What follows belongs to an exercise in optimizing a design on an open flow for small area, a short achievable clock period and few clock cycles per item; a production flow would make more cautious choices.
At most, simulation tests tie the RTL to the original design; equivalence was not proved.
Not every run is shown, and edits may drop behaviour that the tests do not exercise.
Only the layout flow was run in runs 11 and 12; the RTL was not checked for function there.

$ cat flow/design.v
module vproc_mul_block #(
        parameter bit BUF_OPS  = 1'b0,  
        parameter bit BUF_MUL  = 1'b0,  
        parameter bit BUF_RES  = 1'b0   
    )(
        input  logic        clk_i,
        input  logic        async_rst_ni,
        input  logic        sync_rst_ni,
        input  logic [16:0] op1_i,
        input  logic [16:0] op2_i,
        input  logic [15:0] acc_i,
        input  logic        acc_flag_i,  
        input  logic        acc_sub_i,   
        output logic [32:0] res_o
    );
    logic [16:0] op1_q, op2_q;
    logic [32:0] mul_q, mul_d;
    logic [32:0] res_q, res_d;
    logic unused_acc_inputs;
    assign unused_acc_inputs = ^{acc_i, acc_flag_i, acc_sub_i};
    generate
        if (BUF_OPS) begin : gen_buf_ops
            always_ff @(posedge clk_i) begin
                op1_q <= op1_i;
                op2_q <= op2_i;
            end
        end else begin : gen_no_buf_ops
            always_comb begin
                op1_q = op1_i;
                op2_q = op2_i;
            end
        end
        if (BUF_MUL) begin : gen_buf_mul
            always_ff @(posedge clk_i) begin
                mul_q     <= mul_d;
            end
        end else begin : gen_no_buf_mul
            always_comb begin
                mul_q     = mul_d;
            end
        end
        if (BUF_RES) begin : gen_buf_res
            always_ff @(posedge clk_i) begin
                res_q <= res_d;
            end
        end else begin : gen_no_buf_res
            always_comb begin
                res_q = res_d;
            end
        end
    endgenerate
    assign mul_d = $signed(op1_q) * $signed(op2_q);
    assign res_d = mul_q;  
    assign res_o = res_q;
endmodule
module vector_mul_simple (
    input  logic               clk_i,
    input  logic               rst_ni,
    input  logic               in_valid_i,
    input  logic signed [31:0] in_a_i,
    input  logic signed [31:0] in_b_i,
    output logic               out_valid_o,
    output logic signed [63:0] out_result_o
);
  logic v1_q, v2_q, v3_q;
  always_ff @(posedge clk_i or negedge rst_ni) begin
    if (!rst_ni) begin
      v1_q <= 1'b0;
      v2_q <= 1'b0;
      v3_q <= 1'b0;
    end else begin
      v1_q <= in_valid_i;
      v2_q <= v1_q;
      v3_q <= v2_q;
    end
  end
  assign out_valid_o = v3_q;
  logic [15:0] n1, n2, neg, nneg;
  logic [31:0] b_q;
  always_ff @(posedge clk_i) b_q <= in_b_i;
  logic [15:0] n1_d, n2_d, neg_d;
  always_comb begin
    for (int i = 0; i < 16; i++) begin
      n1_d[i] = ~(in_a_i[2*i] ^ ((i == 0) ? 1'b0 : in_a_i[2*i-1]));
      n2_d[i] = ~((in_a_i[2*i+1] & ~in_a_i[2*i] & ~((i == 0) ? 1'b0 : in_a_i[2*i-1])) |
                 (~in_a_i[2*i+1] & in_a_i[2*i] & ((i == 0) ? 1'b0 : in_a_i[2*i-1])));
      neg_d[i] = in_a_i[2*i+1] & ~(in_a_i[2*i] & ((i == 0) ? 1'b0 : in_a_i[2*i-1]));
    end
  end
  always_ff @(posedge clk_i) begin
    n1 <= n1_d;
    n2 <= n2_d;
    neg <= neg_d;
  end
  assign nneg = ~neg;
  logic [31:0] nx0;
  assign nx0 = ~(b_q ^ {32{neg[0]}});
  logic [31:0] nx1;
  assign nx1 = ~(b_q ^ {32{neg[1]}});
  logic [31:0] nx2;
  assign nx2 = ~(b_q ^ {32{neg[2]}});
  logic [31:0] nx3;
  assign nx3 = ~(b_q ^ {32{neg[3]}});
  logic [31:0] nx4;
  assign nx4 = ~(b_q ^ {32{neg[4]}});
  logic [31:0] nx5;
  assign nx5 = ~(b_q ^ {32{neg[5]}});
  logic [31:0] nx6;
  assign nx6 = ~(b_q ^ {32{neg[6]}});
  logic [31:0] nx7;
  assign nx7 = ~(b_q ^ {32{neg[7]}});
  logic [31:0] nx8;
  assign nx8 = ~(b_q ^ {32{neg[8]}});
  logic [31:0] nx9;
  assign nx9 = ~(b_q ^ {32{neg[9]}});
  logic [31:0] nx10;
  assign nx10 = ~(b_q ^ {32{neg[10]}});
  logic [31:0] nx11;
  assign nx11 = ~(b_q ^ {32{neg[11]}});
  logic [31:0] nx12;
  assign nx12 = ~(b_q ^ {32{neg[12]}});
  logic [31:0] nx13;
  assign nx13 = ~(b_q ^ {32{neg[13]}});
  logic [31:0] nx14;
  assign nx14 = ~(b_q ^ {32{neg[14]}});
  logic [31:0] nx15;
  assign nx15 = ~(b_q ^ {32{neg[15]}});
  logic p1;
  logic p2;
  logic p3;
  logic p4;
  logic p5;
  logic p6;
  logic p7;
  logic p8;
  logic p9;
  logic p10;
  logic p11;
  logic p12;
  logic p13;
  logic p14;
  logic p15;
  logic p16;
  logic p17;
  logic p18;
  logic p19;
  logic p20;
  logic p21;
  logic p22;
  logic p23;
  logic p24;
  logic p25;
  logic p26;
  logic p27;
  logic p28;
  logic p29;
  logic p30;
  logic p31;
  logic p32;
  logic p33;
  logic p34;
  logic p35;
  logic p36;
  logic p37;
  logic p38;
  logic p39;
  logic p40;
  logic p41;
  logic p42;
  logic p43;
  logic p44;
  logic p45;
  logic p46;
  logic p47;
  logic p48;
  logic p49;
  logic p50;
  logic p51;
  logic p52;
  logic p53;
  logic p54;
  logic p55;
  logic p56;
  logic p57;
  logic p58;
  logic p59;
  logic p60;
  logic p61;
  logic p62;
  logic p63;
  logic p64;
  logic p65;
  logic p66;
  logic p67;
  logic p68;
  logic p69;
  logic p70;
  logic p71;
  logic p72;
  logic p73;
  logic p74;
  logic p75;
  logic p76;
  logic p77;
  logic p78;
  logic p79;
  logic p80;
  logic p81;
  logic p82;
  logic p83;
  logic p84;
  logic p85;
  logic p86;
  logic p87;
  logic p88;
  logic p89;
  logic p90;
  logic p91;
  logic p92;
  logic p93;
  logic p94;
  logic p95;
  logic p96;
  logic p97;
  logic p98;
  logic p99;
  logic p100;
  logic p101;
  logic p102;
  logic p103;
  logic p104;
  logic p105;
  logic p106;
  logic p107;
  logic p108;
  logic p109;
  logic p110;
  logic p111;
  logic p112;
  logic p113;
  logic p114;
  logic p115;
  logic p116;
  logic p117;
  logic p118;
  logic p119;
  logic p120;
  logic p121;
  logic p122;
  logic p123;
  logic p124;
  logic p125;
  logic p126;
  logic p127;
  logic p128;
  logic p129;
  logic p130;
  logic p131;
  logic p132;
  logic p133;
  logic p134;
  logic p135;
  logic p136;
  logic p137;
  logic p138;
  logic p139;
  logic p140;
  logic p141;
  logic p142;
  logic p143;
  logic p144;
  logic p145;
  logic p146;
  logic p147;
  logic p148;
  logic p149;
  logic p150;
  logic p151;
  logic p152;
  logic p153;
  logic p154;
  logic p155;
  logic p156;
  logic p157;
  logic p158;
  logic p159;
  logic p160;
  logic p161;
  logic p162;
  logic p163;
  logic p164;
  logic p165;
  logic p166;
  logic p167;
  logic p168;
  logic p169;
  logic p170;
  logic p171;
  logic p172;
  logic p173;
  logic p174;
  logic p175;
  logic p176;
  logic p177;
  logic p178;
  logic p179;
  logic p180;
  logic p181;
  logic p182;
  logic p183;
  logic p184;
  logic p185;
  logic p186;
  logic p187;
  logic p188;
  logic p189;
  logic p190;
  logic p191;
  logic p192;
  logic p193;
  logic p194;
  logic p195;
  logic p196;
  logic p197;
  logic p198;
  logic p199;
  logic p200;
  logic p201;
  logic p202;
  logic p203;
  logic p204;
  logic p205;
  logic p206;
  logic p207;
  logic p208;
  logic p209;
  logic p210;
  logic p211;
  logic p212;
  logic p213;
  logic p214;
  logic p215;
  logic p216;
  logic p217;
  logic p218;
  logic p219;
  logic p220;
  logic p221;
  logic p222;
  logic p223;
  logic p224;
  logic p225;
  logic p226;
  logic p227;
  logic p228;
  logic p229;
  logic p230;
  logic p231;
  logic p232;
  logic p233;
  logic p234;
  logic p235;
  logic p236;
  logic p237;
  logic p238;
  logic p239;
  logic p240;
  logic p241;
  logic p242;
  logic p243;
  logic p244;
  logic p245;
  logic p246;
  logic p247;
  logic p248;
  logic p249;
  logic p250;
  logic p251;
  logic p252;
  logic p253;
  logic p254;
  logic p255;
  logic p256;
  logic p257;
  logic p258;
  logic p259;
  logic p260;
  logic p261;
  logic p262;
  logic p263;
  logic p264;
  logic p265;
  logic p266;
  logic p267;
  logic p268;
  logic p269;
  logic p270;
  logic p271;
  logic p272;
  logic p273;
  logic p274;
  logic p275;
  logic p276;
  logic p277;
  logic p278;
  logic p279;
  logic p280;
  logic p281;
  logic p282;
  logic p283;
  logic p284;
  logic p285;
  logic p286;
  logic p287;
  logic p288;
  logic p289;
  logic p290;
  logic p291;
  logic p292;
  logic p293;
  logic p294;
  logic p295;
  logic p296;
  logic p297;
  logic p298;
  logic p299;
  logic p300;
  logic p301;
  logic p302;
  logic p303;
  logic p304;
  logic p305;
  logic p306;
  logic p307;
  logic p308;
  logic p309;
  logic p310;
  logic p311;
  logic p312;
  logic p313;
  logic p314;
  logic p315;
  logic p316;
  logic p317;
  logic p318;
  logic p319;
  logic p320;
  logic p321;
  logic p322;
  logic p323;
  logic p324;
  logic p325;
  logic p326;
  logic p327;
  logic p328;
  logic p329;
  logic p330;
  logic p331;
  logic p332;
  logic p333;
  logic p334;
  logic p335;
  logic p336;
  logic p337;
  logic p338;
  logic p339;
  logic p340;
  logic p341;
  logic p342;
  logic p343;
  logic p344;
  logic p345;
  logic p346;
  logic p347;
  logic p348;
  logic p349;
  logic p350;
  logic p351;
  logic p352;
  logic p353;
  logic p354;
  logic p355;
  logic p356;
  logic p357;
  logic p358;
  logic p359;
  logic p360;
  logic p361;
  logic p362;
  logic p363;
  logic p364;
  logic p365;
  logic p366;
  logic p367;
  logic p368;
  logic p369;
  logic p370;
  logic p371;
  logic p372;
  logic p373;
  logic p374;
  logic p375;
  logic p376;
  logic p377;
  logic p378;
  logic p379;
  logic p380;
  logic p381;
  logic p382;
  logic p383;
  logic p384;
  logic p385;
  logic p386;
  logic p387;
  logic p388;
  logic p389;
  logic p390;
  logic p391;
  logic p392;
  logic p393;
  logic p394;
  logic p395;
  logic p396;
  logic p397;
  logic p398;
  logic p399;
  logic p400;
  logic p401;
  logic p402;
  logic p403;
  logic p404;
  logic p405;
  logic p406;
  logic p407;
  logic p408;
  logic p409;
  logic p410;
  logic p411;
  logic p412;
  logic p413;
  logic p414;
  logic p415;
  logic p416;
  logic p417;
  logic p418;
  logic p419;
  logic p420;
  logic p421;
  logic p422;
  logic p423;
  logic p424;
  logic p425;
  logic p426;
  logic p427;
  logic p428;
  logic p429;
  logic p430;
  logic p431;
  logic p432;
  logic p433;
  logic p434;
  logic p435;
  logic p436;
  logic p437;
  logic p438;
  logic p439;
  logic p440;
  logic p441;
  logic p442;
  logic p443;
  logic p444;
  logic p445;
  logic p446;
  logic p447;
  logic p448;
  logic p449;
  logic p450;
  logic p451;
  logic p452;
  logic p453;
  logic p454;
  logic p455;
  logic p456;
  logic p457;
  logic p458;
  logic p459;
  logic p460;
  logic p461;
  logic p462;
  logic p463;
  logic p464;
  logic p465;
  logic p466;
  logic p467;
  logic p468;
  logic p469;
  logic p470;
  logic p471;
  logic p472;
  logic p473;
  logic p474;
  logic p475;
  logic p476;
  logic p477;
  logic p478;
  logic p479;
  logic p480;
  logic p481;
  logic p482;
  logic p483;
  logic p484;
  logic p485;
  logic p486;
  logic p487;
  logic p488;
  logic p489;
  logic p490;
  logic p491;
  logic p492;
  logic p493;
  logic p494;
  logic p495;
  logic p496;
  logic p497;
  logic p498;
  logic p499;
  logic p500;
  logic p501;
  logic p502;
  logic p503;
  logic p504;
  logic p505;
  logic p506;
  logic p507;
  logic p508;
  logic p509;
  logic p510;
  logic p511;
  logic p512;
  logic p513;
  logic p514;
  logic p515;
  logic p516;
  logic p517;
  logic p518;
  logic p519;
  logic p520;
  logic p521;
  logic p522;
  logic p523;
  logic p524;
  logic p525;
  logic p526;
  logic p527;
  logic p528;
  logic p529;
  logic p530;
  logic p531;
  logic p532;
  logic p533;
  logic p534;
  logic p535;
  logic p536;
  logic p537;
  logic p538;
  logic p539;
  logic p540;
  logic p541;
  logic p542;
  logic p543;
  logic p544;
  logic s545;
  logic c546;
  logic s547;
  logic c548;
  logic s549;
  logic c550;
  logic s551;
  logic c552;
  logic s553;
  logic c554;
  logic s555;
  logic c556;
  logic s557;
  logic c558;
  logic s559;
  logic c560;
  logic s561;
  logic c562;
  logic s563;
  logic c564;
  logic s565;
  logic c566;
  logic s567;
  logic c568;
  logic s569;
  logic c570;
  logic s571;
  logic c572;
  logic s573;
  logic c574;
  logic s575;
  logic c576;
  logic s577;
  logic c578;
  logic s579;
  logic c580;
  logic s581;
  logic c582;
  logic s583;
  logic c584;
  logic s585;
  logic c586;
  logic s587;
  logic c588;
  logic s589;
  logic c590;
  logic s591;
  logic c592;
  logic s593;
  logic c594;
  logic s595;
  logic c596;
  logic s597;
  logic c598;
  logic s599;
  logic c600;
  logic s601;
  logic c602;
  logic s603;
  logic c604;
  logic s605;
  logic c606;
  logic s607;
  logic c608;
  logic s609;
  logic c610;
  logic s611;
  logic c612;
  logic s613;
  logic c614;
  logic s615;
  logic c616;
  logic s617;
  logic c618;
  logic s619;
  logic c620;
  logic s621;
  logic c622;
  logic s623;
  logic c624;
  logic s625;
  logic c626;
  logic s627;
  logic c628;
  logic s629;
  logic c630;
  logic s631;
  logic c632;
  logic s633;
  logic c634;
  logic s635;
  logic c636;
  logic s637;
  logic c638;
  logic s639;
  logic c640;
  logic s641;
  logic c642;
  logic s643;
  logic c644;
  logic s645;
  logic c646;
  logic s647;
  logic c648;
  logic s649;
  logic c650;
  logic s651;
  logic c652;
  logic s653;
  logic c654;
  logic s655;
  logic c656;
  logic s657;
  logic c658;
  logic s659;
  logic c660;
  logic s661;
  logic c662;
  logic s663;
  logic c664;
  logic s665;
  logic c666;
  logic s667;
  logic c668;
  logic s669;
  logic c670;
  logic s671;
  logic c672;
  logic s673;
  logic c674;
  logic s675;
  logic c676;
  logic s677;
  logic c678;
  logic s679;
  logic c680;
  logic s681;
  logic c682;
  logic s683;
  logic c684;
  logic s685;
  logic c686;
  logic s687;
  logic c688;
  logic s689;
  logic c690;
  logic s691;
  logic c692;
  logic s693;
  logic c694;
  logic s695;
  logic c696;
  logic s697;
  logic c698;
  logic s699;
  logic c700;
  logic s701;
  logic c702;
  logic s703;
  logic c704;
  logic s705;
  logic c706;
  logic s707;
  logic c708;
  logic s709;
  logic c710;
  logic s711;
  logic c712;
  logic s713;
  logic c714;
  logic s715;
  logic c716;
  logic s717;
  logic c718;
  logic s719;
  logic c720;
  logic s721;
  logic c722;
  logic s723;
  logic c724;
  logic s725;
  logic c726;
  logic s727;
  logic c728;
  logic s729;
  logic c730;
  logic s731;
  logic c732;
  logic s733;
  logic c734;
  logic s735;
  logic c736;
  logic s737;
  logic c738;
  logic s739;
  logic c740;
  logic s741;
  logic c742;
  logic s743;
  logic c744;
  logic s745;
  logic c746;
  logic s747;
  logic c748;
  logic s749;
  logic c750;
  logic s751;
  logic c752;
  logic s753;
  logic c754;
  logic s755;
  logic c756;
  logic s757;
  logic c758;
  logic s759;
  logic c760;
  logic s761;
  logic c762;
  logic s763;
  logic c764;
  logic s765;
  logic c766;
  logic s767;
  logic c768;
  logic s769;
  logic c770;
  logic s771;
  logic c772;
  logic s773;
  logic c774;
  logic s775;
  logic c776;
  logic s777;
  logic c778;
  logic s779;
  logic c780;
  logic s781;
  logic c782;
  logic s783;
  logic c784;
  logic s785;
  logic c786;
  logic s787;
  logic c788;
  logic s789;
  logic c790;
  logic s791;
  logic c792;
  logic s793;
  logic c794;
  logic s795;
  logic c796;
  logic s797;
  logic c798;
  logic s799;
  logic c800;
  logic s801;
  logic c802;
  logic s803;
  logic c804;
  logic s805;
  logic c806;
  logic s807;
  logic c808;
  logic s809;
  logic c810;
  logic s811;
  logic c812;
  logic s813;
  logic c814;
  logic s815;
  logic c816;
  logic s817;
  logic c818;
  logic s819;
  logic c820;
  logic s821;
  logic c822;
  logic s823;
  logic c824;
  logic s825;
  logic c826;
  logic s827;
  logic c828;
  logic s829;
  logic c830;
  logic s831;
  logic c832;
  logic s833;
  logic c834;
  logic s835;
  logic c836;
  logic s837;
  logic c838;
  logic s839;
  logic c840;
  logic s841;
  logic c842;
  logic s843;
  logic c844;
  logic s845;
  logic c846;
  logic s847;
  logic c848;
  logic s849;
  logic c850;
  logic s851;
  logic c852;
  logic s853;
  logic c854;
  logic s855;
  logic c856;
  logic s857;
  logic c858;
  logic s859;
  logic c860;
  logic s861;
  logic c862;
  logic s863;
  logic c864;
  logic s865;
  logic c866;
  logic s867;
  logic c868;
  logic s869;
  logic c870;
  logic s871;
  logic c872;
  logic s873;
  logic c874;
  logic s875;
  logic c876;
  logic s877;
  logic c878;
  logic s879;
  logic c880;
  logic s881;
  logic c882;
  logic s883;
  logic c884;
  logic s885;
  logic c886;
  logic s887;
  logic c888;
  logic s889;
  logic c890;
  logic s891;
  logic c892;
  logic s893;
  logic c894;
  logic s895;
  logic c896;
  logic s897;
  logic c898;
  logic s899;
  logic c900;
  logic s901;
  logic c902;
  logic s903;
  logic c904;
  logic s905;
  logic c906;
  logic s907;
  logic c908;
  logic s909;
  logic c910;
  logic s911;
  logic c912;
  logic s913;
  logic c914;
  logic s915;
  logic c916;
  logic s917;
  logic c918;
  logic s919;
  logic c920;
  logic s921;
  logic c922;
  logic s923;
  logic c924;
  logic s925;
  logic c926;
  logic s927;
  logic c928;
  logic s929;
  logic c930;
  logic s931;
  logic c932;
  logic s933;
  logic c934;
  logic s935;
  logic c936;
  logic s937;
  logic c938;
  logic s939;
  logic c940;
  logic s941;
  logic c942;
  logic s943;
  logic c944;
  logic s945;
  logic c946;
  logic s947;
  logic c948;
  logic s949;
  logic c950;
  logic s951;
  logic c952;
  logic s953;
  logic c954;
  logic s955;
  logic c956;
  logic s957;
  logic c958;
  logic s959;
  logic c960;
  logic s961;
  logic c962;
  logic s963;
  logic c964;
  logic s965;
  logic c966;
  logic s967;
  logic c968;
  logic s969;
  logic c970;
  logic s971;
  logic c972;
  logic s973;
  logic c974;
  logic s975;
  logic c976;
  logic s977;
  logic c978;
  logic s979;
  logic c980;
  logic s981;
  logic c982;
  logic s983;
  logic c984;
  logic s985;
  logic c986;
  logic s987;
  logic c988;
  logic s989;
  logic c990;
  logic s991;
  logic c992;
  logic s993;
  logic c994;
  logic s995;
  logic c996;
  logic s997;
  logic c998;
  logic s999;
  logic c1000;
  logic s1001;
  logic c1002;
  logic s1003;
  logic c1004;
  logic s1005;
  logic c1006;
  logic s1007;
  logic c1008;
  logic s1009;
  logic c1010;
  logic s1011;
  logic c1012;
  logic s1013;
  logic c1014;
  logic s1015;
  logic c1016;
  logic s1017;
  logic c1018;
  logic s1019;
  logic c1020;
  logic s1021;
  logic c1022;
  logic s1023;
  logic c1024;
  logic s1025;
  logic c1026;
  logic s1027;
  logic c1028;
  logic s1029;
  logic c1030;
  logic s1031;
  logic c1032;
  logic s1033;
  logic c1034;
  logic s1035;
  logic c1036;
  logic s1037;
  logic c1038;
  logic s1039;
  logic c1040;
  logic s1041;
  logic c1042;
  logic s1043;
  logic c1044;
  logic s1045;
  logic c1046;
  logic s1047;
  logic c1048;
  logic s1049;
  logic c1050;
  logic s1051;
  logic c1052;
  logic s1053;
  logic c1054;
  logic s1055;
  logic c1056;
  logic s1057;
  logic c1058;
  logic s1059;
  logic c1060;
  logic s1061;
  logic c1062;
  logic s1063;
  logic c1064;
  logic s1065;
  logic c1066;
  logic s1067;
  logic c1068;
  logic s1069;
  logic c1070;
  logic s1071;
  logic c1072;
  logic s1073;
  logic c1074;
  logic s1075;
  logic c1076;
  logic s1077;
  logic c1078;
  logic s1079;
  logic c1080;
  logic s1081;
  logic c1082;
  logic s1083;
  logic c1084;
  logic s1085;
  logic c1086;
  logic s1087;
  logic c1088;
  logic s1089;
  logic c1090;
  logic s1091;
  logic c1092;
  logic s1093;
  logic c1094;
  logic s1095;
  logic c1096;
  logic s1097;
  logic c1098;
  logic s1099;
  logic c1100;
  logic s1101;
  logic c1102;
  logic s1103;
  logic c1104;
  logic s1105;
  logic c1106;
  logic s1107;
  logic c1108;
  logic s1109;
  logic c1110;
  logic s1111;
  logic c1112;
  logic s1113;
  logic c1114;
  logic s1115;
  logic c1116;
  logic s1117;
  logic c1118;
  logic s1119;
  logic c1120;
  logic s1121;
  logic c1122;
  logic s1123;
  logic c1124;
  logic s1125;
  logic c1126;
  logic s1127;
  logic c1128;
  logic s1129;
  logic c1130;
  logic s1131;
  logic c1132;
  logic s1133;
  logic c1134;
  logic s1135;
  logic c1136;
  logic s1137;
  logic c1138;
  logic s1139;
  logic c1140;
  logic s1141;
  logic c1142;
  logic s1143;
  logic c1144;
  logic s1145;
  logic c1146;
  logic s1147;
  logic c1148;
  logic s1149;
  logic c1150;
  logic s1151;
  logic c1152;
  logic s1153;
  logic c1154;
  logic s1155;
  logic c1156;
  logic s1157;
  logic c1158;
  logic s1159;
  logic c1160;
  logic s1161;
  logic c1162;
  logic s1163;
  logic c1164;
  logic s1165;
  logic c1166;
  logic s1167;
  logic c1168;
  logic s1169;
  logic c1170;
  logic s1171;
  logic c1172;
  logic s1173;
  logic c1174;
  logic s1175;
  logic c1176;
  logic s1177;
  logic c1178;
  logic s1179;
  logic c1180;
  logic s1181;
  logic c1182;
  logic s1183;
  logic c1184;
  logic s1185;
  logic c1186;
  logic s1187;
  logic c1188;
  logic s1189;
  logic c1190;
  logic s1191;
  logic c1192;
  logic s1193;
  logic c1194;
  logic s1195;
  logic c1196;
  logic s1197;
  logic c1198;
  logic s1199;
  logic c1200;
  logic s1201;
  logic c1202;
  logic s1203;
  logic c1204;
  logic s1205;
  logic c1206;
  logic s1207;
  logic c1208;
  logic s1209;
  logic c1210;
  logic s1211;
  logic c1212;
  logic s1213;
  logic c1214;
  logic s1215;
  logic c1216;
  logic s1217;
  logic c1218;
  logic s1219;
  logic c1220;
  logic s1221;
  logic c1222;
  logic s1223;
  logic c1224;
  logic s1225;
  logic c1226;
  logic s1227;
  logic c1228;
  logic s1229;
  logic c1230;
  logic s1231;
  logic c1232;
  logic s1233;
  logic c1234;
  logic s1235;
  logic c1236;
  logic s1237;
  logic c1238;
  logic s1239;
  logic c1240;
  logic s1241;
  logic c1242;
  logic s1243;
  logic c1244;
  logic s1245;
  logic c1246;
  logic s1247;
  logic c1248;
  logic s1249;
  logic c1250;
  logic s1251;
  logic c1252;
  logic s1253;
  logic c1254;
  logic s1255;
  logic c1256;
  logic s1257;
  logic c1258;
  logic s1259;
  logic c1260;
  logic s1261;
  logic c1262;
  logic s1263;
  logic c1264;
  logic s1265;
  logic c1266;
  logic s1267;
  logic c1268;
  logic s1269;
  logic c1270;
  logic s1271;
  logic c1272;
  logic s1273;
  logic c1274;
  logic s1275;
  logic c1276;
  logic s1277;
  logic c1278;
  logic s1279;
  logic c1280;
  logic s1281;
  logic c1282;
  logic s1283;
  logic c1284;
  logic s1285;
  logic c1286;
  logic s1287;
  logic c1288;
  logic s1289;
  logic c1290;
  logic s1291;
  logic c1292;
  logic s1293;
  logic c1294;
  logic s1295;
  logic c1296;
  logic s1297;
  logic c1298;
  logic s1299;
  logic c1300;
  logic s1301;
  logic c1302;
  logic s1303;
  logic c1304;
  logic s1305;
  logic c1306;
  logic s1307;
  logic c1308;
  logic s1309;
  logic c1310;
  logic s1311;
  logic c1312;
  logic s1313;
  logic c1314;
  logic s1315;
  logic c1316;
  logic s1317;
  logic c1318;
  logic s1319;
  logic c1320;
  logic s1321;
  logic c1322;
  logic s1323;
  logic c1324;
  logic s1325;
  logic c1326;
  logic s1327;
  logic c1328;
  logic s1329;
  logic c1330;
  logic s1331;
  logic c1332;
  logic s1333;
  logic c1334;
  logic s1335;
  logic c1336;
  logic s1337;
  logic c1338;
  logic s1339;
  logic c1340;
  logic s1341;
  logic c1342;
  logic s1343;
  logic c1344;
  logic s1345;
  logic c1346;
  logic s1347;
  logic c1348;
  logic s1349;
  logic c1350;
  logic s1351;
  logic c1352;
  logic s1353;
  logic c1354;
  logic s1355;
  logic c1356;
  logic s1357;
  logic c1358;
  logic s1359;
  logic c1360;
  logic s1361;
  logic c1362;
  logic s1363;
  logic c1364;
  logic s1365;
  logic c1366;
  logic s1367;
  logic c1368;
  logic s1369;
  logic c1370;
  logic s1371;
  logic c1372;
  logic s1373;
  logic c1374;
  logic s1375;
  logic c1376;
  logic s1377;
  logic c1378;
  logic s1379;
  logic c1380;
  logic s1381;
  logic c1382;
  logic s1383;
  logic c1384;
  logic s1385;
  logic c1386;
  logic s1387;
  logic c1388;
  logic s1389;
  logic c1390;
  logic s1391;
  logic c1392;
  logic s1393;
  logic c1394;
  logic s1395;
  logic c1396;
  logic s1397;
  logic c1398;
  logic s1399;
  logic c1400;
  logic s1401;
  logic c1402;
  logic s1403;
  logic c1404;
  logic s1405;
  logic c1406;
  logic s1407;
  logic c1408;
  logic s1409;
  logic c1410;
  logic s1411;
  logic c1412;
  logic s1413;
  logic c1414;
  logic s1415;
  logic c1416;
  logic s1417;
  logic c1418;
  logic s1419;
  logic c1420;
  logic s1421;
  logic c1422;
  logic s1423;
  logic c1424;
  logic s1425;
  logic c1426;
  logic s1427;
  logic c1428;
  logic s1429;
  logic c1430;
  logic s1431;
  logic c1432;
  logic s1433;
  logic c1434;
  logic s1435;
  logic c1436;
  logic s1437;
  logic c1438;
  logic s1439;
  logic c1440;
  logic s1441;
  logic c1442;
  logic s1443;
  logic c1444;
  logic s1445;
  logic c1446;
  logic s1447;
  logic c1448;
  logic s1449;
  logic c1450;
  logic s1451;
  logic c1452;
  logic s1453;
  logic c1454;
  logic s1455;
  logic c1456;
  logic s1457;
  logic c1458;
  logic s1459;
  logic c1460;
  logic s1461;
  logic c1462;
  logic s1463;
  logic c1464;
  logic s1465;
  logic c1466;
  logic s1467;
  logic c1468;
  logic s1469;
  logic c1470;
  logic s1471;
  logic c1472;
  logic s1473;
  logic c1474;
  logic s1475;
  logic c1476;
  logic m1477;
  logic m1478;
  logic m1479;
  logic m1480;
  logic m1481;
  logic m1482;
  logic m1483;
  logic m1484;
  logic m1485;
  logic m1486;
  logic m1487;
  logic m1488;
  logic m1489;
  logic m1490;
  logic m1491;
  logic m1492;
  logic m1493;
  logic m1494;
  logic m1495;
  logic m1496;
  logic m1497;
  logic m1498;
  logic m1499;
  logic m1500;
  logic m1501;
  logic m1502;
  logic m1503;
  logic m1504;
  logic m1505;
  logic m1506;
  logic m1507;
  logic m1508;
  logic m1509;
  logic m1510;
  logic m1511;
  logic m1512;
  logic m1513;
  logic m1514;
  logic m1515;
  logic m1516;
  logic m1517;
  logic m1518;
  logic m1519;
  logic m1520;
  logic m1521;
  logic m1522;
  logic m1523;
  logic m1524;
  logic m1525;
  logic m1526;
  logic m1527;
  logic m1528;
  logic m1529;
  logic m1530;
  logic m1531;
  logic m1532;
  logic m1533;
  logic m1534;
  logic m1535;
  logic m1536;
  logic m1537;
  logic m1538;
  logic m1539;
  logic m1540;
  logic m1541;
  logic m1542;
  logic m1543;
  logic m1544;
  logic m1545;
  logic m1546;
  logic m1547;
  logic m1548;
  logic m1549;
  logic m1550;
  logic m1551;
  logic m1552;
  logic m1553;
  logic m1554;
  logic m1555;
  logic m1556;
  logic m1557;
  logic m1558;
  logic m1559;
  logic m1560;
  logic m1561;
  logic m1562;
  logic m1563;
  logic m1564;
  logic m1565;
  logic m1566;
  logic m1567;
  logic m1568;
  logic m1569;
  logic m1570;
  logic m1571;
  logic m1572;
  logic m1573;
  logic m1574;
  logic m1575;
  logic m1576;
  logic m1577;
  logic m1578;
  logic m1579;
  logic m1580;
  logic m1581;
  logic m1582;
  logic m1583;
  logic m1584;
  logic m1585;
  logic m1586;
  logic m1587;
  logic m1588;
  logic m1589;
  logic m1590;
  logic m1591;
  logic m1592;
  logic m1593;
  logic m1594;
  logic m1595;
  logic m1596;
  logic m1597;
  logic m1598;
  logic m1599;
  logic m1600;
  logic m1601;
  logic m1602;
  logic m1603;
  logic m1604;
  logic m1605;
  logic m1606;
  logic m1607;
  logic m1608;
  logic m1609;
  logic m1610;
  logic m1611;
  logic m1612;
  logic m1613;
  logic m1614;
  logic m1615;
  logic m1616;
  logic m1617;
  logic m1618;
  logic m1619;
  logic m1620;
  logic m1621;
  logic m1622;
  logic m1623;
  logic m1624;
  logic m1625;
  logic m1626;
  logic m1627;
  logic m1628;
  logic m1629;
  logic m1630;
  logic m1631;
  logic m1632;
  logic m1633;
  logic m1634;
  logic m1635;
  logic m1636;
  logic m1637;
  logic m1638;
  logic s1639;
  logic c1640;
  logic s1641;
  logic c1642;
  logic s1643;
  logic c1644;
  logic s1645;
  logic c1646;
  logic s1647;
  logic c1648;
  logic s1649;
  logic c1650;
  logic s1651;
  logic c1652;
  logic s1653;
  logic c1654;
  logic s1655;
  logic c1656;
  logic s1657;
  logic c1658;
  logic s1659;
  logic c1660;
  logic s1661;
  logic c1662;
  logic s1663;
  logic c1664;
  logic s1665;
  logic c1666;
  logic s1667;
  logic c1668;
  logic s1669;
  logic c1670;
  logic s1671;
  logic c1672;
  logic s1673;
  logic c1674;
  logic s1675;
  logic c1676;
  logic s1677;
  logic c1678;
  logic s1679;
  logic c1680;
  logic s1681;
  logic c1682;
  logic s1683;
  logic c1684;
  logic s1685;
  logic c1686;
  logic s1687;
  logic c1688;
  logic s1689;
  logic c1690;
  logic s1691;
  logic c1692;
  logic s1693;
  logic c1694;
  logic s1695;
  logic c1696;
  logic s1697;
  logic c1698;
  logic s1699;
  logic c1700;
  logic s1701;
  logic c1702;
  logic s1703;
  logic c1704;
  logic s1705;
  logic c1706;
  logic s1707;
  logic c1708;
  logic s1709;
  logic c1710;
  logic s1711;
  logic c1712;
  logic s1713;
  logic c1714;
  logic s1715;
  logic c1716;
  logic s1717;
  logic c1718;
  logic s1719;
  logic c1720;
  logic s1721;
  logic c1722;
  logic s1723;
  logic c1724;
  logic s1725;
  logic c1726;
  logic s1727;
  logic c1728;
  logic s1729;
  logic c1730;
  logic s1731;
  logic c1732;
  logic s1733;
  logic c1734;
  logic s1735;
  logic c1736;
  logic s1737;
  logic c1738;
  logic s1739;
  logic c1740;
  logic s1741;
  logic c1742;
  logic s1743;
  logic c1744;
  logic s1745;
  logic c1746;
  logic s1747;
  logic c1748;
  logic s1749;
  logic c1750;
  logic s1751;
  logic c1752;
  logic s1753;
  logic c1754;
  logic s1755;
  logic c1756;
  logic s1757;
  logic c1758;
  logic s1759;
  logic c1760;
  logic s1761;
  logic c1762;
  logic s1763;
  logic c1764;
  logic s1765;
  logic c1766;
  mul_pp u_p1 (.n1(n1[0]), .n2(n2[0]), .nx0(nx0[0]), .nx1(nneg[0]), .p(p1));
  mul_pp u_p2 (.n1(n1[0]), .n2(n2[0]), .nx0(nx0[1]), .nx1(nx0[0]), .p(p2));
  mul_pp u_p3 (.n1(n1[0]), .n2(n2[0]), .nx0(nx0[2]), .nx1(nx0[1]), .p(p3));
  mul_pp u_p4 (.n1(n1[0]), .n2(n2[0]), .nx0(nx0[3]), .nx1(nx0[2]), .p(p4));
  mul_pp u_p5 (.n1(n1[0]), .n2(n2[0]), .nx0(nx0[4]), .nx1(nx0[3]), .p(p5));
  mul_pp u_p6 (.n1(n1[0]), .n2(n2[0]), .nx0(nx0[5]), .nx1(nx0[4]), .p(p6));
  mul_pp u_p7 (.n1(n1[0]), .n2(n2[0]), .nx0(nx0[6]), .nx1(nx0[5]), .p(p7));
  mul_pp u_p8 (.n1(n1[0]), .n2(n2[0]), .nx0(nx0[7]), .nx1(nx0[6]), .p(p8));
  mul_pp u_p9 (.n1(n1[0]), .n2(n2[0]), .nx0(nx0[8]), .nx1(nx0[7]), .p(p9));
  mul_pp u_p10 (.n1(n1[0]), .n2(n2[0]), .nx0(nx0[9]), .nx1(nx0[8]), .p(p10));
  mul_pp u_p11 (.n1(n1[0]), .n2(n2[0]), .nx0(nx0[10]), .nx1(nx0[9]), .p(p11));
  mul_pp u_p12 (.n1(n1[0]), .n2(n2[0]), .nx0(nx0[11]), .nx1(nx0[10]), .p(p12));
  mul_pp u_p13 (.n1(n1[0]), .n2(n2[0]), .nx0(nx0[12]), .nx1(nx0[11]), .p(p13));
  mul_pp u_p14 (.n1(n1[0]), .n2(n2[0]), .nx0(nx0[13]), .nx1(nx0[12]), .p(p14));
  mul_pp u_p15 (.n1(n1[0]), .n2(n2[0]), .nx0(nx0[14]), .nx1(nx0[13]), .p(p15));
  mul_pp u_p16 (.n1(n1[0]), .n2(n2[0]), .nx0(nx0[15]), .nx1(nx0[14]), .p(p16));
  mul_pp u_p17 (.n1(n1[0]), .n2(n2[0]), .nx0(nx0[16]), .nx1(nx0[15]), .p(p17));
  mul_pp u_p18 (.n1(n1[0]), .n2(n2[0]), .nx0(nx0[17]), .nx1(nx0[16]), .p(p18));
  mul_pp u_p19 (.n1(n1[0]), .n2(n2[0]), .nx0(nx0[18]), .nx1(nx0[17]), .p(p19));
  mul_pp u_p20 (.n1(n1[0]), .n2(n2[0]), .nx0(nx0[19]), .nx1(nx0[18]), .p(p20));
  mul_pp u_p21 (.n1(n1[0]), .n2(n2[0]), .nx0(nx0[20]), .nx1(nx0[19]), .p(p21));
  mul_pp u_p22 (.n1(n1[0]), .n2(n2[0]), .nx0(nx0[21]), .nx1(nx0[20]), .p(p22));
  mul_pp u_p23 (.n1(n1[0]), .n2(n2[0]), .nx0(nx0[22]), .nx1(nx0[21]), .p(p23));
  mul_pp u_p24 (.n1(n1[0]), .n2(n2[0]), .nx0(nx0[23]), .nx1(nx0[22]), .p(p24));
  mul_pp u_p25 (.n1(n1[0]), .n2(n2[0]), .nx0(nx0[24]), .nx1(nx0[23]), .p(p25));
  mul_pp u_p26 (.n1(n1[0]), .n2(n2[0]), .nx0(nx0[25]), .nx1(nx0[24]), .p(p26));
  mul_pp u_p27 (.n1(n1[0]), .n2(n2[0]), .nx0(nx0[26]), .nx1(nx0[25]), .p(p27));
  mul_pp u_p28 (.n1(n1[0]), .n2(n2[0]), .nx0(nx0[27]), .nx1(nx0[26]), .p(p28));
  mul_pp u_p29 (.n1(n1[0]), .n2(n2[0]), .nx0(nx0[28]), .nx1(nx0[27]), .p(p29));
  mul_pp u_p30 (.n1(n1[0]), .n2(n2[0]), .nx0(nx0[29]), .nx1(nx0[28]), .p(p30));
  mul_pp u_p31 (.n1(n1[0]), .n2(n2[0]), .nx0(nx0[30]), .nx1(nx0[29]), .p(p31));
  mul_pp u_p32 (.n1(n1[0]), .n2(n2[0]), .nx0(nx0[31]), .nx1(nx0[30]), .p(p32));
  mul_pp u_p33 (.n1(n1[0]), .n2(n2[0]), .nx0(nx0[31]), .nx1(nx0[31]), .p(p33));
  mul_ppn u_p34 (.n1(n1[0]), .n2(n2[0]), .nx0(nx0[31]), .nx1(nx0[31]), .pn(p34));
  mul_pp u_p35 (.n1(n1[1]), .n2(n2[1]), .nx0(nx1[0]), .nx1(nneg[1]), .p(p35));
  mul_pp u_p36 (.n1(n1[1]), .n2(n2[1]), .nx0(nx1[1]), .nx1(nx1[0]), .p(p36));
  mul_pp u_p37 (.n1(n1[1]), .n2(n2[1]), .nx0(nx1[2]), .nx1(nx1[1]), .p(p37));
  mul_pp u_p38 (.n1(n1[1]), .n2(n2[1]), .nx0(nx1[3]), .nx1(nx1[2]), .p(p38));
  mul_pp u_p39 (.n1(n1[1]), .n2(n2[1]), .nx0(nx1[4]), .nx1(nx1[3]), .p(p39));
  mul_pp u_p40 (.n1(n1[1]), .n2(n2[1]), .nx0(nx1[5]), .nx1(nx1[4]), .p(p40));
  mul_pp u_p41 (.n1(n1[1]), .n2(n2[1]), .nx0(nx1[6]), .nx1(nx1[5]), .p(p41));
  mul_pp u_p42 (.n1(n1[1]), .n2(n2[1]), .nx0(nx1[7]), .nx1(nx1[6]), .p(p42));
  mul_pp u_p43 (.n1(n1[1]), .n2(n2[1]), .nx0(nx1[8]), .nx1(nx1[7]), .p(p43));
  mul_pp u_p44 (.n1(n1[1]), .n2(n2[1]), .nx0(nx1[9]), .nx1(nx1[8]), .p(p44));
  mul_pp u_p45 (.n1(n1[1]), .n2(n2[1]), .nx0(nx1[10]), .nx1(nx1[9]), .p(p45));
  mul_pp u_p46 (.n1(n1[1]), .n2(n2[1]), .nx0(nx1[11]), .nx1(nx1[10]), .p(p46));
  mul_pp u_p47 (.n1(n1[1]), .n2(n2[1]), .nx0(nx1[12]), .nx1(nx1[11]), .p(p47));
  mul_pp u_p48 (.n1(n1[1]), .n2(n2[1]), .nx0(nx1[13]), .nx1(nx1[12]), .p(p48));
  mul_pp u_p49 (.n1(n1[1]), .n2(n2[1]), .nx0(nx1[14]), .nx1(nx1[13]), .p(p49));
  mul_pp u_p50 (.n1(n1[1]), .n2(n2[1]), .nx0(nx1[15]), .nx1(nx1[14]), .p(p50));
  mul_pp u_p51 (.n1(n1[1]), .n2(n2[1]), .nx0(nx1[16]), .nx1(nx1[15]), .p(p51));
  mul_pp u_p52 (.n1(n1[1]), .n2(n2[1]), .nx0(nx1[17]), .nx1(nx1[16]), .p(p52));
  mul_pp u_p53 (.n1(n1[1]), .n2(n2[1]), .nx0(nx1[18]), .nx1(nx1[17]), .p(p53));
  mul_pp u_p54 (.n1(n1[1]), .n2(n2[1]), .nx0(nx1[19]), .nx1(nx1[18]), .p(p54));
  mul_pp u_p55 (.n1(n1[1]), .n2(n2[1]), .nx0(nx1[20]), .nx1(nx1[19]), .p(p55));
  mul_pp u_p56 (.n1(n1[1]), .n2(n2[1]), .nx0(nx1[21]), .nx1(nx1[20]), .p(p56));
  mul_pp u_p57 (.n1(n1[1]), .n2(n2[1]), .nx0(nx1[22]), .nx1(nx1[21]), .p(p57));
  mul_pp u_p58 (.n1(n1[1]), .n2(n2[1]), .nx0(nx1[23]), .nx1(nx1[22]), .p(p58));
  mul_pp u_p59 (.n1(n1[1]), .n2(n2[1]), .nx0(nx1[24]), .nx1(nx1[23]), .p(p59));
  mul_pp u_p60 (.n1(n1[1]), .n2(n2[1]), .nx0(nx1[25]), .nx1(nx1[24]), .p(p60));
  mul_pp u_p61 (.n1(n1[1]), .n2(n2[1]), .nx0(nx1[26]), .nx1(nx1[25]), .p(p61));
  mul_pp u_p62 (.n1(n1[1]), .n2(n2[1]), .nx0(nx1[27]), .nx1(nx1[26]), .p(p62));
  mul_pp u_p63 (.n1(n1[1]), .n2(n2[1]), .nx0(nx1[28]), .nx1(nx1[27]), .p(p63));
  mul_pp u_p64 (.n1(n1[1]), .n2(n2[1]), .nx0(nx1[29]), .nx1(nx1[28]), .p(p64));
  mul_pp u_p65 (.n1(n1[1]), .n2(n2[1]), .nx0(nx1[30]), .nx1(nx1[29]), .p(p65));
  mul_pp u_p66 (.n1(n1[1]), .n2(n2[1]), .nx0(nx1[31]), .nx1(nx1[30]), .p(p66));
  mul_pp u_p67 (.n1(n1[1]), .n2(n2[1]), .nx0(nx1[31]), .nx1(nx1[31]), .p(p67));
  mul_ppn u_p68 (.n1(n1[1]), .n2(n2[1]), .nx0(nx1[31]), .nx1(nx1[31]), .pn(p68));
  mul_pp u_p69 (.n1(n1[2]), .n2(n2[2]), .nx0(nx2[0]), .nx1(nneg[2]), .p(p69));
  mul_pp u_p70 (.n1(n1[2]), .n2(n2[2]), .nx0(nx2[1]), .nx1(nx2[0]), .p(p70));
  mul_pp u_p71 (.n1(n1[2]), .n2(n2[2]), .nx0(nx2[2]), .nx1(nx2[1]), .p(p71));
  mul_pp u_p72 (.n1(n1[2]), .n2(n2[2]), .nx0(nx2[3]), .nx1(nx2[2]), .p(p72));
  mul_pp u_p73 (.n1(n1[2]), .n2(n2[2]), .nx0(nx2[4]), .nx1(nx2[3]), .p(p73));
  mul_pp u_p74 (.n1(n1[2]), .n2(n2[2]), .nx0(nx2[5]), .nx1(nx2[4]), .p(p74));
  mul_pp u_p75 (.n1(n1[2]), .n2(n2[2]), .nx0(nx2[6]), .nx1(nx2[5]), .p(p75));
  mul_pp u_p76 (.n1(n1[2]), .n2(n2[2]), .nx0(nx2[7]), .nx1(nx2[6]), .p(p76));
  mul_pp u_p77 (.n1(n1[2]), .n2(n2[2]), .nx0(nx2[8]), .nx1(nx2[7]), .p(p77));
  mul_pp u_p78 (.n1(n1[2]), .n2(n2[2]), .nx0(nx2[9]), .nx1(nx2[8]), .p(p78));
  mul_pp u_p79 (.n1(n1[2]), .n2(n2[2]), .nx0(nx2[10]), .nx1(nx2[9]), .p(p79));
  mul_pp u_p80 (.n1(n1[2]), .n2(n2[2]), .nx0(nx2[11]), .nx1(nx2[10]), .p(p80));
  mul_pp u_p81 (.n1(n1[2]), .n2(n2[2]), .nx0(nx2[12]), .nx1(nx2[11]), .p(p81));
  mul_pp u_p82 (.n1(n1[2]), .n2(n2[2]), .nx0(nx2[13]), .nx1(nx2[12]), .p(p82));
  mul_pp u_p83 (.n1(n1[2]), .n2(n2[2]), .nx0(nx2[14]), .nx1(nx2[13]), .p(p83));
  mul_pp u_p84 (.n1(n1[2]), .n2(n2[2]), .nx0(nx2[15]), .nx1(nx2[14]), .p(p84));
  mul_pp u_p85 (.n1(n1[2]), .n2(n2[2]), .nx0(nx2[16]), .nx1(nx2[15]), .p(p85));
  mul_pp u_p86 (.n1(n1[2]), .n2(n2[2]), .nx0(nx2[17]), .nx1(nx2[16]), .p(p86));
  mul_pp u_p87 (.n1(n1[2]), .n2(n2[2]), .nx0(nx2[18]), .nx1(nx2[17]), .p(p87));
  mul_pp u_p88 (.n1(n1[2]), .n2(n2[2]), .nx0(nx2[19]), .nx1(nx2[18]), .p(p88));
  mul_pp u_p89 (.n1(n1[2]), .n2(n2[2]), .nx0(nx2[20]), .nx1(nx2[19]), .p(p89));
  mul_pp u_p90 (.n1(n1[2]), .n2(n2[2]), .nx0(nx2[21]), .nx1(nx2[20]), .p(p90));
  mul_pp u_p91 (.n1(n1[2]), .n2(n2[2]), .nx0(nx2[22]), .nx1(nx2[21]), .p(p91));
  mul_pp u_p92 (.n1(n1[2]), .n2(n2[2]), .nx0(nx2[23]), .nx1(nx2[22]), .p(p92));
  mul_pp u_p93 (.n1(n1[2]), .n2(n2[2]), .nx0(nx2[24]), .nx1(nx2[23]), .p(p93));
  mul_pp u_p94 (.n1(n1[2]), .n2(n2[2]), .nx0(nx2[25]), .nx1(nx2[24]), .p(p94));
  mul_pp u_p95 (.n1(n1[2]), .n2(n2[2]), .nx0(nx2[26]), .nx1(nx2[25]), .p(p95));
  mul_pp u_p96 (.n1(n1[2]), .n2(n2[2]), .nx0(nx2[27]), .nx1(nx2[26]), .p(p96));
  mul_pp u_p97 (.n1(n1[2]), .n2(n2[2]), .nx0(nx2[28]), .nx1(nx2[27]), .p(p97));
  mul_pp u_p98 (.n1(n1[2]), .n2(n2[2]), .nx0(nx2[29]), .nx1(nx2[28]), .p(p98));
  mul_pp u_p99 (.n1(n1[2]), .n2(n2[2]), .nx0(nx2[30]), .nx1(nx2[29]), .p(p99));
  mul_pp u_p100 (.n1(n1[2]), .n2(n2[2]), .nx0(nx2[31]), .nx1(nx2[30]), .p(p100));
  mul_pp u_p101 (.n1(n1[2]), .n2(n2[2]), .nx0(nx2[31]), .nx1(nx2[31]), .p(p101));
  mul_ppn u_p102 (.n1(n1[2]), .n2(n2[2]), .nx0(nx2[31]), .nx1(nx2[31]), .pn(p102));
  mul_pp u_p103 (.n1(n1[3]), .n2(n2[3]), .nx0(nx3[0]), .nx1(nneg[3]), .p(p103));
  mul_pp u_p104 (.n1(n1[3]), .n2(n2[3]), .nx0(nx3[1]), .nx1(nx3[0]), .p(p104));
  mul_pp u_p105 (.n1(n1[3]), .n2(n2[3]), .nx0(nx3[2]), .nx1(nx3[1]), .p(p105));
  mul_pp u_p106 (.n1(n1[3]), .n2(n2[3]), .nx0(nx3[3]), .nx1(nx3[2]), .p(p106));
  mul_pp u_p107 (.n1(n1[3]), .n2(n2[3]), .nx0(nx3[4]), .nx1(nx3[3]), .p(p107));
  mul_pp u_p108 (.n1(n1[3]), .n2(n2[3]), .nx0(nx3[5]), .nx1(nx3[4]), .p(p108));
  mul_pp u_p109 (.n1(n1[3]), .n2(n2[3]), .nx0(nx3[6]), .nx1(nx3[5]), .p(p109));
  mul_pp u_p110 (.n1(n1[3]), .n2(n2[3]), .nx0(nx3[7]), .nx1(nx3[6]), .p(p110));
  mul_pp u_p111 (.n1(n1[3]), .n2(n2[3]), .nx0(nx3[8]), .nx1(nx3[7]), .p(p111));
  mul_pp u_p112 (.n1(n1[3]), .n2(n2[3]), .nx0(nx3[9]), .nx1(nx3[8]), .p(p112));
  mul_pp u_p113 (.n1(n1[3]), .n2(n2[3]), .nx0(nx3[10]), .nx1(nx3[9]), .p(p113));
  mul_pp u_p114 (.n1(n1[3]), .n2(n2[3]), .nx0(nx3[11]), .nx1(nx3[10]), .p(p114));
  mul_pp u_p115 (.n1(n1[3]), .n2(n2[3]), .nx0(nx3[12]), .nx1(nx3[11]), .p(p115));
  mul_pp u_p116 (.n1(n1[3]), .n2(n2[3]), .nx0(nx3[13]), .nx1(nx3[12]), .p(p116));
  mul_pp u_p117 (.n1(n1[3]), .n2(n2[3]), .nx0(nx3[14]), .nx1(nx3[13]), .p(p117));
  mul_pp u_p118 (.n1(n1[3]), .n2(n2[3]), .nx0(nx3[15]), .nx1(nx3[14]), .p(p118));
  mul_pp u_p119 (.n1(n1[3]), .n2(n2[3]), .nx0(nx3[16]), .nx1(nx3[15]), .p(p119));
  mul_pp u_p120 (.n1(n1[3]), .n2(n2[3]), .nx0(nx3[17]), .nx1(nx3[16]), .p(p120));
  mul_pp u_p121 (.n1(n1[3]), .n2(n2[3]), .nx0(nx3[18]), .nx1(nx3[17]), .p(p121));
  mul_pp u_p122 (.n1(n1[3]), .n2(n2[3]), .nx0(nx3[19]), .nx1(nx3[18]), .p(p122));
  mul_pp u_p123 (.n1(n1[3]), .n2(n2[3]), .nx0(nx3[20]), .nx1(nx3[19]), .p(p123));
  mul_pp u_p124 (.n1(n1[3]), .n2(n2[3]), .nx0(nx3[21]), .nx1(nx3[20]), .p(p124));
  mul_pp u_p125 (.n1(n1[3]), .n2(n2[3]), .nx0(nx3[22]), .nx1(nx3[21]), .p(p125));
  mul_pp u_p126 (.n1(n1[3]), .n2(n2[3]), .nx0(nx3[23]), .nx1(nx3[22]), .p(p126));
  mul_pp u_p127 (.n1(n1[3]), .n2(n2[3]), .nx0(nx3[24]), .nx1(nx3[23]), .p(p127));
  mul_pp u_p128 (.n1(n1[3]), .n2(n2[3]), .nx0(nx3[25]), .nx1(nx3[24]), .p(p128));
  mul_pp u_p129 (.n1(n1[3]), .n2(n2[3]), .nx0(nx3[26]), .nx1(nx3[25]), .p(p129));
  mul_pp u_p130 (.n1(n1[3]), .n2(n2[3]), .nx0(nx3[27]), .nx1(nx3[26]), .p(p130));
  mul_pp u_p131 (.n1(n1[3]), .n2(n2[3]), .nx0(nx3[28]), .nx1(nx3[27]), .p(p131));
  mul_pp u_p132 (.n1(n1[3]), .n2(n2[3]), .nx0(nx3[29]), .nx1(nx3[28]), .p(p132));
  mul_pp u_p133 (.n1(n1[3]), .n2(n2[3]), .nx0(nx3[30]), .nx1(nx3[29]), .p(p133));
  mul_pp u_p134 (.n1(n1[3]), .n2(n2[3]), .nx0(nx3[31]), .nx1(nx3[30]), .p(p134));
  mul_pp u_p135 (.n1(n1[3]), .n2(n2[3]), .nx0(nx3[31]), .nx1(nx3[31]), .p(p135));
  mul_ppn u_p136 (.n1(n1[3]), .n2(n2[3]), .nx0(nx3[31]), .nx1(nx3[31]), .pn(p136));
  mul_pp u_p137 (.n1(n1[4]), .n2(n2[4]), .nx0(nx4[0]), .nx1(nneg[4]), .p(p137));
  mul_pp u_p138 (.n1(n1[4]), .n2(n2[4]), .nx0(nx4[1]), .nx1(nx4[0]), .p(p138));
  mul_pp u_p139 (.n1(n1[4]), .n2(n2[4]), .nx0(nx4[2]), .nx1(nx4[1]), .p(p139));
  mul_pp u_p140 (.n1(n1[4]), .n2(n2[4]), .nx0(nx4[3]), .nx1(nx4[2]), .p(p140));
  mul_pp u_p141 (.n1(n1[4]), .n2(n2[4]), .nx0(nx4[4]), .nx1(nx4[3]), .p(p141));
  mul_pp u_p142 (.n1(n1[4]), .n2(n2[4]), .nx0(nx4[5]), .nx1(nx4[4]), .p(p142));
  mul_pp u_p143 (.n1(n1[4]), .n2(n2[4]), .nx0(nx4[6]), .nx1(nx4[5]), .p(p143));
  mul_pp u_p144 (.n1(n1[4]), .n2(n2[4]), .nx0(nx4[7]), .nx1(nx4[6]), .p(p144));
  mul_pp u_p145 (.n1(n1[4]), .n2(n2[4]), .nx0(nx4[8]), .nx1(nx4[7]), .p(p145));
  mul_pp u_p146 (.n1(n1[4]), .n2(n2[4]), .nx0(nx4[9]), .nx1(nx4[8]), .p(p146));
  mul_pp u_p147 (.n1(n1[4]), .n2(n2[4]), .nx0(nx4[10]), .nx1(nx4[9]), .p(p147));
  mul_pp u_p148 (.n1(n1[4]), .n2(n2[4]), .nx0(nx4[11]), .nx1(nx4[10]), .p(p148));
  mul_pp u_p149 (.n1(n1[4]), .n2(n2[4]), .nx0(nx4[12]), .nx1(nx4[11]), .p(p149));
  mul_pp u_p150 (.n1(n1[4]), .n2(n2[4]), .nx0(nx4[13]), .nx1(nx4[12]), .p(p150));
  mul_pp u_p151 (.n1(n1[4]), .n2(n2[4]), .nx0(nx4[14]), .nx1(nx4[13]), .p(p151));
  mul_pp u_p152 (.n1(n1[4]), .n2(n2[4]), .nx0(nx4[15]), .nx1(nx4[14]), .p(p152));
  mul_pp u_p153 (.n1(n1[4]), .n2(n2[4]), .nx0(nx4[16]), .nx1(nx4[15]), .p(p153));
  mul_pp u_p154 (.n1(n1[4]), .n2(n2[4]), .nx0(nx4[17]), .nx1(nx4[16]), .p(p154));
  mul_pp u_p155 (.n1(n1[4]), .n2(n2[4]), .nx0(nx4[18]), .nx1(nx4[17]), .p(p155));
  mul_pp u_p156 (.n1(n1[4]), .n2(n2[4]), .nx0(nx4[19]), .nx1(nx4[18]), .p(p156));
  mul_pp u_p157 (.n1(n1[4]), .n2(n2[4]), .nx0(nx4[20]), .nx1(nx4[19]), .p(p157));
  mul_pp u_p158 (.n1(n1[4]), .n2(n2[4]), .nx0(nx4[21]), .nx1(nx4[20]), .p(p158));
  mul_pp u_p159 (.n1(n1[4]), .n2(n2[4]), .nx0(nx4[22]), .nx1(nx4[21]), .p(p159));
  mul_pp u_p160 (.n1(n1[4]), .n2(n2[4]), .nx0(nx4[23]), .nx1(nx4[22]), .p(p160));
  mul_pp u_p161 (.n1(n1[4]), .n2(n2[4]), .nx0(nx4[24]), .nx1(nx4[23]), .p(p161));
  mul_pp u_p162 (.n1(n1[4]), .n2(n2[4]), .nx0(nx4[25]), .nx1(nx4[24]), .p(p162));
  mul_pp u_p163 (.n1(n1[4]), .n2(n2[4]), .nx0(nx4[26]), .nx1(nx4[25]), .p(p163));
  mul_pp u_p164 (.n1(n1[4]), .n2(n2[4]), .nx0(nx4[27]), .nx1(nx4[26]), .p(p164));
  mul_pp u_p165 (.n1(n1[4]), .n2(n2[4]), .nx0(nx4[28]), .nx1(nx4[27]), .p(p165));
  mul_pp u_p166 (.n1(n1[4]), .n2(n2[4]), .nx0(nx4[29]), .nx1(nx4[28]), .p(p166));
  mul_pp u_p167 (.n1(n1[4]), .n2(n2[4]), .nx0(nx4[30]), .nx1(nx4[29]), .p(p167));
  mul_pp u_p168 (.n1(n1[4]), .n2(n2[4]), .nx0(nx4[31]), .nx1(nx4[30]), .p(p168));
  mul_pp u_p169 (.n1(n1[4]), .n2(n2[4]), .nx0(nx4[31]), .nx1(nx4[31]), .p(p169));
  mul_ppn u_p170 (.n1(n1[4]), .n2(n2[4]), .nx0(nx4[31]), .nx1(nx4[31]), .pn(p170));
  mul_pp u_p171 (.n1(n1[5]), .n2(n2[5]), .nx0(nx5[0]), .nx1(nneg[5]), .p(p171));
  mul_pp u_p172 (.n1(n1[5]), .n2(n2[5]), .nx0(nx5[1]), .nx1(nx5[0]), .p(p172));
  mul_pp u_p173 (.n1(n1[5]), .n2(n2[5]), .nx0(nx5[2]), .nx1(nx5[1]), .p(p173));
  mul_pp u_p174 (.n1(n1[5]), .n2(n2[5]), .nx0(nx5[3]), .nx1(nx5[2]), .p(p174));
  mul_pp u_p175 (.n1(n1[5]), .n2(n2[5]), .nx0(nx5[4]), .nx1(nx5[3]), .p(p175));
  mul_pp u_p176 (.n1(n1[5]), .n2(n2[5]), .nx0(nx5[5]), .nx1(nx5[4]), .p(p176));
  mul_pp u_p177 (.n1(n1[5]), .n2(n2[5]), .nx0(nx5[6]), .nx1(nx5[5]), .p(p177));
  mul_pp u_p178 (.n1(n1[5]), .n2(n2[5]), .nx0(nx5[7]), .nx1(nx5[6]), .p(p178));
  mul_pp u_p179 (.n1(n1[5]), .n2(n2[5]), .nx0(nx5[8]), .nx1(nx5[7]), .p(p179));
  mul_pp u_p180 (.n1(n1[5]), .n2(n2[5]), .nx0(nx5[9]), .nx1(nx5[8]), .p(p180));
  mul_pp u_p181 (.n1(n1[5]), .n2(n2[5]), .nx0(nx5[10]), .nx1(nx5[9]), .p(p181));
  mul_pp u_p182 (.n1(n1[5]), .n2(n2[5]), .nx0(nx5[11]), .nx1(nx5[10]), .p(p182));
  mul_pp u_p183 (.n1(n1[5]), .n2(n2[5]), .nx0(nx5[12]), .nx1(nx5[11]), .p(p183));
  mul_pp u_p184 (.n1(n1[5]), .n2(n2[5]), .nx0(nx5[13]), .nx1(nx5[12]), .p(p184));
  mul_pp u_p185 (.n1(n1[5]), .n2(n2[5]), .nx0(nx5[14]), .nx1(nx5[13]), .p(p185));
  mul_pp u_p186 (.n1(n1[5]), .n2(n2[5]), .nx0(nx5[15]), .nx1(nx5[14]), .p(p186));
  mul_pp u_p187 (.n1(n1[5]), .n2(n2[5]), .nx0(nx5[16]), .nx1(nx5[15]), .p(p187));
  mul_pp u_p188 (.n1(n1[5]), .n2(n2[5]), .nx0(nx5[17]), .nx1(nx5[16]), .p(p188));
  mul_pp u_p189 (.n1(n1[5]), .n2(n2[5]), .nx0(nx5[18]), .nx1(nx5[17]), .p(p189));
  mul_pp u_p190 (.n1(n1[5]), .n2(n2[5]), .nx0(nx5[19]), .nx1(nx5[18]), .p(p190));
  mul_pp u_p191 (.n1(n1[5]), .n2(n2[5]), .nx0(nx5[20]), .nx1(nx5[19]), .p(p191));
  mul_pp u_p192 (.n1(n1[5]), .n2(n2[5]), .nx0(nx5[21]), .nx1(nx5[20]), .p(p192));
  mul_pp u_p193 (.n1(n1[5]), .n2(n2[5]), .nx0(nx5[22]), .nx1(nx5[21]), .p(p193));
  mul_pp u_p194 (.n1(n1[5]), .n2(n2[5]), .nx0(nx5[23]), .nx1(nx5[22]), .p(p194));
  mul_pp u_p195 (.n1(n1[5]), .n2(n2[5]), .nx0(nx5[24]), .nx1(nx5[23]), .p(p195));
  mul_pp u_p196 (.n1(n1[5]), .n2(n2[5]), .nx0(nx5[25]), .nx1(nx5[24]), .p(p196));
  mul_pp u_p197 (.n1(n1[5]), .n2(n2[5]), .nx0(nx5[26]), .nx1(nx5[25]), .p(p197));
  mul_pp u_p198 (.n1(n1[5]), .n2(n2[5]), .nx0(nx5[27]), .nx1(nx5[26]), .p(p198));
  mul_pp u_p199 (.n1(n1[5]), .n2(n2[5]), .nx0(nx5[28]), .nx1(nx5[27]), .p(p199));
  mul_pp u_p200 (.n1(n1[5]), .n2(n2[5]), .nx0(nx5[29]), .nx1(nx5[28]), .p(p200));
  mul_pp u_p201 (.n1(n1[5]), .n2(n2[5]), .nx0(nx5[30]), .nx1(nx5[29]), .p(p201));
  mul_pp u_p202 (.n1(n1[5]), .n2(n2[5]), .nx0(nx5[31]), .nx1(nx5[30]), .p(p202));
  mul_pp u_p203 (.n1(n1[5]), .n2(n2[5]), .nx0(nx5[31]), .nx1(nx5[31]), .p(p203));
  mul_ppn u_p204 (.n1(n1[5]), .n2(n2[5]), .nx0(nx5[31]), .nx1(nx5[31]), .pn(p204));
  mul_pp u_p205 (.n1(n1[6]), .n2(n2[6]), .nx0(nx6[0]), .nx1(nneg[6]), .p(p205));
  mul_pp u_p206 (.n1(n1[6]), .n2(n2[6]), .nx0(nx6[1]), .nx1(nx6[0]), .p(p206));
  mul_pp u_p207 (.n1(n1[6]), .n2(n2[6]), .nx0(nx6[2]), .nx1(nx6[1]), .p(p207));
  mul_pp u_p208 (.n1(n1[6]), .n2(n2[6]), .nx0(nx6[3]), .nx1(nx6[2]), .p(p208));
  mul_pp u_p209 (.n1(n1[6]), .n2(n2[6]), .nx0(nx6[4]), .nx1(nx6[3]), .p(p209));
  mul_pp u_p210 (.n1(n1[6]), .n2(n2[6]), .nx0(nx6[5]), .nx1(nx6[4]), .p(p210));
  mul_pp u_p211 (.n1(n1[6]), .n2(n2[6]), .nx0(nx6[6]), .nx1(nx6[5]), .p(p211));
  mul_pp u_p212 (.n1(n1[6]), .n2(n2[6]), .nx0(nx6[7]), .nx1(nx6[6]), .p(p212));
  mul_pp u_p213 (.n1(n1[6]), .n2(n2[6]), .nx0(nx6[8]), .nx1(nx6[7]), .p(p213));
  mul_pp u_p214 (.n1(n1[6]), .n2(n2[6]), .nx0(nx6[9]), .nx1(nx6[8]), .p(p214));
  mul_pp u_p215 (.n1(n1[6]), .n2(n2[6]), .nx0(nx6[10]), .nx1(nx6[9]), .p(p215));
  mul_pp u_p216 (.n1(n1[6]), .n2(n2[6]), .nx0(nx6[11]), .nx1(nx6[10]), .p(p216));
  mul_pp u_p217 (.n1(n1[6]), .n2(n2[6]), .nx0(nx6[12]), .nx1(nx6[11]), .p(p217));
  mul_pp u_p218 (.n1(n1[6]), .n2(n2[6]), .nx0(nx6[13]), .nx1(nx6[12]), .p(p218));
  mul_pp u_p219 (.n1(n1[6]), .n2(n2[6]), .nx0(nx6[14]), .nx1(nx6[13]), .p(p219));
  mul_pp u_p220 (.n1(n1[6]), .n2(n2[6]), .nx0(nx6[15]), .nx1(nx6[14]), .p(p220));
  mul_pp u_p221 (.n1(n1[6]), .n2(n2[6]), .nx0(nx6[16]), .nx1(nx6[15]), .p(p221));
  mul_pp u_p222 (.n1(n1[6]), .n2(n2[6]), .nx0(nx6[17]), .nx1(nx6[16]), .p(p222));
  mul_pp u_p223 (.n1(n1[6]), .n2(n2[6]), .nx0(nx6[18]), .nx1(nx6[17]), .p(p223));
  mul_pp u_p224 (.n1(n1[6]), .n2(n2[6]), .nx0(nx6[19]), .nx1(nx6[18]), .p(p224));
  mul_pp u_p225 (.n1(n1[6]), .n2(n2[6]), .nx0(nx6[20]), .nx1(nx6[19]), .p(p225));
  mul_pp u_p226 (.n1(n1[6]), .n2(n2[6]), .nx0(nx6[21]), .nx1(nx6[20]), .p(p226));
  mul_pp u_p227 (.n1(n1[6]), .n2(n2[6]), .nx0(nx6[22]), .nx1(nx6[21]), .p(p227));
  mul_pp u_p228 (.n1(n1[6]), .n2(n2[6]), .nx0(nx6[23]), .nx1(nx6[22]), .p(p228));
  mul_pp u_p229 (.n1(n1[6]), .n2(n2[6]), .nx0(nx6[24]), .nx1(nx6[23]), .p(p229));
  mul_pp u_p230 (.n1(n1[6]), .n2(n2[6]), .nx0(nx6[25]), .nx1(nx6[24]), .p(p230));
  mul_pp u_p231 (.n1(n1[6]), .n2(n2[6]), .nx0(nx6[26]), .nx1(nx6[25]), .p(p231));
  mul_pp u_p232 (.n1(n1[6]), .n2(n2[6]), .nx0(nx6[27]), .nx1(nx6[26]), .p(p232));
  mul_pp u_p233 (.n1(n1[6]), .n2(n2[6]), .nx0(nx6[28]), .nx1(nx6[27]), .p(p233));
  mul_pp u_p234 (.n1(n1[6]), .n2(n2[6]), .nx0(nx6[29]), .nx1(nx6[28]), .p(p234));
  mul_pp u_p235 (.n1(n1[6]), .n2(n2[6]), .nx0(nx6[30]), .nx1(nx6[29]), .p(p235));
  mul_pp u_p236 (.n1(n1[6]), .n2(n2[6]), .nx0(nx6[31]), .nx1(nx6[30]), .p(p236));
  mul_pp u_p237 (.n1(n1[6]), .n2(n2[6]), .nx0(nx6[31]), .nx1(nx6[31]), .p(p237));
  mul_ppn u_p238 (.n1(n1[6]), .n2(n2[6]), .nx0(nx6[31]), .nx1(nx6[31]), .pn(p238));
  mul_pp u_p239 (.n1(n1[7]), .n2(n2[7]), .nx0(nx7[0]), .nx1(nneg[7]), .p(p239));
  mul_pp u_p240 (.n1(n1[7]), .n2(n2[7]), .nx0(nx7[1]), .nx1(nx7[0]), .p(p240));
  mul_pp u_p241 (.n1(n1[7]), .n2(n2[7]), .nx0(nx7[2]), .nx1(nx7[1]), .p(p241));
  mul_pp u_p242 (.n1(n1[7]), .n2(n2[7]), .nx0(nx7[3]), .nx1(nx7[2]), .p(p242));
  mul_pp u_p243 (.n1(n1[7]), .n2(n2[7]), .nx0(nx7[4]), .nx1(nx7[3]), .p(p243));
  mul_pp u_p244 (.n1(n1[7]), .n2(n2[7]), .nx0(nx7[5]), .nx1(nx7[4]), .p(p244));
  mul_pp u_p245 (.n1(n1[7]), .n2(n2[7]), .nx0(nx7[6]), .nx1(nx7[5]), .p(p245));
  mul_pp u_p246 (.n1(n1[7]), .n2(n2[7]), .nx0(nx7[7]), .nx1(nx7[6]), .p(p246));
  mul_pp u_p247 (.n1(n1[7]), .n2(n2[7]), .nx0(nx7[8]), .nx1(nx7[7]), .p(p247));
  mul_pp u_p248 (.n1(n1[7]), .n2(n2[7]), .nx0(nx7[9]), .nx1(nx7[8]), .p(p248));
  mul_pp u_p249 (.n1(n1[7]), .n2(n2[7]), .nx0(nx7[10]), .nx1(nx7[9]), .p(p249));
  mul_pp u_p250 (.n1(n1[7]), .n2(n2[7]), .nx0(nx7[11]), .nx1(nx7[10]), .p(p250));
  mul_pp u_p251 (.n1(n1[7]), .n2(n2[7]), .nx0(nx7[12]), .nx1(nx7[11]), .p(p251));
  mul_pp u_p252 (.n1(n1[7]), .n2(n2[7]), .nx0(nx7[13]), .nx1(nx7[12]), .p(p252));
  mul_pp u_p253 (.n1(n1[7]), .n2(n2[7]), .nx0(nx7[14]), .nx1(nx7[13]), .p(p253));
  mul_pp u_p254 (.n1(n1[7]), .n2(n2[7]), .nx0(nx7[15]), .nx1(nx7[14]), .p(p254));
  mul_pp u_p255 (.n1(n1[7]), .n2(n2[7]), .nx0(nx7[16]), .nx1(nx7[15]), .p(p255));
  mul_pp u_p256 (.n1(n1[7]), .n2(n2[7]), .nx0(nx7[17]), .nx1(nx7[16]), .p(p256));
  mul_pp u_p257 (.n1(n1[7]), .n2(n2[7]), .nx0(nx7[18]), .nx1(nx7[17]), .p(p257));
  mul_pp u_p258 (.n1(n1[7]), .n2(n2[7]), .nx0(nx7[19]), .nx1(nx7[18]), .p(p258));
  mul_pp u_p259 (.n1(n1[7]), .n2(n2[7]), .nx0(nx7[20]), .nx1(nx7[19]), .p(p259));
  mul_pp u_p260 (.n1(n1[7]), .n2(n2[7]), .nx0(nx7[21]), .nx1(nx7[20]), .p(p260));
  mul_pp u_p261 (.n1(n1[7]), .n2(n2[7]), .nx0(nx7[22]), .nx1(nx7[21]), .p(p261));
  mul_pp u_p262 (.n1(n1[7]), .n2(n2[7]), .nx0(nx7[23]), .nx1(nx7[22]), .p(p262));
  mul_pp u_p263 (.n1(n1[7]), .n2(n2[7]), .nx0(nx7[24]), .nx1(nx7[23]), .p(p263));
  mul_pp u_p264 (.n1(n1[7]), .n2(n2[7]), .nx0(nx7[25]), .nx1(nx7[24]), .p(p264));
  mul_pp u_p265 (.n1(n1[7]), .n2(n2[7]), .nx0(nx7[26]), .nx1(nx7[25]), .p(p265));
  mul_pp u_p266 (.n1(n1[7]), .n2(n2[7]), .nx0(nx7[27]), .nx1(nx7[26]), .p(p266));
  mul_pp u_p267 (.n1(n1[7]), .n2(n2[7]), .nx0(nx7[28]), .nx1(nx7[27]), .p(p267));
  mul_pp u_p268 (.n1(n1[7]), .n2(n2[7]), .nx0(nx7[29]), .nx1(nx7[28]), .p(p268));
  mul_pp u_p269 (.n1(n1[7]), .n2(n2[7]), .nx0(nx7[30]), .nx1(nx7[29]), .p(p269));
  mul_pp u_p270 (.n1(n1[7]), .n2(n2[7]), .nx0(nx7[31]), .nx1(nx7[30]), .p(p270));
  mul_pp u_p271 (.n1(n1[7]), .n2(n2[7]), .nx0(nx7[31]), .nx1(nx7[31]), .p(p271));
  mul_ppn u_p272 (.n1(n1[7]), .n2(n2[7]), .nx0(nx7[31]), .nx1(nx7[31]), .pn(p272));
  mul_pp u_p273 (.n1(n1[8]), .n2(n2[8]), .nx0(nx8[0]), .nx1(nneg[8]), .p(p273));
  mul_pp u_p274 (.n1(n1[8]), .n2(n2[8]), .nx0(nx8[1]), .nx1(nx8[0]), .p(p274));
  mul_pp u_p275 (.n1(n1[8]), .n2(n2[8]), .nx0(nx8[2]), .nx1(nx8[1]), .p(p275));
  mul_pp u_p276 (.n1(n1[8]), .n2(n2[8]), .nx0(nx8[3]), .nx1(nx8[2]), .p(p276));
  mul_pp u_p277 (.n1(n1[8]), .n2(n2[8]), .nx0(nx8[4]), .nx1(nx8[3]), .p(p277));
  mul_pp u_p278 (.n1(n1[8]), .n2(n2[8]), .nx0(nx8[5]), .nx1(nx8[4]), .p(p278));
  mul_pp u_p279 (.n1(n1[8]), .n2(n2[8]), .nx0(nx8[6]), .nx1(nx8[5]), .p(p279));
  mul_pp u_p280 (.n1(n1[8]), .n2(n2[8]), .nx0(nx8[7]), .nx1(nx8[6]), .p(p280));
  mul_pp u_p281 (.n1(n1[8]), .n2(n2[8]), .nx0(nx8[8]), .nx1(nx8[7]), .p(p281));
  mul_pp u_p282 (.n1(n1[8]), .n2(n2[8]), .nx0(nx8[9]), .nx1(nx8[8]), .p(p282));
  mul_pp u_p283 (.n1(n1[8]), .n2(n2[8]), .nx0(nx8[10]), .nx1(nx8[9]), .p(p283));
  mul_pp u_p284 (.n1(n1[8]), .n2(n2[8]), .nx0(nx8[11]), .nx1(nx8[10]), .p(p284));
  mul_pp u_p285 (.n1(n1[8]), .n2(n2[8]), .nx0(nx8[12]), .nx1(nx8[11]), .p(p285));
  mul_pp u_p286 (.n1(n1[8]), .n2(n2[8]), .nx0(nx8[13]), .nx1(nx8[12]), .p(p286));
  mul_pp u_p287 (.n1(n1[8]), .n2(n2[8]), .nx0(nx8[14]), .nx1(nx8[13]), .p(p287));
  mul_pp u_p288 (.n1(n1[8]), .n2(n2[8]), .nx0(nx8[15]), .nx1(nx8[14]), .p(p288));
  mul_pp u_p289 (.n1(n1[8]), .n2(n2[8]), .nx0(nx8[16]), .nx1(nx8[15]), .p(p289));
  mul_pp u_p290 (.n1(n1[8]), .n2(n2[8]), .nx0(nx8[17]), .nx1(nx8[16]), .p(p290));
  mul_pp u_p291 (.n1(n1[8]), .n2(n2[8]), .nx0(nx8[18]), .nx1(nx8[17]), .p(p291));
  mul_pp u_p292 (.n1(n1[8]), .n2(n2[8]), .nx0(nx8[19]), .nx1(nx8[18]), .p(p292));
  mul_pp u_p293 (.n1(n1[8]), .n2(n2[8]), .nx0(nx8[20]), .nx1(nx8[19]), .p(p293));
  mul_pp u_p294 (.n1(n1[8]), .n2(n2[8]), .nx0(nx8[21]), .nx1(nx8[20]), .p(p294));
  mul_pp u_p295 (.n1(n1[8]), .n2(n2[8]), .nx0(nx8[22]), .nx1(nx8[21]), .p(p295));
  mul_pp u_p296 (.n1(n1[8]), .n2(n2[8]), .nx0(nx8[23]), .nx1(nx8[22]), .p(p296));
  mul_pp u_p297 (.n1(n1[8]), .n2(n2[8]), .nx0(nx8[24]), .nx1(nx8[23]), .p(p297));
  mul_pp u_p298 (.n1(n1[8]), .n2(n2[8]), .nx0(nx8[25]), .nx1(nx8[24]), .p(p298));
  mul_pp u_p299 (.n1(n1[8]), .n2(n2[8]), .nx0(nx8[26]), .nx1(nx8[25]), .p(p299));
  mul_pp u_p300 (.n1(n1[8]), .n2(n2[8]), .nx0(nx8[27]), .nx1(nx8[26]), .p(p300));
  mul_pp u_p301 (.n1(n1[8]), .n2(n2[8]), .nx0(nx8[28]), .nx1(nx8[27]), .p(p301));
  mul_pp u_p302 (.n1(n1[8]), .n2(n2[8]), .nx0(nx8[29]), .nx1(nx8[28]), .p(p302));
  mul_pp u_p303 (.n1(n1[8]), .n2(n2[8]), .nx0(nx8[30]), .nx1(nx8[29]), .p(p303));
  mul_pp u_p304 (.n1(n1[8]), .n2(n2[8]), .nx0(nx8[31]), .nx1(nx8[30]), .p(p304));
  mul_pp u_p305 (.n1(n1[8]), .n2(n2[8]), .nx0(nx8[31]), .nx1(nx8[31]), .p(p305));
  mul_ppn u_p306 (.n1(n1[8]), .n2(n2[8]), .nx0(nx8[31]), .nx1(nx8[31]), .pn(p306));
  mul_pp u_p307 (.n1(n1[9]), .n2(n2[9]), .nx0(nx9[0]), .nx1(nneg[9]), .p(p307));
  mul_pp u_p308 (.n1(n1[9]), .n2(n2[9]), .nx0(nx9[1]), .nx1(nx9[0]), .p(p308));
  mul_pp u_p309 (.n1(n1[9]), .n2(n2[9]), .nx0(nx9[2]), .nx1(nx9[1]), .p(p309));
  mul_pp u_p310 (.n1(n1[9]), .n2(n2[9]), .nx0(nx9[3]), .nx1(nx9[2]), .p(p310));
  mul_pp u_p311 (.n1(n1[9]), .n2(n2[9]), .nx0(nx9[4]), .nx1(nx9[3]), .p(p311));
  mul_pp u_p312 (.n1(n1[9]), .n2(n2[9]), .nx0(nx9[5]), .nx1(nx9[4]), .p(p312));
  mul_pp u_p313 (.n1(n1[9]), .n2(n2[9]), .nx0(nx9[6]), .nx1(nx9[5]), .p(p313));
  mul_pp u_p314 (.n1(n1[9]), .n2(n2[9]), .nx0(nx9[7]), .nx1(nx9[6]), .p(p314));
  mul_pp u_p315 (.n1(n1[9]), .n2(n2[9]), .nx0(nx9[8]), .nx1(nx9[7]), .p(p315));
  mul_pp u_p316 (.n1(n1[9]), .n2(n2[9]), .nx0(nx9[9]), .nx1(nx9[8]), .p(p316));
  mul_pp u_p317 (.n1(n1[9]), .n2(n2[9]), .nx0(nx9[10]), .nx1(nx9[9]), .p(p317));
  mul_pp u_p318 (.n1(n1[9]), .n2(n2[9]), .nx0(nx9[11]), .nx1(nx9[10]), .p(p318));
  mul_pp u_p319 (.n1(n1[9]), .n2(n2[9]), .nx0(nx9[12]), .nx1(nx9[11]), .p(p319));
  mul_pp u_p320 (.n1(n1[9]), .n2(n2[9]), .nx0(nx9[13]), .nx1(nx9[12]), .p(p320));
  mul_pp u_p321 (.n1(n1[9]), .n2(n2[9]), .nx0(nx9[14]), .nx1(nx9[13]), .p(p321));
  mul_pp u_p322 (.n1(n1[9]), .n2(n2[9]), .nx0(nx9[15]), .nx1(nx9[14]), .p(p322));
  mul_pp u_p323 (.n1(n1[9]), .n2(n2[9]), .nx0(nx9[16]), .nx1(nx9[15]), .p(p323));
  mul_pp u_p324 (.n1(n1[9]), .n2(n2[9]), .nx0(nx9[17]), .nx1(nx9[16]), .p(p324));
  mul_pp u_p325 (.n1(n1[9]), .n2(n2[9]), .nx0(nx9[18]), .nx1(nx9[17]), .p(p325));
  mul_pp u_p326 (.n1(n1[9]), .n2(n2[9]), .nx0(nx9[19]), .nx1(nx9[18]), .p(p326));
  mul_pp u_p327 (.n1(n1[9]), .n2(n2[9]), .nx0(nx9[20]), .nx1(nx9[19]), .p(p327));
  mul_pp u_p328 (.n1(n1[9]), .n2(n2[9]), .nx0(nx9[21]), .nx1(nx9[20]), .p(p328));
  mul_pp u_p329 (.n1(n1[9]), .n2(n2[9]), .nx0(nx9[22]), .nx1(nx9[21]), .p(p329));
  mul_pp u_p330 (.n1(n1[9]), .n2(n2[9]), .nx0(nx9[23]), .nx1(nx9[22]), .p(p330));
  mul_pp u_p331 (.n1(n1[9]), .n2(n2[9]), .nx0(nx9[24]), .nx1(nx9[23]), .p(p331));
  mul_pp u_p332 (.n1(n1[9]), .n2(n2[9]), .nx0(nx9[25]), .nx1(nx9[24]), .p(p332));
  mul_pp u_p333 (.n1(n1[9]), .n2(n2[9]), .nx0(nx9[26]), .nx1(nx9[25]), .p(p333));
  mul_pp u_p334 (.n1(n1[9]), .n2(n2[9]), .nx0(nx9[27]), .nx1(nx9[26]), .p(p334));
  mul_pp u_p335 (.n1(n1[9]), .n2(n2[9]), .nx0(nx9[28]), .nx1(nx9[27]), .p(p335));
  mul_pp u_p336 (.n1(n1[9]), .n2(n2[9]), .nx0(nx9[29]), .nx1(nx9[28]), .p(p336));
  mul_pp u_p337 (.n1(n1[9]), .n2(n2[9]), .nx0(nx9[30]), .nx1(nx9[29]), .p(p337));
  mul_pp u_p338 (.n1(n1[9]), .n2(n2[9]), .nx0(nx9[31]), .nx1(nx9[30]), .p(p338));
  mul_pp u_p339 (.n1(n1[9]), .n2(n2[9]), .nx0(nx9[31]), .nx1(nx9[31]), .p(p339));
  mul_ppn u_p340 (.n1(n1[9]), .n2(n2[9]), .nx0(nx9[31]), .nx1(nx9[31]), .pn(p340));
  mul_pp u_p341 (.n1(n1[10]), .n2(n2[10]), .nx0(nx10[0]), .nx1(nneg[10]), .p(p341));
  mul_pp u_p342 (.n1(n1[10]), .n2(n2[10]), .nx0(nx10[1]), .nx1(nx10[0]), .p(p342));
  mul_pp u_p343 (.n1(n1[10]), .n2(n2[10]), .nx0(nx10[2]), .nx1(nx10[1]), .p(p343));
  mul_pp u_p344 (.n1(n1[10]), .n2(n2[10]), .nx0(nx10[3]), .nx1(nx10[2]), .p(p344));
  mul_pp u_p345 (.n1(n1[10]), .n2(n2[10]), .nx0(nx10[4]), .nx1(nx10[3]), .p(p345));
  mul_pp u_p346 (.n1(n1[10]), .n2(n2[10]), .nx0(nx10[5]), .nx1(nx10[4]), .p(p346));
  mul_pp u_p347 (.n1(n1[10]), .n2(n2[10]), .nx0(nx10[6]), .nx1(nx10[5]), .p(p347));
  mul_pp u_p348 (.n1(n1[10]), .n2(n2[10]), .nx0(nx10[7]), .nx1(nx10[6]), .p(p348));
  mul_pp u_p349 (.n1(n1[10]), .n2(n2[10]), .nx0(nx10[8]), .nx1(nx10[7]), .p(p349));
  mul_pp u_p350 (.n1(n1[10]), .n2(n2[10]), .nx0(nx10[9]), .nx1(nx10[8]), .p(p350));
  mul_pp u_p351 (.n1(n1[10]), .n2(n2[10]), .nx0(nx10[10]), .nx1(nx10[9]), .p(p351));
  mul_pp u_p352 (.n1(n1[10]), .n2(n2[10]), .nx0(nx10[11]), .nx1(nx10[10]), .p(p352));
  mul_pp u_p353 (.n1(n1[10]), .n2(n2[10]), .nx0(nx10[12]), .nx1(nx10[11]), .p(p353));
  mul_pp u_p354 (.n1(n1[10]), .n2(n2[10]), .nx0(nx10[13]), .nx1(nx10[12]), .p(p354));
  mul_pp u_p355 (.n1(n1[10]), .n2(n2[10]), .nx0(nx10[14]), .nx1(nx10[13]), .p(p355));
  mul_pp u_p356 (.n1(n1[10]), .n2(n2[10]), .nx0(nx10[15]), .nx1(nx10[14]), .p(p356));
  mul_pp u_p357 (.n1(n1[10]), .n2(n2[10]), .nx0(nx10[16]), .nx1(nx10[15]), .p(p357));
  mul_pp u_p358 (.n1(n1[10]), .n2(n2[10]), .nx0(nx10[17]), .nx1(nx10[16]), .p(p358));
  mul_pp u_p359 (.n1(n1[10]), .n2(n2[10]), .nx0(nx10[18]), .nx1(nx10[17]), .p(p359));
  mul_pp u_p360 (.n1(n1[10]), .n2(n2[10]), .nx0(nx10[19]), .nx1(nx10[18]), .p(p360));
  mul_pp u_p361 (.n1(n1[10]), .n2(n2[10]), .nx0(nx10[20]), .nx1(nx10[19]), .p(p361));
  mul_pp u_p362 (.n1(n1[10]), .n2(n2[10]), .nx0(nx10[21]), .nx1(nx10[20]), .p(p362));
  mul_pp u_p363 (.n1(n1[10]), .n2(n2[10]), .nx0(nx10[22]), .nx1(nx10[21]), .p(p363));
  mul_pp u_p364 (.n1(n1[10]), .n2(n2[10]), .nx0(nx10[23]), .nx1(nx10[22]), .p(p364));
  mul_pp u_p365 (.n1(n1[10]), .n2(n2[10]), .nx0(nx10[24]), .nx1(nx10[23]), .p(p365));
  mul_pp u_p366 (.n1(n1[10]), .n2(n2[10]), .nx0(nx10[25]), .nx1(nx10[24]), .p(p366));
  mul_pp u_p367 (.n1(n1[10]), .n2(n2[10]), .nx0(nx10[26]), .nx1(nx10[25]), .p(p367));
  mul_pp u_p368 (.n1(n1[10]), .n2(n2[10]), .nx0(nx10[27]), .nx1(nx10[26]), .p(p368));
  mul_pp u_p369 (.n1(n1[10]), .n2(n2[10]), .nx0(nx10[28]), .nx1(nx10[27]), .p(p369));
  mul_pp u_p370 (.n1(n1[10]), .n2(n2[10]), .nx0(nx10[29]), .nx1(nx10[28]), .p(p370));
  mul_pp u_p371 (.n1(n1[10]), .n2(n2[10]), .nx0(nx10[30]), .nx1(nx10[29]), .p(p371));
  mul_pp u_p372 (.n1(n1[10]), .n2(n2[10]), .nx0(nx10[31]), .nx1(nx10[30]), .p(p372));
  mul_pp u_p373 (.n1(n1[10]), .n2(n2[10]), .nx0(nx10[31]), .nx1(nx10[31]), .p(p373));
  mul_ppn u_p374 (.n1(n1[10]), .n2(n2[10]), .nx0(nx10[31]), .nx1(nx10[31]), .pn(p374));
  mul_pp u_p375 (.n1(n1[11]), .n2(n2[11]), .nx0(nx11[0]), .nx1(nneg[11]), .p(p375));
  mul_pp u_p376 (.n1(n1[11]), .n2(n2[11]), .nx0(nx11[1]), .nx1(nx11[0]), .p(p376));
  mul_pp u_p377 (.n1(n1[11]), .n2(n2[11]), .nx0(nx11[2]), .nx1(nx11[1]), .p(p377));
  mul_pp u_p378 (.n1(n1[11]), .n2(n2[11]), .nx0(nx11[3]), .nx1(nx11[2]), .p(p378));
  mul_pp u_p379 (.n1(n1[11]), .n2(n2[11]), .nx0(nx11[4]), .nx1(nx11[3]), .p(p379));
  mul_pp u_p380 (.n1(n1[11]), .n2(n2[11]), .nx0(nx11[5]), .nx1(nx11[4]), .p(p380));
  mul_pp u_p381 (.n1(n1[11]), .n2(n2[11]), .nx0(nx11[6]), .nx1(nx11[5]), .p(p381));
  mul_pp u_p382 (.n1(n1[11]), .n2(n2[11]), .nx0(nx11[7]), .nx1(nx11[6]), .p(p382));
  mul_pp u_p383 (.n1(n1[11]), .n2(n2[11]), .nx0(nx11[8]), .nx1(nx11[7]), .p(p383));
  mul_pp u_p384 (.n1(n1[11]), .n2(n2[11]), .nx0(nx11[9]), .nx1(nx11[8]), .p(p384));
  mul_pp u_p385 (.n1(n1[11]), .n2(n2[11]), .nx0(nx11[10]), .nx1(nx11[9]), .p(p385));
  mul_pp u_p386 (.n1(n1[11]), .n2(n2[11]), .nx0(nx11[11]), .nx1(nx11[10]), .p(p386));
  mul_pp u_p387 (.n1(n1[11]), .n2(n2[11]), .nx0(nx11[12]), .nx1(nx11[11]), .p(p387));
  mul_pp u_p388 (.n1(n1[11]), .n2(n2[11]), .nx0(nx11[13]), .nx1(nx11[12]), .p(p388));
  mul_pp u_p389 (.n1(n1[11]), .n2(n2[11]), .nx0(nx11[14]), .nx1(nx11[13]), .p(p389));
  mul_pp u_p390 (.n1(n1[11]), .n2(n2[11]), .nx0(nx11[15]), .nx1(nx11[14]), .p(p390));
  mul_pp u_p391 (.n1(n1[11]), .n2(n2[11]), .nx0(nx11[16]), .nx1(nx11[15]), .p(p391));
  mul_pp u_p392 (.n1(n1[11]), .n2(n2[11]), .nx0(nx11[17]), .nx1(nx11[16]), .p(p392));
  mul_pp u_p393 (.n1(n1[11]), .n2(n2[11]), .nx0(nx11[18]), .nx1(nx11[17]), .p(p393));
  mul_pp u_p394 (.n1(n1[11]), .n2(n2[11]), .nx0(nx11[19]), .nx1(nx11[18]), .p(p394));
  mul_pp u_p395 (.n1(n1[11]), .n2(n2[11]), .nx0(nx11[20]), .nx1(nx11[19]), .p(p395));
  mul_pp u_p396 (.n1(n1[11]), .n2(n2[11]), .nx0(nx11[21]), .nx1(nx11[20]), .p(p396));
  mul_pp u_p397 (.n1(n1[11]), .n2(n2[11]), .nx0(nx11[22]), .nx1(nx11[21]), .p(p397));
  mul_pp u_p398 (.n1(n1[11]), .n2(n2[11]), .nx0(nx11[23]), .nx1(nx11[22]), .p(p398));
  mul_pp u_p399 (.n1(n1[11]), .n2(n2[11]), .nx0(nx11[24]), .nx1(nx11[23]), .p(p399));
  mul_pp u_p400 (.n1(n1[11]), .n2(n2[11]), .nx0(nx11[25]), .nx1(nx11[24]), .p(p400));
  mul_pp u_p401 (.n1(n1[11]), .n2(n2[11]), .nx0(nx11[26]), .nx1(nx11[25]), .p(p401));
  mul_pp u_p402 (.n1(n1[11]), .n2(n2[11]), .nx0(nx11[27]), .nx1(nx11[26]), .p(p402));
  mul_pp u_p403 (.n1(n1[11]), .n2(n2[11]), .nx0(nx11[28]), .nx1(nx11[27]), .p(p403));
  mul_pp u_p404 (.n1(n1[11]), .n2(n2[11]), .nx0(nx11[29]), .nx1(nx11[28]), .p(p404));
  mul_pp u_p405 (.n1(n1[11]), .n2(n2[11]), .nx0(nx11[30]), .nx1(nx11[29]), .p(p405));
  mul_pp u_p406 (.n1(n1[11]), .n2(n2[11]), .nx0(nx11[31]), .nx1(nx11[30]), .p(p406));
  mul_pp u_p407 (.n1(n1[11]), .n2(n2[11]), .nx0(nx11[31]), .nx1(nx11[31]), .p(p407));
  mul_ppn u_p408 (.n1(n1[11]), .n2(n2[11]), .nx0(nx11[31]), .nx1(nx11[31]), .pn(p408));
  mul_pp u_p409 (.n1(n1[12]), .n2(n2[12]), .nx0(nx12[0]), .nx1(nneg[12]), .p(p409));
  mul_pp u_p410 (.n1(n1[12]), .n2(n2[12]), .nx0(nx12[1]), .nx1(nx12[0]), .p(p410));
  mul_pp u_p411 (.n1(n1[12]), .n2(n2[12]), .nx0(nx12[2]), .nx1(nx12[1]), .p(p411));
  mul_pp u_p412 (.n1(n1[12]), .n2(n2[12]), .nx0(nx12[3]), .nx1(nx12[2]), .p(p412));
  mul_pp u_p413 (.n1(n1[12]), .n2(n2[12]), .nx0(nx12[4]), .nx1(nx12[3]), .p(p413));
  mul_pp u_p414 (.n1(n1[12]), .n2(n2[12]), .nx0(nx12[5]), .nx1(nx12[4]), .p(p414));
  mul_pp u_p415 (.n1(n1[12]), .n2(n2[12]), .nx0(nx12[6]), .nx1(nx12[5]), .p(p415));
  mul_pp u_p416 (.n1(n1[12]), .n2(n2[12]), .nx0(nx12[7]), .nx1(nx12[6]), .p(p416));
  mul_pp u_p417 (.n1(n1[12]), .n2(n2[12]), .nx0(nx12[8]), .nx1(nx12[7]), .p(p417));
  mul_pp u_p418 (.n1(n1[12]), .n2(n2[12]), .nx0(nx12[9]), .nx1(nx12[8]), .p(p418));
  mul_pp u_p419 (.n1(n1[12]), .n2(n2[12]), .nx0(nx12[10]), .nx1(nx12[9]), .p(p419));
  mul_pp u_p420 (.n1(n1[12]), .n2(n2[12]), .nx0(nx12[11]), .nx1(nx12[10]), .p(p420));
  mul_pp u_p421 (.n1(n1[12]), .n2(n2[12]), .nx0(nx12[12]), .nx1(nx12[11]), .p(p421));
  mul_pp u_p422 (.n1(n1[12]), .n2(n2[12]), .nx0(nx12[13]), .nx1(nx12[12]), .p(p422));
  mul_pp u_p423 (.n1(n1[12]), .n2(n2[12]), .nx0(nx12[14]), .nx1(nx12[13]), .p(p423));
  mul_pp u_p424 (.n1(n1[12]), .n2(n2[12]), .nx0(nx12[15]), .nx1(nx12[14]), .p(p424));
  mul_pp u_p425 (.n1(n1[12]), .n2(n2[12]), .nx0(nx12[16]), .nx1(nx12[15]), .p(p425));
  mul_pp u_p426 (.n1(n1[12]), .n2(n2[12]), .nx0(nx12[17]), .nx1(nx12[16]), .p(p426));
  mul_pp u_p427 (.n1(n1[12]), .n2(n2[12]), .nx0(nx12[18]), .nx1(nx12[17]), .p(p427));
  mul_pp u_p428 (.n1(n1[12]), .n2(n2[12]), .nx0(nx12[19]), .nx1(nx12[18]), .p(p428));
  mul_pp u_p429 (.n1(n1[12]), .n2(n2[12]), .nx0(nx12[20]), .nx1(nx12[19]), .p(p429));
  mul_pp u_p430 (.n1(n1[12]), .n2(n2[12]), .nx0(nx12[21]), .nx1(nx12[20]), .p(p430));
  mul_pp u_p431 (.n1(n1[12]), .n2(n2[12]), .nx0(nx12[22]), .nx1(nx12[21]), .p(p431));
  mul_pp u_p432 (.n1(n1[12]), .n2(n2[12]), .nx0(nx12[23]), .nx1(nx12[22]), .p(p432));
  mul_pp u_p433 (.n1(n1[12]), .n2(n2[12]), .nx0(nx12[24]), .nx1(nx12[23]), .p(p433));
  mul_pp u_p434 (.n1(n1[12]), .n2(n2[12]), .nx0(nx12[25]), .nx1(nx12[24]), .p(p434));
  mul_pp u_p435 (.n1(n1[12]), .n2(n2[12]), .nx0(nx12[26]), .nx1(nx12[25]), .p(p435));
  mul_pp u_p436 (.n1(n1[12]), .n2(n2[12]), .nx0(nx12[27]), .nx1(nx12[26]), .p(p436));
  mul_pp u_p437 (.n1(n1[12]), .n2(n2[12]), .nx0(nx12[28]), .nx1(nx12[27]), .p(p437));
  mul_pp u_p438 (.n1(n1[12]), .n2(n2[12]), .nx0(nx12[29]), .nx1(nx12[28]), .p(p438));
  mul_pp u_p439 (.n1(n1[12]), .n2(n2[12]), .nx0(nx12[30]), .nx1(nx12[29]), .p(p439));
  mul_pp u_p440 (.n1(n1[12]), .n2(n2[12]), .nx0(nx12[31]), .nx1(nx12[30]), .p(p440));
  mul_pp u_p441 (.n1(n1[12]), .n2(n2[12]), .nx0(nx12[31]), .nx1(nx12[31]), .p(p441));
  mul_ppn u_p442 (.n1(n1[12]), .n2(n2[12]), .nx0(nx12[31]), .nx1(nx12[31]), .pn(p442));
  mul_pp u_p443 (.n1(n1[13]), .n2(n2[13]), .nx0(nx13[0]), .nx1(nneg[13]), .p(p443));
  mul_pp u_p444 (.n1(n1[13]), .n2(n2[13]), .nx0(nx13[1]), .nx1(nx13[0]), .p(p444));
  mul_pp u_p445 (.n1(n1[13]), .n2(n2[13]), .nx0(nx13[2]), .nx1(nx13[1]), .p(p445));
  mul_pp u_p446 (.n1(n1[13]), .n2(n2[13]), .nx0(nx13[3]), .nx1(nx13[2]), .p(p446));
  mul_pp u_p447 (.n1(n1[13]), .n2(n2[13]), .nx0(nx13[4]), .nx1(nx13[3]), .p(p447));
  mul_pp u_p448 (.n1(n1[13]), .n2(n2[13]), .nx0(nx13[5]), .nx1(nx13[4]), .p(p448));
  mul_pp u_p449 (.n1(n1[13]), .n2(n2[13]), .nx0(nx13[6]), .nx1(nx13[5]), .p(p449));
  mul_pp u_p450 (.n1(n1[13]), .n2(n2[13]), .nx0(nx13[7]), .nx1(nx13[6]), .p(p450));
  mul_pp u_p451 (.n1(n1[13]), .n2(n2[13]), .nx0(nx13[8]), .nx1(nx13[7]), .p(p451));
  mul_pp u_p452 (.n1(n1[13]), .n2(n2[13]), .nx0(nx13[9]), .nx1(nx13[8]), .p(p452));
  mul_pp u_p453 (.n1(n1[13]), .n2(n2[13]), .nx0(nx13[10]), .nx1(nx13[9]), .p(p453));
  mul_pp u_p454 (.n1(n1[13]), .n2(n2[13]), .nx0(nx13[11]), .nx1(nx13[10]), .p(p454));
  mul_pp u_p455 (.n1(n1[13]), .n2(n2[13]), .nx0(nx13[12]), .nx1(nx13[11]), .p(p455));
  mul_pp u_p456 (.n1(n1[13]), .n2(n2[13]), .nx0(nx13[13]), .nx1(nx13[12]), .p(p456));
  mul_pp u_p457 (.n1(n1[13]), .n2(n2[13]), .nx0(nx13[14]), .nx1(nx13[13]), .p(p457));
  mul_pp u_p458 (.n1(n1[13]), .n2(n2[13]), .nx0(nx13[15]), .nx1(nx13[14]), .p(p458));
  mul_pp u_p459 (.n1(n1[13]), .n2(n2[13]), .nx0(nx13[16]), .nx1(nx13[15]), .p(p459));
  mul_pp u_p460 (.n1(n1[13]), .n2(n2[13]), .nx0(nx13[17]), .nx1(nx13[16]), .p(p460));
  mul_pp u_p461 (.n1(n1[13]), .n2(n2[13]), .nx0(nx13[18]), .nx1(nx13[17]), .p(p461));
  mul_pp u_p462 (.n1(n1[13]), .n2(n2[13]), .nx0(nx13[19]), .nx1(nx13[18]), .p(p462));
  mul_pp u_p463 (.n1(n1[13]), .n2(n2[13]), .nx0(nx13[20]), .nx1(nx13[19]), .p(p463));
  mul_pp u_p464 (.n1(n1[13]), .n2(n2[13]), .nx0(nx13[21]), .nx1(nx13[20]), .p(p464));
  mul_pp u_p465 (.n1(n1[13]), .n2(n2[13]), .nx0(nx13[22]), .nx1(nx13[21]), .p(p465));
  mul_pp u_p466 (.n1(n1[13]), .n2(n2[13]), .nx0(nx13[23]), .nx1(nx13[22]), .p(p466));
  mul_pp u_p467 (.n1(n1[13]), .n2(n2[13]), .nx0(nx13[24]), .nx1(nx13[23]), .p(p467));
  mul_pp u_p468 (.n1(n1[13]), .n2(n2[13]), .nx0(nx13[25]), .nx1(nx13[24]), .p(p468));
  mul_pp u_p469 (.n1(n1[13]), .n2(n2[13]), .nx0(nx13[26]), .nx1(nx13[25]), .p(p469));
  mul_pp u_p470 (.n1(n1[13]), .n2(n2[13]), .nx0(nx13[27]), .nx1(nx13[26]), .p(p470));
  mul_pp u_p471 (.n1(n1[13]), .n2(n2[13]), .nx0(nx13[28]), .nx1(nx13[27]), .p(p471));
  mul_pp u_p472 (.n1(n1[13]), .n2(n2[13]), .nx0(nx13[29]), .nx1(nx13[28]), .p(p472));
  mul_pp u_p473 (.n1(n1[13]), .n2(n2[13]), .nx0(nx13[30]), .nx1(nx13[29]), .p(p473));
  mul_pp u_p474 (.n1(n1[13]), .n2(n2[13]), .nx0(nx13[31]), .nx1(nx13[30]), .p(p474));
  mul_pp u_p475 (.n1(n1[13]), .n2(n2[13]), .nx0(nx13[31]), .nx1(nx13[31]), .p(p475));
  mul_ppn u_p476 (.n1(n1[13]), .n2(n2[13]), .nx0(nx13[31]), .nx1(nx13[31]), .pn(p476));
  mul_pp u_p477 (.n1(n1[14]), .n2(n2[14]), .nx0(nx14[0]), .nx1(nneg[14]), .p(p477));
  mul_pp u_p478 (.n1(n1[14]), .n2(n2[14]), .nx0(nx14[1]), .nx1(nx14[0]), .p(p478));
  mul_pp u_p479 (.n1(n1[14]), .n2(n2[14]), .nx0(nx14[2]), .nx1(nx14[1]), .p(p479));
  mul_pp u_p480 (.n1(n1[14]), .n2(n2[14]), .nx0(nx14[3]), .nx1(nx14[2]), .p(p480));
  mul_pp u_p481 (.n1(n1[14]), .n2(n2[14]), .nx0(nx14[4]), .nx1(nx14[3]), .p(p481));
  mul_pp u_p482 (.n1(n1[14]), .n2(n2[14]), .nx0(nx14[5]), .nx1(nx14[4]), .p(p482));
  mul_pp u_p483 (.n1(n1[14]), .n2(n2[14]), .nx0(nx14[6]), .nx1(nx14[5]), .p(p483));
  mul_pp u_p484 (.n1(n1[14]), .n2(n2[14]), .nx0(nx14[7]), .nx1(nx14[6]), .p(p484));
  mul_pp u_p485 (.n1(n1[14]), .n2(n2[14]), .nx0(nx14[8]), .nx1(nx14[7]), .p(p485));
  mul_pp u_p486 (.n1(n1[14]), .n2(n2[14]), .nx0(nx14[9]), .nx1(nx14[8]), .p(p486));
  mul_pp u_p487 (.n1(n1[14]), .n2(n2[14]), .nx0(nx14[10]), .nx1(nx14[9]), .p(p487));
  mul_pp u_p488 (.n1(n1[14]), .n2(n2[14]), .nx0(nx14[11]), .nx1(nx14[10]), .p(p488));
  mul_pp u_p489 (.n1(n1[14]), .n2(n2[14]), .nx0(nx14[12]), .nx1(nx14[11]), .p(p489));
  mul_pp u_p490 (.n1(n1[14]), .n2(n2[14]), .nx0(nx14[13]), .nx1(nx14[12]), .p(p490));
  mul_pp u_p491 (.n1(n1[14]), .n2(n2[14]), .nx0(nx14[14]), .nx1(nx14[13]), .p(p491));
  mul_pp u_p492 (.n1(n1[14]), .n2(n2[14]), .nx0(nx14[15]), .nx1(nx14[14]), .p(p492));
  mul_pp u_p493 (.n1(n1[14]), .n2(n2[14]), .nx0(nx14[16]), .nx1(nx14[15]), .p(p493));
  mul_pp u_p494 (.n1(n1[14]), .n2(n2[14]), .nx0(nx14[17]), .nx1(nx14[16]), .p(p494));
  mul_pp u_p495 (.n1(n1[14]), .n2(n2[14]), .nx0(nx14[18]), .nx1(nx14[17]), .p(p495));
  mul_pp u_p496 (.n1(n1[14]), .n2(n2[14]), .nx0(nx14[19]), .nx1(nx14[18]), .p(p496));
  mul_pp u_p497 (.n1(n1[14]), .n2(n2[14]), .nx0(nx14[20]), .nx1(nx14[19]), .p(p497));
  mul_pp u_p498 (.n1(n1[14]), .n2(n2[14]), .nx0(nx14[21]), .nx1(nx14[20]), .p(p498));
  mul_pp u_p499 (.n1(n1[14]), .n2(n2[14]), .nx0(nx14[22]), .nx1(nx14[21]), .p(p499));
  mul_pp u_p500 (.n1(n1[14]), .n2(n2[14]), .nx0(nx14[23]), .nx1(nx14[22]), .p(p500));
  mul_pp u_p501 (.n1(n1[14]), .n2(n2[14]), .nx0(nx14[24]), .nx1(nx14[23]), .p(p501));
  mul_pp u_p502 (.n1(n1[14]), .n2(n2[14]), .nx0(nx14[25]), .nx1(nx14[24]), .p(p502));
  mul_pp u_p503 (.n1(n1[14]), .n2(n2[14]), .nx0(nx14[26]), .nx1(nx14[25]), .p(p503));
  mul_pp u_p504 (.n1(n1[14]), .n2(n2[14]), .nx0(nx14[27]), .nx1(nx14[26]), .p(p504));
  mul_pp u_p505 (.n1(n1[14]), .n2(n2[14]), .nx0(nx14[28]), .nx1(nx14[27]), .p(p505));
  mul_pp u_p506 (.n1(n1[14]), .n2(n2[14]), .nx0(nx14[29]), .nx1(nx14[28]), .p(p506));
  mul_pp u_p507 (.n1(n1[14]), .n2(n2[14]), .nx0(nx14[30]), .nx1(nx14[29]), .p(p507));
  mul_pp u_p508 (.n1(n1[14]), .n2(n2[14]), .nx0(nx14[31]), .nx1(nx14[30]), .p(p508));
  mul_pp u_p509 (.n1(n1[14]), .n2(n2[14]), .nx0(nx14[31]), .nx1(nx14[31]), .p(p509));
  mul_ppn u_p510 (.n1(n1[14]), .n2(n2[14]), .nx0(nx14[31]), .nx1(nx14[31]), .pn(p510));
  mul_pp u_p511 (.n1(n1[15]), .n2(n2[15]), .nx0(nx15[0]), .nx1(nneg[15]), .p(p511));
  mul_pp u_p512 (.n1(n1[15]), .n2(n2[15]), .nx0(nx15[1]), .nx1(nx15[0]), .p(p512));
  mul_pp u_p513 (.n1(n1[15]), .n2(n2[15]), .nx0(nx15[2]), .nx1(nx15[1]), .p(p513));
  mul_pp u_p514 (.n1(n1[15]), .n2(n2[15]), .nx0(nx15[3]), .nx1(nx15[2]), .p(p514));
  mul_pp u_p515 (.n1(n1[15]), .n2(n2[15]), .nx0(nx15[4]), .nx1(nx15[3]), .p(p515));
  mul_pp u_p516 (.n1(n1[15]), .n2(n2[15]), .nx0(nx15[5]), .nx1(nx15[4]), .p(p516));
  mul_pp u_p517 (.n1(n1[15]), .n2(n2[15]), .nx0(nx15[6]), .nx1(nx15[5]), .p(p517));
  mul_pp u_p518 (.n1(n1[15]), .n2(n2[15]), .nx0(nx15[7]), .nx1(nx15[6]), .p(p518));
  mul_pp u_p519 (.n1(n1[15]), .n2(n2[15]), .nx0(nx15[8]), .nx1(nx15[7]), .p(p519));
  mul_pp u_p520 (.n1(n1[15]), .n2(n2[15]), .nx0(nx15[9]), .nx1(nx15[8]), .p(p520));
  mul_pp u_p521 (.n1(n1[15]), .n2(n2[15]), .nx0(nx15[10]), .nx1(nx15[9]), .p(p521));
  mul_pp u_p522 (.n1(n1[15]), .n2(n2[15]), .nx0(nx15[11]), .nx1(nx15[10]), .p(p522));
  mul_pp u_p523 (.n1(n1[15]), .n2(n2[15]), .nx0(nx15[12]), .nx1(nx15[11]), .p(p523));
  mul_pp u_p524 (.n1(n1[15]), .n2(n2[15]), .nx0(nx15[13]), .nx1(nx15[12]), .p(p524));
  mul_pp u_p525 (.n1(n1[15]), .n2(n2[15]), .nx0(nx15[14]), .nx1(nx15[13]), .p(p525));
  mul_pp u_p526 (.n1(n1[15]), .n2(n2[15]), .nx0(nx15[15]), .nx1(nx15[14]), .p(p526));
  mul_pp u_p527 (.n1(n1[15]), .n2(n2[15]), .nx0(nx15[16]), .nx1(nx15[15]), .p(p527));
  mul_pp u_p528 (.n1(n1[15]), .n2(n2[15]), .nx0(nx15[17]), .nx1(nx15[16]), .p(p528));
  mul_pp u_p529 (.n1(n1[15]), .n2(n2[15]), .nx0(nx15[18]), .nx1(nx15[17]), .p(p529));
  mul_pp u_p530 (.n1(n1[15]), .n2(n2[15]), .nx0(nx15[19]), .nx1(nx15[18]), .p(p530));
  mul_pp u_p531 (.n1(n1[15]), .n2(n2[15]), .nx0(nx15[20]), .nx1(nx15[19]), .p(p531));
  mul_pp u_p532 (.n1(n1[15]), .n2(n2[15]), .nx0(nx15[21]), .nx1(nx15[20]), .p(p532));
  mul_pp u_p533 (.n1(n1[15]), .n2(n2[15]), .nx0(nx15[22]), .nx1(nx15[21]), .p(p533));
  mul_pp u_p534 (.n1(n1[15]), .n2(n2[15]), .nx0(nx15[23]), .nx1(nx15[22]), .p(p534));
  mul_pp u_p535 (.n1(n1[15]), .n2(n2[15]), .nx0(nx15[24]), .nx1(nx15[23]), .p(p535));
  mul_pp u_p536 (.n1(n1[15]), .n2(n2[15]), .nx0(nx15[25]), .nx1(nx15[24]), .p(p536));
  mul_pp u_p537 (.n1(n1[15]), .n2(n2[15]), .nx0(nx15[26]), .nx1(nx15[25]), .p(p537));
  mul_pp u_p538 (.n1(n1[15]), .n2(n2[15]), .nx0(nx15[27]), .nx1(nx15[26]), .p(p538));
  mul_pp u_p539 (.n1(n1[15]), .n2(n2[15]), .nx0(nx15[28]), .nx1(nx15[27]), .p(p539));
  mul_pp u_p540 (.n1(n1[15]), .n2(n2[15]), .nx0(nx15[29]), .nx1(nx15[28]), .p(p540));
  mul_pp u_p541 (.n1(n1[15]), .n2(n2[15]), .nx0(nx15[30]), .nx1(nx15[29]), .p(p541));
  mul_pp u_p542 (.n1(n1[15]), .n2(n2[15]), .nx0(nx15[31]), .nx1(nx15[30]), .p(p542));
  mul_pp u_p543 (.n1(n1[15]), .n2(n2[15]), .nx0(nx15[31]), .nx1(nx15[31]), .p(p543));
  mul_ppn u_p544 (.n1(n1[15]), .n2(n2[15]), .nx0(nx15[31]), .nx1(nx15[31]), .pn(p544));
  mul_fa u_s545 (.a(p3), .b(p35), .c(neg[1]), .s(s545), .co(c546));
  mul_fa u_s547 (.a(p5), .b(p37), .c(p69), .s(s547), .co(c548));
  mul_fa u_s549 (.a(p6), .b(p38), .c(p70), .s(s549), .co(c550));
  mul_fa u_s551 (.a(p7), .b(p39), .c(p71), .s(s551), .co(c552));
  mul_ha u_s553 (.a(p103), .b(neg[3]), .s(s553), .co(c554));
  mul_fa u_s555 (.a(p8), .b(p40), .c(p72), .s(s555), .co(c556));
  mul_fa u_s557 (.a(p9), .b(p41), .c(p73), .s(s557), .co(c558));
  mul_fa u_s559 (.a(p105), .b(p137), .c(neg[4]), .s(s559), .co(c560));
  mul_fa u_s561 (.a(p10), .b(p42), .c(p74), .s(s561), .co(c562));
  mul_ha u_s563 (.a(p106), .b(p138), .s(s563), .co(c564));
  mul_fa u_s565 (.a(p11), .b(p43), .c(p75), .s(s565), .co(c566));
  mul_fa u_s567 (.a(p107), .b(p139), .c(p171), .s(s567), .co(c568));
  mul_fa u_s569 (.a(p12), .b(p44), .c(p76), .s(s569), .co(c570));
  mul_fa u_s571 (.a(p108), .b(p140), .c(p172), .s(s571), .co(c572));
  mul_fa u_s573 (.a(p13), .b(p45), .c(p77), .s(s573), .co(c574));
  mul_fa u_s575 (.a(p109), .b(p141), .c(p173), .s(s575), .co(c576));
  mul_ha u_s577 (.a(p205), .b(neg[6]), .s(s577), .co(c578));
  mul_fa u_s579 (.a(p14), .b(p46), .c(p78), .s(s579), .co(c580));
  mul_fa u_s581 (.a(p110), .b(p142), .c(p174), .s(s581), .co(c582));
  mul_fa u_s583 (.a(p15), .b(p47), .c(p79), .s(s583), .co(c584));
  mul_fa u_s585 (.a(p111), .b(p143), .c(p175), .s(s585), .co(c586));
  mul_fa u_s587 (.a(p207), .b(p239), .c(neg[7]), .s(s587), .co(c588));
  mul_fa u_s589 (.a(p16), .b(p48), .c(p80), .s(s589), .co(c590));
  mul_fa u_s591 (.a(p112), .b(p144), .c(p176), .s(s591), .co(c592));
  mul_ha u_s593 (.a(p208), .b(p240), .s(s593), .co(c594));
  mul_fa u_s595 (.a(p17), .b(p49), .c(p81), .s(s595), .co(c596));
  mul_fa u_s597 (.a(p113), .b(p145), .c(p177), .s(s597), .co(c598));
  mul_fa u_s599 (.a(p209), .b(p241), .c(p273), .s(s599), .co(c600));
  mul_fa u_s601 (.a(p18), .b(p50), .c(p82), .s(s601), .co(c602));
  mul_fa u_s603 (.a(p114), .b(p146), .c(p178), .s(s603), .co(c604));
  mul_fa u_s605 (.a(p210), .b(p242), .c(p274), .s(s605), .co(c606));
  mul_fa u_s607 (.a(p19), .b(p51), .c(p83), .s(s607), .co(c608));
  mul_fa u_s609 (.a(p115), .b(p147), .c(p179), .s(s609), .co(c610));
  mul_fa u_s611 (.a(p211), .b(p243), .c(p275), .s(s611), .co(c612));
  mul_ha u_s613 (.a(p307), .b(neg[9]), .s(s613), .co(c614));
  mul_fa u_s615 (.a(p20), .b(p52), .c(p84), .s(s615), .co(c616));
  mul_fa u_s617 (.a(p116), .b(p148), .c(p180), .s(s617), .co(c618));
  mul_fa u_s619 (.a(p212), .b(p244), .c(p276), .s(s619), .co(c620));
  mul_fa u_s621 (.a(p21), .b(p53), .c(p85), .s(s621), .co(c622));
  mul_fa u_s623 (.a(p117), .b(p149), .c(p181), .s(s623), .co(c624));
  mul_fa u_s625 (.a(p213), .b(p245), .c(p277), .s(s625), .co(c626));
  mul_fa u_s627 (.a(p309), .b(p341), .c(neg[10]), .s(s627), .co(c628));
  mul_fa u_s629 (.a(p22), .b(p54), .c(p86), .s(s629), .co(c630));
  mul_fa u_s631 (.a(p118), .b(p150), .c(p182), .s(s631), .co(c632));
  mul_fa u_s633 (.a(p214), .b(p246), .c(p278), .s(s633), .co(c634));
  mul_ha u_s635 (.a(p310), .b(p342), .s(s635), .co(c636));
  mul_fa u_s637 (.a(p23), .b(p55), .c(p87), .s(s637), .co(c638));
  mul_fa u_s639 (.a(p119), .b(p151), .c(p183), .s(s639), .co(c640));
  mul_fa u_s641 (.a(p215), .b(p247), .c(p279), .s(s641), .co(c642));
  mul_fa u_s643 (.a(p311), .b(p343), .c(p375), .s(s643), .co(c644));
  mul_fa u_s645 (.a(p24), .b(p56), .c(p88), .s(s645), .co(c646));
  mul_fa u_s647 (.a(p120), .b(p152), .c(p184), .s(s647), .co(c648));
  mul_fa u_s649 (.a(p216), .b(p248), .c(p280), .s(s649), .co(c650));
  mul_fa u_s651 (.a(p312), .b(p344), .c(p376), .s(s651), .co(c652));
  mul_fa u_s653 (.a(p25), .b(p57), .c(p89), .s(s653), .co(c654));
  mul_fa u_s655 (.a(p121), .b(p153), .c(p185), .s(s655), .co(c656));
  mul_fa u_s657 (.a(p217), .b(p249), .c(p281), .s(s657), .co(c658));
  mul_fa u_s659 (.a(p313), .b(p345), .c(p377), .s(s659), .co(c660));
  mul_ha u_s661 (.a(p409), .b(neg[12]), .s(s661), .co(c662));
  mul_fa u_s663 (.a(p26), .b(p58), .c(p90), .s(s663), .co(c664));
  mul_fa u_s665 (.a(p122), .b(p154), .c(p186), .s(s665), .co(c666));
  mul_fa u_s667 (.a(p218), .b(p250), .c(p282), .s(s667), .co(c668));
  mul_fa u_s669 (.a(p314), .b(p346), .c(p378), .s(s669), .co(c670));
  mul_fa u_s671 (.a(p27), .b(p59), .c(p91), .s(s671), .co(c672));
  mul_fa u_s673 (.a(p123), .b(p155), .c(p187), .s(s673), .co(c674));
  mul_fa u_s675 (.a(p219), .b(p251), .c(p283), .s(s675), .co(c676));
  mul_fa u_s677 (.a(p315), .b(p347), .c(p379), .s(s677), .co(c678));
  mul_fa u_s679 (.a(p411), .b(p443), .c(neg[13]), .s(s679), .co(c680));
  mul_fa u_s681 (.a(p28), .b(p60), .c(p92), .s(s681), .co(c682));
  mul_fa u_s683 (.a(p124), .b(p156), .c(p188), .s(s683), .co(c684));
  mul_fa u_s685 (.a(p220), .b(p252), .c(p284), .s(s685), .co(c686));
  mul_fa u_s687 (.a(p316), .b(p348), .c(p380), .s(s687), .co(c688));
  mul_ha u_s689 (.a(p412), .b(p444), .s(s689), .co(c690));
  mul_fa u_s691 (.a(p29), .b(p61), .c(p93), .s(s691), .co(c692));
  mul_fa u_s693 (.a(p125), .b(p157), .c(p189), .s(s693), .co(c694));
  mul_fa u_s695 (.a(p221), .b(p253), .c(p285), .s(s695), .co(c696));
  mul_fa u_s697 (.a(p317), .b(p349), .c(p381), .s(s697), .co(c698));
  mul_fa u_s699 (.a(p413), .b(p445), .c(p477), .s(s699), .co(c700));
  mul_fa u_s701 (.a(p30), .b(p62), .c(p94), .s(s701), .co(c702));
  mul_fa u_s703 (.a(p126), .b(p158), .c(p190), .s(s703), .co(c704));
  mul_fa u_s705 (.a(p222), .b(p254), .c(p286), .s(s705), .co(c706));
  mul_fa u_s707 (.a(p318), .b(p350), .c(p382), .s(s707), .co(c708));
  mul_fa u_s709 (.a(p414), .b(p446), .c(p478), .s(s709), .co(c710));
  mul_fa u_s711 (.a(p31), .b(p63), .c(p95), .s(s711), .co(c712));
  mul_fa u_s713 (.a(p127), .b(p159), .c(p191), .s(s713), .co(c714));
  mul_fa u_s715 (.a(p223), .b(p255), .c(p287), .s(s715), .co(c716));
  mul_fa u_s717 (.a(p319), .b(p351), .c(p383), .s(s717), .co(c718));
  mul_fa u_s719 (.a(p415), .b(p447), .c(p479), .s(s719), .co(c720));
  mul_ha u_s721 (.a(p511), .b(neg[15]), .s(s721), .co(c722));
  mul_fa u_s723 (.a(p32), .b(p64), .c(p96), .s(s723), .co(c724));
  mul_fa u_s725 (.a(p128), .b(p160), .c(p192), .s(s725), .co(c726));
  mul_fa u_s727 (.a(p224), .b(p256), .c(p288), .s(s727), .co(c728));
  mul_fa u_s729 (.a(p320), .b(p352), .c(p384), .s(s729), .co(c730));
  mul_fa u_s731 (.a(p416), .b(p448), .c(p480), .s(s731), .co(c732));
  mul_fa u_s733 (.a(p33), .b(p65), .c(p97), .s(s733), .co(c734));
  mul_fa u_s735 (.a(p129), .b(p161), .c(p193), .s(s735), .co(c736));
  mul_fa u_s737 (.a(p225), .b(p257), .c(p289), .s(s737), .co(c738));
  mul_fa u_s739 (.a(p321), .b(p353), .c(p385), .s(s739), .co(c740));
  mul_fa u_s741 (.a(p417), .b(p449), .c(p481), .s(s741), .co(c742));
  mul_fa u_s743 (.a(p34), .b(p66), .c(p98), .s(s743), .co(c744));
  mul_fa u_s745 (.a(p130), .b(p162), .c(p194), .s(s745), .co(c746));
  mul_fa u_s747 (.a(p226), .b(p258), .c(p290), .s(s747), .co(c748));
  mul_fa u_s749 (.a(p322), .b(p354), .c(p386), .s(s749), .co(c750));
  mul_fa u_s751 (.a(p418), .b(p450), .c(p482), .s(s751), .co(c752));
  mul_ha u_s753 (.a(p514), .b(1'b1), .s(s753), .co(c754));
  mul_fa u_s755 (.a(p67), .b(p99), .c(p131), .s(s755), .co(c756));
  mul_fa u_s757 (.a(p163), .b(p195), .c(p227), .s(s757), .co(c758));
  mul_fa u_s759 (.a(p259), .b(p291), .c(p323), .s(s759), .co(c760));
  mul_fa u_s761 (.a(p355), .b(p387), .c(p419), .s(s761), .co(c762));
  mul_fa u_s763 (.a(p451), .b(p483), .c(p515), .s(s763), .co(c764));
  mul_fa u_s765 (.a(p68), .b(p100), .c(p132), .s(s765), .co(c766));
  mul_fa u_s767 (.a(p164), .b(p196), .c(p228), .s(s767), .co(c768));
  mul_fa u_s769 (.a(p260), .b(p292), .c(p324), .s(s769), .co(c770));
  mul_fa u_s771 (.a(p356), .b(p388), .c(p420), .s(s771), .co(c772));
  mul_fa u_s773 (.a(p452), .b(p484), .c(p516), .s(s773), .co(c774));
  mul_fa u_s775 (.a(p101), .b(p133), .c(p165), .s(s775), .co(c776));
  mul_fa u_s777 (.a(p197), .b(p229), .c(p261), .s(s777), .co(c778));
  mul_fa u_s779 (.a(p293), .b(p325), .c(p357), .s(s779), .co(c780));
  mul_fa u_s781 (.a(p389), .b(p421), .c(p453), .s(s781), .co(c782));
  mul_fa u_s783 (.a(p485), .b(p517), .c(1'b1), .s(s783), .co(c784));
  mul_fa u_s785 (.a(p102), .b(p134), .c(p166), .s(s785), .co(c786));
  mul_fa u_s787 (.a(p198), .b(p230), .c(p262), .s(s787), .co(c788));
  mul_fa u_s789 (.a(p294), .b(p326), .c(p358), .s(s789), .co(c790));
  mul_fa u_s791 (.a(p390), .b(p422), .c(p454), .s(s791), .co(c792));
  mul_ha u_s793 (.a(p486), .b(p518), .s(s793), .co(c794));
  mul_fa u_s795 (.a(p135), .b(p167), .c(p199), .s(s795), .co(c796));
  mul_fa u_s797 (.a(p231), .b(p263), .c(p295), .s(s797), .co(c798));
  mul_fa u_s799 (.a(p327), .b(p359), .c(p391), .s(s799), .co(c800));
  mul_fa u_s801 (.a(p423), .b(p455), .c(p487), .s(s801), .co(c802));
  mul_ha u_s803 (.a(p519), .b(1'b1), .s(s803), .co(c804));
  mul_fa u_s805 (.a(p136), .b(p168), .c(p200), .s(s805), .co(c806));
  mul_fa u_s807 (.a(p232), .b(p264), .c(p296), .s(s807), .co(c808));
  mul_fa u_s809 (.a(p328), .b(p360), .c(p392), .s(s809), .co(c810));
  mul_fa u_s811 (.a(p424), .b(p456), .c(p488), .s(s811), .co(c812));
  mul_fa u_s813 (.a(p169), .b(p201), .c(p233), .s(s813), .co(c814));
  mul_fa u_s815 (.a(p265), .b(p297), .c(p329), .s(s815), .co(c816));
  mul_fa u_s817 (.a(p361), .b(p393), .c(p425), .s(s817), .co(c818));
  mul_fa u_s819 (.a(p457), .b(p489), .c(p521), .s(s819), .co(c820));
  mul_fa u_s821 (.a(p170), .b(p202), .c(p234), .s(s821), .co(c822));
  mul_fa u_s823 (.a(p266), .b(p298), .c(p330), .s(s823), .co(c824));
  mul_fa u_s825 (.a(p362), .b(p394), .c(p426), .s(s825), .co(c826));
  mul_fa u_s827 (.a(p458), .b(p490), .c(p522), .s(s827), .co(c828));
  mul_fa u_s829 (.a(p203), .b(p235), .c(p267), .s(s829), .co(c830));
  mul_fa u_s831 (.a(p299), .b(p331), .c(p363), .s(s831), .co(c832));
  mul_fa u_s833 (.a(p395), .b(p427), .c(p459), .s(s833), .co(c834));
  mul_fa u_s835 (.a(p491), .b(p523), .c(1'b1), .s(s835), .co(c836));
  mul_fa u_s837 (.a(p204), .b(p236), .c(p268), .s(s837), .co(c838));
  mul_fa u_s839 (.a(p300), .b(p332), .c(p364), .s(s839), .co(c840));
  mul_fa u_s841 (.a(p396), .b(p428), .c(p460), .s(s841), .co(c842));
  mul_ha u_s843 (.a(p492), .b(p524), .s(s843), .co(c844));
  mul_fa u_s845 (.a(p237), .b(p269), .c(p301), .s(s845), .co(c846));
  mul_fa u_s847 (.a(p333), .b(p365), .c(p397), .s(s847), .co(c848));
  mul_fa u_s849 (.a(p429), .b(p461), .c(p493), .s(s849), .co(c850));
  mul_ha u_s851 (.a(p525), .b(1'b1), .s(s851), .co(c852));
  mul_fa u_s853 (.a(p238), .b(p270), .c(p302), .s(s853), .co(c854));
  mul_fa u_s855 (.a(p334), .b(p366), .c(p398), .s(s855), .co(c856));
  mul_fa u_s857 (.a(p430), .b(p462), .c(p494), .s(s857), .co(c858));
  mul_fa u_s859 (.a(p271), .b(p303), .c(p335), .s(s859), .co(c860));
  mul_fa u_s861 (.a(p367), .b(p399), .c(p431), .s(s861), .co(c862));
  mul_fa u_s863 (.a(p463), .b(p495), .c(p527), .s(s863), .co(c864));
  mul_fa u_s865 (.a(p272), .b(p304), .c(p336), .s(s865), .co(c866));
  mul_fa u_s867 (.a(p368), .b(p400), .c(p432), .s(s867), .co(c868));
  mul_fa u_s869 (.a(p464), .b(p496), .c(p528), .s(s869), .co(c870));
  mul_fa u_s871 (.a(p305), .b(p337), .c(p369), .s(s871), .co(c872));
  mul_fa u_s873 (.a(p401), .b(p433), .c(p465), .s(s873), .co(c874));
  mul_fa u_s875 (.a(p497), .b(p529), .c(1'b1), .s(s875), .co(c876));
  mul_fa u_s877 (.a(p306), .b(p338), .c(p370), .s(s877), .co(c878));
  mul_fa u_s879 (.a(p402), .b(p434), .c(p466), .s(s879), .co(c880));
  mul_ha u_s881 (.a(p498), .b(p530), .s(s881), .co(c882));
  mul_fa u_s883 (.a(p339), .b(p371), .c(p403), .s(s883), .co(c884));
  mul_fa u_s885 (.a(p435), .b(p467), .c(p499), .s(s885), .co(c886));
  mul_ha u_s887 (.a(p531), .b(1'b1), .s(s887), .co(c888));
  mul_fa u_s889 (.a(p340), .b(p372), .c(p404), .s(s889), .co(c890));
  mul_fa u_s891 (.a(p436), .b(p468), .c(p500), .s(s891), .co(c892));
  mul_fa u_s893 (.a(p373), .b(p405), .c(p437), .s(s893), .co(c894));
  mul_fa u_s895 (.a(p469), .b(p501), .c(p533), .s(s895), .co(c896));
  mul_fa u_s897 (.a(p374), .b(p406), .c(p438), .s(s897), .co(c898));
  mul_fa u_s899 (.a(p470), .b(p502), .c(p534), .s(s899), .co(c900));
  mul_fa u_s901 (.a(p407), .b(p439), .c(p471), .s(s901), .co(c902));
  mul_fa u_s903 (.a(p503), .b(p535), .c(1'b1), .s(s903), .co(c904));
  mul_fa u_s905 (.a(p408), .b(p440), .c(p472), .s(s905), .co(c906));
  mul_ha u_s907 (.a(p504), .b(p536), .s(s907), .co(c908));
  mul_fa u_s909 (.a(p441), .b(p473), .c(p505), .s(s909), .co(c910));
  mul_ha u_s911 (.a(p537), .b(1'b1), .s(s911), .co(c912));
  mul_fa u_s913 (.a(p442), .b(p474), .c(p506), .s(s913), .co(c914));
  mul_fa u_s915 (.a(p475), .b(p507), .c(p539), .s(s915), .co(c916));
  mul_fa u_s917 (.a(p476), .b(p508), .c(p540), .s(s917), .co(c918));
  mul_fa u_s919 (.a(p509), .b(p541), .c(1'b1), .s(s919), .co(c920));
  mul_fa u_s921 (.a(c546), .b(p4), .c(p36), .s(s921), .co(c922));
  mul_fa u_s923 (.a(c550), .b(s551), .c(s553), .s(s923), .co(c924));
  mul_fa u_s925 (.a(c552), .b(c554), .c(s555), .s(s925), .co(c926));
  mul_fa u_s927 (.a(c556), .b(s557), .c(s559), .s(s927), .co(c928));
  mul_fa u_s929 (.a(c558), .b(c560), .c(s561), .s(s929), .co(c930));
  mul_fa u_s931 (.a(c562), .b(c564), .c(s565), .s(s931), .co(c932));
  mul_ha u_s933 (.a(s567), .b(neg[5]), .s(s933), .co(c934));
  mul_fa u_s935 (.a(c566), .b(c568), .c(s569), .s(s935), .co(c936));
  mul_fa u_s937 (.a(c570), .b(c572), .c(s573), .s(s937), .co(c938));
  mul_ha u_s939 (.a(s575), .b(s577), .s(s939), .co(c940));
  mul_fa u_s941 (.a(c574), .b(c576), .c(c578), .s(s941), .co(c942));
  mul_fa u_s943 (.a(s579), .b(s581), .c(p206), .s(s943), .co(c944));
  mul_fa u_s945 (.a(c580), .b(c582), .c(s583), .s(s945), .co(c946));
  mul_ha u_s947 (.a(s585), .b(s587), .s(s947), .co(c948));
  mul_fa u_s949 (.a(c584), .b(c586), .c(c588), .s(s949), .co(c950));
  mul_fa u_s951 (.a(s589), .b(s591), .c(s593), .s(s951), .co(c952));
  mul_fa u_s953 (.a(c590), .b(c592), .c(c594), .s(s953), .co(c954));
  mul_fa u_s955 (.a(s595), .b(s597), .c(s599), .s(s955), .co(c956));
  mul_fa u_s957 (.a(c596), .b(c598), .c(c600), .s(s957), .co(c958));
  mul_fa u_s959 (.a(s601), .b(s603), .c(s605), .s(s959), .co(c960));
  mul_fa u_s961 (.a(c602), .b(c604), .c(c606), .s(s961), .co(c962));
  mul_fa u_s963 (.a(s607), .b(s609), .c(s611), .s(s963), .co(c964));
  mul_fa u_s965 (.a(c608), .b(c610), .c(c612), .s(s965), .co(c966));
  mul_fa u_s967 (.a(c614), .b(s615), .c(s617), .s(s967), .co(c968));
  mul_ha u_s969 (.a(s619), .b(p308), .s(s969), .co(c970));
  mul_fa u_s971 (.a(c616), .b(c618), .c(c620), .s(s971), .co(c972));
  mul_fa u_s973 (.a(s621), .b(s623), .c(s625), .s(s973), .co(c974));
  mul_fa u_s975 (.a(c622), .b(c624), .c(c626), .s(s975), .co(c976));
  mul_fa u_s977 (.a(c628), .b(s629), .c(s631), .s(s977), .co(c978));
  mul_ha u_s979 (.a(s633), .b(s635), .s(s979), .co(c980));
  mul_fa u_s981 (.a(c630), .b(c632), .c(c634), .s(s981), .co(c982));
  mul_fa u_s983 (.a(c636), .b(s637), .c(s639), .s(s983), .co(c984));
  mul_fa u_s985 (.a(s641), .b(s643), .c(neg[11]), .s(s985), .co(c986));
  mul_fa u_s987 (.a(c638), .b(c640), .c(c642), .s(s987), .co(c988));
  mul_fa u_s989 (.a(c644), .b(s645), .c(s647), .s(s989), .co(c990));
  mul_ha u_s991 (.a(s649), .b(s651), .s(s991), .co(c992));
  mul_fa u_s993 (.a(c646), .b(c648), .c(c650), .s(s993), .co(c994));
  mul_fa u_s995 (.a(c652), .b(s653), .c(s655), .s(s995), .co(c996));
  mul_fa u_s997 (.a(s657), .b(s659), .c(s661), .s(s997), .co(c998));
  mul_fa u_s999 (.a(c654), .b(c656), .c(c658), .s(s999), .co(c1000));
  mul_fa u_s1001 (.a(c660), .b(c662), .c(s663), .s(s1001), .co(c1002));
  mul_fa u_s1003 (.a(s665), .b(s667), .c(s669), .s(s1003), .co(c1004));
  mul_fa u_s1005 (.a(c664), .b(c666), .c(c668), .s(s1005), .co(c1006));
  mul_fa u_s1007 (.a(c670), .b(s671), .c(s673), .s(s1007), .co(c1008));
  mul_fa u_s1009 (.a(s675), .b(s677), .c(s679), .s(s1009), .co(c1010));
  mul_fa u_s1011 (.a(c672), .b(c674), .c(c676), .s(s1011), .co(c1012));
  mul_fa u_s1013 (.a(c678), .b(c680), .c(s681), .s(s1013), .co(c1014));
  mul_fa u_s1015 (.a(s683), .b(s685), .c(s687), .s(s1015), .co(c1016));
  mul_fa u_s1017 (.a(c682), .b(c684), .c(c686), .s(s1017), .co(c1018));
  mul_fa u_s1019 (.a(c688), .b(c690), .c(s691), .s(s1019), .co(c1020));
  mul_fa u_s1021 (.a(s693), .b(s695), .c(s697), .s(s1021), .co(c1022));
  mul_ha u_s1023 (.a(s699), .b(neg[14]), .s(s1023), .co(c1024));
  mul_fa u_s1025 (.a(c692), .b(c694), .c(c696), .s(s1025), .co(c1026));
  mul_fa u_s1027 (.a(c698), .b(c700), .c(s701), .s(s1027), .co(c1028));
  mul_fa u_s1029 (.a(s703), .b(s705), .c(s707), .s(s1029), .co(c1030));
  mul_fa u_s1031 (.a(c702), .b(c704), .c(c706), .s(s1031), .co(c1032));
  mul_fa u_s1033 (.a(c708), .b(c710), .c(s711), .s(s1033), .co(c1034));
  mul_fa u_s1035 (.a(s713), .b(s715), .c(s717), .s(s1035), .co(c1036));
  mul_ha u_s1037 (.a(s719), .b(s721), .s(s1037), .co(c1038));
  mul_fa u_s1039 (.a(c712), .b(c714), .c(c716), .s(s1039), .co(c1040));
  mul_fa u_s1041 (.a(c718), .b(c720), .c(c722), .s(s1041), .co(c1042));
  mul_fa u_s1043 (.a(s723), .b(s725), .c(s727), .s(s1043), .co(c1044));
  mul_fa u_s1045 (.a(s729), .b(s731), .c(p512), .s(s1045), .co(c1046));
  mul_fa u_s1047 (.a(c724), .b(c726), .c(c728), .s(s1047), .co(c1048));
  mul_fa u_s1049 (.a(c730), .b(c732), .c(s733), .s(s1049), .co(c1050));
  mul_fa u_s1051 (.a(s735), .b(s737), .c(s739), .s(s1051), .co(c1052));
  mul_ha u_s1053 (.a(s741), .b(p513), .s(s1053), .co(c1054));
  mul_fa u_s1055 (.a(c734), .b(c736), .c(c738), .s(s1055), .co(c1056));
  mul_fa u_s1057 (.a(c740), .b(c742), .c(s743), .s(s1057), .co(c1058));
  mul_fa u_s1059 (.a(s745), .b(s747), .c(s749), .s(s1059), .co(c1060));
  mul_ha u_s1061 (.a(s751), .b(s753), .s(s1061), .co(c1062));
  mul_fa u_s1063 (.a(c744), .b(c746), .c(c748), .s(s1063), .co(c1064));
  mul_fa u_s1065 (.a(c750), .b(c752), .c(c754), .s(s1065), .co(c1066));
  mul_fa u_s1067 (.a(s755), .b(s757), .c(s759), .s(s1067), .co(c1068));
  mul_fa u_s1069 (.a(s761), .b(s763), .c(1'b1), .s(s1069), .co(c1070));
  mul_fa u_s1071 (.a(c756), .b(c758), .c(c760), .s(s1071), .co(c1072));
  mul_fa u_s1073 (.a(c762), .b(c764), .c(s765), .s(s1073), .co(c1074));
  mul_fa u_s1075 (.a(s767), .b(s769), .c(s771), .s(s1075), .co(c1076));
  mul_fa u_s1077 (.a(c766), .b(c768), .c(c770), .s(s1077), .co(c1078));
  mul_fa u_s1079 (.a(c772), .b(c774), .c(s775), .s(s1079), .co(c1080));
  mul_fa u_s1081 (.a(s777), .b(s779), .c(s781), .s(s1081), .co(c1082));
  mul_fa u_s1083 (.a(c776), .b(c778), .c(c780), .s(s1083), .co(c1084));
  mul_fa u_s1085 (.a(c782), .b(c784), .c(s785), .s(s1085), .co(c1086));
  mul_fa u_s1087 (.a(s787), .b(s789), .c(s791), .s(s1087), .co(c1088));
  mul_fa u_s1089 (.a(c786), .b(c788), .c(c790), .s(s1089), .co(c1090));
  mul_fa u_s1091 (.a(c792), .b(c794), .c(s795), .s(s1091), .co(c1092));
  mul_fa u_s1093 (.a(s797), .b(s799), .c(s801), .s(s1093), .co(c1094));
  mul_fa u_s1095 (.a(c796), .b(c798), .c(c800), .s(s1095), .co(c1096));
  mul_fa u_s1097 (.a(c802), .b(c804), .c(s805), .s(s1097), .co(c1098));
  mul_fa u_s1099 (.a(s807), .b(s809), .c(s811), .s(s1099), .co(c1100));
  mul_fa u_s1101 (.a(c806), .b(c808), .c(c810), .s(s1101), .co(c1102));
  mul_fa u_s1103 (.a(c812), .b(s813), .c(s815), .s(s1103), .co(c1104));
  mul_fa u_s1105 (.a(s817), .b(s819), .c(1'b1), .s(s1105), .co(c1106));
  mul_fa u_s1107 (.a(c814), .b(c816), .c(c818), .s(s1107), .co(c1108));
  mul_fa u_s1109 (.a(c820), .b(s821), .c(s823), .s(s1109), .co(c1110));
  mul_ha u_s1111 (.a(s825), .b(s827), .s(s1111), .co(c1112));
  mul_fa u_s1113 (.a(c822), .b(c824), .c(c826), .s(s1113), .co(c1114));
  mul_fa u_s1115 (.a(c828), .b(s829), .c(s831), .s(s1115), .co(c1116));
  mul_ha u_s1117 (.a(s833), .b(s835), .s(s1117), .co(c1118));
  mul_fa u_s1119 (.a(c830), .b(c832), .c(c834), .s(s1119), .co(c1120));
  mul_fa u_s1121 (.a(c836), .b(s837), .c(s839), .s(s1121), .co(c1122));
  mul_ha u_s1123 (.a(s841), .b(s843), .s(s1123), .co(c1124));
  mul_fa u_s1125 (.a(c838), .b(c840), .c(c842), .s(s1125), .co(c1126));
  mul_fa u_s1127 (.a(c844), .b(s845), .c(s847), .s(s1127), .co(c1128));
  mul_ha u_s1129 (.a(s849), .b(s851), .s(s1129), .co(c1130));
  mul_fa u_s1131 (.a(c846), .b(c848), .c(c850), .s(s1131), .co(c1132));
  mul_fa u_s1133 (.a(c852), .b(s853), .c(s855), .s(s1133), .co(c1134));
  mul_ha u_s1135 (.a(s857), .b(p526), .s(s1135), .co(c1136));
  mul_fa u_s1137 (.a(c854), .b(c856), .c(c858), .s(s1137), .co(c1138));
  mul_fa u_s1139 (.a(s859), .b(s861), .c(s863), .s(s1139), .co(c1140));
  mul_fa u_s1141 (.a(c860), .b(c862), .c(c864), .s(s1141), .co(c1142));
  mul_fa u_s1143 (.a(s865), .b(s867), .c(s869), .s(s1143), .co(c1144));
  mul_fa u_s1145 (.a(c866), .b(c868), .c(c870), .s(s1145), .co(c1146));
  mul_fa u_s1147 (.a(s871), .b(s873), .c(s875), .s(s1147), .co(c1148));
  mul_fa u_s1149 (.a(c872), .b(c874), .c(c876), .s(s1149), .co(c1150));
  mul_fa u_s1151 (.a(s877), .b(s879), .c(s881), .s(s1151), .co(c1152));
  mul_fa u_s1153 (.a(c878), .b(c880), .c(c882), .s(s1153), .co(c1154));
  mul_fa u_s1155 (.a(s883), .b(s885), .c(s887), .s(s1155), .co(c1156));
  mul_fa u_s1157 (.a(c884), .b(c886), .c(c888), .s(s1157), .co(c1158));
  mul_fa u_s1159 (.a(s889), .b(s891), .c(p532), .s(s1159), .co(c1160));
  mul_fa u_s1161 (.a(c890), .b(c892), .c(s893), .s(s1161), .co(c1162));
  mul_ha u_s1163 (.a(s895), .b(1'b1), .s(s1163), .co(c1164));
  mul_fa u_s1165 (.a(c894), .b(c896), .c(s897), .s(s1165), .co(c1166));
  mul_fa u_s1167 (.a(c898), .b(c900), .c(s901), .s(s1167), .co(c1168));
  mul_fa u_s1169 (.a(c902), .b(c904), .c(s905), .s(s1169), .co(c1170));
  mul_fa u_s1171 (.a(c906), .b(c908), .c(s909), .s(s1171), .co(c1172));
  mul_fa u_s1173 (.a(c910), .b(c912), .c(s913), .s(s1173), .co(c1174));
  mul_fa u_s1175 (.a(c914), .b(s915), .c(1'b1), .s(s1175), .co(c1176));
  mul_fa u_s1177 (.a(c920), .b(p510), .c(p542), .s(s1177), .co(c1178));
  mul_fa u_s1179 (.a(c922), .b(s547), .c(neg[2]), .s(s1179), .co(c1180));
  mul_fa u_s1181 (.a(c924), .b(s925), .c(p104), .s(s1181), .co(c1182));
  mul_fa u_s1183 (.a(c928), .b(s929), .c(s563), .s(s1183), .co(c1184));
  mul_fa u_s1185 (.a(c930), .b(s931), .c(s933), .s(s1185), .co(c1186));
  mul_fa u_s1187 (.a(c932), .b(c934), .c(s935), .s(s1187), .co(c1188));
  mul_fa u_s1189 (.a(c936), .b(s937), .c(s939), .s(s1189), .co(c1190));
  mul_fa u_s1191 (.a(c938), .b(c940), .c(s941), .s(s1191), .co(c1192));
  mul_fa u_s1193 (.a(c942), .b(c944), .c(s945), .s(s1193), .co(c1194));
  mul_fa u_s1195 (.a(c946), .b(c948), .c(s949), .s(s1195), .co(c1196));
  mul_fa u_s1197 (.a(c950), .b(c952), .c(s953), .s(s1197), .co(c1198));
  mul_ha u_s1199 (.a(s955), .b(neg[8]), .s(s1199), .co(c1200));
  mul_fa u_s1201 (.a(c954), .b(c956), .c(s957), .s(s1201), .co(c1202));
  mul_fa u_s1203 (.a(c958), .b(c960), .c(s961), .s(s1203), .co(c1204));
  mul_ha u_s1205 (.a(s963), .b(s613), .s(s1205), .co(c1206));
  mul_fa u_s1207 (.a(c962), .b(c964), .c(s965), .s(s1207), .co(c1208));
  mul_ha u_s1209 (.a(s967), .b(s969), .s(s1209), .co(c1210));
  mul_fa u_s1211 (.a(c966), .b(c968), .c(c970), .s(s1211), .co(c1212));
  mul_fa u_s1213 (.a(s971), .b(s973), .c(s627), .s(s1213), .co(c1214));
  mul_fa u_s1215 (.a(c972), .b(c974), .c(s975), .s(s1215), .co(c1216));
  mul_ha u_s1217 (.a(s977), .b(s979), .s(s1217), .co(c1218));
  mul_fa u_s1219 (.a(c976), .b(c978), .c(c980), .s(s1219), .co(c1220));
  mul_fa u_s1221 (.a(s981), .b(s983), .c(s985), .s(s1221), .co(c1222));
  mul_fa u_s1223 (.a(c982), .b(c984), .c(c986), .s(s1223), .co(c1224));
  mul_fa u_s1225 (.a(s987), .b(s989), .c(s991), .s(s1225), .co(c1226));
  mul_fa u_s1227 (.a(c988), .b(c990), .c(c992), .s(s1227), .co(c1228));
  mul_fa u_s1229 (.a(s993), .b(s995), .c(s997), .s(s1229), .co(c1230));
  mul_fa u_s1231 (.a(c994), .b(c996), .c(c998), .s(s1231), .co(c1232));
  mul_fa u_s1233 (.a(s999), .b(s1001), .c(s1003), .s(s1233), .co(c1234));
  mul_fa u_s1235 (.a(c1000), .b(c1002), .c(c1004), .s(s1235), .co(c1236));
  mul_fa u_s1237 (.a(s1005), .b(s1007), .c(s1009), .s(s1237), .co(c1238));
  mul_fa u_s1239 (.a(c1006), .b(c1008), .c(c1010), .s(s1239), .co(c1240));
  mul_fa u_s1241 (.a(s1011), .b(s1013), .c(s1015), .s(s1241), .co(c1242));
  mul_fa u_s1243 (.a(c1012), .b(c1014), .c(c1016), .s(s1243), .co(c1244));
  mul_fa u_s1245 (.a(s1017), .b(s1019), .c(s1021), .s(s1245), .co(c1246));
  mul_fa u_s1247 (.a(c1018), .b(c1020), .c(c1022), .s(s1247), .co(c1248));
  mul_fa u_s1249 (.a(c1024), .b(s1025), .c(s1027), .s(s1249), .co(c1250));
  mul_ha u_s1251 (.a(s1029), .b(s709), .s(s1251), .co(c1252));
  mul_fa u_s1253 (.a(c1026), .b(c1028), .c(c1030), .s(s1253), .co(c1254));
  mul_fa u_s1255 (.a(s1031), .b(s1033), .c(s1035), .s(s1255), .co(c1256));
  mul_fa u_s1257 (.a(c1032), .b(c1034), .c(c1036), .s(s1257), .co(c1258));
  mul_fa u_s1259 (.a(c1038), .b(s1039), .c(s1041), .s(s1259), .co(c1260));
  mul_ha u_s1261 (.a(s1043), .b(s1045), .s(s1261), .co(c1262));
  mul_fa u_s1263 (.a(c1040), .b(c1042), .c(c1044), .s(s1263), .co(c1264));
  mul_fa u_s1265 (.a(c1046), .b(s1047), .c(s1049), .s(s1265), .co(c1266));
  mul_ha u_s1267 (.a(s1051), .b(s1053), .s(s1267), .co(c1268));
  mul_fa u_s1269 (.a(c1048), .b(c1050), .c(c1052), .s(s1269), .co(c1270));
  mul_fa u_s1271 (.a(c1054), .b(s1055), .c(s1057), .s(s1271), .co(c1272));
  mul_ha u_s1273 (.a(s1059), .b(s1061), .s(s1273), .co(c1274));
  mul_fa u_s1275 (.a(c1056), .b(c1058), .c(c1060), .s(s1275), .co(c1276));
  mul_fa u_s1277 (.a(c1062), .b(s1063), .c(s1065), .s(s1277), .co(c1278));
  mul_ha u_s1279 (.a(s1067), .b(s1069), .s(s1279), .co(c1280));
  mul_fa u_s1281 (.a(c1064), .b(c1066), .c(c1068), .s(s1281), .co(c1282));
  mul_fa u_s1283 (.a(c1070), .b(s1071), .c(s1073), .s(s1283), .co(c1284));
  mul_ha u_s1285 (.a(s1075), .b(s773), .s(s1285), .co(c1286));
  mul_fa u_s1287 (.a(c1072), .b(c1074), .c(c1076), .s(s1287), .co(c1288));
  mul_fa u_s1289 (.a(s1077), .b(s1079), .c(s1081), .s(s1289), .co(c1290));
  mul_fa u_s1291 (.a(c1078), .b(c1080), .c(c1082), .s(s1291), .co(c1292));
  mul_fa u_s1293 (.a(s1083), .b(s1085), .c(s1087), .s(s1293), .co(c1294));
  mul_fa u_s1295 (.a(c1084), .b(c1086), .c(c1088), .s(s1295), .co(c1296));
  mul_fa u_s1297 (.a(s1089), .b(s1091), .c(s1093), .s(s1297), .co(c1298));
  mul_fa u_s1299 (.a(c1090), .b(c1092), .c(c1094), .s(s1299), .co(c1300));
  mul_fa u_s1301 (.a(s1095), .b(s1097), .c(s1099), .s(s1301), .co(c1302));
  mul_fa u_s1303 (.a(c1096), .b(c1098), .c(c1100), .s(s1303), .co(c1304));
  mul_fa u_s1305 (.a(s1101), .b(s1103), .c(s1105), .s(s1305), .co(c1306));
  mul_fa u_s1307 (.a(c1102), .b(c1104), .c(c1106), .s(s1307), .co(c1308));
  mul_fa u_s1309 (.a(s1107), .b(s1109), .c(s1111), .s(s1309), .co(c1310));
  mul_fa u_s1311 (.a(c1108), .b(c1110), .c(c1112), .s(s1311), .co(c1312));
  mul_fa u_s1313 (.a(s1113), .b(s1115), .c(s1117), .s(s1313), .co(c1314));
  mul_fa u_s1315 (.a(c1114), .b(c1116), .c(c1118), .s(s1315), .co(c1316));
  mul_fa u_s1317 (.a(s1119), .b(s1121), .c(s1123), .s(s1317), .co(c1318));
  mul_fa u_s1319 (.a(c1120), .b(c1122), .c(c1124), .s(s1319), .co(c1320));
  mul_fa u_s1321 (.a(s1125), .b(s1127), .c(s1129), .s(s1321), .co(c1322));
  mul_fa u_s1323 (.a(c1126), .b(c1128), .c(c1130), .s(s1323), .co(c1324));
  mul_fa u_s1325 (.a(s1131), .b(s1133), .c(s1135), .s(s1325), .co(c1326));
  mul_fa u_s1327 (.a(c1132), .b(c1134), .c(c1136), .s(s1327), .co(c1328));
  mul_fa u_s1329 (.a(s1137), .b(s1139), .c(1'b1), .s(s1329), .co(c1330));
  mul_fa u_s1331 (.a(c1138), .b(c1140), .c(s1141), .s(s1331), .co(c1332));
  mul_fa u_s1333 (.a(c1142), .b(c1144), .c(s1145), .s(s1333), .co(c1334));
  mul_fa u_s1335 (.a(c1146), .b(c1148), .c(s1149), .s(s1335), .co(c1336));
  mul_fa u_s1337 (.a(c1150), .b(c1152), .c(s1153), .s(s1337), .co(c1338));
  mul_fa u_s1339 (.a(c1154), .b(c1156), .c(s1157), .s(s1339), .co(c1340));
  mul_fa u_s1341 (.a(c1158), .b(c1160), .c(s1161), .s(s1341), .co(c1342));
  mul_fa u_s1343 (.a(c1162), .b(c1164), .c(s1165), .s(s1343), .co(c1344));
  mul_fa u_s1345 (.a(c1166), .b(s1167), .c(s903), .s(s1345), .co(c1346));
  mul_fa u_s1347 (.a(c1168), .b(s1169), .c(s907), .s(s1347), .co(c1348));
  mul_fa u_s1349 (.a(c1170), .b(s1171), .c(s911), .s(s1349), .co(c1350));
  mul_fa u_s1351 (.a(c1172), .b(s1173), .c(p538), .s(s1351), .co(c1352));
  mul_fa u_s1353 (.a(c1176), .b(c916), .c(s917), .s(s1353), .co(c1354));
  mul_fa u_s1355 (.a(c1178), .b(p543), .c(1'b1), .s(s1355), .co(c1356));
  mul_fa u_s1357 (.a(c1180), .b(c548), .c(s549), .s(s1357), .co(c1358));
  mul_fa u_s1359 (.a(c1182), .b(c926), .c(s927), .s(s1359), .co(c1360));
  mul_fa u_s1361 (.a(c1186), .b(s1187), .c(s571), .s(s1361), .co(c1362));
  mul_fa u_s1363 (.a(c1190), .b(s1191), .c(s943), .s(s1363), .co(c1364));
  mul_fa u_s1365 (.a(c1192), .b(s1193), .c(s947), .s(s1365), .co(c1366));
  mul_fa u_s1367 (.a(c1194), .b(s1195), .c(s951), .s(s1367), .co(c1368));
  mul_fa u_s1369 (.a(c1196), .b(s1197), .c(s1199), .s(s1369), .co(c1370));
  mul_fa u_s1371 (.a(c1198), .b(c1200), .c(s1201), .s(s1371), .co(c1372));
  mul_fa u_s1373 (.a(c1202), .b(s1203), .c(s1205), .s(s1373), .co(c1374));
  mul_fa u_s1375 (.a(c1204), .b(c1206), .c(s1207), .s(s1375), .co(c1376));
  mul_fa u_s1377 (.a(c1208), .b(c1210), .c(s1211), .s(s1377), .co(c1378));
  mul_fa u_s1379 (.a(c1212), .b(c1214), .c(s1215), .s(s1379), .co(c1380));
  mul_fa u_s1381 (.a(c1216), .b(c1218), .c(s1219), .s(s1381), .co(c1382));
  mul_fa u_s1383 (.a(c1220), .b(c1222), .c(s1223), .s(s1383), .co(c1384));
  mul_fa u_s1385 (.a(c1224), .b(c1226), .c(s1227), .s(s1385), .co(c1386));
  mul_fa u_s1387 (.a(c1228), .b(c1230), .c(s1231), .s(s1387), .co(c1388));
  mul_ha u_s1389 (.a(s1233), .b(p410), .s(s1389), .co(c1390));
  mul_fa u_s1391 (.a(c1232), .b(c1234), .c(s1235), .s(s1391), .co(c1392));
  mul_fa u_s1393 (.a(c1236), .b(c1238), .c(s1239), .s(s1393), .co(c1394));
  mul_ha u_s1395 (.a(s1241), .b(s689), .s(s1395), .co(c1396));
  mul_fa u_s1397 (.a(c1240), .b(c1242), .c(s1243), .s(s1397), .co(c1398));
  mul_ha u_s1399 (.a(s1245), .b(s1023), .s(s1399), .co(c1400));
  mul_fa u_s1401 (.a(c1244), .b(c1246), .c(s1247), .s(s1401), .co(c1402));
  mul_ha u_s1403 (.a(s1249), .b(s1251), .s(s1403), .co(c1404));
  mul_fa u_s1405 (.a(c1248), .b(c1250), .c(c1252), .s(s1405), .co(c1406));
  mul_fa u_s1407 (.a(s1253), .b(s1255), .c(s1037), .s(s1407), .co(c1408));
  mul_fa u_s1409 (.a(c1254), .b(c1256), .c(s1257), .s(s1409), .co(c1410));
  mul_ha u_s1411 (.a(s1259), .b(s1261), .s(s1411), .co(c1412));
  mul_fa u_s1413 (.a(c1258), .b(c1260), .c(c1262), .s(s1413), .co(c1414));
  mul_fa u_s1415 (.a(s1263), .b(s1265), .c(s1267), .s(s1415), .co(c1416));
  mul_fa u_s1417 (.a(c1264), .b(c1266), .c(c1268), .s(s1417), .co(c1418));
  mul_fa u_s1419 (.a(s1269), .b(s1271), .c(s1273), .s(s1419), .co(c1420));
  mul_fa u_s1421 (.a(c1270), .b(c1272), .c(c1274), .s(s1421), .co(c1422));
  mul_fa u_s1423 (.a(s1275), .b(s1277), .c(s1279), .s(s1423), .co(c1424));
  mul_fa u_s1425 (.a(c1276), .b(c1278), .c(c1280), .s(s1425), .co(c1426));
  mul_fa u_s1427 (.a(s1281), .b(s1283), .c(s1285), .s(s1427), .co(c1428));
  mul_fa u_s1429 (.a(c1282), .b(c1284), .c(c1286), .s(s1429), .co(c1430));
  mul_fa u_s1431 (.a(s1287), .b(s1289), .c(s783), .s(s1431), .co(c1432));
  mul_fa u_s1433 (.a(c1288), .b(c1290), .c(s1291), .s(s1433), .co(c1434));
  mul_ha u_s1435 (.a(s1293), .b(s793), .s(s1435), .co(c1436));
  mul_fa u_s1437 (.a(c1292), .b(c1294), .c(s1295), .s(s1437), .co(c1438));
  mul_ha u_s1439 (.a(s1297), .b(s803), .s(s1439), .co(c1440));
  mul_fa u_s1441 (.a(c1296), .b(c1298), .c(s1299), .s(s1441), .co(c1442));
  mul_ha u_s1443 (.a(s1301), .b(p520), .s(s1443), .co(c1444));
  mul_fa u_s1445 (.a(c1300), .b(c1302), .c(s1303), .s(s1445), .co(c1446));
  mul_fa u_s1447 (.a(c1304), .b(c1306), .c(s1307), .s(s1447), .co(c1448));
  mul_fa u_s1449 (.a(c1308), .b(c1310), .c(s1311), .s(s1449), .co(c1450));
  mul_fa u_s1451 (.a(c1312), .b(c1314), .c(s1315), .s(s1451), .co(c1452));
  mul_fa u_s1453 (.a(c1316), .b(c1318), .c(s1319), .s(s1453), .co(c1454));
  mul_fa u_s1455 (.a(c1320), .b(c1322), .c(s1323), .s(s1455), .co(c1456));
  mul_fa u_s1457 (.a(c1324), .b(c1326), .c(s1327), .s(s1457), .co(c1458));
  mul_fa u_s1459 (.a(c1328), .b(c1330), .c(s1331), .s(s1459), .co(c1460));
  mul_fa u_s1461 (.a(c1332), .b(s1333), .c(s1147), .s(s1461), .co(c1462));
  mul_fa u_s1463 (.a(c1334), .b(s1335), .c(s1151), .s(s1463), .co(c1464));
  mul_fa u_s1465 (.a(c1336), .b(s1337), .c(s1155), .s(s1465), .co(c1466));
  mul_fa u_s1467 (.a(c1338), .b(s1339), .c(s1159), .s(s1467), .co(c1468));
  mul_fa u_s1469 (.a(c1340), .b(s1341), .c(s1163), .s(s1469), .co(c1470));
  mul_fa u_s1471 (.a(c1342), .b(s1343), .c(s899), .s(s1471), .co(c1472));
  mul_fa u_s1473 (.a(c1352), .b(c1174), .c(s1175), .s(s1473), .co(c1474));
  mul_fa u_s1475 (.a(c1354), .b(c918), .c(s919), .s(s1475), .co(c1476));
  mul_ha u_s1639 (.a(m1529), .b(m1530), .s(s1639), .co(c1640));
  mul_ha u_s1641 (.a(m1533), .b(m1534), .s(s1641), .co(c1642));
  mul_fa u_s1643 (.a(m1536), .b(m1537), .c(m1538), .s(s1643), .co(c1644));
  mul_fa u_s1645 (.a(m1540), .b(m1541), .c(m1542), .s(s1645), .co(c1646));
  mul_fa u_s1647 (.a(m1544), .b(m1545), .c(m1546), .s(s1647), .co(c1648));
  mul_fa u_s1649 (.a(m1548), .b(m1549), .c(m1550), .s(s1649), .co(c1650));
  mul_fa u_s1651 (.a(m1552), .b(m1553), .c(m1554), .s(s1651), .co(c1652));
  mul_fa u_s1653 (.a(m1556), .b(m1557), .c(m1558), .s(s1653), .co(c1654));
  mul_fa u_s1655 (.a(m1560), .b(m1561), .c(m1562), .s(s1655), .co(c1656));
  mul_fa u_s1657 (.a(m1564), .b(m1565), .c(m1566), .s(s1657), .co(c1658));
  mul_fa u_s1659 (.a(m1568), .b(m1569), .c(m1570), .s(s1659), .co(c1660));
  mul_fa u_s1661 (.a(m1572), .b(m1573), .c(m1574), .s(s1661), .co(c1662));
  mul_fa u_s1663 (.a(m1576), .b(m1577), .c(m1578), .s(s1663), .co(c1664));
  mul_fa u_s1665 (.a(m1580), .b(m1581), .c(m1582), .s(s1665), .co(c1666));
  mul_fa u_s1667 (.a(m1584), .b(m1585), .c(m1586), .s(s1667), .co(c1668));
  mul_ha u_s1669 (.a(m1588), .b(m1589), .s(s1669), .co(c1670));
  mul_ha u_s1671 (.a(m1591), .b(m1592), .s(s1671), .co(c1672));
  mul_ha u_s1673 (.a(m1594), .b(m1595), .s(s1673), .co(c1674));
  mul_ha u_s1675 (.a(m1597), .b(m1598), .s(s1675), .co(c1676));
  mul_ha u_s1677 (.a(m1600), .b(m1601), .s(s1677), .co(c1678));
  mul_ha u_s1679 (.a(m1603), .b(m1604), .s(s1679), .co(c1680));
  mul_ha u_s1681 (.a(m1606), .b(m1607), .s(s1681), .co(c1682));
  mul_ha u_s1683 (.a(m1493), .b(m1494), .s(s1683), .co(c1684));
  mul_ha u_s1685 (.a(m1503), .b(m1504), .s(s1685), .co(c1686));
  mul_ha u_s1687 (.a(m1506), .b(m1507), .s(s1687), .co(c1688));
  mul_fa u_s1689 (.a(m1508), .b(m1509), .c(m1510), .s(s1689), .co(c1690));
  mul_fa u_s1691 (.a(m1511), .b(m1512), .c(m1513), .s(s1691), .co(c1692));
  mul_fa u_s1693 (.a(m1514), .b(m1515), .c(m1516), .s(s1693), .co(c1694));
  mul_fa u_s1695 (.a(m1517), .b(m1518), .c(m1519), .s(s1695), .co(c1696));
  mul_fa u_s1697 (.a(m1520), .b(m1521), .c(m1522), .s(s1697), .co(c1698));
  mul_fa u_s1699 (.a(m1523), .b(m1524), .c(m1525), .s(s1699), .co(c1700));
  mul_fa u_s1701 (.a(m1526), .b(m1527), .c(m1528), .s(s1701), .co(c1702));
  mul_fa u_s1703 (.a(s1639), .b(m1531), .c(m1532), .s(s1703), .co(c1704));
  mul_fa u_s1705 (.a(s1641), .b(m1535), .c(c1640), .s(s1705), .co(c1706));
  mul_fa u_s1707 (.a(s1643), .b(m1539), .c(c1642), .s(s1707), .co(c1708));
  mul_fa u_s1709 (.a(s1645), .b(m1543), .c(c1644), .s(s1709), .co(c1710));
  mul_fa u_s1711 (.a(s1647), .b(m1547), .c(c1646), .s(s1711), .co(c1712));
  mul_fa u_s1713 (.a(s1649), .b(m1551), .c(c1648), .s(s1713), .co(c1714));
  mul_fa u_s1715 (.a(s1651), .b(m1555), .c(c1650), .s(s1715), .co(c1716));
  mul_fa u_s1717 (.a(s1653), .b(m1559), .c(c1652), .s(s1717), .co(c1718));
  mul_fa u_s1719 (.a(s1655), .b(m1563), .c(c1654), .s(s1719), .co(c1720));
  mul_fa u_s1721 (.a(s1657), .b(m1567), .c(c1656), .s(s1721), .co(c1722));
  mul_fa u_s1723 (.a(s1659), .b(m1571), .c(c1658), .s(s1723), .co(c1724));
  mul_fa u_s1725 (.a(s1661), .b(m1575), .c(c1660), .s(s1725), .co(c1726));
  mul_fa u_s1727 (.a(s1663), .b(m1579), .c(c1662), .s(s1727), .co(c1728));
  mul_fa u_s1729 (.a(s1665), .b(m1583), .c(c1664), .s(s1729), .co(c1730));
  mul_fa u_s1731 (.a(s1667), .b(m1587), .c(c1666), .s(s1731), .co(c1732));
  mul_fa u_s1733 (.a(s1669), .b(m1590), .c(c1668), .s(s1733), .co(c1734));
  mul_fa u_s1735 (.a(s1671), .b(m1593), .c(c1670), .s(s1735), .co(c1736));
  mul_fa u_s1737 (.a(s1673), .b(m1596), .c(c1672), .s(s1737), .co(c1738));
  mul_fa u_s1739 (.a(s1675), .b(m1599), .c(c1674), .s(s1739), .co(c1740));
  mul_fa u_s1741 (.a(s1677), .b(m1602), .c(c1676), .s(s1741), .co(c1742));
  mul_fa u_s1743 (.a(s1679), .b(m1605), .c(c1678), .s(s1743), .co(c1744));
  mul_fa u_s1745 (.a(s1681), .b(m1608), .c(c1680), .s(s1745), .co(c1746));
  mul_fa u_s1747 (.a(m1609), .b(m1610), .c(c1682), .s(s1747), .co(c1748));
  mul_ha u_s1749 (.a(m1611), .b(m1612), .s(s1749), .co(c1750));
  mul_ha u_s1751 (.a(m1613), .b(m1614), .s(s1751), .co(c1752));
  mul_ha u_s1753 (.a(m1615), .b(m1616), .s(s1753), .co(c1754));
  mul_ha u_s1755 (.a(m1617), .b(m1618), .s(s1755), .co(c1756));
  mul_ha u_s1757 (.a(m1619), .b(m1620), .s(s1757), .co(c1758));
  mul_fa u_s1759 (.a(m1621), .b(m1622), .c(m1623), .s(s1759), .co(c1760));
  mul_ha u_s1761 (.a(m1624), .b(m1625), .s(s1761), .co(c1762));
  mul_ha u_s1763 (.a(m1626), .b(m1627), .s(s1763), .co(c1764));
  mul_ha u_s1765 (.a(m1628), .b(m1629), .s(s1765), .co(c1766));
  always_ff @(posedge clk_i) begin
    m1477 <= p1;
    m1478 <= neg[0];
    m1479 <= p2;
    m1480 <= s545;
    m1481 <= s921;
    m1482 <= s1179;
    m1483 <= s1357;
    m1484 <= c1358;
    m1485 <= s923;
    m1486 <= s1181;
    m1487 <= s1359;
    m1488 <= c1360;
    m1489 <= s1183;
    m1490 <= c1184;
    m1491 <= s1185;
    m1492 <= s1361;
    m1493 <= c1362;
    m1494 <= c1188;
    m1495 <= s1189;
    m1496 <= s1363;
    m1497 <= c1364;
    m1498 <= s1365;
    m1499 <= c1366;
    m1500 <= s1367;
    m1501 <= c1368;
    m1502 <= s1369;
    m1503 <= c1370;
    m1504 <= s1371;
    m1505 <= s959;
    m1506 <= c1372;
    m1507 <= s1373;
    m1508 <= c1374;
    m1509 <= s1375;
    m1510 <= s1209;
    m1511 <= c1376;
    m1512 <= s1377;
    m1513 <= s1213;
    m1514 <= c1378;
    m1515 <= s1379;
    m1516 <= s1217;
    m1517 <= c1380;
    m1518 <= s1381;
    m1519 <= s1221;
    m1520 <= c1382;
    m1521 <= s1383;
    m1522 <= s1225;
    m1523 <= c1384;
    m1524 <= s1385;
    m1525 <= s1229;
    m1526 <= c1386;
    m1527 <= s1387;
    m1528 <= s1389;
    m1529 <= c1388;
    m1530 <= c1390;
    m1531 <= s1391;
    m1532 <= s1237;
    m1533 <= c1392;
    m1534 <= s1393;
    m1535 <= s1395;
    m1536 <= c1394;
    m1537 <= c1396;
    m1538 <= s1397;
    m1539 <= s1399;
    m1540 <= c1398;
    m1541 <= c1400;
    m1542 <= s1401;
    m1543 <= s1403;
    m1544 <= c1402;
    m1545 <= c1404;
    m1546 <= s1405;
    m1547 <= s1407;
    m1548 <= c1406;
    m1549 <= c1408;
    m1550 <= s1409;
    m1551 <= s1411;
    m1552 <= c1410;
    m1553 <= c1412;
    m1554 <= s1413;
    m1555 <= s1415;
    m1556 <= c1414;
    m1557 <= c1416;
    m1558 <= s1417;
    m1559 <= s1419;
    m1560 <= c1418;
    m1561 <= c1420;
    m1562 <= s1421;
    m1563 <= s1423;
    m1564 <= c1422;
    m1565 <= c1424;
    m1566 <= s1425;
    m1567 <= s1427;
    m1568 <= c1426;
    m1569 <= c1428;
    m1570 <= s1429;
    m1571 <= s1431;
    m1572 <= c1430;
    m1573 <= c1432;
    m1574 <= s1433;
    m1575 <= s1435;
    m1576 <= c1434;
    m1577 <= c1436;
    m1578 <= s1437;
    m1579 <= s1439;
    m1580 <= c1438;
    m1581 <= c1440;
    m1582 <= s1441;
    m1583 <= s1443;
    m1584 <= c1442;
    m1585 <= c1444;
    m1586 <= s1445;
    m1587 <= s1305;
    m1588 <= c1446;
    m1589 <= s1447;
    m1590 <= s1309;
    m1591 <= c1448;
    m1592 <= s1449;
    m1593 <= s1313;
    m1594 <= c1450;
    m1595 <= s1451;
    m1596 <= s1317;
    m1597 <= c1452;
    m1598 <= s1453;
    m1599 <= s1321;
    m1600 <= c1454;
    m1601 <= s1455;
    m1602 <= s1325;
    m1603 <= c1456;
    m1604 <= s1457;
    m1605 <= s1329;
    m1606 <= c1458;
    m1607 <= s1459;
    m1608 <= s1143;
    m1609 <= c1460;
    m1610 <= s1461;
    m1611 <= c1462;
    m1612 <= s1463;
    m1613 <= c1464;
    m1614 <= s1465;
    m1615 <= c1466;
    m1616 <= s1467;
    m1617 <= c1468;
    m1618 <= s1469;
    m1619 <= c1470;
    m1620 <= s1471;
    m1621 <= c1472;
    m1622 <= c1344;
    m1623 <= s1345;
    m1624 <= c1346;
    m1625 <= s1347;
    m1626 <= c1348;
    m1627 <= s1349;
    m1628 <= c1350;
    m1629 <= s1351;
    m1630 <= s1473;
    m1631 <= c1474;
    m1632 <= s1353;
    m1633 <= s1475;
    m1634 <= c1476;
    m1635 <= s1177;
    m1636 <= s1355;
    m1637 <= c1356;
    m1638 <= p544;
  end
  logic [63:0] ra, rb;
  assign ra = {m1637, m1636, m1634, m1633, m1631, m1630, s1765, s1763, s1761, s1759, s1757, s1755, s1753, s1751, s1749, s1747, s1745, s1743, s1741, s1739, s1737, s1735, s1733, s1731, s1729, s1727, s1725, s1723, s1721, s1719, s1717, s1715, s1713, s1711, s1709, s1707, s1705, s1703, s1701, s1699, s1697, s1695, s1693, s1691, s1689, s1687, s1685, m1501, m1499, m1497, m1496, s1683, m1492, m1490, m1488, m1487, m1486, m1484, m1483, m1482, m1481, m1480, m1479, m1477};
  assign rb = {m1638, 1'b0, m1635, 1'b0, m1632, c1766, c1764, c1762, c1760, c1758, c1756, c1754, c1752, c1750, c1748, c1746, c1744, c1742, c1740, c1738, c1736, c1734, c1732, c1730, c1728, c1726, c1724, c1722, c1720, c1718, c1716, c1714, c1712, c1710, c1708, c1706, c1704, c1702, c1700, c1698, c1696, c1694, c1692, c1690, c1688, c1686, m1505, m1502, m1500, m1498, c1684, m1495, 1'b0, m1491, m1489, 1'b0, 1'b0, m1485, 1'b0, 1'b0, 1'b0, 1'b0, 1'b0, m1478};
  logic [63:0] res_q;
  always_ff @(posedge clk_i) res_q <= ra + rb;
  assign out_result_o = res_q;
endmodule
module mul_pp (input logic n1, n2, nx0, nx1, output logic p);
  assign p = ~((n1 | nx0) & (n2 | nx1));
endmodule
module mul_ppn (input logic n1, n2, nx0, nx1, output logic pn);
  assign pn = (n1 | nx0) & (n2 | nx1);
endmodule
module mul_fa (input logic a, b, c, output logic s, co);
  assign s = a ^ b ^ c;
  assign co = (a & b) | (c & (a ^ b));
endmodule
module mul_ha (input logic a, b, output logic s, co);
  assign s = a ^ b;
  assign co = a & b;
endmodule
$ cat flow/run.sh
#!/bin/bash
# synth_recipe.tcl (not shown) runs the flow's synth.tcl, then flattens the netlist and writes it again
# the make line also repeats each setting of config.mk as NAME=value (left out here)
make -C /OpenROAD-flow-scripts/flow DESIGN_CONFIG=/design/flow/config.mk WORK_HOME=/design/flow/orfs CLKGATE_MAP_FILE= SYNTH_SCRIPT=/design/flow/synth_recipe.tcl finish
$ cat flow/config.mk
export PLATFORM = sky130hd
export DESIGN_NAME = vector_mul_simple
export DESIGN_NICKNAME = vector_mul_simple
export VERILOG_FILES = /design/flow/design.v
export SDC_FILE = /design/flow/constraint.sdc
export NUM_CORES = 4
export LEC_CHECK = 0
export CAP_MARGIN = 20
export CORE_MARGIN = 2
export CORE_UTILIZATION = 40
export SETUP_SLACK_MARGIN = 4.3
export SLEW_MARGIN = 20
export SYNTH_HIERARCHICAL = 1
export SYNTH_MINIMUM_KEEP_SIZE = 0
$ cat flow/constraint.sdc
create_clock -name core_clock -period 8.0 [get_ports {clk_i}]
set_input_delay 1.6000 -clock core_clock [delete_from_list [all_inputs] [get_ports {clk_i}]]
set_output_delay 1.6000 -clock core_clock [all_outputs]
set_load 0.01 [all_outputs]
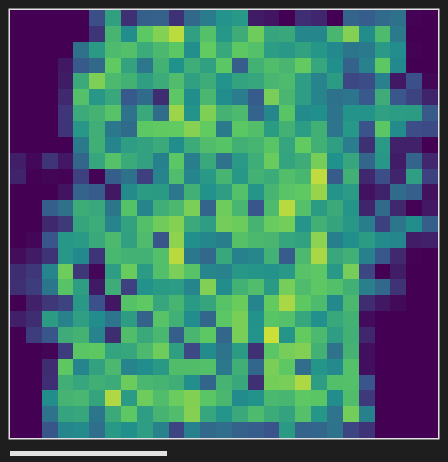
*Local utilization, run 1*
Bar = 100 um. 27 x 27 tiles, from dark purple (low) to yellow (high), 0 to 100% covered.
fullest tile: 92%
nearly empty tiles: 16%
mean over tiles: 43%
final core occ: 45.9%
starting density of the core: 40.3%
Core Area: 0.0715 mm2

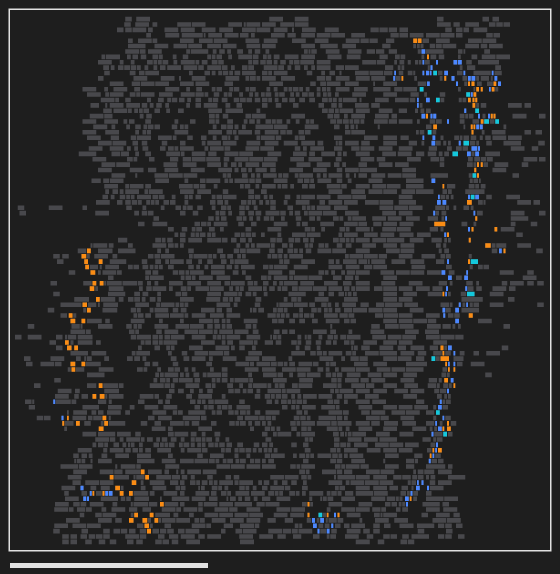
*Logic cells by family, run 1*
Bar = 100 um.
| colour | family | cells | most used |
|---|---|---|---|
| cyan | and/or cells | 18 | and3_1 |
| blue | nand cells | 107 | nand2_1 |
| orange | nor cells | 107 | nor2_1 |
multi-input combinational area share: 67.3%
most common cell after layout, fill and taps aside: xnor2_1
non-filler cells, final: 3,732

==> summary.txt, run 1 <==
Syn Inst Count=approximately 2,700; DP Wirelength=70,000 um; Avg Vias per Cell=6.09; WL/cell=approximately 26 um; flops & latches, synth=309; GRT met1 Usage=34.9%; layout cells sized above 1=under 10%; Max-cap violations=0; most frequent cells in the layout=xnor2_1 (547), o22ai_1 (530), fa_1 (458); initial detailed-routing violation count=2,542; Leading cell kind=multi-input combinational cells; Non-clock buffer share=5.43%; register area share after synthesis=21.5%; Fmax=278 MHz; clock buffers=47; die area=0.0743 mm2; family with the most delay on the worst path=adder cells; DP Area=0.0313 mm2; number of synthesized flops with an enable pin=0; max FFs per register=64; vias in the first global route=23,400; Bufs on Longest Clock Path=3; clock sink count=309; Yosys warning count=7; CP startpoint kind=flop; gpl congestion=0.955; final net count=between 3,000 and 4,000; Post-Synth XOR/XNOR Area=17.3%; simple-gate portion of the synthesized area=under 10%; Critical Path RT=8.45 ns; Routed Antenna Nets=0; Die Y=273 um; GR Layer Usage met2=a little under two fifths; crit path DAT=4.05 ns; worst rel slew slack=29.1%; initial antenna violation count=2; minimum clock period=3.60 ns; HP Class=reg2reg; Reg with most FFs=res_q; met3 wire length=12,000 um; fin area=around 0.033 mm2; # rows=98; Slowest-stage cell, CP=fa_1; clock-cell share of area=under 10%; busiest layer in global routing=met2; library cells used by synthesis=67; global-route wire length before repair=146,000 um; area grow syn2layout=13.8%; outcome=finished clean; DRC violation count after routing=0; CP cell instances=fa_1 -> fa_1 -> ha_1 -> a21oi_2 -> o21ai_0 -> a21oi_1 -> nor2_1 -> a2111oi_4 -> o21ai_0 -> or4_1 -> and3_1; RSZ-0062 raised after global routing=true; GR Overflow Total=0; Max Used Layer=met5; ant diodes=0; Post-synth top flop=dfxtp_1; die width=roughly 270 um
Testbench counts for the RTL of run 1, summed over its fixed seeds: cycles 16,016, items 16,000.
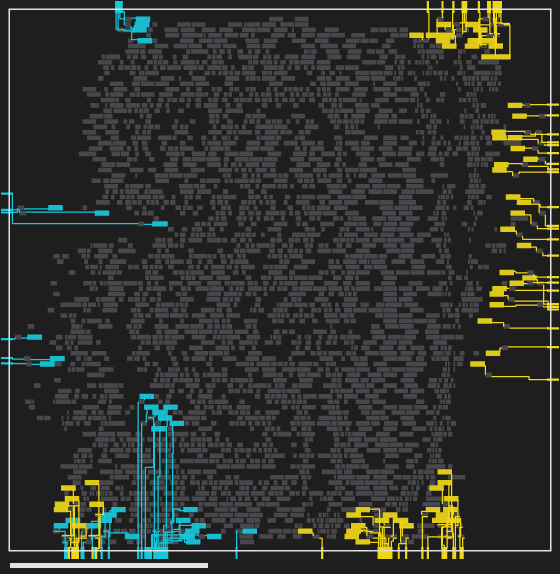
*I/O nets highlighted, run 1*
Bar = 100 um.
| colour | port | bits | direction | end cells | buffers | wire |
|---|---|---|---|---|---|---|
| yellow | out_result_o | 64 | output | 64 | 64 | 1,330 um |
| cyan | in_b_i | 32 | input | 32 | 32 | 1,070 um |
I/O pins: 132
IO Port Bufs: 131

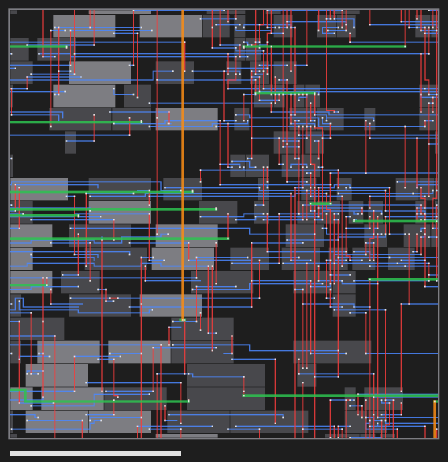
*Layout detail, run 1*
Bar = 20 um. Window x 179 to 229, y 179 to 229 um. Cells in grey, sequential cells in the stronger grey; small squares are vias.
| colour | layer |
|---|---|
| orange | metal 4 |
| blue | metal 1 |
| red | metal 2 |
| green | metal 3 |
cells with their middle in the window: 96
most frequent: dfxtp_1 (18), ha_1 (11), fa_1 (10)
sequential cells in the window: 18

## run 1: timing repair
action                                  in CTS  in global routing
resized for setup                           15                 18
pin swaps                                    3                  1
endpoints found under the hold margin        0                  0
buffers inserted                             2                  1
hold buffers                                 0                  0
endpoints found under the setup margin      39                 12
## run 1: per-module statistics from Yosys (local to each module, per instance)
module	cell area (um2)	times used	flip-flops and latches	cells
vector_mul_simple	15300	1	309	1581
mul_fa	20.0	458	0	1
mul_ha	12.5	72	0	1
mul_ppn	8.76	16	0	1
mul_pp	6.26	528	0	1
## run 1: path summary, 6_finish.rpt
kind | from | to | slack, ns | depth (start not counted)
max in group asynchronous | rst_ni | v3_q$_DFF_PN0_ | 6.63 | 1
worst min register to register | v1_q$_DFF_PN0_ | v2_q$_DFF_PN0_ | 0.35 | 0
min in group asynchronous | rst_ni | v2_q$_DFF_PN0_ | 1.22 | 1
worst max register to register | m1544$_DFF_P_ | res_q[63]$_DFF_P_ | 4.40 | 11
worst min-delay path | v1_q$_DFF_PN0_ | v2_q$_DFF_PN0_ | 0.35 | 0
worst max-delay path | m1544$_DFF_P_ | res_q[63]$_DFF_P_ | 4.40 | 11
## Run 2: what changed since run 1
--- a/flow/config.mk
+++ b/flow/config.mk
@@ -8,7 +8,7 @@
 export CAP_MARGIN = 20
 export CORE_MARGIN = 2
 export CORE_UTILIZATION = 40
-export SETUP_SLACK_MARGIN = 4.3
+export SETUP_SLACK_MARGIN = 4.7
 export SLEW_MARGIN = 20
 export SYNTH_HIERARCHICAL = 1
 export SYNTH_MINIMUM_KEEP_SIZE = 0
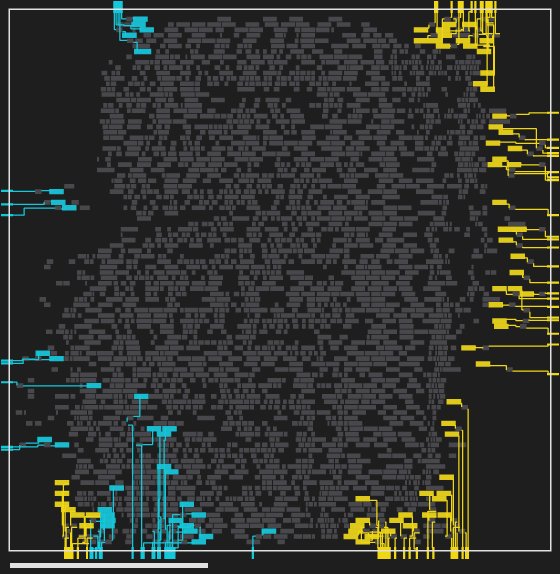
*I/O nets highlighted, run 2*
Bar = 100 um.
| colour | port | bits | direction | end cells | buffers | wire |
|---|---|---|---|---|---|---|
| cyan | in_b_i | 32 | input | 32 | 32 | 875 um |
| yellow | out_result_o | 64 | output | 64 | 64 | 1,520 um |

==> summary.txt, run 2 <==
outcome=finished clean; Syn Inst Count=2,655; library cells used by synthesis=67; final net count=3,469; fin crit share=43.0%; max FFs per register=64; reg2reg start=m1540$_DFF_P_; via count=between 20,000 and 25,000; Core Area=0.0715 mm2; CP startpoint kind=flop; minimum clock period=3.44 ns; I/O pins=132; starting density of the core=40.3%; die width=roughly 270 um; Yosys warning count=7; WL/cell=26.5 um; fraction of area in registers=between 15 and 20%; register area share after synthesis=21.5%; Leading cell kind=multi-input combinational cells; Die Y=~270 um; DP Area=0.0313 mm2; most common cell after layout, fill and taps aside=o22ai_1; Setup crit start=m1540$_DFF_P_; fin area=approximately 0.034 mm2; IO Port Bufs=between 100 and 150; clock sink count=309; Slowest-stage cell, CP=fa_1; CTS Buf Count=39; clock buffers=just under 50; final core occ=between 40% and 50%; CP cell instances=fa_1 -> fa_1 -> ha_4 -> nand4_1 -> nor3_2 -> a22o_1 -> a22oi_2 -> a31o_4 -> a211oi_4 -> o31ai_2 -> xnor2_1; number of synthesized flops with an enable pin=0; Bufs on Longest Clock Path=3; area grow syn2layout=19.3%; flops & latches, synth=309; slack of the worst reg-to-reg path=between 4 and 5 ns; GR Overflow Total=0; Fmax=291 MHz; initial detailed-routing violation count=~2,900; crit path kind=reg2reg; Max-cap violations=0; min-delay src=v1_q$_DFF_PN0_; RSZ-0062 raised after global routing=true; worst rel slew slack=51.4%; clock-cell share of area=4.01%; Routed Antenna Nets=0; multi-input combinational area share=66.1%; gpl congestion=0.974; Reg with most FFs=res_q; family with the most delay on the worst path=adder cells; DRC violation count after routing=0; Non-clock buffer share=7.63%; DP Wirelength=approximately 70,000 um; die area=between 0.07 and 0.08 mm2; initial antenna violation count=2; global-route wire length before repair=150,000 um; worst slew pin tran=0.726 ns; Post-synth top flop=dfxtp_1; Avg Vias per Cell=6.24; # rows=a little under 100; most frequent cells in the layout=o22ai_1 (530), xnor2_1 (525), fa_1 (457); non-filler cells, final=3,784; crit path DAT=3.89 ns; Root Driver=clkbuf_16
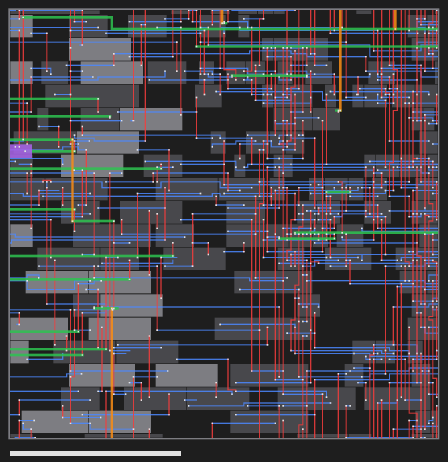
*Layout detail, run 2*
Bar = 20 um. Window x 179 to 229, y 179 to 229 um. Cells in grey, sequential cells in the stronger grey; small squares are vias.
| colour | layer |
|---|---|
| blue | metal 1 |
| red | metal 2 |
| purple | metal 5 |
| orange | metal 4 |
| green | metal 3 |
sequential cells in the window: 14
most frequent: dfxtp_1 (12), ha_1 (11), fa_1 (11)
cells with their middle in the window: 113

[run 2: worst paths after layout]
kind                            depth (start not counted)           endpoint
worst max-delay path                                   11  res_q[58]$_DFF_P_
worst min-delay path                                    0     v2_q$_DFF_PN0_
worst max register to register                         11  res_q[58]$_DFF_P_
worst min register to register                          0     v2_q$_DFF_PN0_
max in group asynchronous                               1     v1_q$_DFF_PN0_
min in group asynchronous                               1     v2_q$_DFF_PN0_
[run 2: what timing repair did]
item / CTS / global route
setup buffers: 22 / 30
setup endpoints to repair: 160 / 111
resized for setup: 122 / 119
hold buffers: 0 / 0
pin swaps: 28 / 26
cloned: 0 / 2
[run 2: kinds of logic (layout without fill, tap and decap cells)]
logic type | after synthesis | after routing | synth area share [%]
AOI/OAI and AO/OA | 751 | 751 | 16.6
xor gates and xnor gates | 571 | 571 | 17.3
adders and majority gates | 599 | 599 | 37.9
buffers and inverters | 192 | 355 | 2.52
DFF | 309 | 309 | 21.5
other | 1 | 17 | 0.0130
and+or+nand+nor | 232 | 232 | 4.10
[run 2: per-layer routing]
metal,GRT usage [%],vias up,part of all wire [%]
met1,34.5,11600,39
met3,11.2,349,14
li1,-,9837,-
met2,38.5,1778,42
met4,10.9,2,4.4
met5,0,-,0.013
## Run 3: what changed since run 2
--- a/flow/config.mk
+++ b/flow/config.mk
@@ -8,7 +8,6 @@
 export CAP_MARGIN = 20
 export CORE_MARGIN = 2
 export CORE_UTILIZATION = 40
-export SETUP_SLACK_MARGIN = 4.7
 export SLEW_MARGIN = 20
 export SYNTH_HIERARCHICAL = 1
 export SYNTH_MINIMUM_KEEP_SIZE = 0
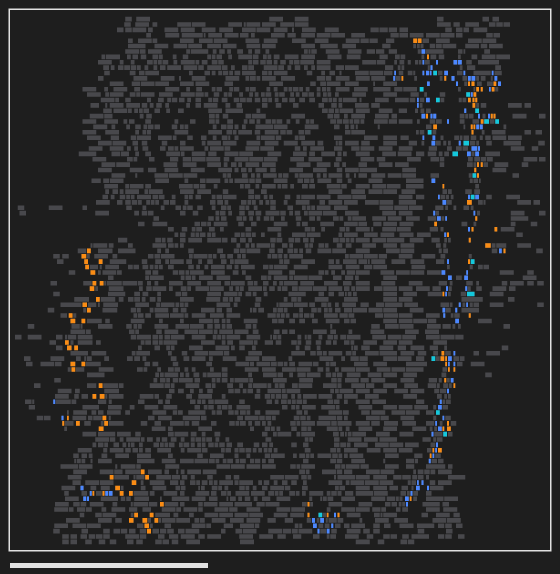
*Logic cells by family, run 3*
Bar = 100 um.
| colour | family | cells | most used |
|---|---|---|---|
| orange | nor cells | 107 | nor2_1 |
| blue | nand cells | 107 | nand2_1 |
| cyan | and/or cells | 18 | and3_1 |
non-filler cells, final: 3,729
multi-input combinational area share: 67.2%

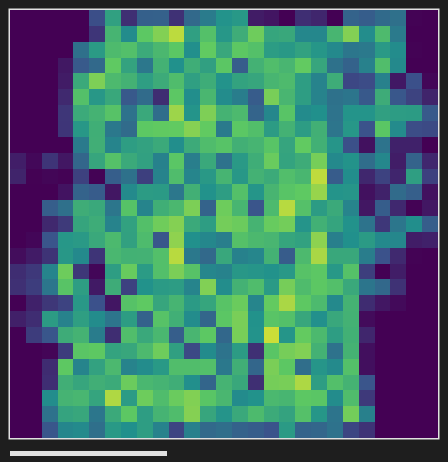
*Local utilization, run 3*
Bar = 100 um. 27 x 27 tiles, from dark purple (low) to yellow (high), 0 to 100% covered.
tiles over 75% full: 8.1%
mean over tiles: 42%
fullest tile: 92%
final core occ: 45.7%

==> summary.txt, run 3 <==
outcome=finished clean; # rows=98; Avg Vias per Cell=6.09; worst rel slew slack=24.8%; Post-synth top flop=dfxtp_1; max incr delay on CP=0.71 ns; Slowest-stage cell, CP=a2111oi_1; Mapped Area=0.0288 mm2; simple-gate portion of the synthesized area=4.10%; Synth area leader=fa_1; Synth top area share=31.8%; max FFs per register=64; CP startpoint kind=flop; CTS resizes=0; register area share after synthesis=a little over a fifth; slack of the worst reg-to-reg path=roughly 3.9 ns; Setup crit start=m1576$_DFF_P_; reg2reg start=m1576$_DFF_P_; crit path to=res_q[63]$_DFF_P_; vias in the first global route=23,500; Worst-path clk slew=0.06 ns; crit path DAT=around 4.6 ns; HP Class=reg2reg; die width=273 um; Worst R2R End=res_q[63]$_DFF_P_; most common cell after layout, fill and taps aside=xnor2_1; Critical Path RT=approximately 8.5 ns; crit path kind=reg2reg; initial antenna violation count=2; Compound-Gate Fraction of Synth Area=16.6%; area grow syn2layout=13.3%; Crit Path Max Fanout=7; R2R depth=11; starting density of the core=between 40% and 50%; clock sink count=309; number of synthesized flops with an enable pin=0; hold endpoint=v2_q$_DFF_PN0_; Fin Clk Skew=0.0506 ns; Routed Antenna Nets=0; ant diodes=0; IO Port Bufs=131; global-route wire length before repair=146,000 um; Post-Synth XOR/XNOR Area=17.3%; placed cell count=3,662; Final Hold Fails=0; Area contributors post-synth=fa_1 (32%), dfxtp_1 (21%), xnor2_1 (17%), o22ai_1 (11%), ha_1 (6.1%); flops & latches, synth=309; gpl congestion=0.955; I/O pins=132; CP cell instances=fa_1 -> fa_1 -> ha_1 -> a21oi_1 -> o21ai_1 -> a21oi_1 -> nor3b_1 -> a2111oi_1 -> o21ai_0 -> or4_1 -> and3_1; initial detailed-routing violation count=2,706; multiplexer area fraction after synthesis=0%; Top Registers=res_q: 64 flops, b_q: 32 flops; RSZ-0062 raised after global routing=false; library cells used by synthesis=67; storage element area=0.00625 mm2; Hold WS=0.351 ns; layout cells sized above 1=6.15%; most instantiated library cell after synthesis=xnor2_1; hold_buf cts=0; Reg with most FFs=res_q; postcts setup bufs=0; fin area=0.0327 mm2; Bufs on Longest Clock Path=3; die area=approximately 0.074 mm2; multi-input logic area=0.0220 mm2; post-route worst setup slack=3.88 ns; final net count=3,418; worst skew pair latency=about 0.59 ns; Final Setup Violations=0; largest net degree at the start of global routing=35; TritonCTS clock tree=yes; fin crit share=between 50% and 60%; Root Driver=clkbuf_16; Fillers=6,605; via count=22,700; DRT Pass-1 Iters=7; Max-cap violations=0; Core Area=0.0715 mm2; ys async rst share=less than 1%; WL/cell=25.7 um; CTS Buf Count=38; DP Area=0.0313 mm2; CTS H-tree lvls=2; worst slew pin tran=1.13 ns; DP Wirelength=70,000 um; Syn Inst Count=between 2,000 and 3,000; post-synthesis adder-cell area fraction=between 30% and 40%; Total GRT Usage=between 20% and 30%; Fmax=243 MHz; minimum clock period=4.12 ns; DRC violation count after routing=0; most frequent cells in the layout=xnor2_1 (547), o22ai_1 (530), fa_1 (458); main combinational cell family by area after synthesis=adder cells; Yosys warning count=7; GR Overflow Total=0; Die Y=273 um; hold depth=0; min-delay src=v1_q$_DFF_PN0_
## run 3: cell counts after synthesis
No cell type changed its count.
## run 3: layout make-up
class	instances	area share, %
Multi-Input combinational cell	2169	67.2
Tap cell	950	3.64
Clock inverter	20	0.862
Clock buffer	47	3.26
Timing Repair Buffer	191	5.39
Inverter	43	0.494
Sequential cell	309	19.1
## run 3: per-module statistics from Yosys (local to each module, per instance)
| module | copies in the design | area, um2 |
|---|---|---|
| mul_pp | 528 | 6.26 |
| mul_ha | 72 | 12.5 |
| mul_ppn | 16 | 8.76 |
| mul_fa | 458 | 20.0 |
| vector_mul_simple | 1 | 15300 |
## run 3: layer usage
metal  vias up  track usage (%)  share of wire (%)
met4         2             9.96                3.9
met1     11200             34.9                 42
met3       264             8.49                 12
met5         -                0              0.011
met2      1502             37.8                 42
li1       9717                -                  -
## run 3: critical path, delay by kind of cell (launching register included)
kind,cells,cell delay [ns]
AO/OA/AOI/OAI,5,1.60
adder cells (fa/ha/maj),3,1.41
flip-flops,1,0.32
AND/OR/NAND/NOR,3,0.68
## Run 4: large edit since run 3, in outline
flow/design.v: 3152 -> 4120 lines; modules unchanged: 5
  vector_mul_simple: edited, 3083 -> 4036 lines
  mul_aoi: new, 3 lines
  mul_oai: new, 3 lines
  mul_nand: new, 3 lines
  mul_nor: new, 3 lines
  mul_inv: new, 3 lines
==> module mul_nand as of run 4 <==
module mul_nand (input logic a, b, output logic y);
  assign y = ~(a & b);
endmodule
==> module mul_nor as of run 4 <==
module mul_nor (input logic a, b, output logic y);
  assign y = ~(a | b);
endmodule
==> module mul_aoi as of run 4 <==
module mul_aoi (input logic a, b, c, output logic y);
  assign y = ~(a | (b & c));
endmodule
==> module mul_inv as of run 4 <==
module mul_inv (input logic a, output logic y);
  assign y = ~a;
endmodule
==> module mul_oai as of run 4 <==
module mul_oai (input logic a, b, c, output logic y);
  assign y = ~(a & (b | c));
endmodule
--- a/flow/config.mk
+++ b/flow/config.mk
@@ -9,4 +9,7 @@
 export CORE_MARGIN = 2
 export CORE_UTILIZATION = 40
+export CTS_BUF_LIST = sky130_fd_sc_hd__clkbuf_8
+export CTS_CLUSTER_SIZE = 30
+export SETUP_SLACK_MARGIN = 4.5
 export SLEW_MARGIN = 20
 export SYNTH_HIERARCHICAL = 1
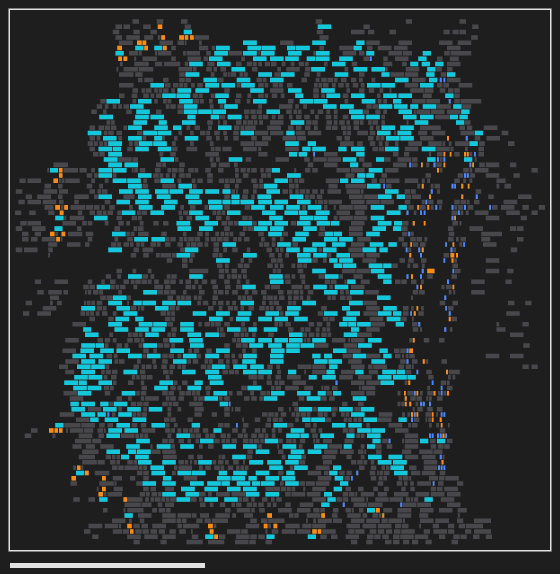
*Logic cells by family, run 4*
Bar = 100 um.
| colour | family | cells | most used |
|---|---|---|---|
| orange | nor cells | 97 | nor2_1 |
| cyan | fa/ha/maj cells | 599 | fa_1 |
| blue | nand cells | 82 | nand2_1 |
multi-input combinational area share: 66.9%
non-filler cells, final: 3,708

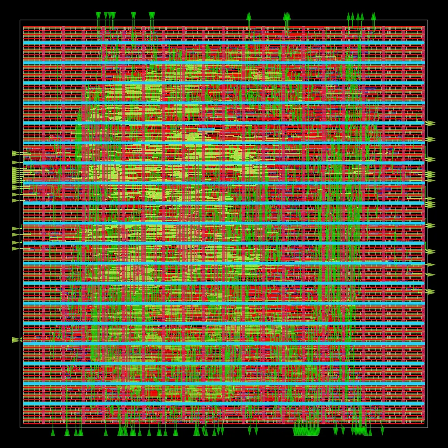
*Full-chip view from the flow's report step, run 4*
WL final: 98,100 um
final core occ: 44.3%
fin area: 0.0324 mm2

==> summary.txt, run 4 <==
outcome=finished clean; Non-clock buffers=189; flops & latches, synth=309; Bufs on Longest Clock Path=3; hold_buf cts=0; Hold WS=approximately 0.35 ns; GRT met1 Usage=32.6%; Yosys warning count=7; minimum clock period=3.47 ns; Post-Synth XOR/XNOR Area=17.0%; starting density of the core=40.6%; Synth area leader=fa_1; family with the most delay on the worst path=adder cells; Tapcells=959; number of synthesized flops with an enable pin=0; met3 wire length=12,500 um; storage element area=0.00628 mm2; Multi-Input Combinational=around 2,100; met2 wire len=42,200 um; Crit Path Max Fanout=34; WL/cell=26.4 um; R2R depth=5; final net count=3,372; crit path to=m1531$_DFF_P_; HP Class=reg2reg; met1 WL=around 38,000 um; CP startpoint kind=flop; initial antenna violation count=5; main combinational cell family by area after synthesis=adder cells; initial detailed-routing violation count=2,814; Setup crit start=n2[6]$_DFF_P_; clock sink count=309; Max Used Layer=met5; clock buffers=64; Fillers=6,794; die area=0.0765 mm2; most instantiated library cell after synthesis=xnor2_1; CTS Buf Count=56; global-route wire length before repair=146,000 um; RSZ-0062 raised after global routing=true; Core Area=0.0732 mm2; Worst R2R End=m1531$_DFF_P_; IO Port Bufs=131; Post-synth top flop=dfxtp_1; placed cell count=3,606; Fin Clk Skew=0.0456 ns; CP cell instances=o22ai_1 -> fa_1 -> fa_1 -> fa_1 -> fa_1; crit path DAT=4.06 ns; ys async rst share=less than 1%; postcts setup bufs=0; Leading cell kind=multi-input combinational cells; Final Setup Violations=0; via count=22,300; CTS H-tree lvls=2; fraction of area in registers=19.4%; busiest layer in global routing=met2; library cells used by synthesis=22; crit end category=flop; Critical Path RT=~8.6 ns; Fmax=288 MHz; inverter count=52; worst skew pair latency=around 0.70 ns; Synth top area share=30.9%; seq_cells=between 300 and 400; multi-input logic area=0.0217 mm2; Total GRT Usage=25.2%; Worst-path clk slew=0.06 ns; crit path kind=reg2reg; CTS resizes=15; simple-gate portion of the synthesized area=2.71%; cell count along the critical path=5; DRC violation count after routing=0; synth cell count leaders=xnor2_1 (553), o22ai_1 (528), fa_1 (458), dfxtp_1 (306), ha_1 (141); I/O pins=132; gpl congestion=0.935; layout cells sized above 1=between 10% and 20%; post-route worst setup slack=4.53 ns; clock-cell share of area=3.71%; Final Hold Fails=0; max FFs per register=64; Routed Antenna Nets=0; most frequent cells in the layout=xnor2_1 (545), o22ai_1 (528), fa_1 (458); multiplexer area fraction after synthesis=0%; die width=between 200 and 300 um; max incr delay on CP=roughly 0.91 ns; Die Y=277 um; post-synthesis adder-cell area fraction=36.8%; # rows=99; worst rel slew slack=37.9%; Reg with most FFs=res_q; TritonCTS clock tree=yes; slack of the worst reg-to-reg path=4.53 ns; Syn Inst Count=between 2,000 and 3,000; DP Area=0.0310 mm2; Slowest-stage cell, CP=dfxtp_2; register area share after synthesis=20.9%; Max-cap violations=0; largest net degree at the start of global routing=35; GR Layer Usage met2=between 30% and 40%; Avg Vias per Cell=6.01; fin crit share=43.3%; ant diodes=2; met3 usage=around 8.6%; most common cell after layout, fill and taps aside=xnor2_1; worst slew pin tran=0.931 ns; CP Buf/Inv Count=0; area grow syn2layout=9.21%; Non-clock buffer share=between 5 and 6%; DRT Pass-1 Iters=5; reg2reg start=n2[6]$_DFF_P_; Root Driver=clkbuf_8; Mapped Area=0.0297 mm2; GR Overflow Total=0; Area contributors post-synth=fa_1 (31%), dfxtp_1 (21%), xnor2_1 (16%), o22ai_1 (11%), ha_1 (5.9%); Top Registers=res_q: 64 flops, b_q: 32 flops; Crit path top cell by count=fa_1; Compound-Gate Fraction of Synth Area=between 10% and 20%; DP Wirelength=71,500 um; vias in the first global route=23,300
Testbench counts for the RTL of run 4, summed over its fixed seeds: cycles 16,016, items 16,000.
[run 4: changes by cell type in the layout (fill, tap and decap cells not counted), sizes merged, moves of 8 or more]
| cell | previous run | this run |
|---|---|---|
| clkbuf | 47 | 68 |
| inv | 46 | 69 |
| nand3 | 18 | 0 |
| nor2 | 45 | 54 |
| a21oi | 76 | 115 |
| o21ai | 35 | 69 |
| nand2 | 62 | 82 |
| nand4 | 23 | 0 |
| o21bai | 11 | 0 |
| a21o | 16 | 0 |
| and3 | 8 | 0 |
| a31oi | 12 | 0 |
| nor3 | 11 | 0 |
| o21a | 10 | 0 |
[run 4: how the worst min path moves through the flow]
stage	cells past startpoint	to	start	slack, ns
floorplan	0	v2_q$_DFF_PN0_	v1_q$_DFF_PN0_	0.33
global placement	0	v3_q$_DFF_PN0_	v2_q$_DFF_PN0_	0.34
detailed placement	0	v2_q$_DFF_PN0_	v1_q$_DFF_PN0_	0.34
CTS	0	v2_q$_DFF_PN0_	v1_q$_DFF_PN0_	0.35
global route	0	v2_q$_DFF_PN0_	v1_q$_DFF_PN0_	0.37
finish	0	v2_q$_DFF_PN0_	v1_q$_DFF_PN0_	0.35
## Run 5: what changed since run 4
--- a/flow/config.mk
+++ b/flow/config.mk
@@ -10,7 +10,7 @@
 export CORE_UTILIZATION = 40
 export CTS_BUF_LIST = sky130_fd_sc_hd__clkbuf_8
 export CTS_CLUSTER_SIZE = 30
-export SETUP_SLACK_MARGIN = 4.5
+export SETUP_SLACK_MARGIN = 4.8
 export SLEW_MARGIN = 20
 export SYNTH_HIERARCHICAL = 1
 export SYNTH_MINIMUM_KEEP_SIZE = 0
==> summary.txt, run 5 <==
Crit Path Max Fanout=16; library cells used by synthesis=22; Tapcells=959; CTS Buf Count=56; worst skew pair latency=0.72 ns; DP Wirelength=71,500 um; RSZ-0062 raised after global routing=true; Syn Inst Count=2,572; Avg Vias per Cell=roughly 6.1; ys async rst share=0.971%; met1 WL=39,500 um; simple-gate portion of the synthesized area=approximately 2.7%; Top Registers=res_q: 64 flops, b_q: 32 flops; GRT met1 Usage=33.1%; Critical Path RT=roughly 8.6 ns; GR Overflow Total=0; inverter count=52; Area contributors post-synth=fa_1 (31%), dfxtp_1 (21%), xnor2_1 (16%), o22ai_1 (11%), ha_1 (5.9%); layout cells sized above 1=approximately 19%; Setup WS pre-CTS=4.32 ns; main combinational cell family by area after synthesis=adder cells; die width=between 200 and 300 um; Fmax=305 MHz; crit end category=flop; family with the most delay on the worst path=adder cells; Multi-Input Combinational=~2,100; met2 wire len=44,800 um; most instantiated library cell after synthesis=xnor2_1; global-route wire length before repair=150,000 um; HP Class=reg2reg; max FFs per register=64; Max Used Layer=met5; register area share after synthesis=between 20% and 30%; DP Area=0.0310 mm2; Non-clock buffers=about 250; via count=23,100; met3 wire length=13,700 um; initial detailed-routing violation count=between 2,000 and 3,000; Fillers=6,543; starting density of the core=40.6%; TritonCTS clock tree=yes; Root Driver=clkbuf_8; synth cell count leaders=xnor2_1 (553), o22ai_1 (528), fa_1 (458), dfxtp_1 (306), ha_1 (141); Yosys warning count=7; Post-synth top flop=dfxtp_1; ant diodes=2; worst rel slew slack=44.3%; area grow syn2layout=17.4%; Worst-path clk slew=0.06 ns; placed cell count=3,606; flops & latches, synth=309; GR Layer Usage met2=39.4%; Hold WS=0.349 ns; met3 usage=between 8 and 9%; fin area=0.0349 mm2; # rows=99; CP startpoint kind=flop; worst slew pin tran=0.829 ns; number of synthesized flops with an enable pin=0; I/O pins=between 100 and 150; Crit path top cell by count=fa_1; storage element area=0.00632 mm2; WL final=104,000 um; clock sink count=around 300; syn avg cell area=11.5 um2; Post-Synth XOR/XNOR Area=approximately 17%; post-synthesis adder-cell area fraction=36.8%; seq_cells=roughly 310; clock-cell share of area=3.45%; DRT Pass-1 Iters=9; gpl congestion=0.935; Bufs on Longest Clock Path=3; WL/cell=27.7 um; Mapped Area=0.0297 mm2; Max-cap violations=0; fin. max-slew vios=0; CP Buf/Inv Count=1; crit path kind=reg2reg; CTS H-tree lvls=2; fin crit share=41.0%; max incr delay on CP=0.64 ns; Final Setup Violations=0; Non-clock buffer share=9.00%; Fin Clk Skew=0.0504 ns; Slowest-stage cell, CP=fa_2; Total GRT Usage=between 20% and 30%; multiplexer area fraction after synthesis=0%; initial antenna violation count=4; die area=0.0765 mm2; Routed Antenna Nets=0; Synth top area share=30.9%; Reg with most FFs=res_q; Die Y=277 um; minimum clock period=3.28 ns; CP cell instances=clkbuf_8 -> xnor2_1 -> o22ai_1 -> fa_1 -> fa_1 -> fa_1 -> fa_2; final net count=3,428; Final Hold Fails=0; largest net degree at the start of global routing=35; multi-input logic area=0.0228 mm2; clock buffers=64; fraction of area in registers=a little under a fifth; IO Port Bufs=131; post-route worst setup slack=between 4 and 5 ns; busiest layer in global routing=met2; Synth area leader=fa_1; vias in the first global route=23,700; outcome=finished clean; total negative slack=0 ns; Compound-Gate Fraction of Synth Area=~16%; crit path DAT=3.87 ns; DRC violation count after routing=0; Leading cell kind=multi-input combinational cells; most frequent cells in the layout=o22ai_1 (509), xnor2_1 (488), fa_1 (419)
-- run 5: cell counts after synthesis --
Identical to the previous run, type by type.
-- run 5: worst paths after layout --
kind	from	to	slack (ns)	depth (start not counted)
min reg2reg	v1_q$_DFF_PN0_	v2_q$_DFF_PN0_	0.35	0
min in group asynchronous	rst_ni	v2_q$_DFF_PN0_	1.09	1
max reg2reg	b_q[20]$_DFF_P_	m1589$_DFF_P_	4.72	7
max in group asynchronous	rst_ni	v3_q$_DFF_PN0_	6.78	1
min	v1_q$_DFF_PN0_	v2_q$_DFF_PN0_	0.35	0
max	b_q[20]$_DFF_P_	m1589$_DFF_P_	4.72	7
-- run 5: what timing repair did --
action	CTS	global route
buffers inserted	22	17
pin swaps	1	30
endpoints found under the setup margin	157	135
hold buffers	0	0
gates cloned	8	10
gates resized for setup	177	213
-- run 5: modules after synthesis (local to each module, per instance), a selection --
module,flip-flops and latches,cell area [um2]
mul_fa,0,20.0
mul_ha,0,12.5
mul_inv,0,3.75
mul_nand,0,3.75
mul_oai,0,5.00
mul_pp,0,6.26
mul_ppn,0,8.76
vector_mul_simple,309,13700
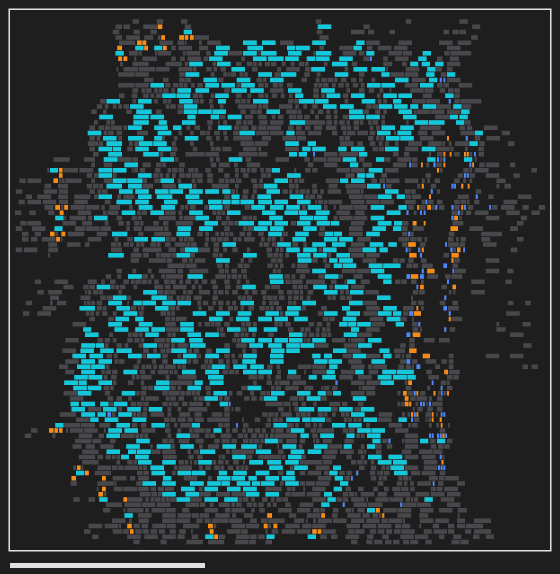
*Logic cells by family, run 5*
Bar = 100 um.
| colour | family | cells | most used |
|---|---|---|---|
| orange | nor cells | 97 | nor2_1 |
| blue | nand cells | 82 | nand2_1 |
| cyan | fa/ha/maj cells | 599 | fa_1 |
multi-input combinational area share: 65.4%
most common cell after layout, fill and taps aside: o22ai_1
non-filler cells, final: 3,764

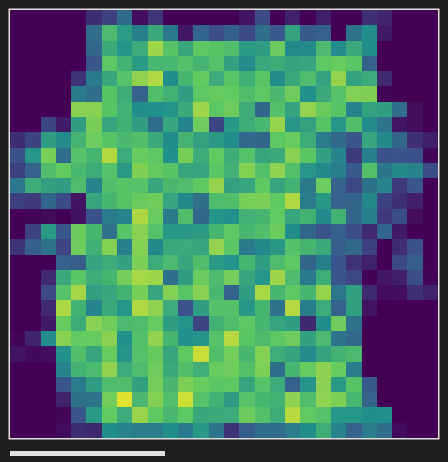
*Local utilization, run 5*
Bar = 100 um. 28 x 28 tiles, from dark purple (low) to yellow (high), 0 to 100% covered.
tiles over 75% full: 14%
nearly empty tiles: 19%
mean over tiles: 44%
fullest tile: 96%
Core Area: 0.0732 mm2
final core occ: 47.6%

### Full-chip view from the flow's report step, run 5

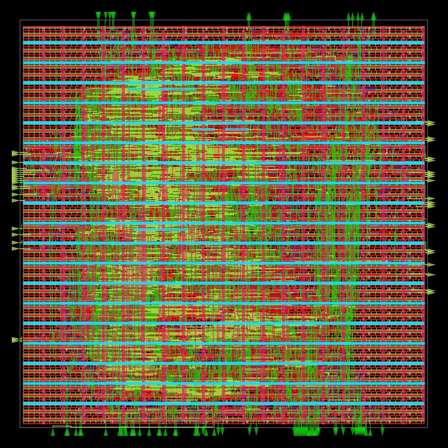

## Run 6: what changed since run 5
--- a/flow/config.mk
+++ b/flow/config.mk
@@ -8,9 +8,7 @@
 export CAP_MARGIN = 20
 export CORE_MARGIN = 2
 export CORE_UTILIZATION = 40
-export CTS_BUF_LIST = sky130_fd_sc_hd__clkbuf_8
-export CTS_CLUSTER_SIZE = 30
-export SETUP_SLACK_MARGIN = 4.8
+export SETUP_SLACK_MARGIN = 4.5
 export SLEW_MARGIN = 20
 export SYNTH_HIERARCHICAL = 1
 export SYNTH_MINIMUM_KEEP_SIZE = 0
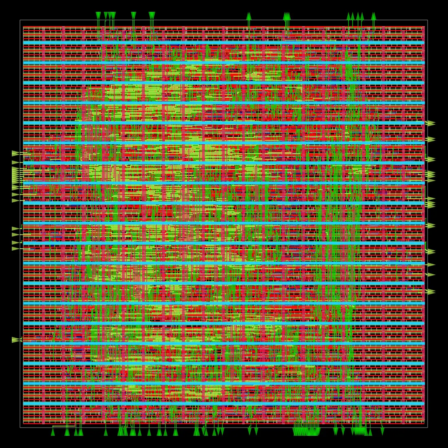
*Full-chip view from the flow's report step, run 6*
final core occ: 44.5%
WL final: 97,900 um

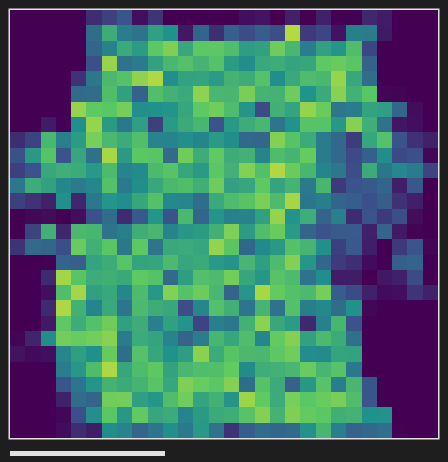
*Local utilization, run 6*
Bar = 100 um. 28 x 28 tiles, from dark purple (low) to yellow (high), 0 to 100% covered.
mean over tiles: 41%
tiles over 75% full: 9.8%
fullest tile: 89%
nearly empty tiles: 19%
starting density of the core: 40.6%

==> summary.txt, run 6 <==
die width=277 um; DP Wirelength=71,500 um; outcome=finished clean; max FFs per register=64; most common cell after layout, fill and taps aside=xnor2_1; met2 wire len=about 42,000 um; Crit Path Max Fanout=34; Post-synth top flop=dfxtp_1; Final Hold Fails=0; reg2reg start=n1[7]$_DFF_P_; initial antenna violation count=4; Total GRT Usage=25.2%; Setup WS pre-CTS=4.32 ns; Syn Inst Count=between 2,000 and 3,000; Critical Path RT=8.46 ns; minimum clock period=3.47 ns; RSZ-0062 raised after global routing=true; die area=0.0765 mm2; fin crit share=43.4%; HP Class=reg2reg; most instantiated library cell after synthesis=xnor2_1; largest net degree at the start of global routing=35; Bufs on Longest Clock Path=3; CP cell instances=o22ai_1 -> fa_1 -> fa_1 -> fa_1 -> fa_1; Slowest-stage cell, CP=dfxtp_2; DRT Pass-1 Iters=8; library cells used by synthesis=22; Reg with most FFs=res_q; busiest layer in global routing=met2; Crit path top cell by count=fa_1; DRC violation count after routing=0; Die Y=277 um; Synth area leader=fa_1; non-filler cells, final=3,679; area grow syn2layout=9.66%; # rows=99; Synth top area share=30.9%; worst slew pin tran=0.978 ns; family with the most delay on the worst path=adder cells; max incr delay on CP=just over 0.9 ns; Hold WS=0.349 ns; IO Port Bufs=131; Routed Antenna Nets=0; Fmax=288 MHz; CP startpoint kind=flop; CTS H-tree lvls=2; hold_buf cts=0; R2R depth=5; layout cells sized above 1=10.4%; WL/cell=26.6 um; Fillers=a little under 7,000; storage element area=between 0.006 and 0.007 mm2; DP Area=around 0.031 mm2; crit path DAT=3.93 ns; Max-cap violations=0; crit path to=m1589$_DFF_P_; worst skew pair latency=0.60 ns; worst rel slew slack=34.8%; Yosys warning count=7; ys async rst share=0.971%; TritonCTS clock tree=yes; fin area=between 0.03 and 0.04 mm2; via count=between 20,000 and 25,000; multi-input logic area=0.0217 mm2; CTS resizes=14; Setup crit start=n1[7]$_DFF_P_; GRT met1 Usage=33.2%; GR Layer Usage met2=37.8%; GR Overflow Total=0; final net count=between 3,000 and 4,000; postcts setup bufs=0; Core Area=0.0732 mm2; register area share after synthesis=20.9%; crit end category=flop; Root Driver=clkbuf_16; Fin Clk Skew=0.0423 ns; crit path kind=reg2reg; CTS Buf Count=39; CP Buf/Inv Count=0; global-route wire length before repair=146,000 um; syn avg cell area=11.5 um2; Worst R2R End=m1589$_DFF_P_; placed cell count=around 3,600; flops & latches, synth=a little over 300; Top Registers=res_q: 64 flops, b_q: 32 flops; min-delay src=v1_q$_DFF_PN0_; synth cell count leaders=xnor2_1 (553), o22ai_1 (528), fa_1 (458), dfxtp_1 (306), ha_1 (141); Area contributors post-synth=fa_1 (31%), dfxtp_1 (21%), xnor2_1 (16%), o22ai_1 (11%), ha_1 (5.9%); number of synthesized flops with an enable pin=0; clock sink count=309; Final Setup Violations=0; hold depth=0; most frequent cells in the layout=xnor2_1 (543), o22ai_1 (528), fa_1 (458); cell count along the critical path=5; Max Used Layer=met4; post-route worst setup slack=4.53 ns; slack of the worst reg-to-reg path=4.53 ns; initial detailed-routing violation count=2,628; met1 WL=38,500 um; gpl congestion=0.935; fin. max-slew vios=0; Avg Vias per Cell=6.05; met3 wire length=12,500 um; I/O pins=around 130; vias in the first global route=~23,000; met3 usage=8.02%; Mapped Area=between 0.02 and 0.03 mm2; total negative slack=0 ns; hold endpoint=v2_q$_DFF_PN0_; Worst-path clk slew=0.06 ns
-- run 6: cell counts after synthesis --
Identical to the previous run, type by type.
-- run 6: cell families (layout without fill, tap and decap cells) --
logic type,count (synthesis),in the layout,synth area share (%)
XOR/XNOR,575,575,17.0
other,1,17,0.0126
buffers and inverters,180,312,6.66
flip-flops,309,309,20.9
AO/OA/AOI/OAI,728,728,16.0
adder cells (fa/ha/maj),599,599,36.8
AND/OR/NAND/NOR,180,180,2.71
-- run 6: area by class of cell --
| cell class | instances | area share [%] |
|---|---|---|
| Sequential cell | 309 | 19.3 |
| Antenna cell | 1 | 0.00768 |
| Clock buffer | 50 | 3.28 |
| Tap cell | 959 | 3.68 |
| Multi-Input combinational cell | 2098 | 66.6 |
| Inverter | 52 | 0.599 |
| Timing Repair Buffer | 189 | 5.68 |
| Clock inverter | 21 | 0.864 |
-- run 6: per-stage QoR --
step,utilization (%)
2_1_floorplan,-
3_3_place_gp,42.3
3_5_place_dp,42.3
4_1_cts,44.2
5_1_grt,44.5
6_report,44.5
### Logic cells by family, run 6

Bar = 100 um.
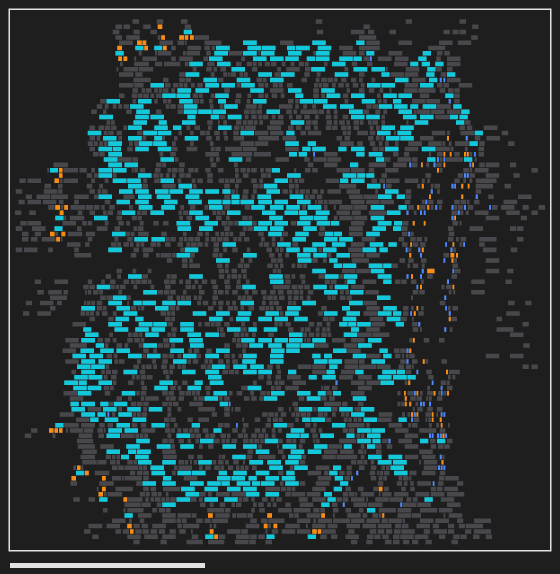

## Run 7: what changed since run 6
==> flow/flow/run.sh (new file) <==
#!/bin/bash
# Layout flow: the standard ORFS flow (standard.sh, unchanged synthesis), except that the
# buffers placed on the input and output ports are sky130_fd_sc_hd__buf_2 instead of the
# resizer's default pick (clkdlybuf4s50_1, which is twice the area and slow).
set -euo pipefail
export BUFFER_PORTS_ARGS="-buffer_cell sky130_fd_sc_hd__buf_2"
bash standard.sh > standard.log 2>&1
==> flow/standard.sh (new file) <==
#!/bin/bash
# synth_recipe.tcl (not shown) runs the flow's synth.tcl, then flattens the netlist and writes it again
# the make line also repeats each setting of config.mk as NAME=value (left out here)
make -C /OpenROAD-flow-scripts/flow DESIGN_CONFIG=/design/flow/config.mk WORK_HOME=/design/flow/orfs CLKGATE_MAP_FILE= SYNTH_SCRIPT=/design/flow/synth_recipe.tcl "${@:-finish}"
removed: flow/run.sh
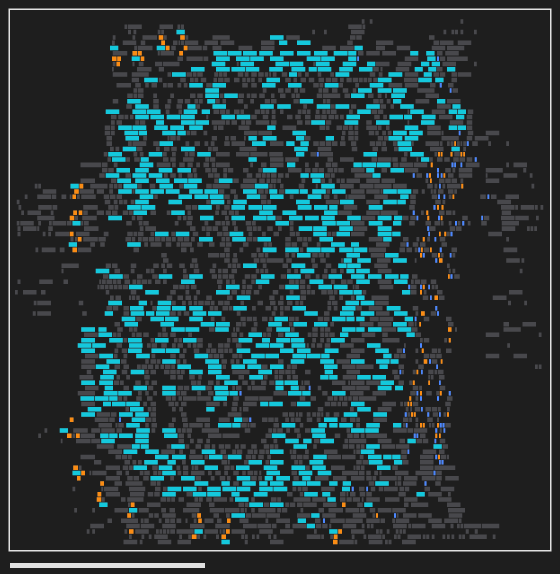
*Logic cells by family, run 7*
Bar = 100 um.
| colour | family | cells | most used |
|---|---|---|---|
| cyan | fa/ha/maj cells | 599 | fa_1 |
| orange | nor cells | 97 | nor2_1 |
| blue | nand cells | 82 | nand2_1 |
multi-input combinational area share: 68.0%
non-filler cells, final: 3,677

==> summary.txt, run 7 <==
total negative slack=0 ns; Fin Clk Skew=0.0219 ns; largest net degree at the start of global routing=35; minimum clock period=3.48 ns; most instantiated library cell after synthesis=xnor2_1; Post-synth top flop=dfxtp_1; Fmax=288 MHz; Syn Inst Count=2,572; Reg with most FFs=res_q; Root Driver=clkbuf_16; hold endpoint=v3_q$_DFF_PN0_; CTS Buf Count=41; gpl congestion=0.936; CP cell instances=buf_4 -> xnor2_1 -> o22ai_1 -> fa_1 -> fa_1 -> fa_1 -> fa_1; outcome=finished clean; Core Area=about 0.073 mm2; GRT met1 Usage=32.7%; Area contributors post-synth=fa_1 (31%), dfxtp_1 (21%), xnor2_1 (16%), o22ai_1 (11%), ha_1 (5.9%); busiest layer in global routing=met2; register area share after synthesis=20.9%; Fillers=slightly below 7,000; Avg Vias per Cell=6.08; die width=277 um; final net count=~3,400; Bufs on Longest Clock Path=3; global-route wire length before repair=around 150,000 um; Final Hold Fails=0; CP Buf/Inv Count=1; hold depth=0; most common cell after layout, fill and taps aside=xnor2_1; WL/cell=about 26 um; clock sink count=309; GR Overflow Total=0; CTS H-tree lvls=2; IO Port Bufs=131; Crit Path Max Fanout=16; syn avg cell area=11.5 um2; Slowest-stage cell, CP=fa_1; Final Setup Violations=0; hold_buf cts=0; Routed Antenna Nets=0; Max-cap violations=0; cell count along the critical path=7; CP startpoint kind=flop; Crit path top cell by count=fa_1; Synth top area share=30.9%; min-delay src=v2_q$_DFF_PN0_; Synth area leader=fa_1; Setup WS pre-CTS=~4.2 ns; HP Class=reg2reg; initial antenna violation count=1; Critical Path RT=8.48 ns; crit path to=m1586$_DFF_P_; max FFs per register=64; fin crit share=43.5%; crit path DAT=3.95 ns; met3 wire length=11,600 um; final core occ=43.5%; worst slew pin tran=0.982 ns; DRT Pass-1 Iters=7; via count=approximately 22,000; GR Layer Usage met2=37.6%; met2 wire len=42,000 um; met3 usage=slightly below 8%; area grow syn2layout=7.25%; RSZ-0062 raised after global routing=true; Top Registers=res_q: 64 flops, b_q: 32 flops; I/O pins=132; fin. max-slew vios=0; Worst R2R End=m1586$_DFF_P_; crit path kind=reg2reg; Max Used Layer=met5; initial detailed-routing violation count=2,739; DP Area=0.0303 mm2; DP Wirelength=71,400 um; DRC violation count after routing=0; R2R depth=7; Setup crit start=b_q[18]$_DFF_P_; synth cell count leaders=xnor2_1 (553), o22ai_1 (528), fa_1 (458), dfxtp_1 (306), ha_1 (141); family with the most delay on the worst path=adder cells; vias in the first global route=23,500; Total GRT Usage=roughly a quarter; slack of the worst reg-to-reg path=4.52 ns; layout cells sized above 1=about 15%; worst skew pair latency=just under 0.6 ns; # rows=99; Yosys warning count=7; TritonCTS clock tree=yes; Mapped Area=0.0297 mm2; Worst-path clk slew=0.06 ns; met1 WL=38,600 um; reg2reg start=b_q[18]$_DFF_P_; max incr delay on CP=around 0.68 ns; Die Y=277 um; worst rel slew slack=34.6%
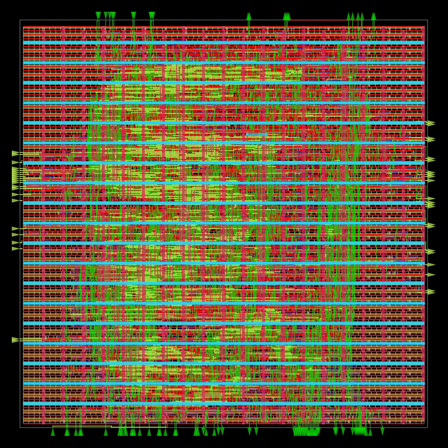
*Full-chip view from the flow's report step, run 7*
WL final: 97,400 um
fin area: 0.0319 mm2
die area: 0.0765 mm2

## run 7: cell count changes in the layout (fill, tap and decap cells not counted), moves of 4 or more
cell	previous run	this run
xnor2_1	543	547
nor2_2	1	5
clkdlybuf4s50_1	131	0
buf_2	0	131
xnor2_2	11	7
## run 7: kinds of logic after synthesis
family          after synthesis  synth area share (%)
compound gates              728                  16.0
fa+ha+maj                   599                  36.8
xor+xnor                    575                  17.0
flops                       309                  20.9
buf+inv                     180                  6.66
simple gates                180                  2.71
other cells                   1                0.0126
## run 7: final cells by class
type,count,area [um2],area share (%)
clock buffers,56,1150,3.62
clock inverters,16,223,0.699
inverters,52,195,0.613
multi-input cells,2098,21700,68.0
flip-flops and latches,309,6260,19.7
well taps,959,1200,3.77
repair buffers,187,1150,3.61
## run 7: per-stage QoR
| stage | hold slack [ns] | instances |
|---|---|---|
| finish | 0.351 | 3677 |
| detailed placement | 0.341 | 3604 |
| global placement | 0.339 | 3604 |
| floorplan | 0.331 | 2587 |
| CTS | 0.355 | 3676 |
| global route | 0.368 | 3677 |
## run 7: what timing repair did
action,CTS,global route
endpoints found under the setup margin,97,52
buffers inserted,0,1
gates resized for setup,16,28
endpoints found under the hold margin,0,0
## Run 8: what changed since run 7
--- a/flow/config.mk
+++ b/flow/config.mk
@@ -7,7 +7,7 @@
 export LEC_CHECK = 0
 export CAP_MARGIN = 20
 export CORE_MARGIN = 2
-export CORE_UTILIZATION = 40
+export CORE_UTILIZATION = 70
 export SETUP_SLACK_MARGIN = 4.5
 export SLEW_MARGIN = 20
 export SYNTH_HIERARCHICAL = 1
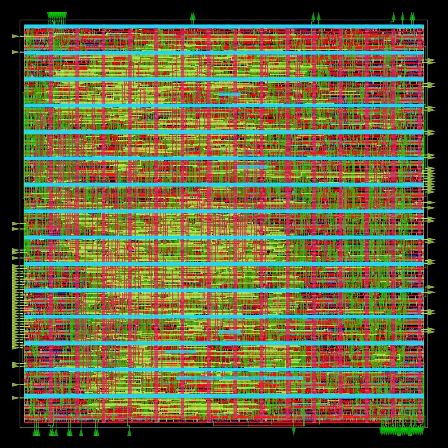
*Full-chip view from the flow's report step, run 8*
non-filler cells, final: 3,268
fin area: 0.0314 mm2
final core occ: 74.9%

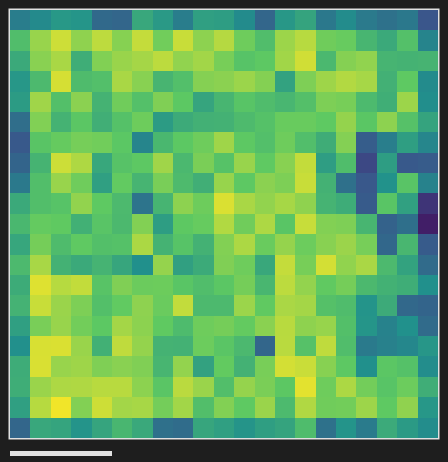
*Local utilization, run 8*
Bar = 50 um. 21 x 21 tiles, from dark purple (low) to yellow (high), 0 to 100% covered.
mean over tiles: 70%
fullest tile: 98%
tiles over 75% full: 45%
starting density of the core: 70.8%
Core Area: 0.0419 mm2

==> summary.txt, run 8 <==
DRT Pass-1 Iters=9; crit path to=res_q[41]$_DFF_P_; CP Buf/Inv Count=0; hold depth=0; Multi-Input Combinational=2,098; initial detailed-routing violation count=around 3,700; I/O pins=132; fin crit share=43.9%; Non-clock buffers=206; gpl congestion=roughly 1.0; Non-clock buffer share=around 4.3%; Final Setup Violations=0; Reg with most FFs=res_q; outcome=finished clean; Synth area leader=fa_1; CP cell instances=fa_1 -> fa_1 -> ha_1 -> nand2_1 -> nor2_1 -> nand2_1 -> nor2_2 -> nand2_1 -> o21ai_4 -> a21oi_2 -> xnor2_2; Critical Path RT=around 8.5 ns; crit path kind=reg2reg; IO Port Bufs=131; Worst R2R End=res_q[41]$_DFF_P_; seq_cells=309; Crit Path Max Fanout=3; Setup crit start=m1560$_DFF_P_; Die Y=around 210 um; die area=between 0.04 and 0.05 mm2; postcts setup bufs=0; clock sink count=between 300 and 400; minimum clock period=3.51 ns; synth cell count leaders=xnor2_1 (553), o22ai_1 (528), fa_1 (458), dfxtp_1 (306), ha_1 (141); WL final=around 95,000 um; number of synthesized flops with an enable pin=0; Avg Vias per Cell=7.09; most common cell after layout, fill and taps aside=xnor2_1; via count=between 20,000 and 25,000; global-route wire length before repair=141,000 um; Area contributors post-synth=fa_1 (31%), dfxtp_1 (21%), xnor2_1 (16%), o22ai_1 (11%), ha_1 (5.9%); most instantiated library cell after synthesis=xnor2_1; Mapped Area=0.0297 mm2; fraction of area in registers=19.9%; Crit path top cell by count=nand2_1; DP Wirelength=66,100 um; min-delay src=v1_q$_DFF_PN0_; Max-cap violations=0; register area share after synthesis=20.9%; worst skew pair latency=roughly 0.56 ns; cell count along the critical path=11; storage element area=0.00627 mm2; area grow syn2layout=5.82%; Yosys warning count=7; syn avg cell area=11.5 um2; inverter count=52; Final Hold Fails=0; CTS H-tree lvls=2; crit end category=flop; Leading cell kind=multi-input combinational cells; HP Class=reg2reg; vias in the first global route=23,600; layout cells sized above 1=14.8%; worst rel slew slack=35.2%; Top Registers=res_q: 64 flops, b_q: 32 flops; Fin Clk Skew=~0.016 ns; Routed Antenna Nets=0; # rows=75; max FFs per register=64; most frequent cells in the layout=xnor2_1 (551), o22ai_1 (528), fa_1 (458); CTS Buf Count=36; TritonCTS clock tree=yes; Root Driver=clkbuf_16
-- run 8: per-stage QoR --
stage	setup slack [ns]	util, %	instance area [um2]	std cells
after CTS	4.50	74.4	31200	3259
after global routing	4.45	74.9	31400	3267
final	4.49	74.9	31400	3268
after detailed placement	4.10	71.1	29800	3196
after floorplan	4.89	-	29800	2587
after global placement	4.16	71.1	29800	3196
-- run 8: logic make-up (layout without fill, tap and decap cells) --
logic type | after synthesis | after routing | synth area share [%]
other | 1 | 17 | 0.0126
DFF | 309 | 309 | 20.9
AOI/OAI and AO/OA | 728 | 728 | 16.0
adders and majority gates | 599 | 599 | 36.8
xor gates and xnor gates | 575 | 575 | 17.0
buffers and inverters | 180 | 321 | 6.66
and+or+nand+nor | 180 | 180 | 2.71
-- run 8: layer usage --
layer  up-vias  GRT usage (%)  share of wire (%)
met5         -           1.11               0.11
met4        10           19.6                6.0
li1       9375              -                  -
met2      2168           62.5                 42
met3       452           15.8                 15
met1     11200           57.4                 37
## Run 9: what changed since run 8
--- a/flow/config.mk
+++ b/flow/config.mk
@@ -7,7 +7,7 @@
 export LEC_CHECK = 0
 export CAP_MARGIN = 20
 export CORE_MARGIN = 2
-export CORE_UTILIZATION = 70
+export CORE_UTILIZATION = 55
 export SETUP_SLACK_MARGIN = 4.5
 export SLEW_MARGIN = 20
 export SYNTH_HIERARCHICAL = 1
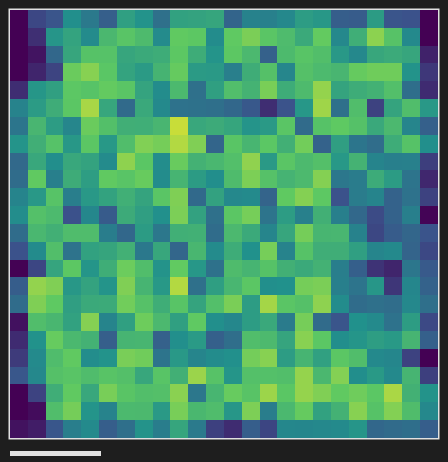
*Local utilization, run 9*
Bar = 50 um. 24 x 24 tiles, from dark purple (low) to yellow (high), 0 to 100% covered.
mean over tiles: 55%
tiles over 75% full: 14%
fullest tile: 92%
nearly empty tiles: 1.9%
final core occ: 58.5%
starting density of the core: 55.4%
Core Area: 0.0536 mm2

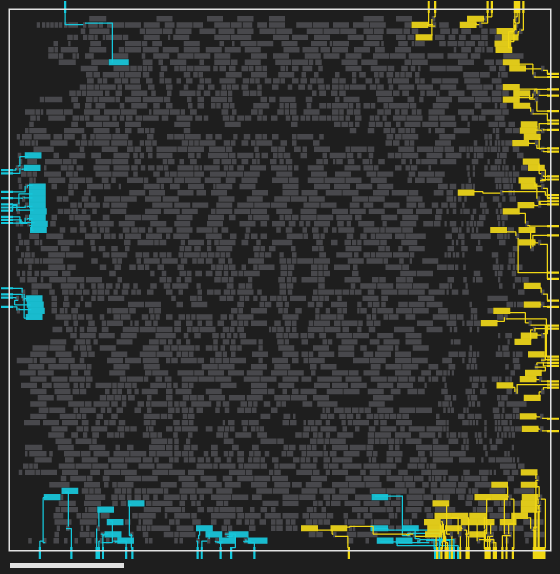
*I/O nets highlighted, run 9*
Bar = 50 um.
| colour | port | bits | direction | end cells | buffers | wire |
|---|---|---|---|---|---|---|
| yellow | out_result_o | 64 | output | 64 | 64 | 1,020 um |
| cyan | in_b_i | 32 | input | 32 | 32 | 589 um |

==> summary.txt, run 9 <==
reg2reg start=b_q[4]$_DFF_P_; placed cell count=3,336; total negative slack=0 ns; Fillers=about 4,700; Crit Path Max Fanout=16; Final Hold Fails=0; Fin Clk Skew=0.0243 ns; crit path to=m1504$_DFF_P_; Reg with most FFs=res_q; Top Registers=res_q: 64 flops, b_q: 32 flops; Die Y=236 um; simple-gate portion of the synthesized area=2.71%; fin crit share=43.1%; number of synthesized flops with an enable pin=0; IO Port Bufs=131; outcome=finished clean; most instantiated library cell after synthesis=xnor2_1; post-route worst setup slack=4.55 ns; Compound-Gate Fraction of Synth Area=roughly 16%; multiplexer area fraction after synthesis=0%; Total GRT Usage=34.5%; layout cells sized above 1=14.9%; CTS Buf Count=39; main combinational cell family by area after synthesis=adder cells; register area share after synthesis=20.9%; I/O pins=roughly 130; post-synthesis adder-cell area fraction=a little under two fifths; CTS H-tree lvls=2; initial antenna violation count=0; hold endpoint=v2_q$_DFF_PN0_; flops & latches, synth=309; global-route wire length before repair=144,000 um; Slowest-stage cell, CP=dfxtp_2; Setup WS pre-CTS=4.16 ns; crit path DAT=3.89 ns; ant diodes=0; minimum clock period=between 3 and 4 ns; clock sink count=between 300 and 400; R2R depth=6; die area=0.0559 mm2; area grow syn2layout=5.51%; Fmax=290 MHz; worst slew pin tran=0.999 ns; max incr delay on CP=0.88 ns; hold depth=0; # rows=85; final net count=between 3,000 and 4,000; crit end category=flop; most frequent cells in the layout=xnor2_1 (552), o22ai_1 (528), fa_1 (458); Routed Antenna Nets=0; via count=22,200; Mapped Area=0.0297 mm2; Post-synth top flop=dfxtp_1; syn avg cell area=11.5 um2; Post-Synth XOR/XNOR Area=17.0%; synth cell count leaders=xnor2_1 (553), o22ai_1 (528), fa_1 (458), dfxtp_1 (306), ha_1 (141); CP cell instances=xnor2_1 -> o22ai_1 -> fa_1 -> fa_1 -> fa_1 -> fa_1; DRC violation count after routing=0; die width=236 um; storage element area=roughly 0.0063 mm2; min-delay src=v1_q$_DFF_PN0_; Crit path top cell by count=fa_1; non-filler cells, final=3,406; Avg Vias per Cell=6.53; gpl congestion=0.954; DRT Pass-1 Iters=6; ys async rst share=less than 1%; Setup crit start=b_q[4]$_DFF_P_; initial detailed-routing violation count=just over 3,000; Hold WS=0.348 ns; DP Wirelength=68,700 um; max FFs per register=64; Synth top area share=30.9%; Yosys warning count=7; Area contributors post-synth=fa_1 (31%), dfxtp_1 (21%), xnor2_1 (16%), o22ai_1 (11%), ha_1 (5.9%); most common cell after layout, fill and taps aside=xnor2_1; TritonCTS clock tree=yes; Final Setup Violations=0; RSZ-0062 raised after global routing=true; fin area=0.0313 mm2; library cells used by synthesis=22; Critical Path RT=8.44 ns; Bufs on Longest Clock Path=3; Worst-path clk slew=0.06 ns; multi-input logic area=0.0216 mm2; slack of the worst reg-to-reg path=4.55 ns; WL final=~97,000 um; GR Overflow Total=0; vias in the first global route=between 20,000 and 25,000; worst skew pair latency=0.58 ns; Root Driver=clkbuf_16; worst rel slew slack=33.4%; HP Class=reg2reg; crit path kind=reg2reg; Worst R2R End=m1504$_DFF_P_; WL/cell=28.5 um; DP Area=between 0.02 and 0.03 mm2; largest net degree at the start of global routing=35; fin. max-slew vios=0; Syn Inst Count=2,572; Max-cap violations=0; Synth area leader=fa_1; CP startpoint kind=flop
[run 9: critical path: cells and delay by family, from the launching register on]
kind	cells	cell delay, ns
AOI/OAI and AO/OA	1	0.28
xor gates and xnor gates	1	0.26
adders and majority gates	4	1.88
DFF	1	0.88
[run 9: area by class of cell]
type,count,share of cell area [%]
clock buffer,48,3.35
clock inverter,20,0.655
inverter,52,0.623
multi-input combinational,2098,69.0
sequential,309,20.0
tap,696,2.78
timing repair buffer,183,3.56
[run 9: what timing repair did]
| item | 4_1_cts | 5_1_grt |
|---|---|---|
| endpoints found under the setup margin | 95 | 80 |
| buffers inserted | 0 | 2 |
| hold buffers | 0 | 0 |
| gates resized for setup | 7 | 24 |
[run 9: routing by layer]
layer	share of wire [%]	global-route usage, %
met2	42	50.0
met3	13	12.3
met4	4.2	12.9
met5	0	0
met1	41	47.6
[run 9: Yosys stat by module, one instance, submodules excluded]
module	cells	flip-flops and latches
mul_fa	1	0
mul_aoi	1	0
mul_inv	1	0
vector_mul_simple	1121	309
mul_pp	1	0
mul_nand	1	0
mul_nor	1	0
mul_oai	1	0
mul_ppn	1	0
mul_ha	1	0
## Run 10: what changed since run 9
==> flow/flow/run.sh (replaced) <==
#!/bin/bash
# Layout flow: the standard ORFS flow (standard.sh, unchanged synthesis), except that
#  - the buffers placed on the input and output ports are sky130_fd_sc_hd__buf_2 instead of the
#    resizer's default pick (clkdlybuf4s50_1, twice the area and slow), and
#  - the buffers that abc put in the synthesized netlist are removed at floorplan, so that the
#    resizer buffers the design for the layout it actually has.
set -euo pipefail
export BUFFER_PORTS_ARGS="-buffer_cell sky130_fd_sc_hd__buf_2"
export REMOVE_ABC_BUFFERS=1
bash standard.sh > standard.log 2>&1
--- a/flow/config.mk
+++ b/flow/config.mk
@@ -7,7 +7,7 @@
 export LEC_CHECK = 0
 export CAP_MARGIN = 20
 export CORE_MARGIN = 2
-export CORE_UTILIZATION = 55
+export CORE_UTILIZATION = 40
 export SETUP_SLACK_MARGIN = 4.5
 export SLEW_MARGIN = 20
 export SYNTH_HIERARCHICAL = 1
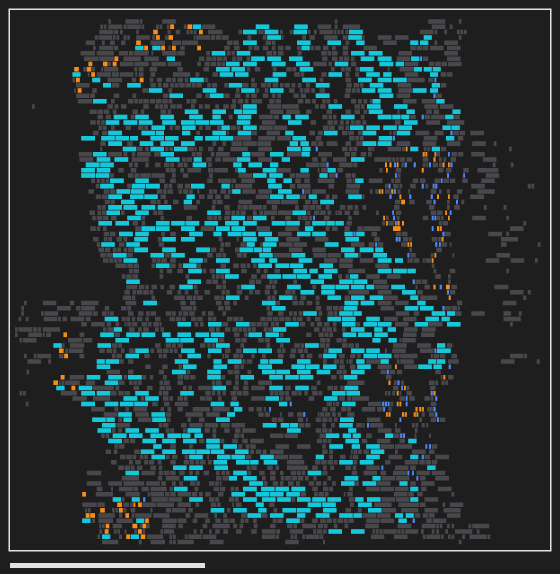
*Logic cells by family, run 10*
Bar = 100 um.
| colour | family | cells | most used |
|---|---|---|---|
| blue | nand cells | 82 | nand2_1 |
| orange | nor cells | 97 | nor2_1 |
| cyan | fa/ha/maj cells | 599 | fa_1 |
multi-input combinational area share: 67.9%
non-filler cells, final: 3,677
most common cell after layout, fill and taps aside: xnor2_1

==> summary.txt, run 10 <==
Syn Inst Count=roughly 2,600; layout cells sized above 1=15.3%; CP startpoint kind=flop; Post-synth top flop=dfxtp_1; hold endpoint=v2_q$_DFF_PN0_; max FFs per register=between 60 and 70; Fin Clk Skew=0.0183 ns; HP Class=reg2reg; fin area=between 0.03 and 0.04 mm2; Setup WS pre-CTS=4.11 ns; global-route wire length before repair=150,000 um; hold depth=0; TritonCTS clock tree=yes; vias in the first global route=~24,000; DP Area=~0.030 mm2; initial antenna violation count=1; Final Setup Violations=0; slack of the worst reg-to-reg path=~4.5 ns; Max-cap violations=0; WL final=101,000 um; number of synthesized flops with an enable pin=0; placed cell count=3,604; CTS Buf Count=39; DRT Pass-1 Iters=6; Post-Synth XOR/XNOR Area=17.0%; most frequent cells in the layout=xnor2_1 (545), o22ai_1 (527), fa_1 (458); worst rel slew slack=between 30 and 40%; synth cell count leaders=xnor2_1 (553), o22ai_1 (528), fa_1 (458), dfxtp_1 (306), ha_1 (141); DRC violation count after routing=0; area grow syn2layout=7.57%; worst skew pair latency=0.56 ns; Slowest-stage cell, CP=fa_1; main combinational cell family by area after synthesis=adder cells; Avg Vias per Cell=6.13; crit path to=res_q[59]$_DFF_P_; R2R depth=10; crit end category=flop; Synth top area share=30.9%; CP cell instances=fa_1 -> ha_1 -> nand2_1 -> nor2_1 -> nand2_1 -> nor2_1 -> a21oi_2 -> o21ai_1 -> a21oi_2 -> xnor2_1; Critical Path RT=between 8 and 9 ns; I/O pins=132; Die Y=277 um; Mapped Area=slightly below 0.03 mm2; min-delay src=v1_q$_DFF_PN0_; crit path kind=reg2reg; Reg with most FFs=res_q; Worst R2R End=res_q[59]$_DFF_P_; CTS H-tree lvls=2; final core occ=43.6%; total negative slack=0 ns; hold_buf cts=0; initial detailed-routing violation count=2,707; Yosys warning count=7; Compound-Gate Fraction of Synth Area=16.0%; most instantiated library cell after synthesis=xnor2_1; clock sink count=around 310; Core Area=0.0732 mm2; flops & latches, synth=between 300 and 400; largest net degree at the start of global routing=35; reg2reg start=m1523$_DFF_P_; via count=22,500; crit path DAT=just under 4 ns; library cells used by synthesis=22; Final Hold Fails=0; gpl congestion=0.921; fin. max-slew vios=0; minimum clock period=3.51 ns; Top Registers=res_q: 64 flops, b_q: 32 flops; IO Port Bufs=131; die area=between 0.07 and 0.08 mm2; Synth area leader=fa_1; final net count=3,354; starting density of the core=40.6%; worst slew pin tran=0.990 ns; Worst-path clk slew=0.06 ns; syn avg cell area=about 12 um2; simple-gate portion of the synthesized area=between 2 and 3%; RSZ-0062 raised after global routing=true; Bufs on Longest Clock Path=3; Total GRT Usage=between 20% and 30%; Crit Path Max Fanout=3; multiplexer area fraction after synthesis=0%; Setup crit start=m1523$_DFF_P_; WL/cell=27.3 um; DP Wirelength=71,400 um; Routed Antenna Nets=0; # rows=99; register area share after synthesis=20.9%; ys async rst share=0.971%; Fmax=285 MHz; max incr delay on CP=0.49 ns; outcome=finished clean; Area contributors post-synth=fa_1 (31%), dfxtp_1 (21%), xnor2_1 (16%), o22ai_1 (11%), ha_1 (5.9%); Root Driver=clkbuf_16; GR Overflow Total=0; fin crit share=43.9%; post-route worst setup slack=4.49 ns; ant diodes=0; post-synthesis adder-cell area fraction=36.8%; die width=between 200 and 300 um; Hold WS=0.346 ns
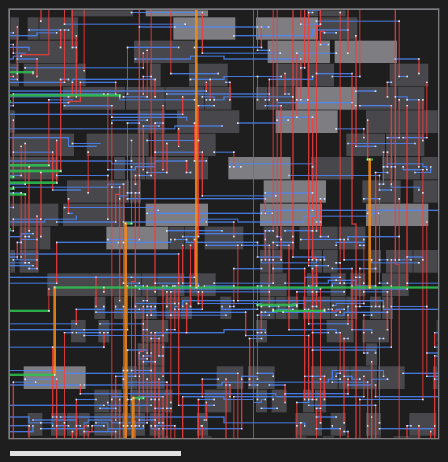
*Layout detail, run 10*
Bar = 20 um. Window x 182 to 232, y 182 to 232 um. Cells in grey, sequential cells in the stronger grey; small squares are vias.
| colour | layer |
|---|---|
| green | metal 3 |
| blue | metal 1 |
| orange | metal 4 |
| red | metal 2 |
sequential cells in the window: 13
cells with their middle in the window: 135
most frequent: o21ai_1 (23), a21oi_2 (22), nand2_1 (17)

run 10: worst max-delay path: cells and delay by family (launching register included):
family	cells	cell delay, ns
AO/OA/AOI/OAI	3	0.67
XOR/XNOR	1	0.13
AND/OR/NAND/NOR	4	1.36
flip-flops	1	0.36
adder cells (fa/ha/maj)	2	0.88
run 10: final cells by class:
cell class                 instances  area, um2
multi-input combinational       2098      21700
inverter                          52        195
tap                              959       1200
sequential                       309       6280
clock inverter                    20        289
timing repair buffer             188       1170
clock buffer                      51       1110
fill                            6832      41300
run 10: repair_timing:
item                                    CTS  global route
buffers inserted                          0             2
resized for setup                        14            40
endpoints found under the setup margin   99            77
run 10: metal layers:
metal | share of wire (%) | vias up | track usage, %
met2 | 43 | 1784 | 39.3
met3 | 12 | 330 | 8.21
met4 | 5.0 | 2 | 11.9
met1 | 39 | 11100 | 33.5
met5 | 0.0099 | - | 0.625
li1 | - | 9351 | -
### Local utilization, run 10

Bar = 100 um. 28 x 28 tiles, from dark purple (low) to yellow (high), 0 to 100% covered.
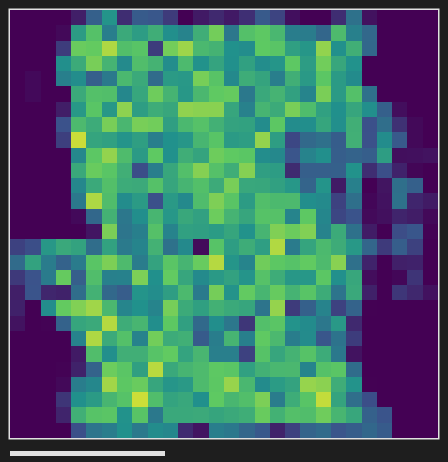

--- run 11: outline of the changes from run 10 ---
flow/design.v: 4120 -> 4136 lines; modules unchanged: 10
  vector_mul_simple: edited, 4036 -> 4052 lines
==> flow/flow/run.sh (replaced) <==
#!/bin/bash
# Layout flow: the standard ORFS flow (standard.sh, unchanged synthesis), except that the
# buffers placed on the input and output ports are sky130_fd_sc_hd__buf_2 instead of the
# resizer's default pick (clkdlybuf4s50_1, which is twice the area and slow).
set -euo pipefail
export BUFFER_PORTS_ARGS="-buffer_cell sky130_fd_sc_hd__buf_2"
bash standard.sh > standard.log 2>&1
--- a/flow/config.mk
+++ b/flow/config.mk
@@ -8,5 +8,5 @@
 export CAP_MARGIN = 20
 export CORE_MARGIN = 2
-export CORE_UTILIZATION = 40
+export CORE_UTILIZATION = 60
 export SETUP_SLACK_MARGIN = 4.5
 export SLEW_MARGIN = 20
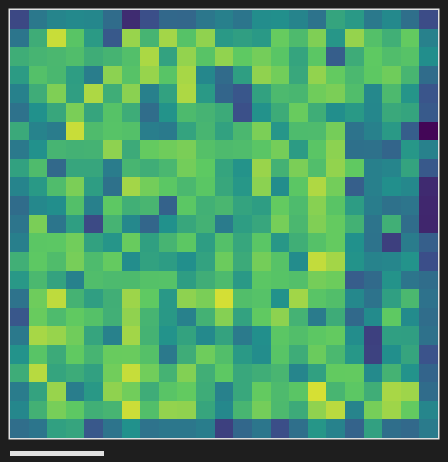
*Local utilization, run 11*
Bar = 50 um. 23 x 23 tiles, from dark purple (low) to yellow (high), 0 to 100% covered.
fullest tile: 94%
nearly empty tiles: 0.20%
tiles over 75% full: 22%
mean over tiles: 60%
Core Area: 0.0490 mm2
starting density of the core: 60.7%

==> summary.txt, run 11 <==
outcome=finished clean; Non-clock buffer share=3.62%; post-route worst setup slack=~4.5 ns; hold depth=0; register area share after synthesis=20.9%; worst skew pair latency=0.57 ns; number of synthesized flops with an enable pin=0; hold endpoint=v3_q$_DFF_PN0_; R2R depth=6; clock buffers=53; syn avg cell area=11.5 um2; area grow syn2layout=5.80%; crit path kind=reg2reg; multi-input combinational area share=68.8%; placed cell count=3,302; Reg with most FFs=res_q; max FFs per register=64; Avg Vias per Cell=6.72; Slowest-stage cell, CP=dfxtp_2; Synth top area share=30.9%; worst slew pin tran=about 1.0 ns; Synth area leader=fa_1; DP Area=0.0299 mm2; Max-cap violations=0; most frequent cells in the layout=xnor2_1 (553), o22ai_1 (528), fa_1 (458); Total GRT Usage=38.9%; Tapcells=approximately 660; max incr delay on CP=roughly 0.9 ns; WL/cell=29.3 um; CP Buf/Inv Count=0; IO Port Bufs=131; CP cell instances=xnor2_1 -> o22ai_1 -> fa_1 -> fa_1 -> fa_1 -> fa_1; Setup WS pre-CTS=4.24 ns; DRC violation count after routing=0; synth cell count leaders=xnor2_1 (553), o22ai_1 (528), fa_1 (458), dfxtp_1 (306), ha_1 (141); most instantiated library cell after synthesis=xnor2_1; crit end category=flop; slack of the worst reg-to-reg path=4.53 ns; most common cell after layout, fill and taps aside=xnor2_1; Syn Inst Count=roughly 2,600; Crit path top cell by count=fa_1; fin crit share=43.4%; ant diodes=0; clock-cell share of area=4.34%; fin area=around 0.031 mm2; WL final=99,000 um; Worst-path clk slew=0.06 ns; TritonCTS clock tree=yes; cell count along the critical path=6; GR Overflow Total=0; clock sink count=309; library cells used by synthesis=22; I/O pins=~130; Area contributors post-synth=fa_1 (31%), dfxtp_1 (21%), xnor2_1 (16%), o22ai_1 (11%), ha_1 (5.9%); vias in the first global route=23,300; crit path to=m1559$_DFF_P_; # rows=81; fraction of area in registers=between 10% and 20%; die area=~0.051 mm2; seq_cells=309; Yosys warning count=7; final core occ=64.2%; multi-input logic area=0.0216 mm2; final net count=3,349; initial antenna violation count=2; family with the most delay on the worst path=adder cells; flops & latches, synth=309; layout cells sized above 1=15.0%; gpl congestion=0.990; total negative slack=0 ns; minimum clock period=3.47 ns; Post-synth top flop=dfxtp_1; RSZ-0062 raised after global routing=true
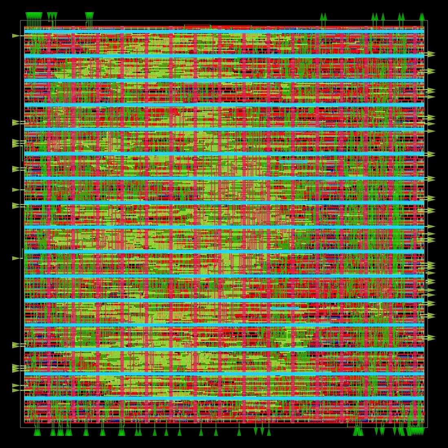
*Full-chip view from the flow's report step, run 11*
non-filler cells, final: 3,377
die width: 227 um

-- run 11: timing repair --
item | in CTS | in global routing
endpoints found under the setup margin | 92 | 46
pin swaps | 0 | 0
buffers inserted | 0 | 4
gates cloned | 0 | 0
resized for setup | 7 | 25
hold buffers | 0 | 0
-- run 11: cells by family (layout without fill, tap and decap cells) --
| kind of cell | count (synthesis) | in the layout | share of synthesized area, % |
|---|---|---|---|
| AO/OA/AOI/OAI | 728 | 728 | 16.0 |
| XOR/XNOR | 575 | 575 | 17.0 |
| adder cells (fa/ha/maj) | 599 | 599 | 36.8 |
| AND/OR/NAND/NOR | 180 | 180 | 2.71 |
| other | 1 | 16 | 0.0126 |
| buffers and inverters | 180 | 306 | 6.66 |
| flip-flops | 309 | 309 | 20.9 |
-- run 11: metal layers --
layer	vias up	track usage, %	part of all wire (%)
met4	4	15.7	4.7
met5	-	0	0.027
met2	1892	56.9	42
met1	11100	51.8	38
li1	9317	-	-
met3	402	15.2	15
==> run 12: too many edits to list; what changed since run 11 <==
flow/design.v: 4136 -> 4177 lines; modules unchanged: 10
  vector_mul_simple: edited, 4052 -> 4086 lines
  mul_rec: new, 7 lines
==> module mul_rec as of run 12 <==
module mul_rec (input logic clk, input logic [2:0] a, output logic n1, n2, neg);
  always_ff @(posedge clk) begin
    n1 <= ~(a[1] ^ a[0]);
    n2 <= ~((a[2] & ~a[1] & ~a[0]) | (~a[2] & a[1] & a[0]));
    neg <= a[2] & ~(a[1] & a[0]);
  end
endmodule
==> flow/flow/run.sh (replaced) <==
#!/bin/bash
# Layout flow: the standard ORFS flow (standard.sh, unchanged synthesis), except that
#  - the buffers placed on the input and output ports are sky130_fd_sc_hd__buf_2 instead of the
#    resizer's default pick (clkdlybuf4s50_1, twice the area and slow), and
#  - the buffers that abc put in the synthesized netlist are removed at floorplan, so that the
#    resizer buffers the design for the layout it actually has.
set -euo pipefail
export BUFFER_PORTS_ARGS="-buffer_cell sky130_fd_sc_hd__buf_2"
export REMOVE_ABC_BUFFERS=1
bash standard.sh > standard.log 2>&1
--- a/flow/config.mk
+++ b/flow/config.mk
@@ -8,5 +8,5 @@
 export CAP_MARGIN = 20
 export CORE_MARGIN = 2
-export CORE_UTILIZATION = 60
+export CORE_UTILIZATION = 40
 export SETUP_SLACK_MARGIN = 4.5
 export SLEW_MARGIN = 20
==> summary.txt, run 12 <==
busiest layer in global routing=met2; Crit Path Max Fanout=3; worst rel slew slack=45.2%; Routed Antenna Nets=0; CP startpoint kind=flop; Post-synth top flop=dfxtp_1; total negative slack=0 ns; fraction of area in registers=21.4%; initial detailed-routing violation count=just over 2,000; Reg with most FFs=res_q; flops & latches, synth=357; Bufs on Longest Clock Path=3; outcome=finished clean; Synth top area share=~29%; crit path to=res_q[37]$_DFF_P_; hold endpoint=v3_q$_DFF_PN0_; hold depth=0; final net count=3,506; largest net degree at the start of global routing=19; met3 usage=about 4.4%; DP Wirelength=72,000 um; reg2reg start=m1556$_DFF_P_; GR Layer Usage met2=32.9%; Setup WS pre-CTS=4.29 ns; gpl congestion=~0.93; crit end category=flop; WL/cell=approximately 22 um; CP Buf/Inv Count=0; Fin Clk Skew=0.0149 ns; via count=21,900; Multi-Input Combinational=2,188; ys async rst share=0.840%; Yosys warning count=8; seq_cells=357; HP Class=reg2reg; max FFs per register=64; I/O pins=around 130; R2R depth=11; clock sink count=roughly 360; fin area=roughly 0.034 mm2; Fillers=roughly 7,500; Root Driver=clkbuf_16; Fmax=~290 MHz; Core Area=about 0.08 mm2; minimum clock period=3.40 ns; syn avg cell area=11.6 um2; cell count along the critical path=11; hold_buf cts=0; multi-input combinational area share=67.1%; placed cell count=3,830; min-delay src=v2_q$_DFF_PN0_; final core occ=42.7%; ant diodes=1; GRT met1 Usage=29.5%; family with the most delay on the worst path=adder cells; Final Hold Fails=0; Syn Inst Count=2,721; global-route wire length before repair=135,000 um; storage element area=0.00720 mm2; max incr delay on CP=~0.51 ns; multi-input logic area=0.0226 mm2; Max-cap violations=0; Tapcells=1,050; Worst-path clk slew=0.06 ns; post-route worst setup slack=4.60 ns; vias in the first global route=22,700; Non-clock buffers=167; worst slew pin tran=0.821 ns; Avg Vias per Cell=5.60; inverter count=68; most frequent cells in the layout=xnor2_1 (552), o22ai_1 (528), fa_1 (458); initial antenna violation count=3; worst skew pair latency=0.57 ns; CTS Buf Count=41; fin. max-slew vios=0; Hold WS=0.345 ns; clock-cell share of area=a little over 4%; fin crit share=42.5%; clock buffers=51; Worst R2R End=res_q[37]$_DFF_P_; IO Port Bufs=around 130; CTS resizes=27; CTS H-tree lvls=2; Final Setup Violations=0; met1 WL=about 38,000 um; CP cell instances=fa_1 -> fa_1 -> ha_1 -> nand2_1 -> nor2_1 -> nand2_1 -> nor2_1 -> nand2_1 -> o21ai_2 -> a21oi_2 -> xnor2_1; postcts setup bufs=0; layout cells sized above 1=between 10% and 20%; Leading cell kind=multi-input combinational cells; starting density of the core=40.3%; most common cell after layout, fill and taps aside=xnor2_1; Slowest-stage cell, CP=fa_1; library cells used by synthesis=19; register area share after synthesis=roughly 23%; Crit path top cell by count=nand2_1; Total GRT Usage=21.3%; Top Registers=res_q: 64 flops, b_q: 32 flops; TritonCTS clock tree=yes; Setup crit start=m1556$_DFF_P_; Mapped Area=around 0.032 mm2; Area contributors post-synth=fa_1 (29%), dfxtp_1 (22%), xnor2_1 (15%), o22ai_1 (10%), ha_1 (6.2%); slack of the worst reg-to-reg path=4.60 ns; synth cell count leaders=xnor2_1 (554), o22ai_1 (528), fa_1 (458), dfxtp_1 (354), ha_1 (158); GR Overflow Total=0; DP Area=~0.032 mm2; RSZ-0062 raised after global routing=true; Synth area leader=fa_1; Max Used Layer=met5; number of synthesized flops with an enable pin=0; crit path DAT=~3.9 ns; met2 wire len=approximately 38,000 um; DRT Pass-1 Iters=7; Non-clock buffer share=2.76%; crit path kind=reg2reg; met3 wire length=7510 um; Critical Path RT=8.45 ns; DRC violation count after routing=0; area grow syn2layout=6.14%; most instantiated library cell after synthesis=xnor2_1; # rows=~100
run 12: changes by cell type in the layout (fill, tap and decap cells not counted), sizes merged, moves of 2 or more:
cell / change
ha: +17
clkinv: -3
clkinvlp: +2
inv: +24
a21oi: +17
clkbuf: -2
buf: -16
nor3b: +18
nor2b: +35
conb: +6
dfxtp: +48
run 12: Yosys stat by module (local to each module, per instance):
module	cells	times used	flops+latches	cell area, um2
vector_mul_simple	982	1	261	12200
mul_rec	9	32	3	110
mul_fa	1	458	0	20.0
mul_ha	1	126	0	12.5
mul_aoi	1	100	0	8.76
mul_ppn	1	16	0	8.76
mul_pp	1	528	0	6.26
mul_oai	1	69	0	5.00
mul_inv	1	20	0	3.75
mul_nand	1	81	0	3.75
mul_nor	1	53	0	3.75
run 12: kinds of logic after synthesis:
| family | synth area share, % |
|---|---|
| AO/OA/AOI/OAI | 15.6 |
| adder cells (fa/ha/maj) | 35.2 |
| XOR/XNOR | 15.9 |
| flip-flops | 22.6 |
| AND/OR/NAND/NOR | 4.11 |
| buffers and inverters | 6.62 |
| other | 0.0237 |
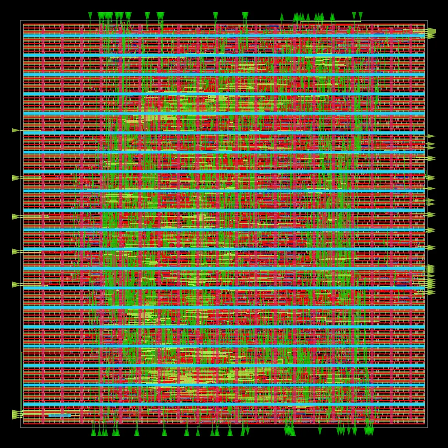
*Full-chip view from the flow's report step, run 12*
non-filler cells, final: 3,906
die area: 0.0815 mm2
die width: 286 um
WL final: 87,100 um

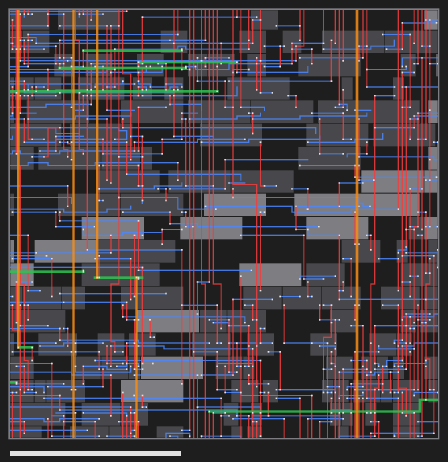
*Layout detail, run 12*
Bar = 20 um. Window x 189 to 239, y 189 to 239 um. Cells in grey, sequential cells in the stronger grey; small squares are vias.
| colour | layer |
|---|---|
| green | metal 3 |
| blue | metal 1 |
| orange | metal 4 |
| red | metal 2 |
most frequent: fa_1 (27), ha_1 (16)
netlist names of flops here include: res_q (2)
cells with their middle in the window: 124
sequential cells in the window: 12

### Logic cells by family, run 12

Bar = 100 um.
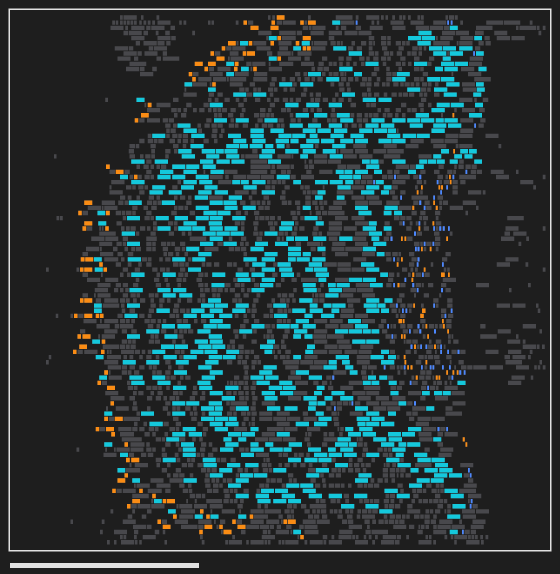

==> run 13: too many edits to list; what changed since run 12 <==
flow/design.v: 4177 -> 4639 lines; modules unchanged: 10
  vector_mul_simple: edited, 4086 -> 4555 lines
  removed: mul_rec
==> flow/flow/run.sh (replaced) <==
#!/bin/bash
# Layout flow: the standard ORFS flow (standard.sh, unchanged synthesis), except that the
# buffers placed on the input and output ports are sky130_fd_sc_hd__buf_2 instead of the
# resizer's default pick (clkdlybuf4s50_1, which is twice the area and slow).
set -euo pipefail
export BUFFER_PORTS_ARGS="-buffer_cell sky130_fd_sc_hd__buf_2"
bash standard.sh > standard.log 2>&1
--- a/flow/config.mk
+++ b/flow/config.mk
@@ -8,6 +8,5 @@
 export CAP_MARGIN = 20
 export CORE_MARGIN = 2
-export CORE_UTILIZATION = 40
-export SETUP_SLACK_MARGIN = 4.5
+export CORE_UTILIZATION = 55
 export SLEW_MARGIN = 20
 export SYNTH_HIERARCHICAL = 1
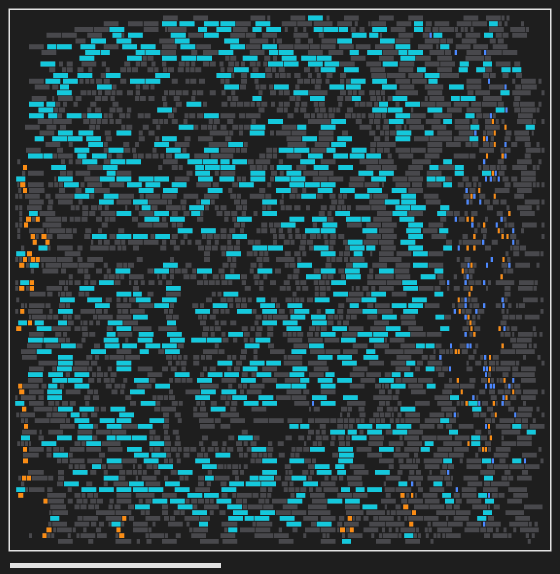
*Logic cells by family, run 13*
Bar = 100 um.
| colour | family | cells | most used |
|---|---|---|---|
| blue | nand cells | 75 | nand2_1 |
| orange | nor cells | 97 | nor2_1 |
| cyan | fa/ha/maj cells | 596 | fa_1 |
non-filler cells, final: 3,861
multi-input combinational area share: 57.7%

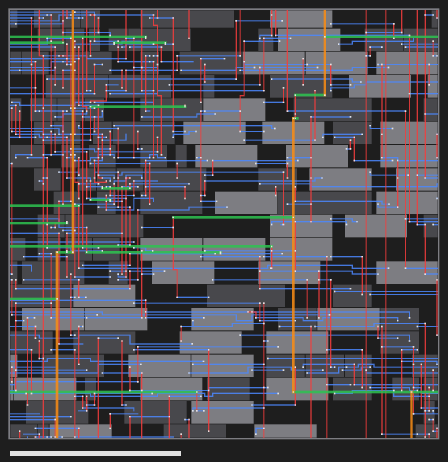
*Layout detail, run 13*
Bar = 20 um. Window x 167 to 217, y 167 to 217 um. Cells in grey, sequential cells in the stronger grey; small squares are vias.
| colour | layer |
|---|---|
| orange | metal 4 |
| green | metal 3 |
| blue | metal 1 |
| red | metal 2 |
sequential cells in the window: 40
most frequent: dfxtp_1 (40), fa_1 (17), o22ai_1 (15)
cells with their middle in the window: 119

==> summary.txt, run 13 <==
TritonCTS clock tree=yes; Core Area=about 0.063 mm2; max FFs per register=64; Syn Inst Count=approximately 2,800; WL final=107,000 um; final core occ=about three fifths; CP startpoint kind=flop; initial detailed-routing violation count=3,199; met3 usage=9.69%; # rows=92; met3 wire length=around 13,000 um; layout cells sized above 1=between 10 and 15%; DRT Pass-1 Iters=6; worst rel slew slack=25.0%; register area share after synthesis=around a third; Final Setup Violations=0; area grow syn2layout=7.44%; Avg Vias per Cell=between 6 and 7; Worst-path clk slew=~0.060 ns; final net count=3,626; CTS Buf Count=61; met1 WL=45,400 um; Crit Path Max Fanout=5; Final Hold Fails=0; met2 wire len=44,000 um; R2R depth=9; Mapped Area=around 0.035 mm2; Routed Antenna Nets=0; fin area=~0.037 mm2; ys async rst share=0.710%; min-delay src=m1186$_DFF_P_; synth cell count leaders=dfxtp_1 (559), xnor2_1 (553), o22ai_1 (528), fa_1 (451), ha_1 (145); reg2reg start=m1876$_DFF_P_; hold_buf cts=0; number of synthesized flops with an enable pin=0; Die Y=255 um; Reg with most FFs=res_q; I/O pins=132; library cells used by synthesis=22; starting density of the core=55.4%; DP Area=0.0352 mm2; outcome=finished clean; GRT met1 Usage=46.6%; max incr delay on CP=0.60 ns; busiest layer in global routing=met1; Yosys warning count=7; GR Layer Usage met2=between 40% and 50%; post-route worst setup slack=5.09 ns; gpl congestion=0.947; CTS resizes=0; crit end category=flop; Worst R2R End=res_q[49]$_DFF_P_; RSZ-0062 raised after global routing=false; storage element area=0.0113 mm2; Max-cap violations=0; CP Buf/Inv Count=1; worst skew pair latency=roughly 0.65 ns; postcts setup bufs=0; Top Registers=res_q: 64 flops, b_q: 32 flops; Fmax=343 MHz; hold depth=0; Post-synth top flop=dfxtp_1; GR Overflow Total=0; IO Port Bufs=131; Fillers=5,255; clock sink count=between 500 and 600; slack of the worst reg-to-reg path=5.09 ns; Total GRT Usage=between 30% and 40%; DP Wirelength=76,200 um; worst slew pin tran=1.12 ns; CP cell instances=ha_1 -> nand2_1 -> nor2_1 -> a21oi_2 -> o21ai_1 -> inv_1 -> o21ai_1 -> a21oi_2 -> xnor2_1; Fin Clk Skew=0.0326 ns; Area contributors post-synth=dfxtp_1 (32%), fa_1 (26%), xnor2_1 (14%), o22ai_1 (9.5%), ha_1 (5.2%); Setup WS pre-CTS=5.04 ns; Bufs on Longest Clock Path=3; placed cell count=between 3,000 and 4,000; crit path kind=reg2reg; Synth area leader=dfxtp_1; fin. max-slew vios=0; DRC violation count after routing=0; multi-input logic area=0.0216 mm2; Root Driver=clkbuf_16; hold endpoint=m1882$_DFF_P_; Critical Path RT=8.52 ns; family with the most delay on the worst path=compound AO/OA/AOI/OAI gates; flops & latches, synth=563; most common cell after layout, fill and taps aside=xnor2_1; syn avg cell area=about 12 um2; Slowest-stage cell, CP=o21ai_1; die width=255 um; die area=0.0652 mm2; crit path DAT=3.43 ns; global-route wire length before repair=between 150,000 and 200,000 um; Max Used Layer=met4; total negative slack=0 ns; fin crit share=36.4%; vias in the first global route=roughly 25,000; most frequent cells in the layout=xnor2_1 (553), o22ai_1 (528), dfxtp_1 (522); initial antenna violation count=5; Hold WS=0.323 ns; minimum clock period=2.91 ns; HP Class=reg2reg; largest net degree at the start of global routing=35; most instantiated library cell after synthesis=dfxtp_1; Synth top area share=32.2%; CTS H-tree lvls=2; via count=24,100; WL/cell=about 28 um
Testbench counts for the RTL of run 13, summed over its fixed seeds: cycles 16,024, items 16,000.
## run 13: layout make-up
class	instances	share of cell area, %
tap	846	2.83
antenna	2	0.0134
multi-input combinational	2100	57.7
inverter	49	0.492
timing repair buffer	188	2.90
clock inverter	24	0.898
clock buffer	89	4.77
sequential	563	30.4
## run 13: cells by family (layout without fill, tap and decap cells)
family,after synthesis,count (layout),share of synthesized area [%]
compound gates,740,740,13.9
xor+xnor,575,575,14.5
fa+ha+maj,596,596,31.2
buf+inv,177,350,5.65
flops,563,563,32.5
other cells,1,18,0.0108
simple gates,173,173,2.24
## run 13: how the worst max path moves through the flow
stage,start,to,slack [ns],cells past startpoint
2_1_floorplan,m1310$_DFF_P_,m1937$_DFF_P_,5.78,4
5_1_grt,m1877$_DFF_P_,res_q[49]$_DFF_P_,4.91,9
6_report,m1876$_DFF_P_,res_q[49]$_DFF_P_,5.09,9
4_1_cts,m1876$_DFF_P_,res_q[49]$_DFF_P_,5.02,9
3_5_place_dp,m1876$_DFF_P_,res_q[49]$_DFF_P_,5.04,9
3_3_place_gp,m1876$_DFF_P_,res_q[49]$_DFF_P_,5.03,9

==> gallery <==
Full-chip view from the flow's report step.
Plate I
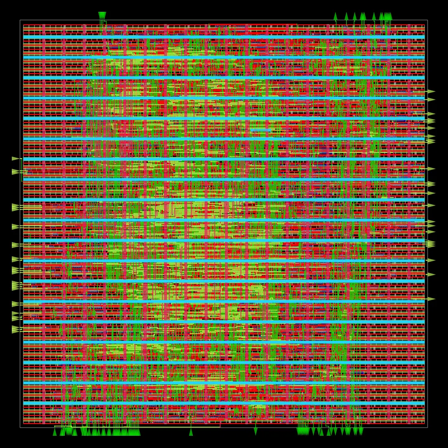
Plate II
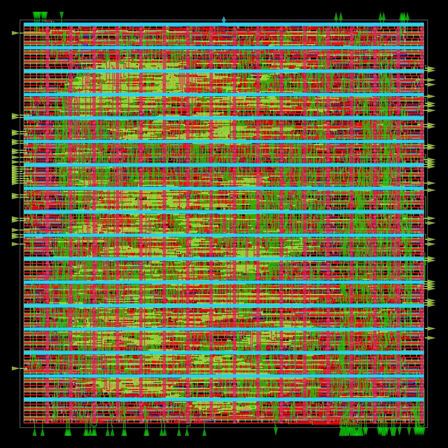
Plate III
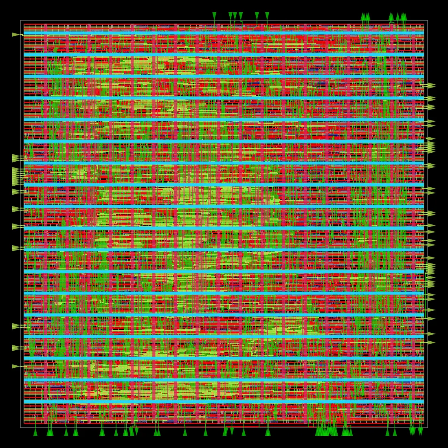
Plate IV
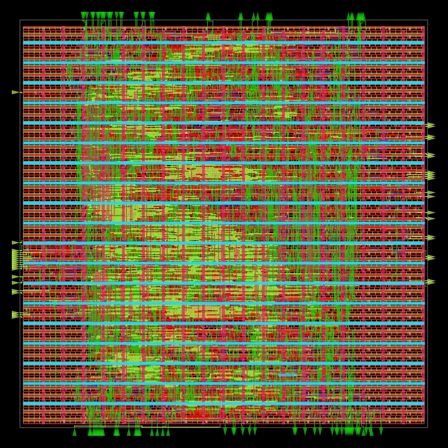
Plate III -> run 13
Plate II -> run 9
Plate I -> run 1
Plate IV -> run 10


==> screenshots <==
I/O nets highlighted.
panel A
Bar = 100 um.
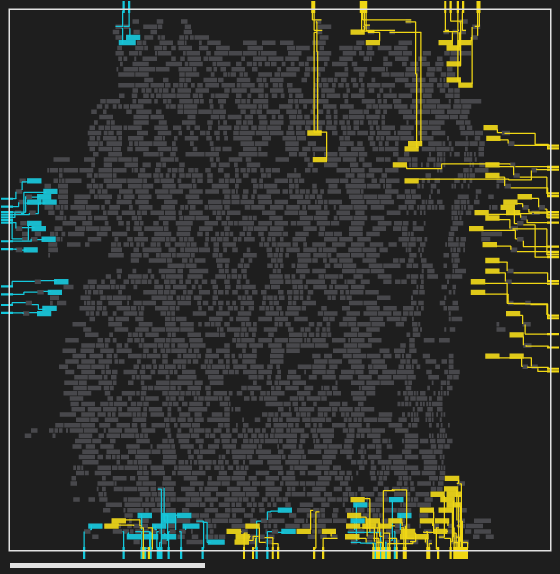
panel B
Bar = 100 um.
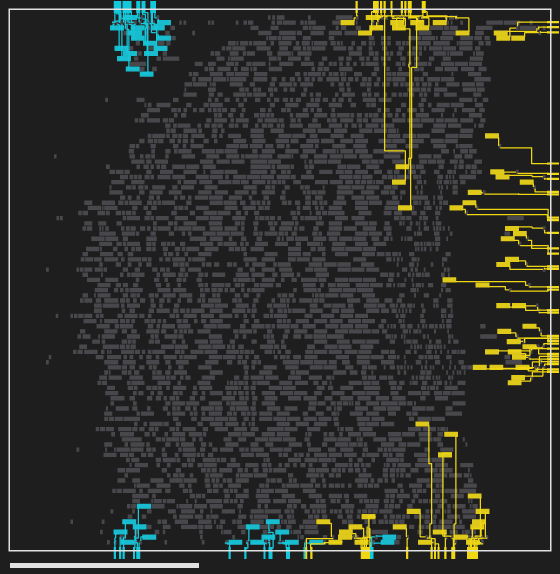
panel C
Bar = 100 um.
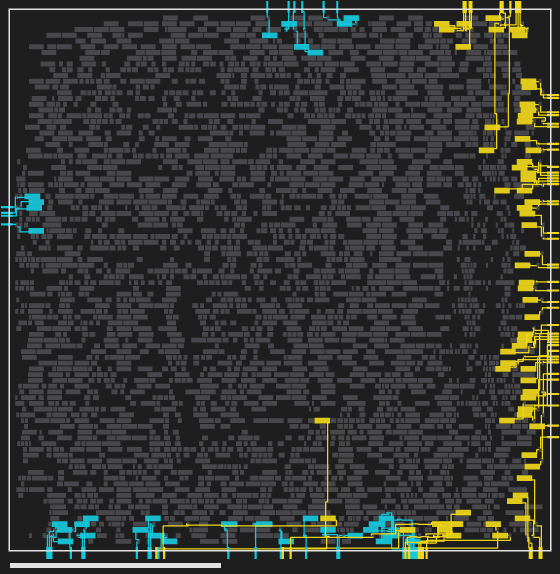
panel D
Bar = 100 um.
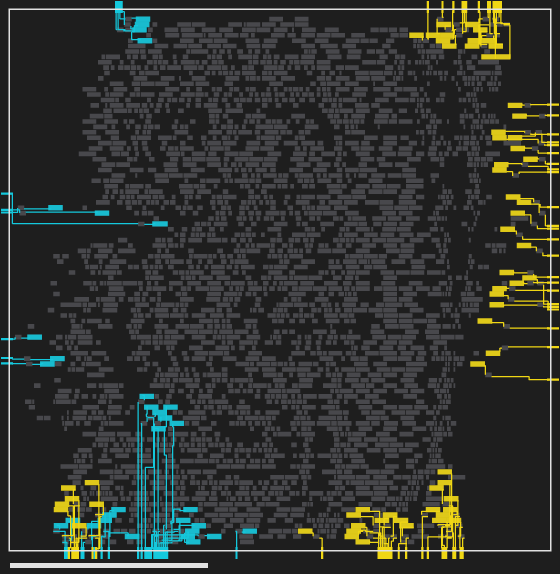
panel E
Bar = 100 um.
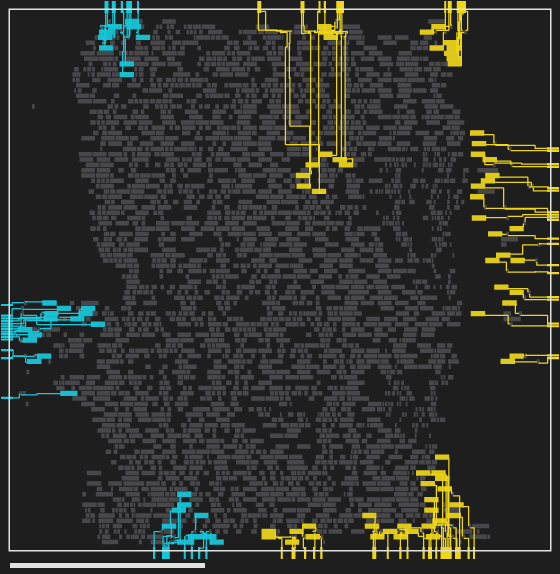
panel F
Bar = 50 um.
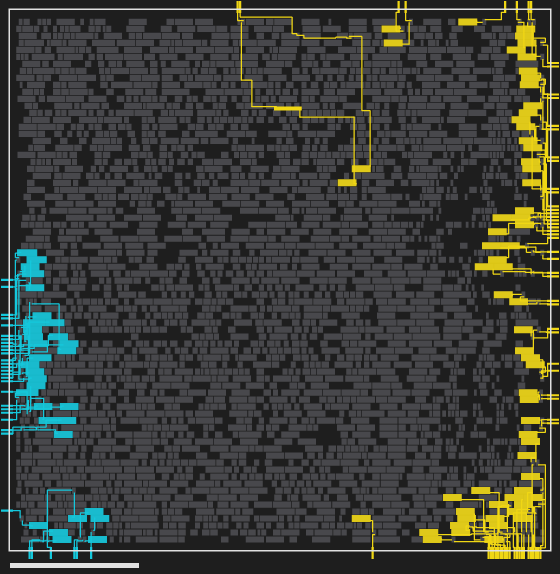
Of these, smallest die: panel F
- panel E = run 10
- panel C = run 13
- panel B = run 12
- panel F = run 8
- panel D = run 3
- panel A = run 5

Key to panel E:
| colour | port | bits | direction | end cells | buffers | wire |
|---|---|---|---|---|---|---|
| cyan | in_b_i | 32 | input | 32 | 32 | 718 um |
| yellow | out_result_o | 64 | output | 64 | 64 | 2,000 um |

[separate check: timing with driven ports]
How much do the figures lean on ideal ports? The routed layouts below were timed once more, with nothing changed but the port constraints. Step 1 sets driving cells, clkbuf_16 on the clock port and buf_2 on the other inputs (assumed; they add their load-dependent delay and slew). Step 2 moves the port delays by t, midway between the first and last clock arrival at a register: inputs arrive t later, outputs are due t later. That takes back most of the time a late clock gives input paths. Three values: no drivers, after step 1, after step 2; two values: the first two.
| run | t (ns) | setup WS [ns] | latest minus earliest clock arrival (ns) | slew at the worst register clock pin (ns) | pins driven straight from the clock port |
|---|---|---|---|---|---|
| run 1 | 0.625 | 4.403 / 4.403 / 4.403 | 0.049 / 0.049 | 0.07 / 0.07 | 1 |
| run 2 | 0.627 | 4.559 / 4.559 / 4.559 | 0.021 / 0.021 | 0.07 / 0.07 | 1 |
| run 3 | 0.626 | 3.877 / 3.877 / 3.877 | 0.052 / 0.052 | 0.07 / 0.07 | 1 |
| run 4 | 0.737 | 4.533 / 4.533 / 4.533 | 0.046 / 0.046 | 0.07 / 0.07 | 1 |
| run 5 | 0.746 | 4.717 / 4.717 / 4.717 | 0.052 / 0.053 | 0.08 / 0.08 | 1 |
| run 6 | 0.645 | 4.529 / 4.529 / 4.529 | 0.043 / 0.042 | 0.08 / 0.08 | 1 |
| run 7 | 0.633 | 4.524 / 4.524 / 4.524 | 0.022 / 0.022 | 0.06 / 0.06 | 1 |
| run 8 | 0.613 | 4.491 / 4.491 / 4.491 | 0.017 / 0.017 | 0.06 / 0.06 | 1 |
| run 9 | 0.627 | 4.552 / 4.552 / 4.552 | 0.024 / 0.024 | 0.06 / 0.06 | 1 |
| run 10 | 0.613 | 4.490 / 4.490 / 4.490 | 0.020 / 0.021 | 0.07 / 0.07 | 1 |
| run 11 | 0.619 | 4.531 / 4.531 / 4.531 | 0.019 / 0.019 | 0.07 / 0.07 | 1 |
| run 12 | 0.625 | 4.602 / 4.602 / 4.602 | 0.015 / 0.015 | 0.07 / 0.07 | 1 |
| run 13 | 0.699 | 5.088 / 5.088 / 5.088 | 0.034 / 0.034 | 0.06 / 0.06 | 1 |
After both steps every run listed still meets setup and hold.
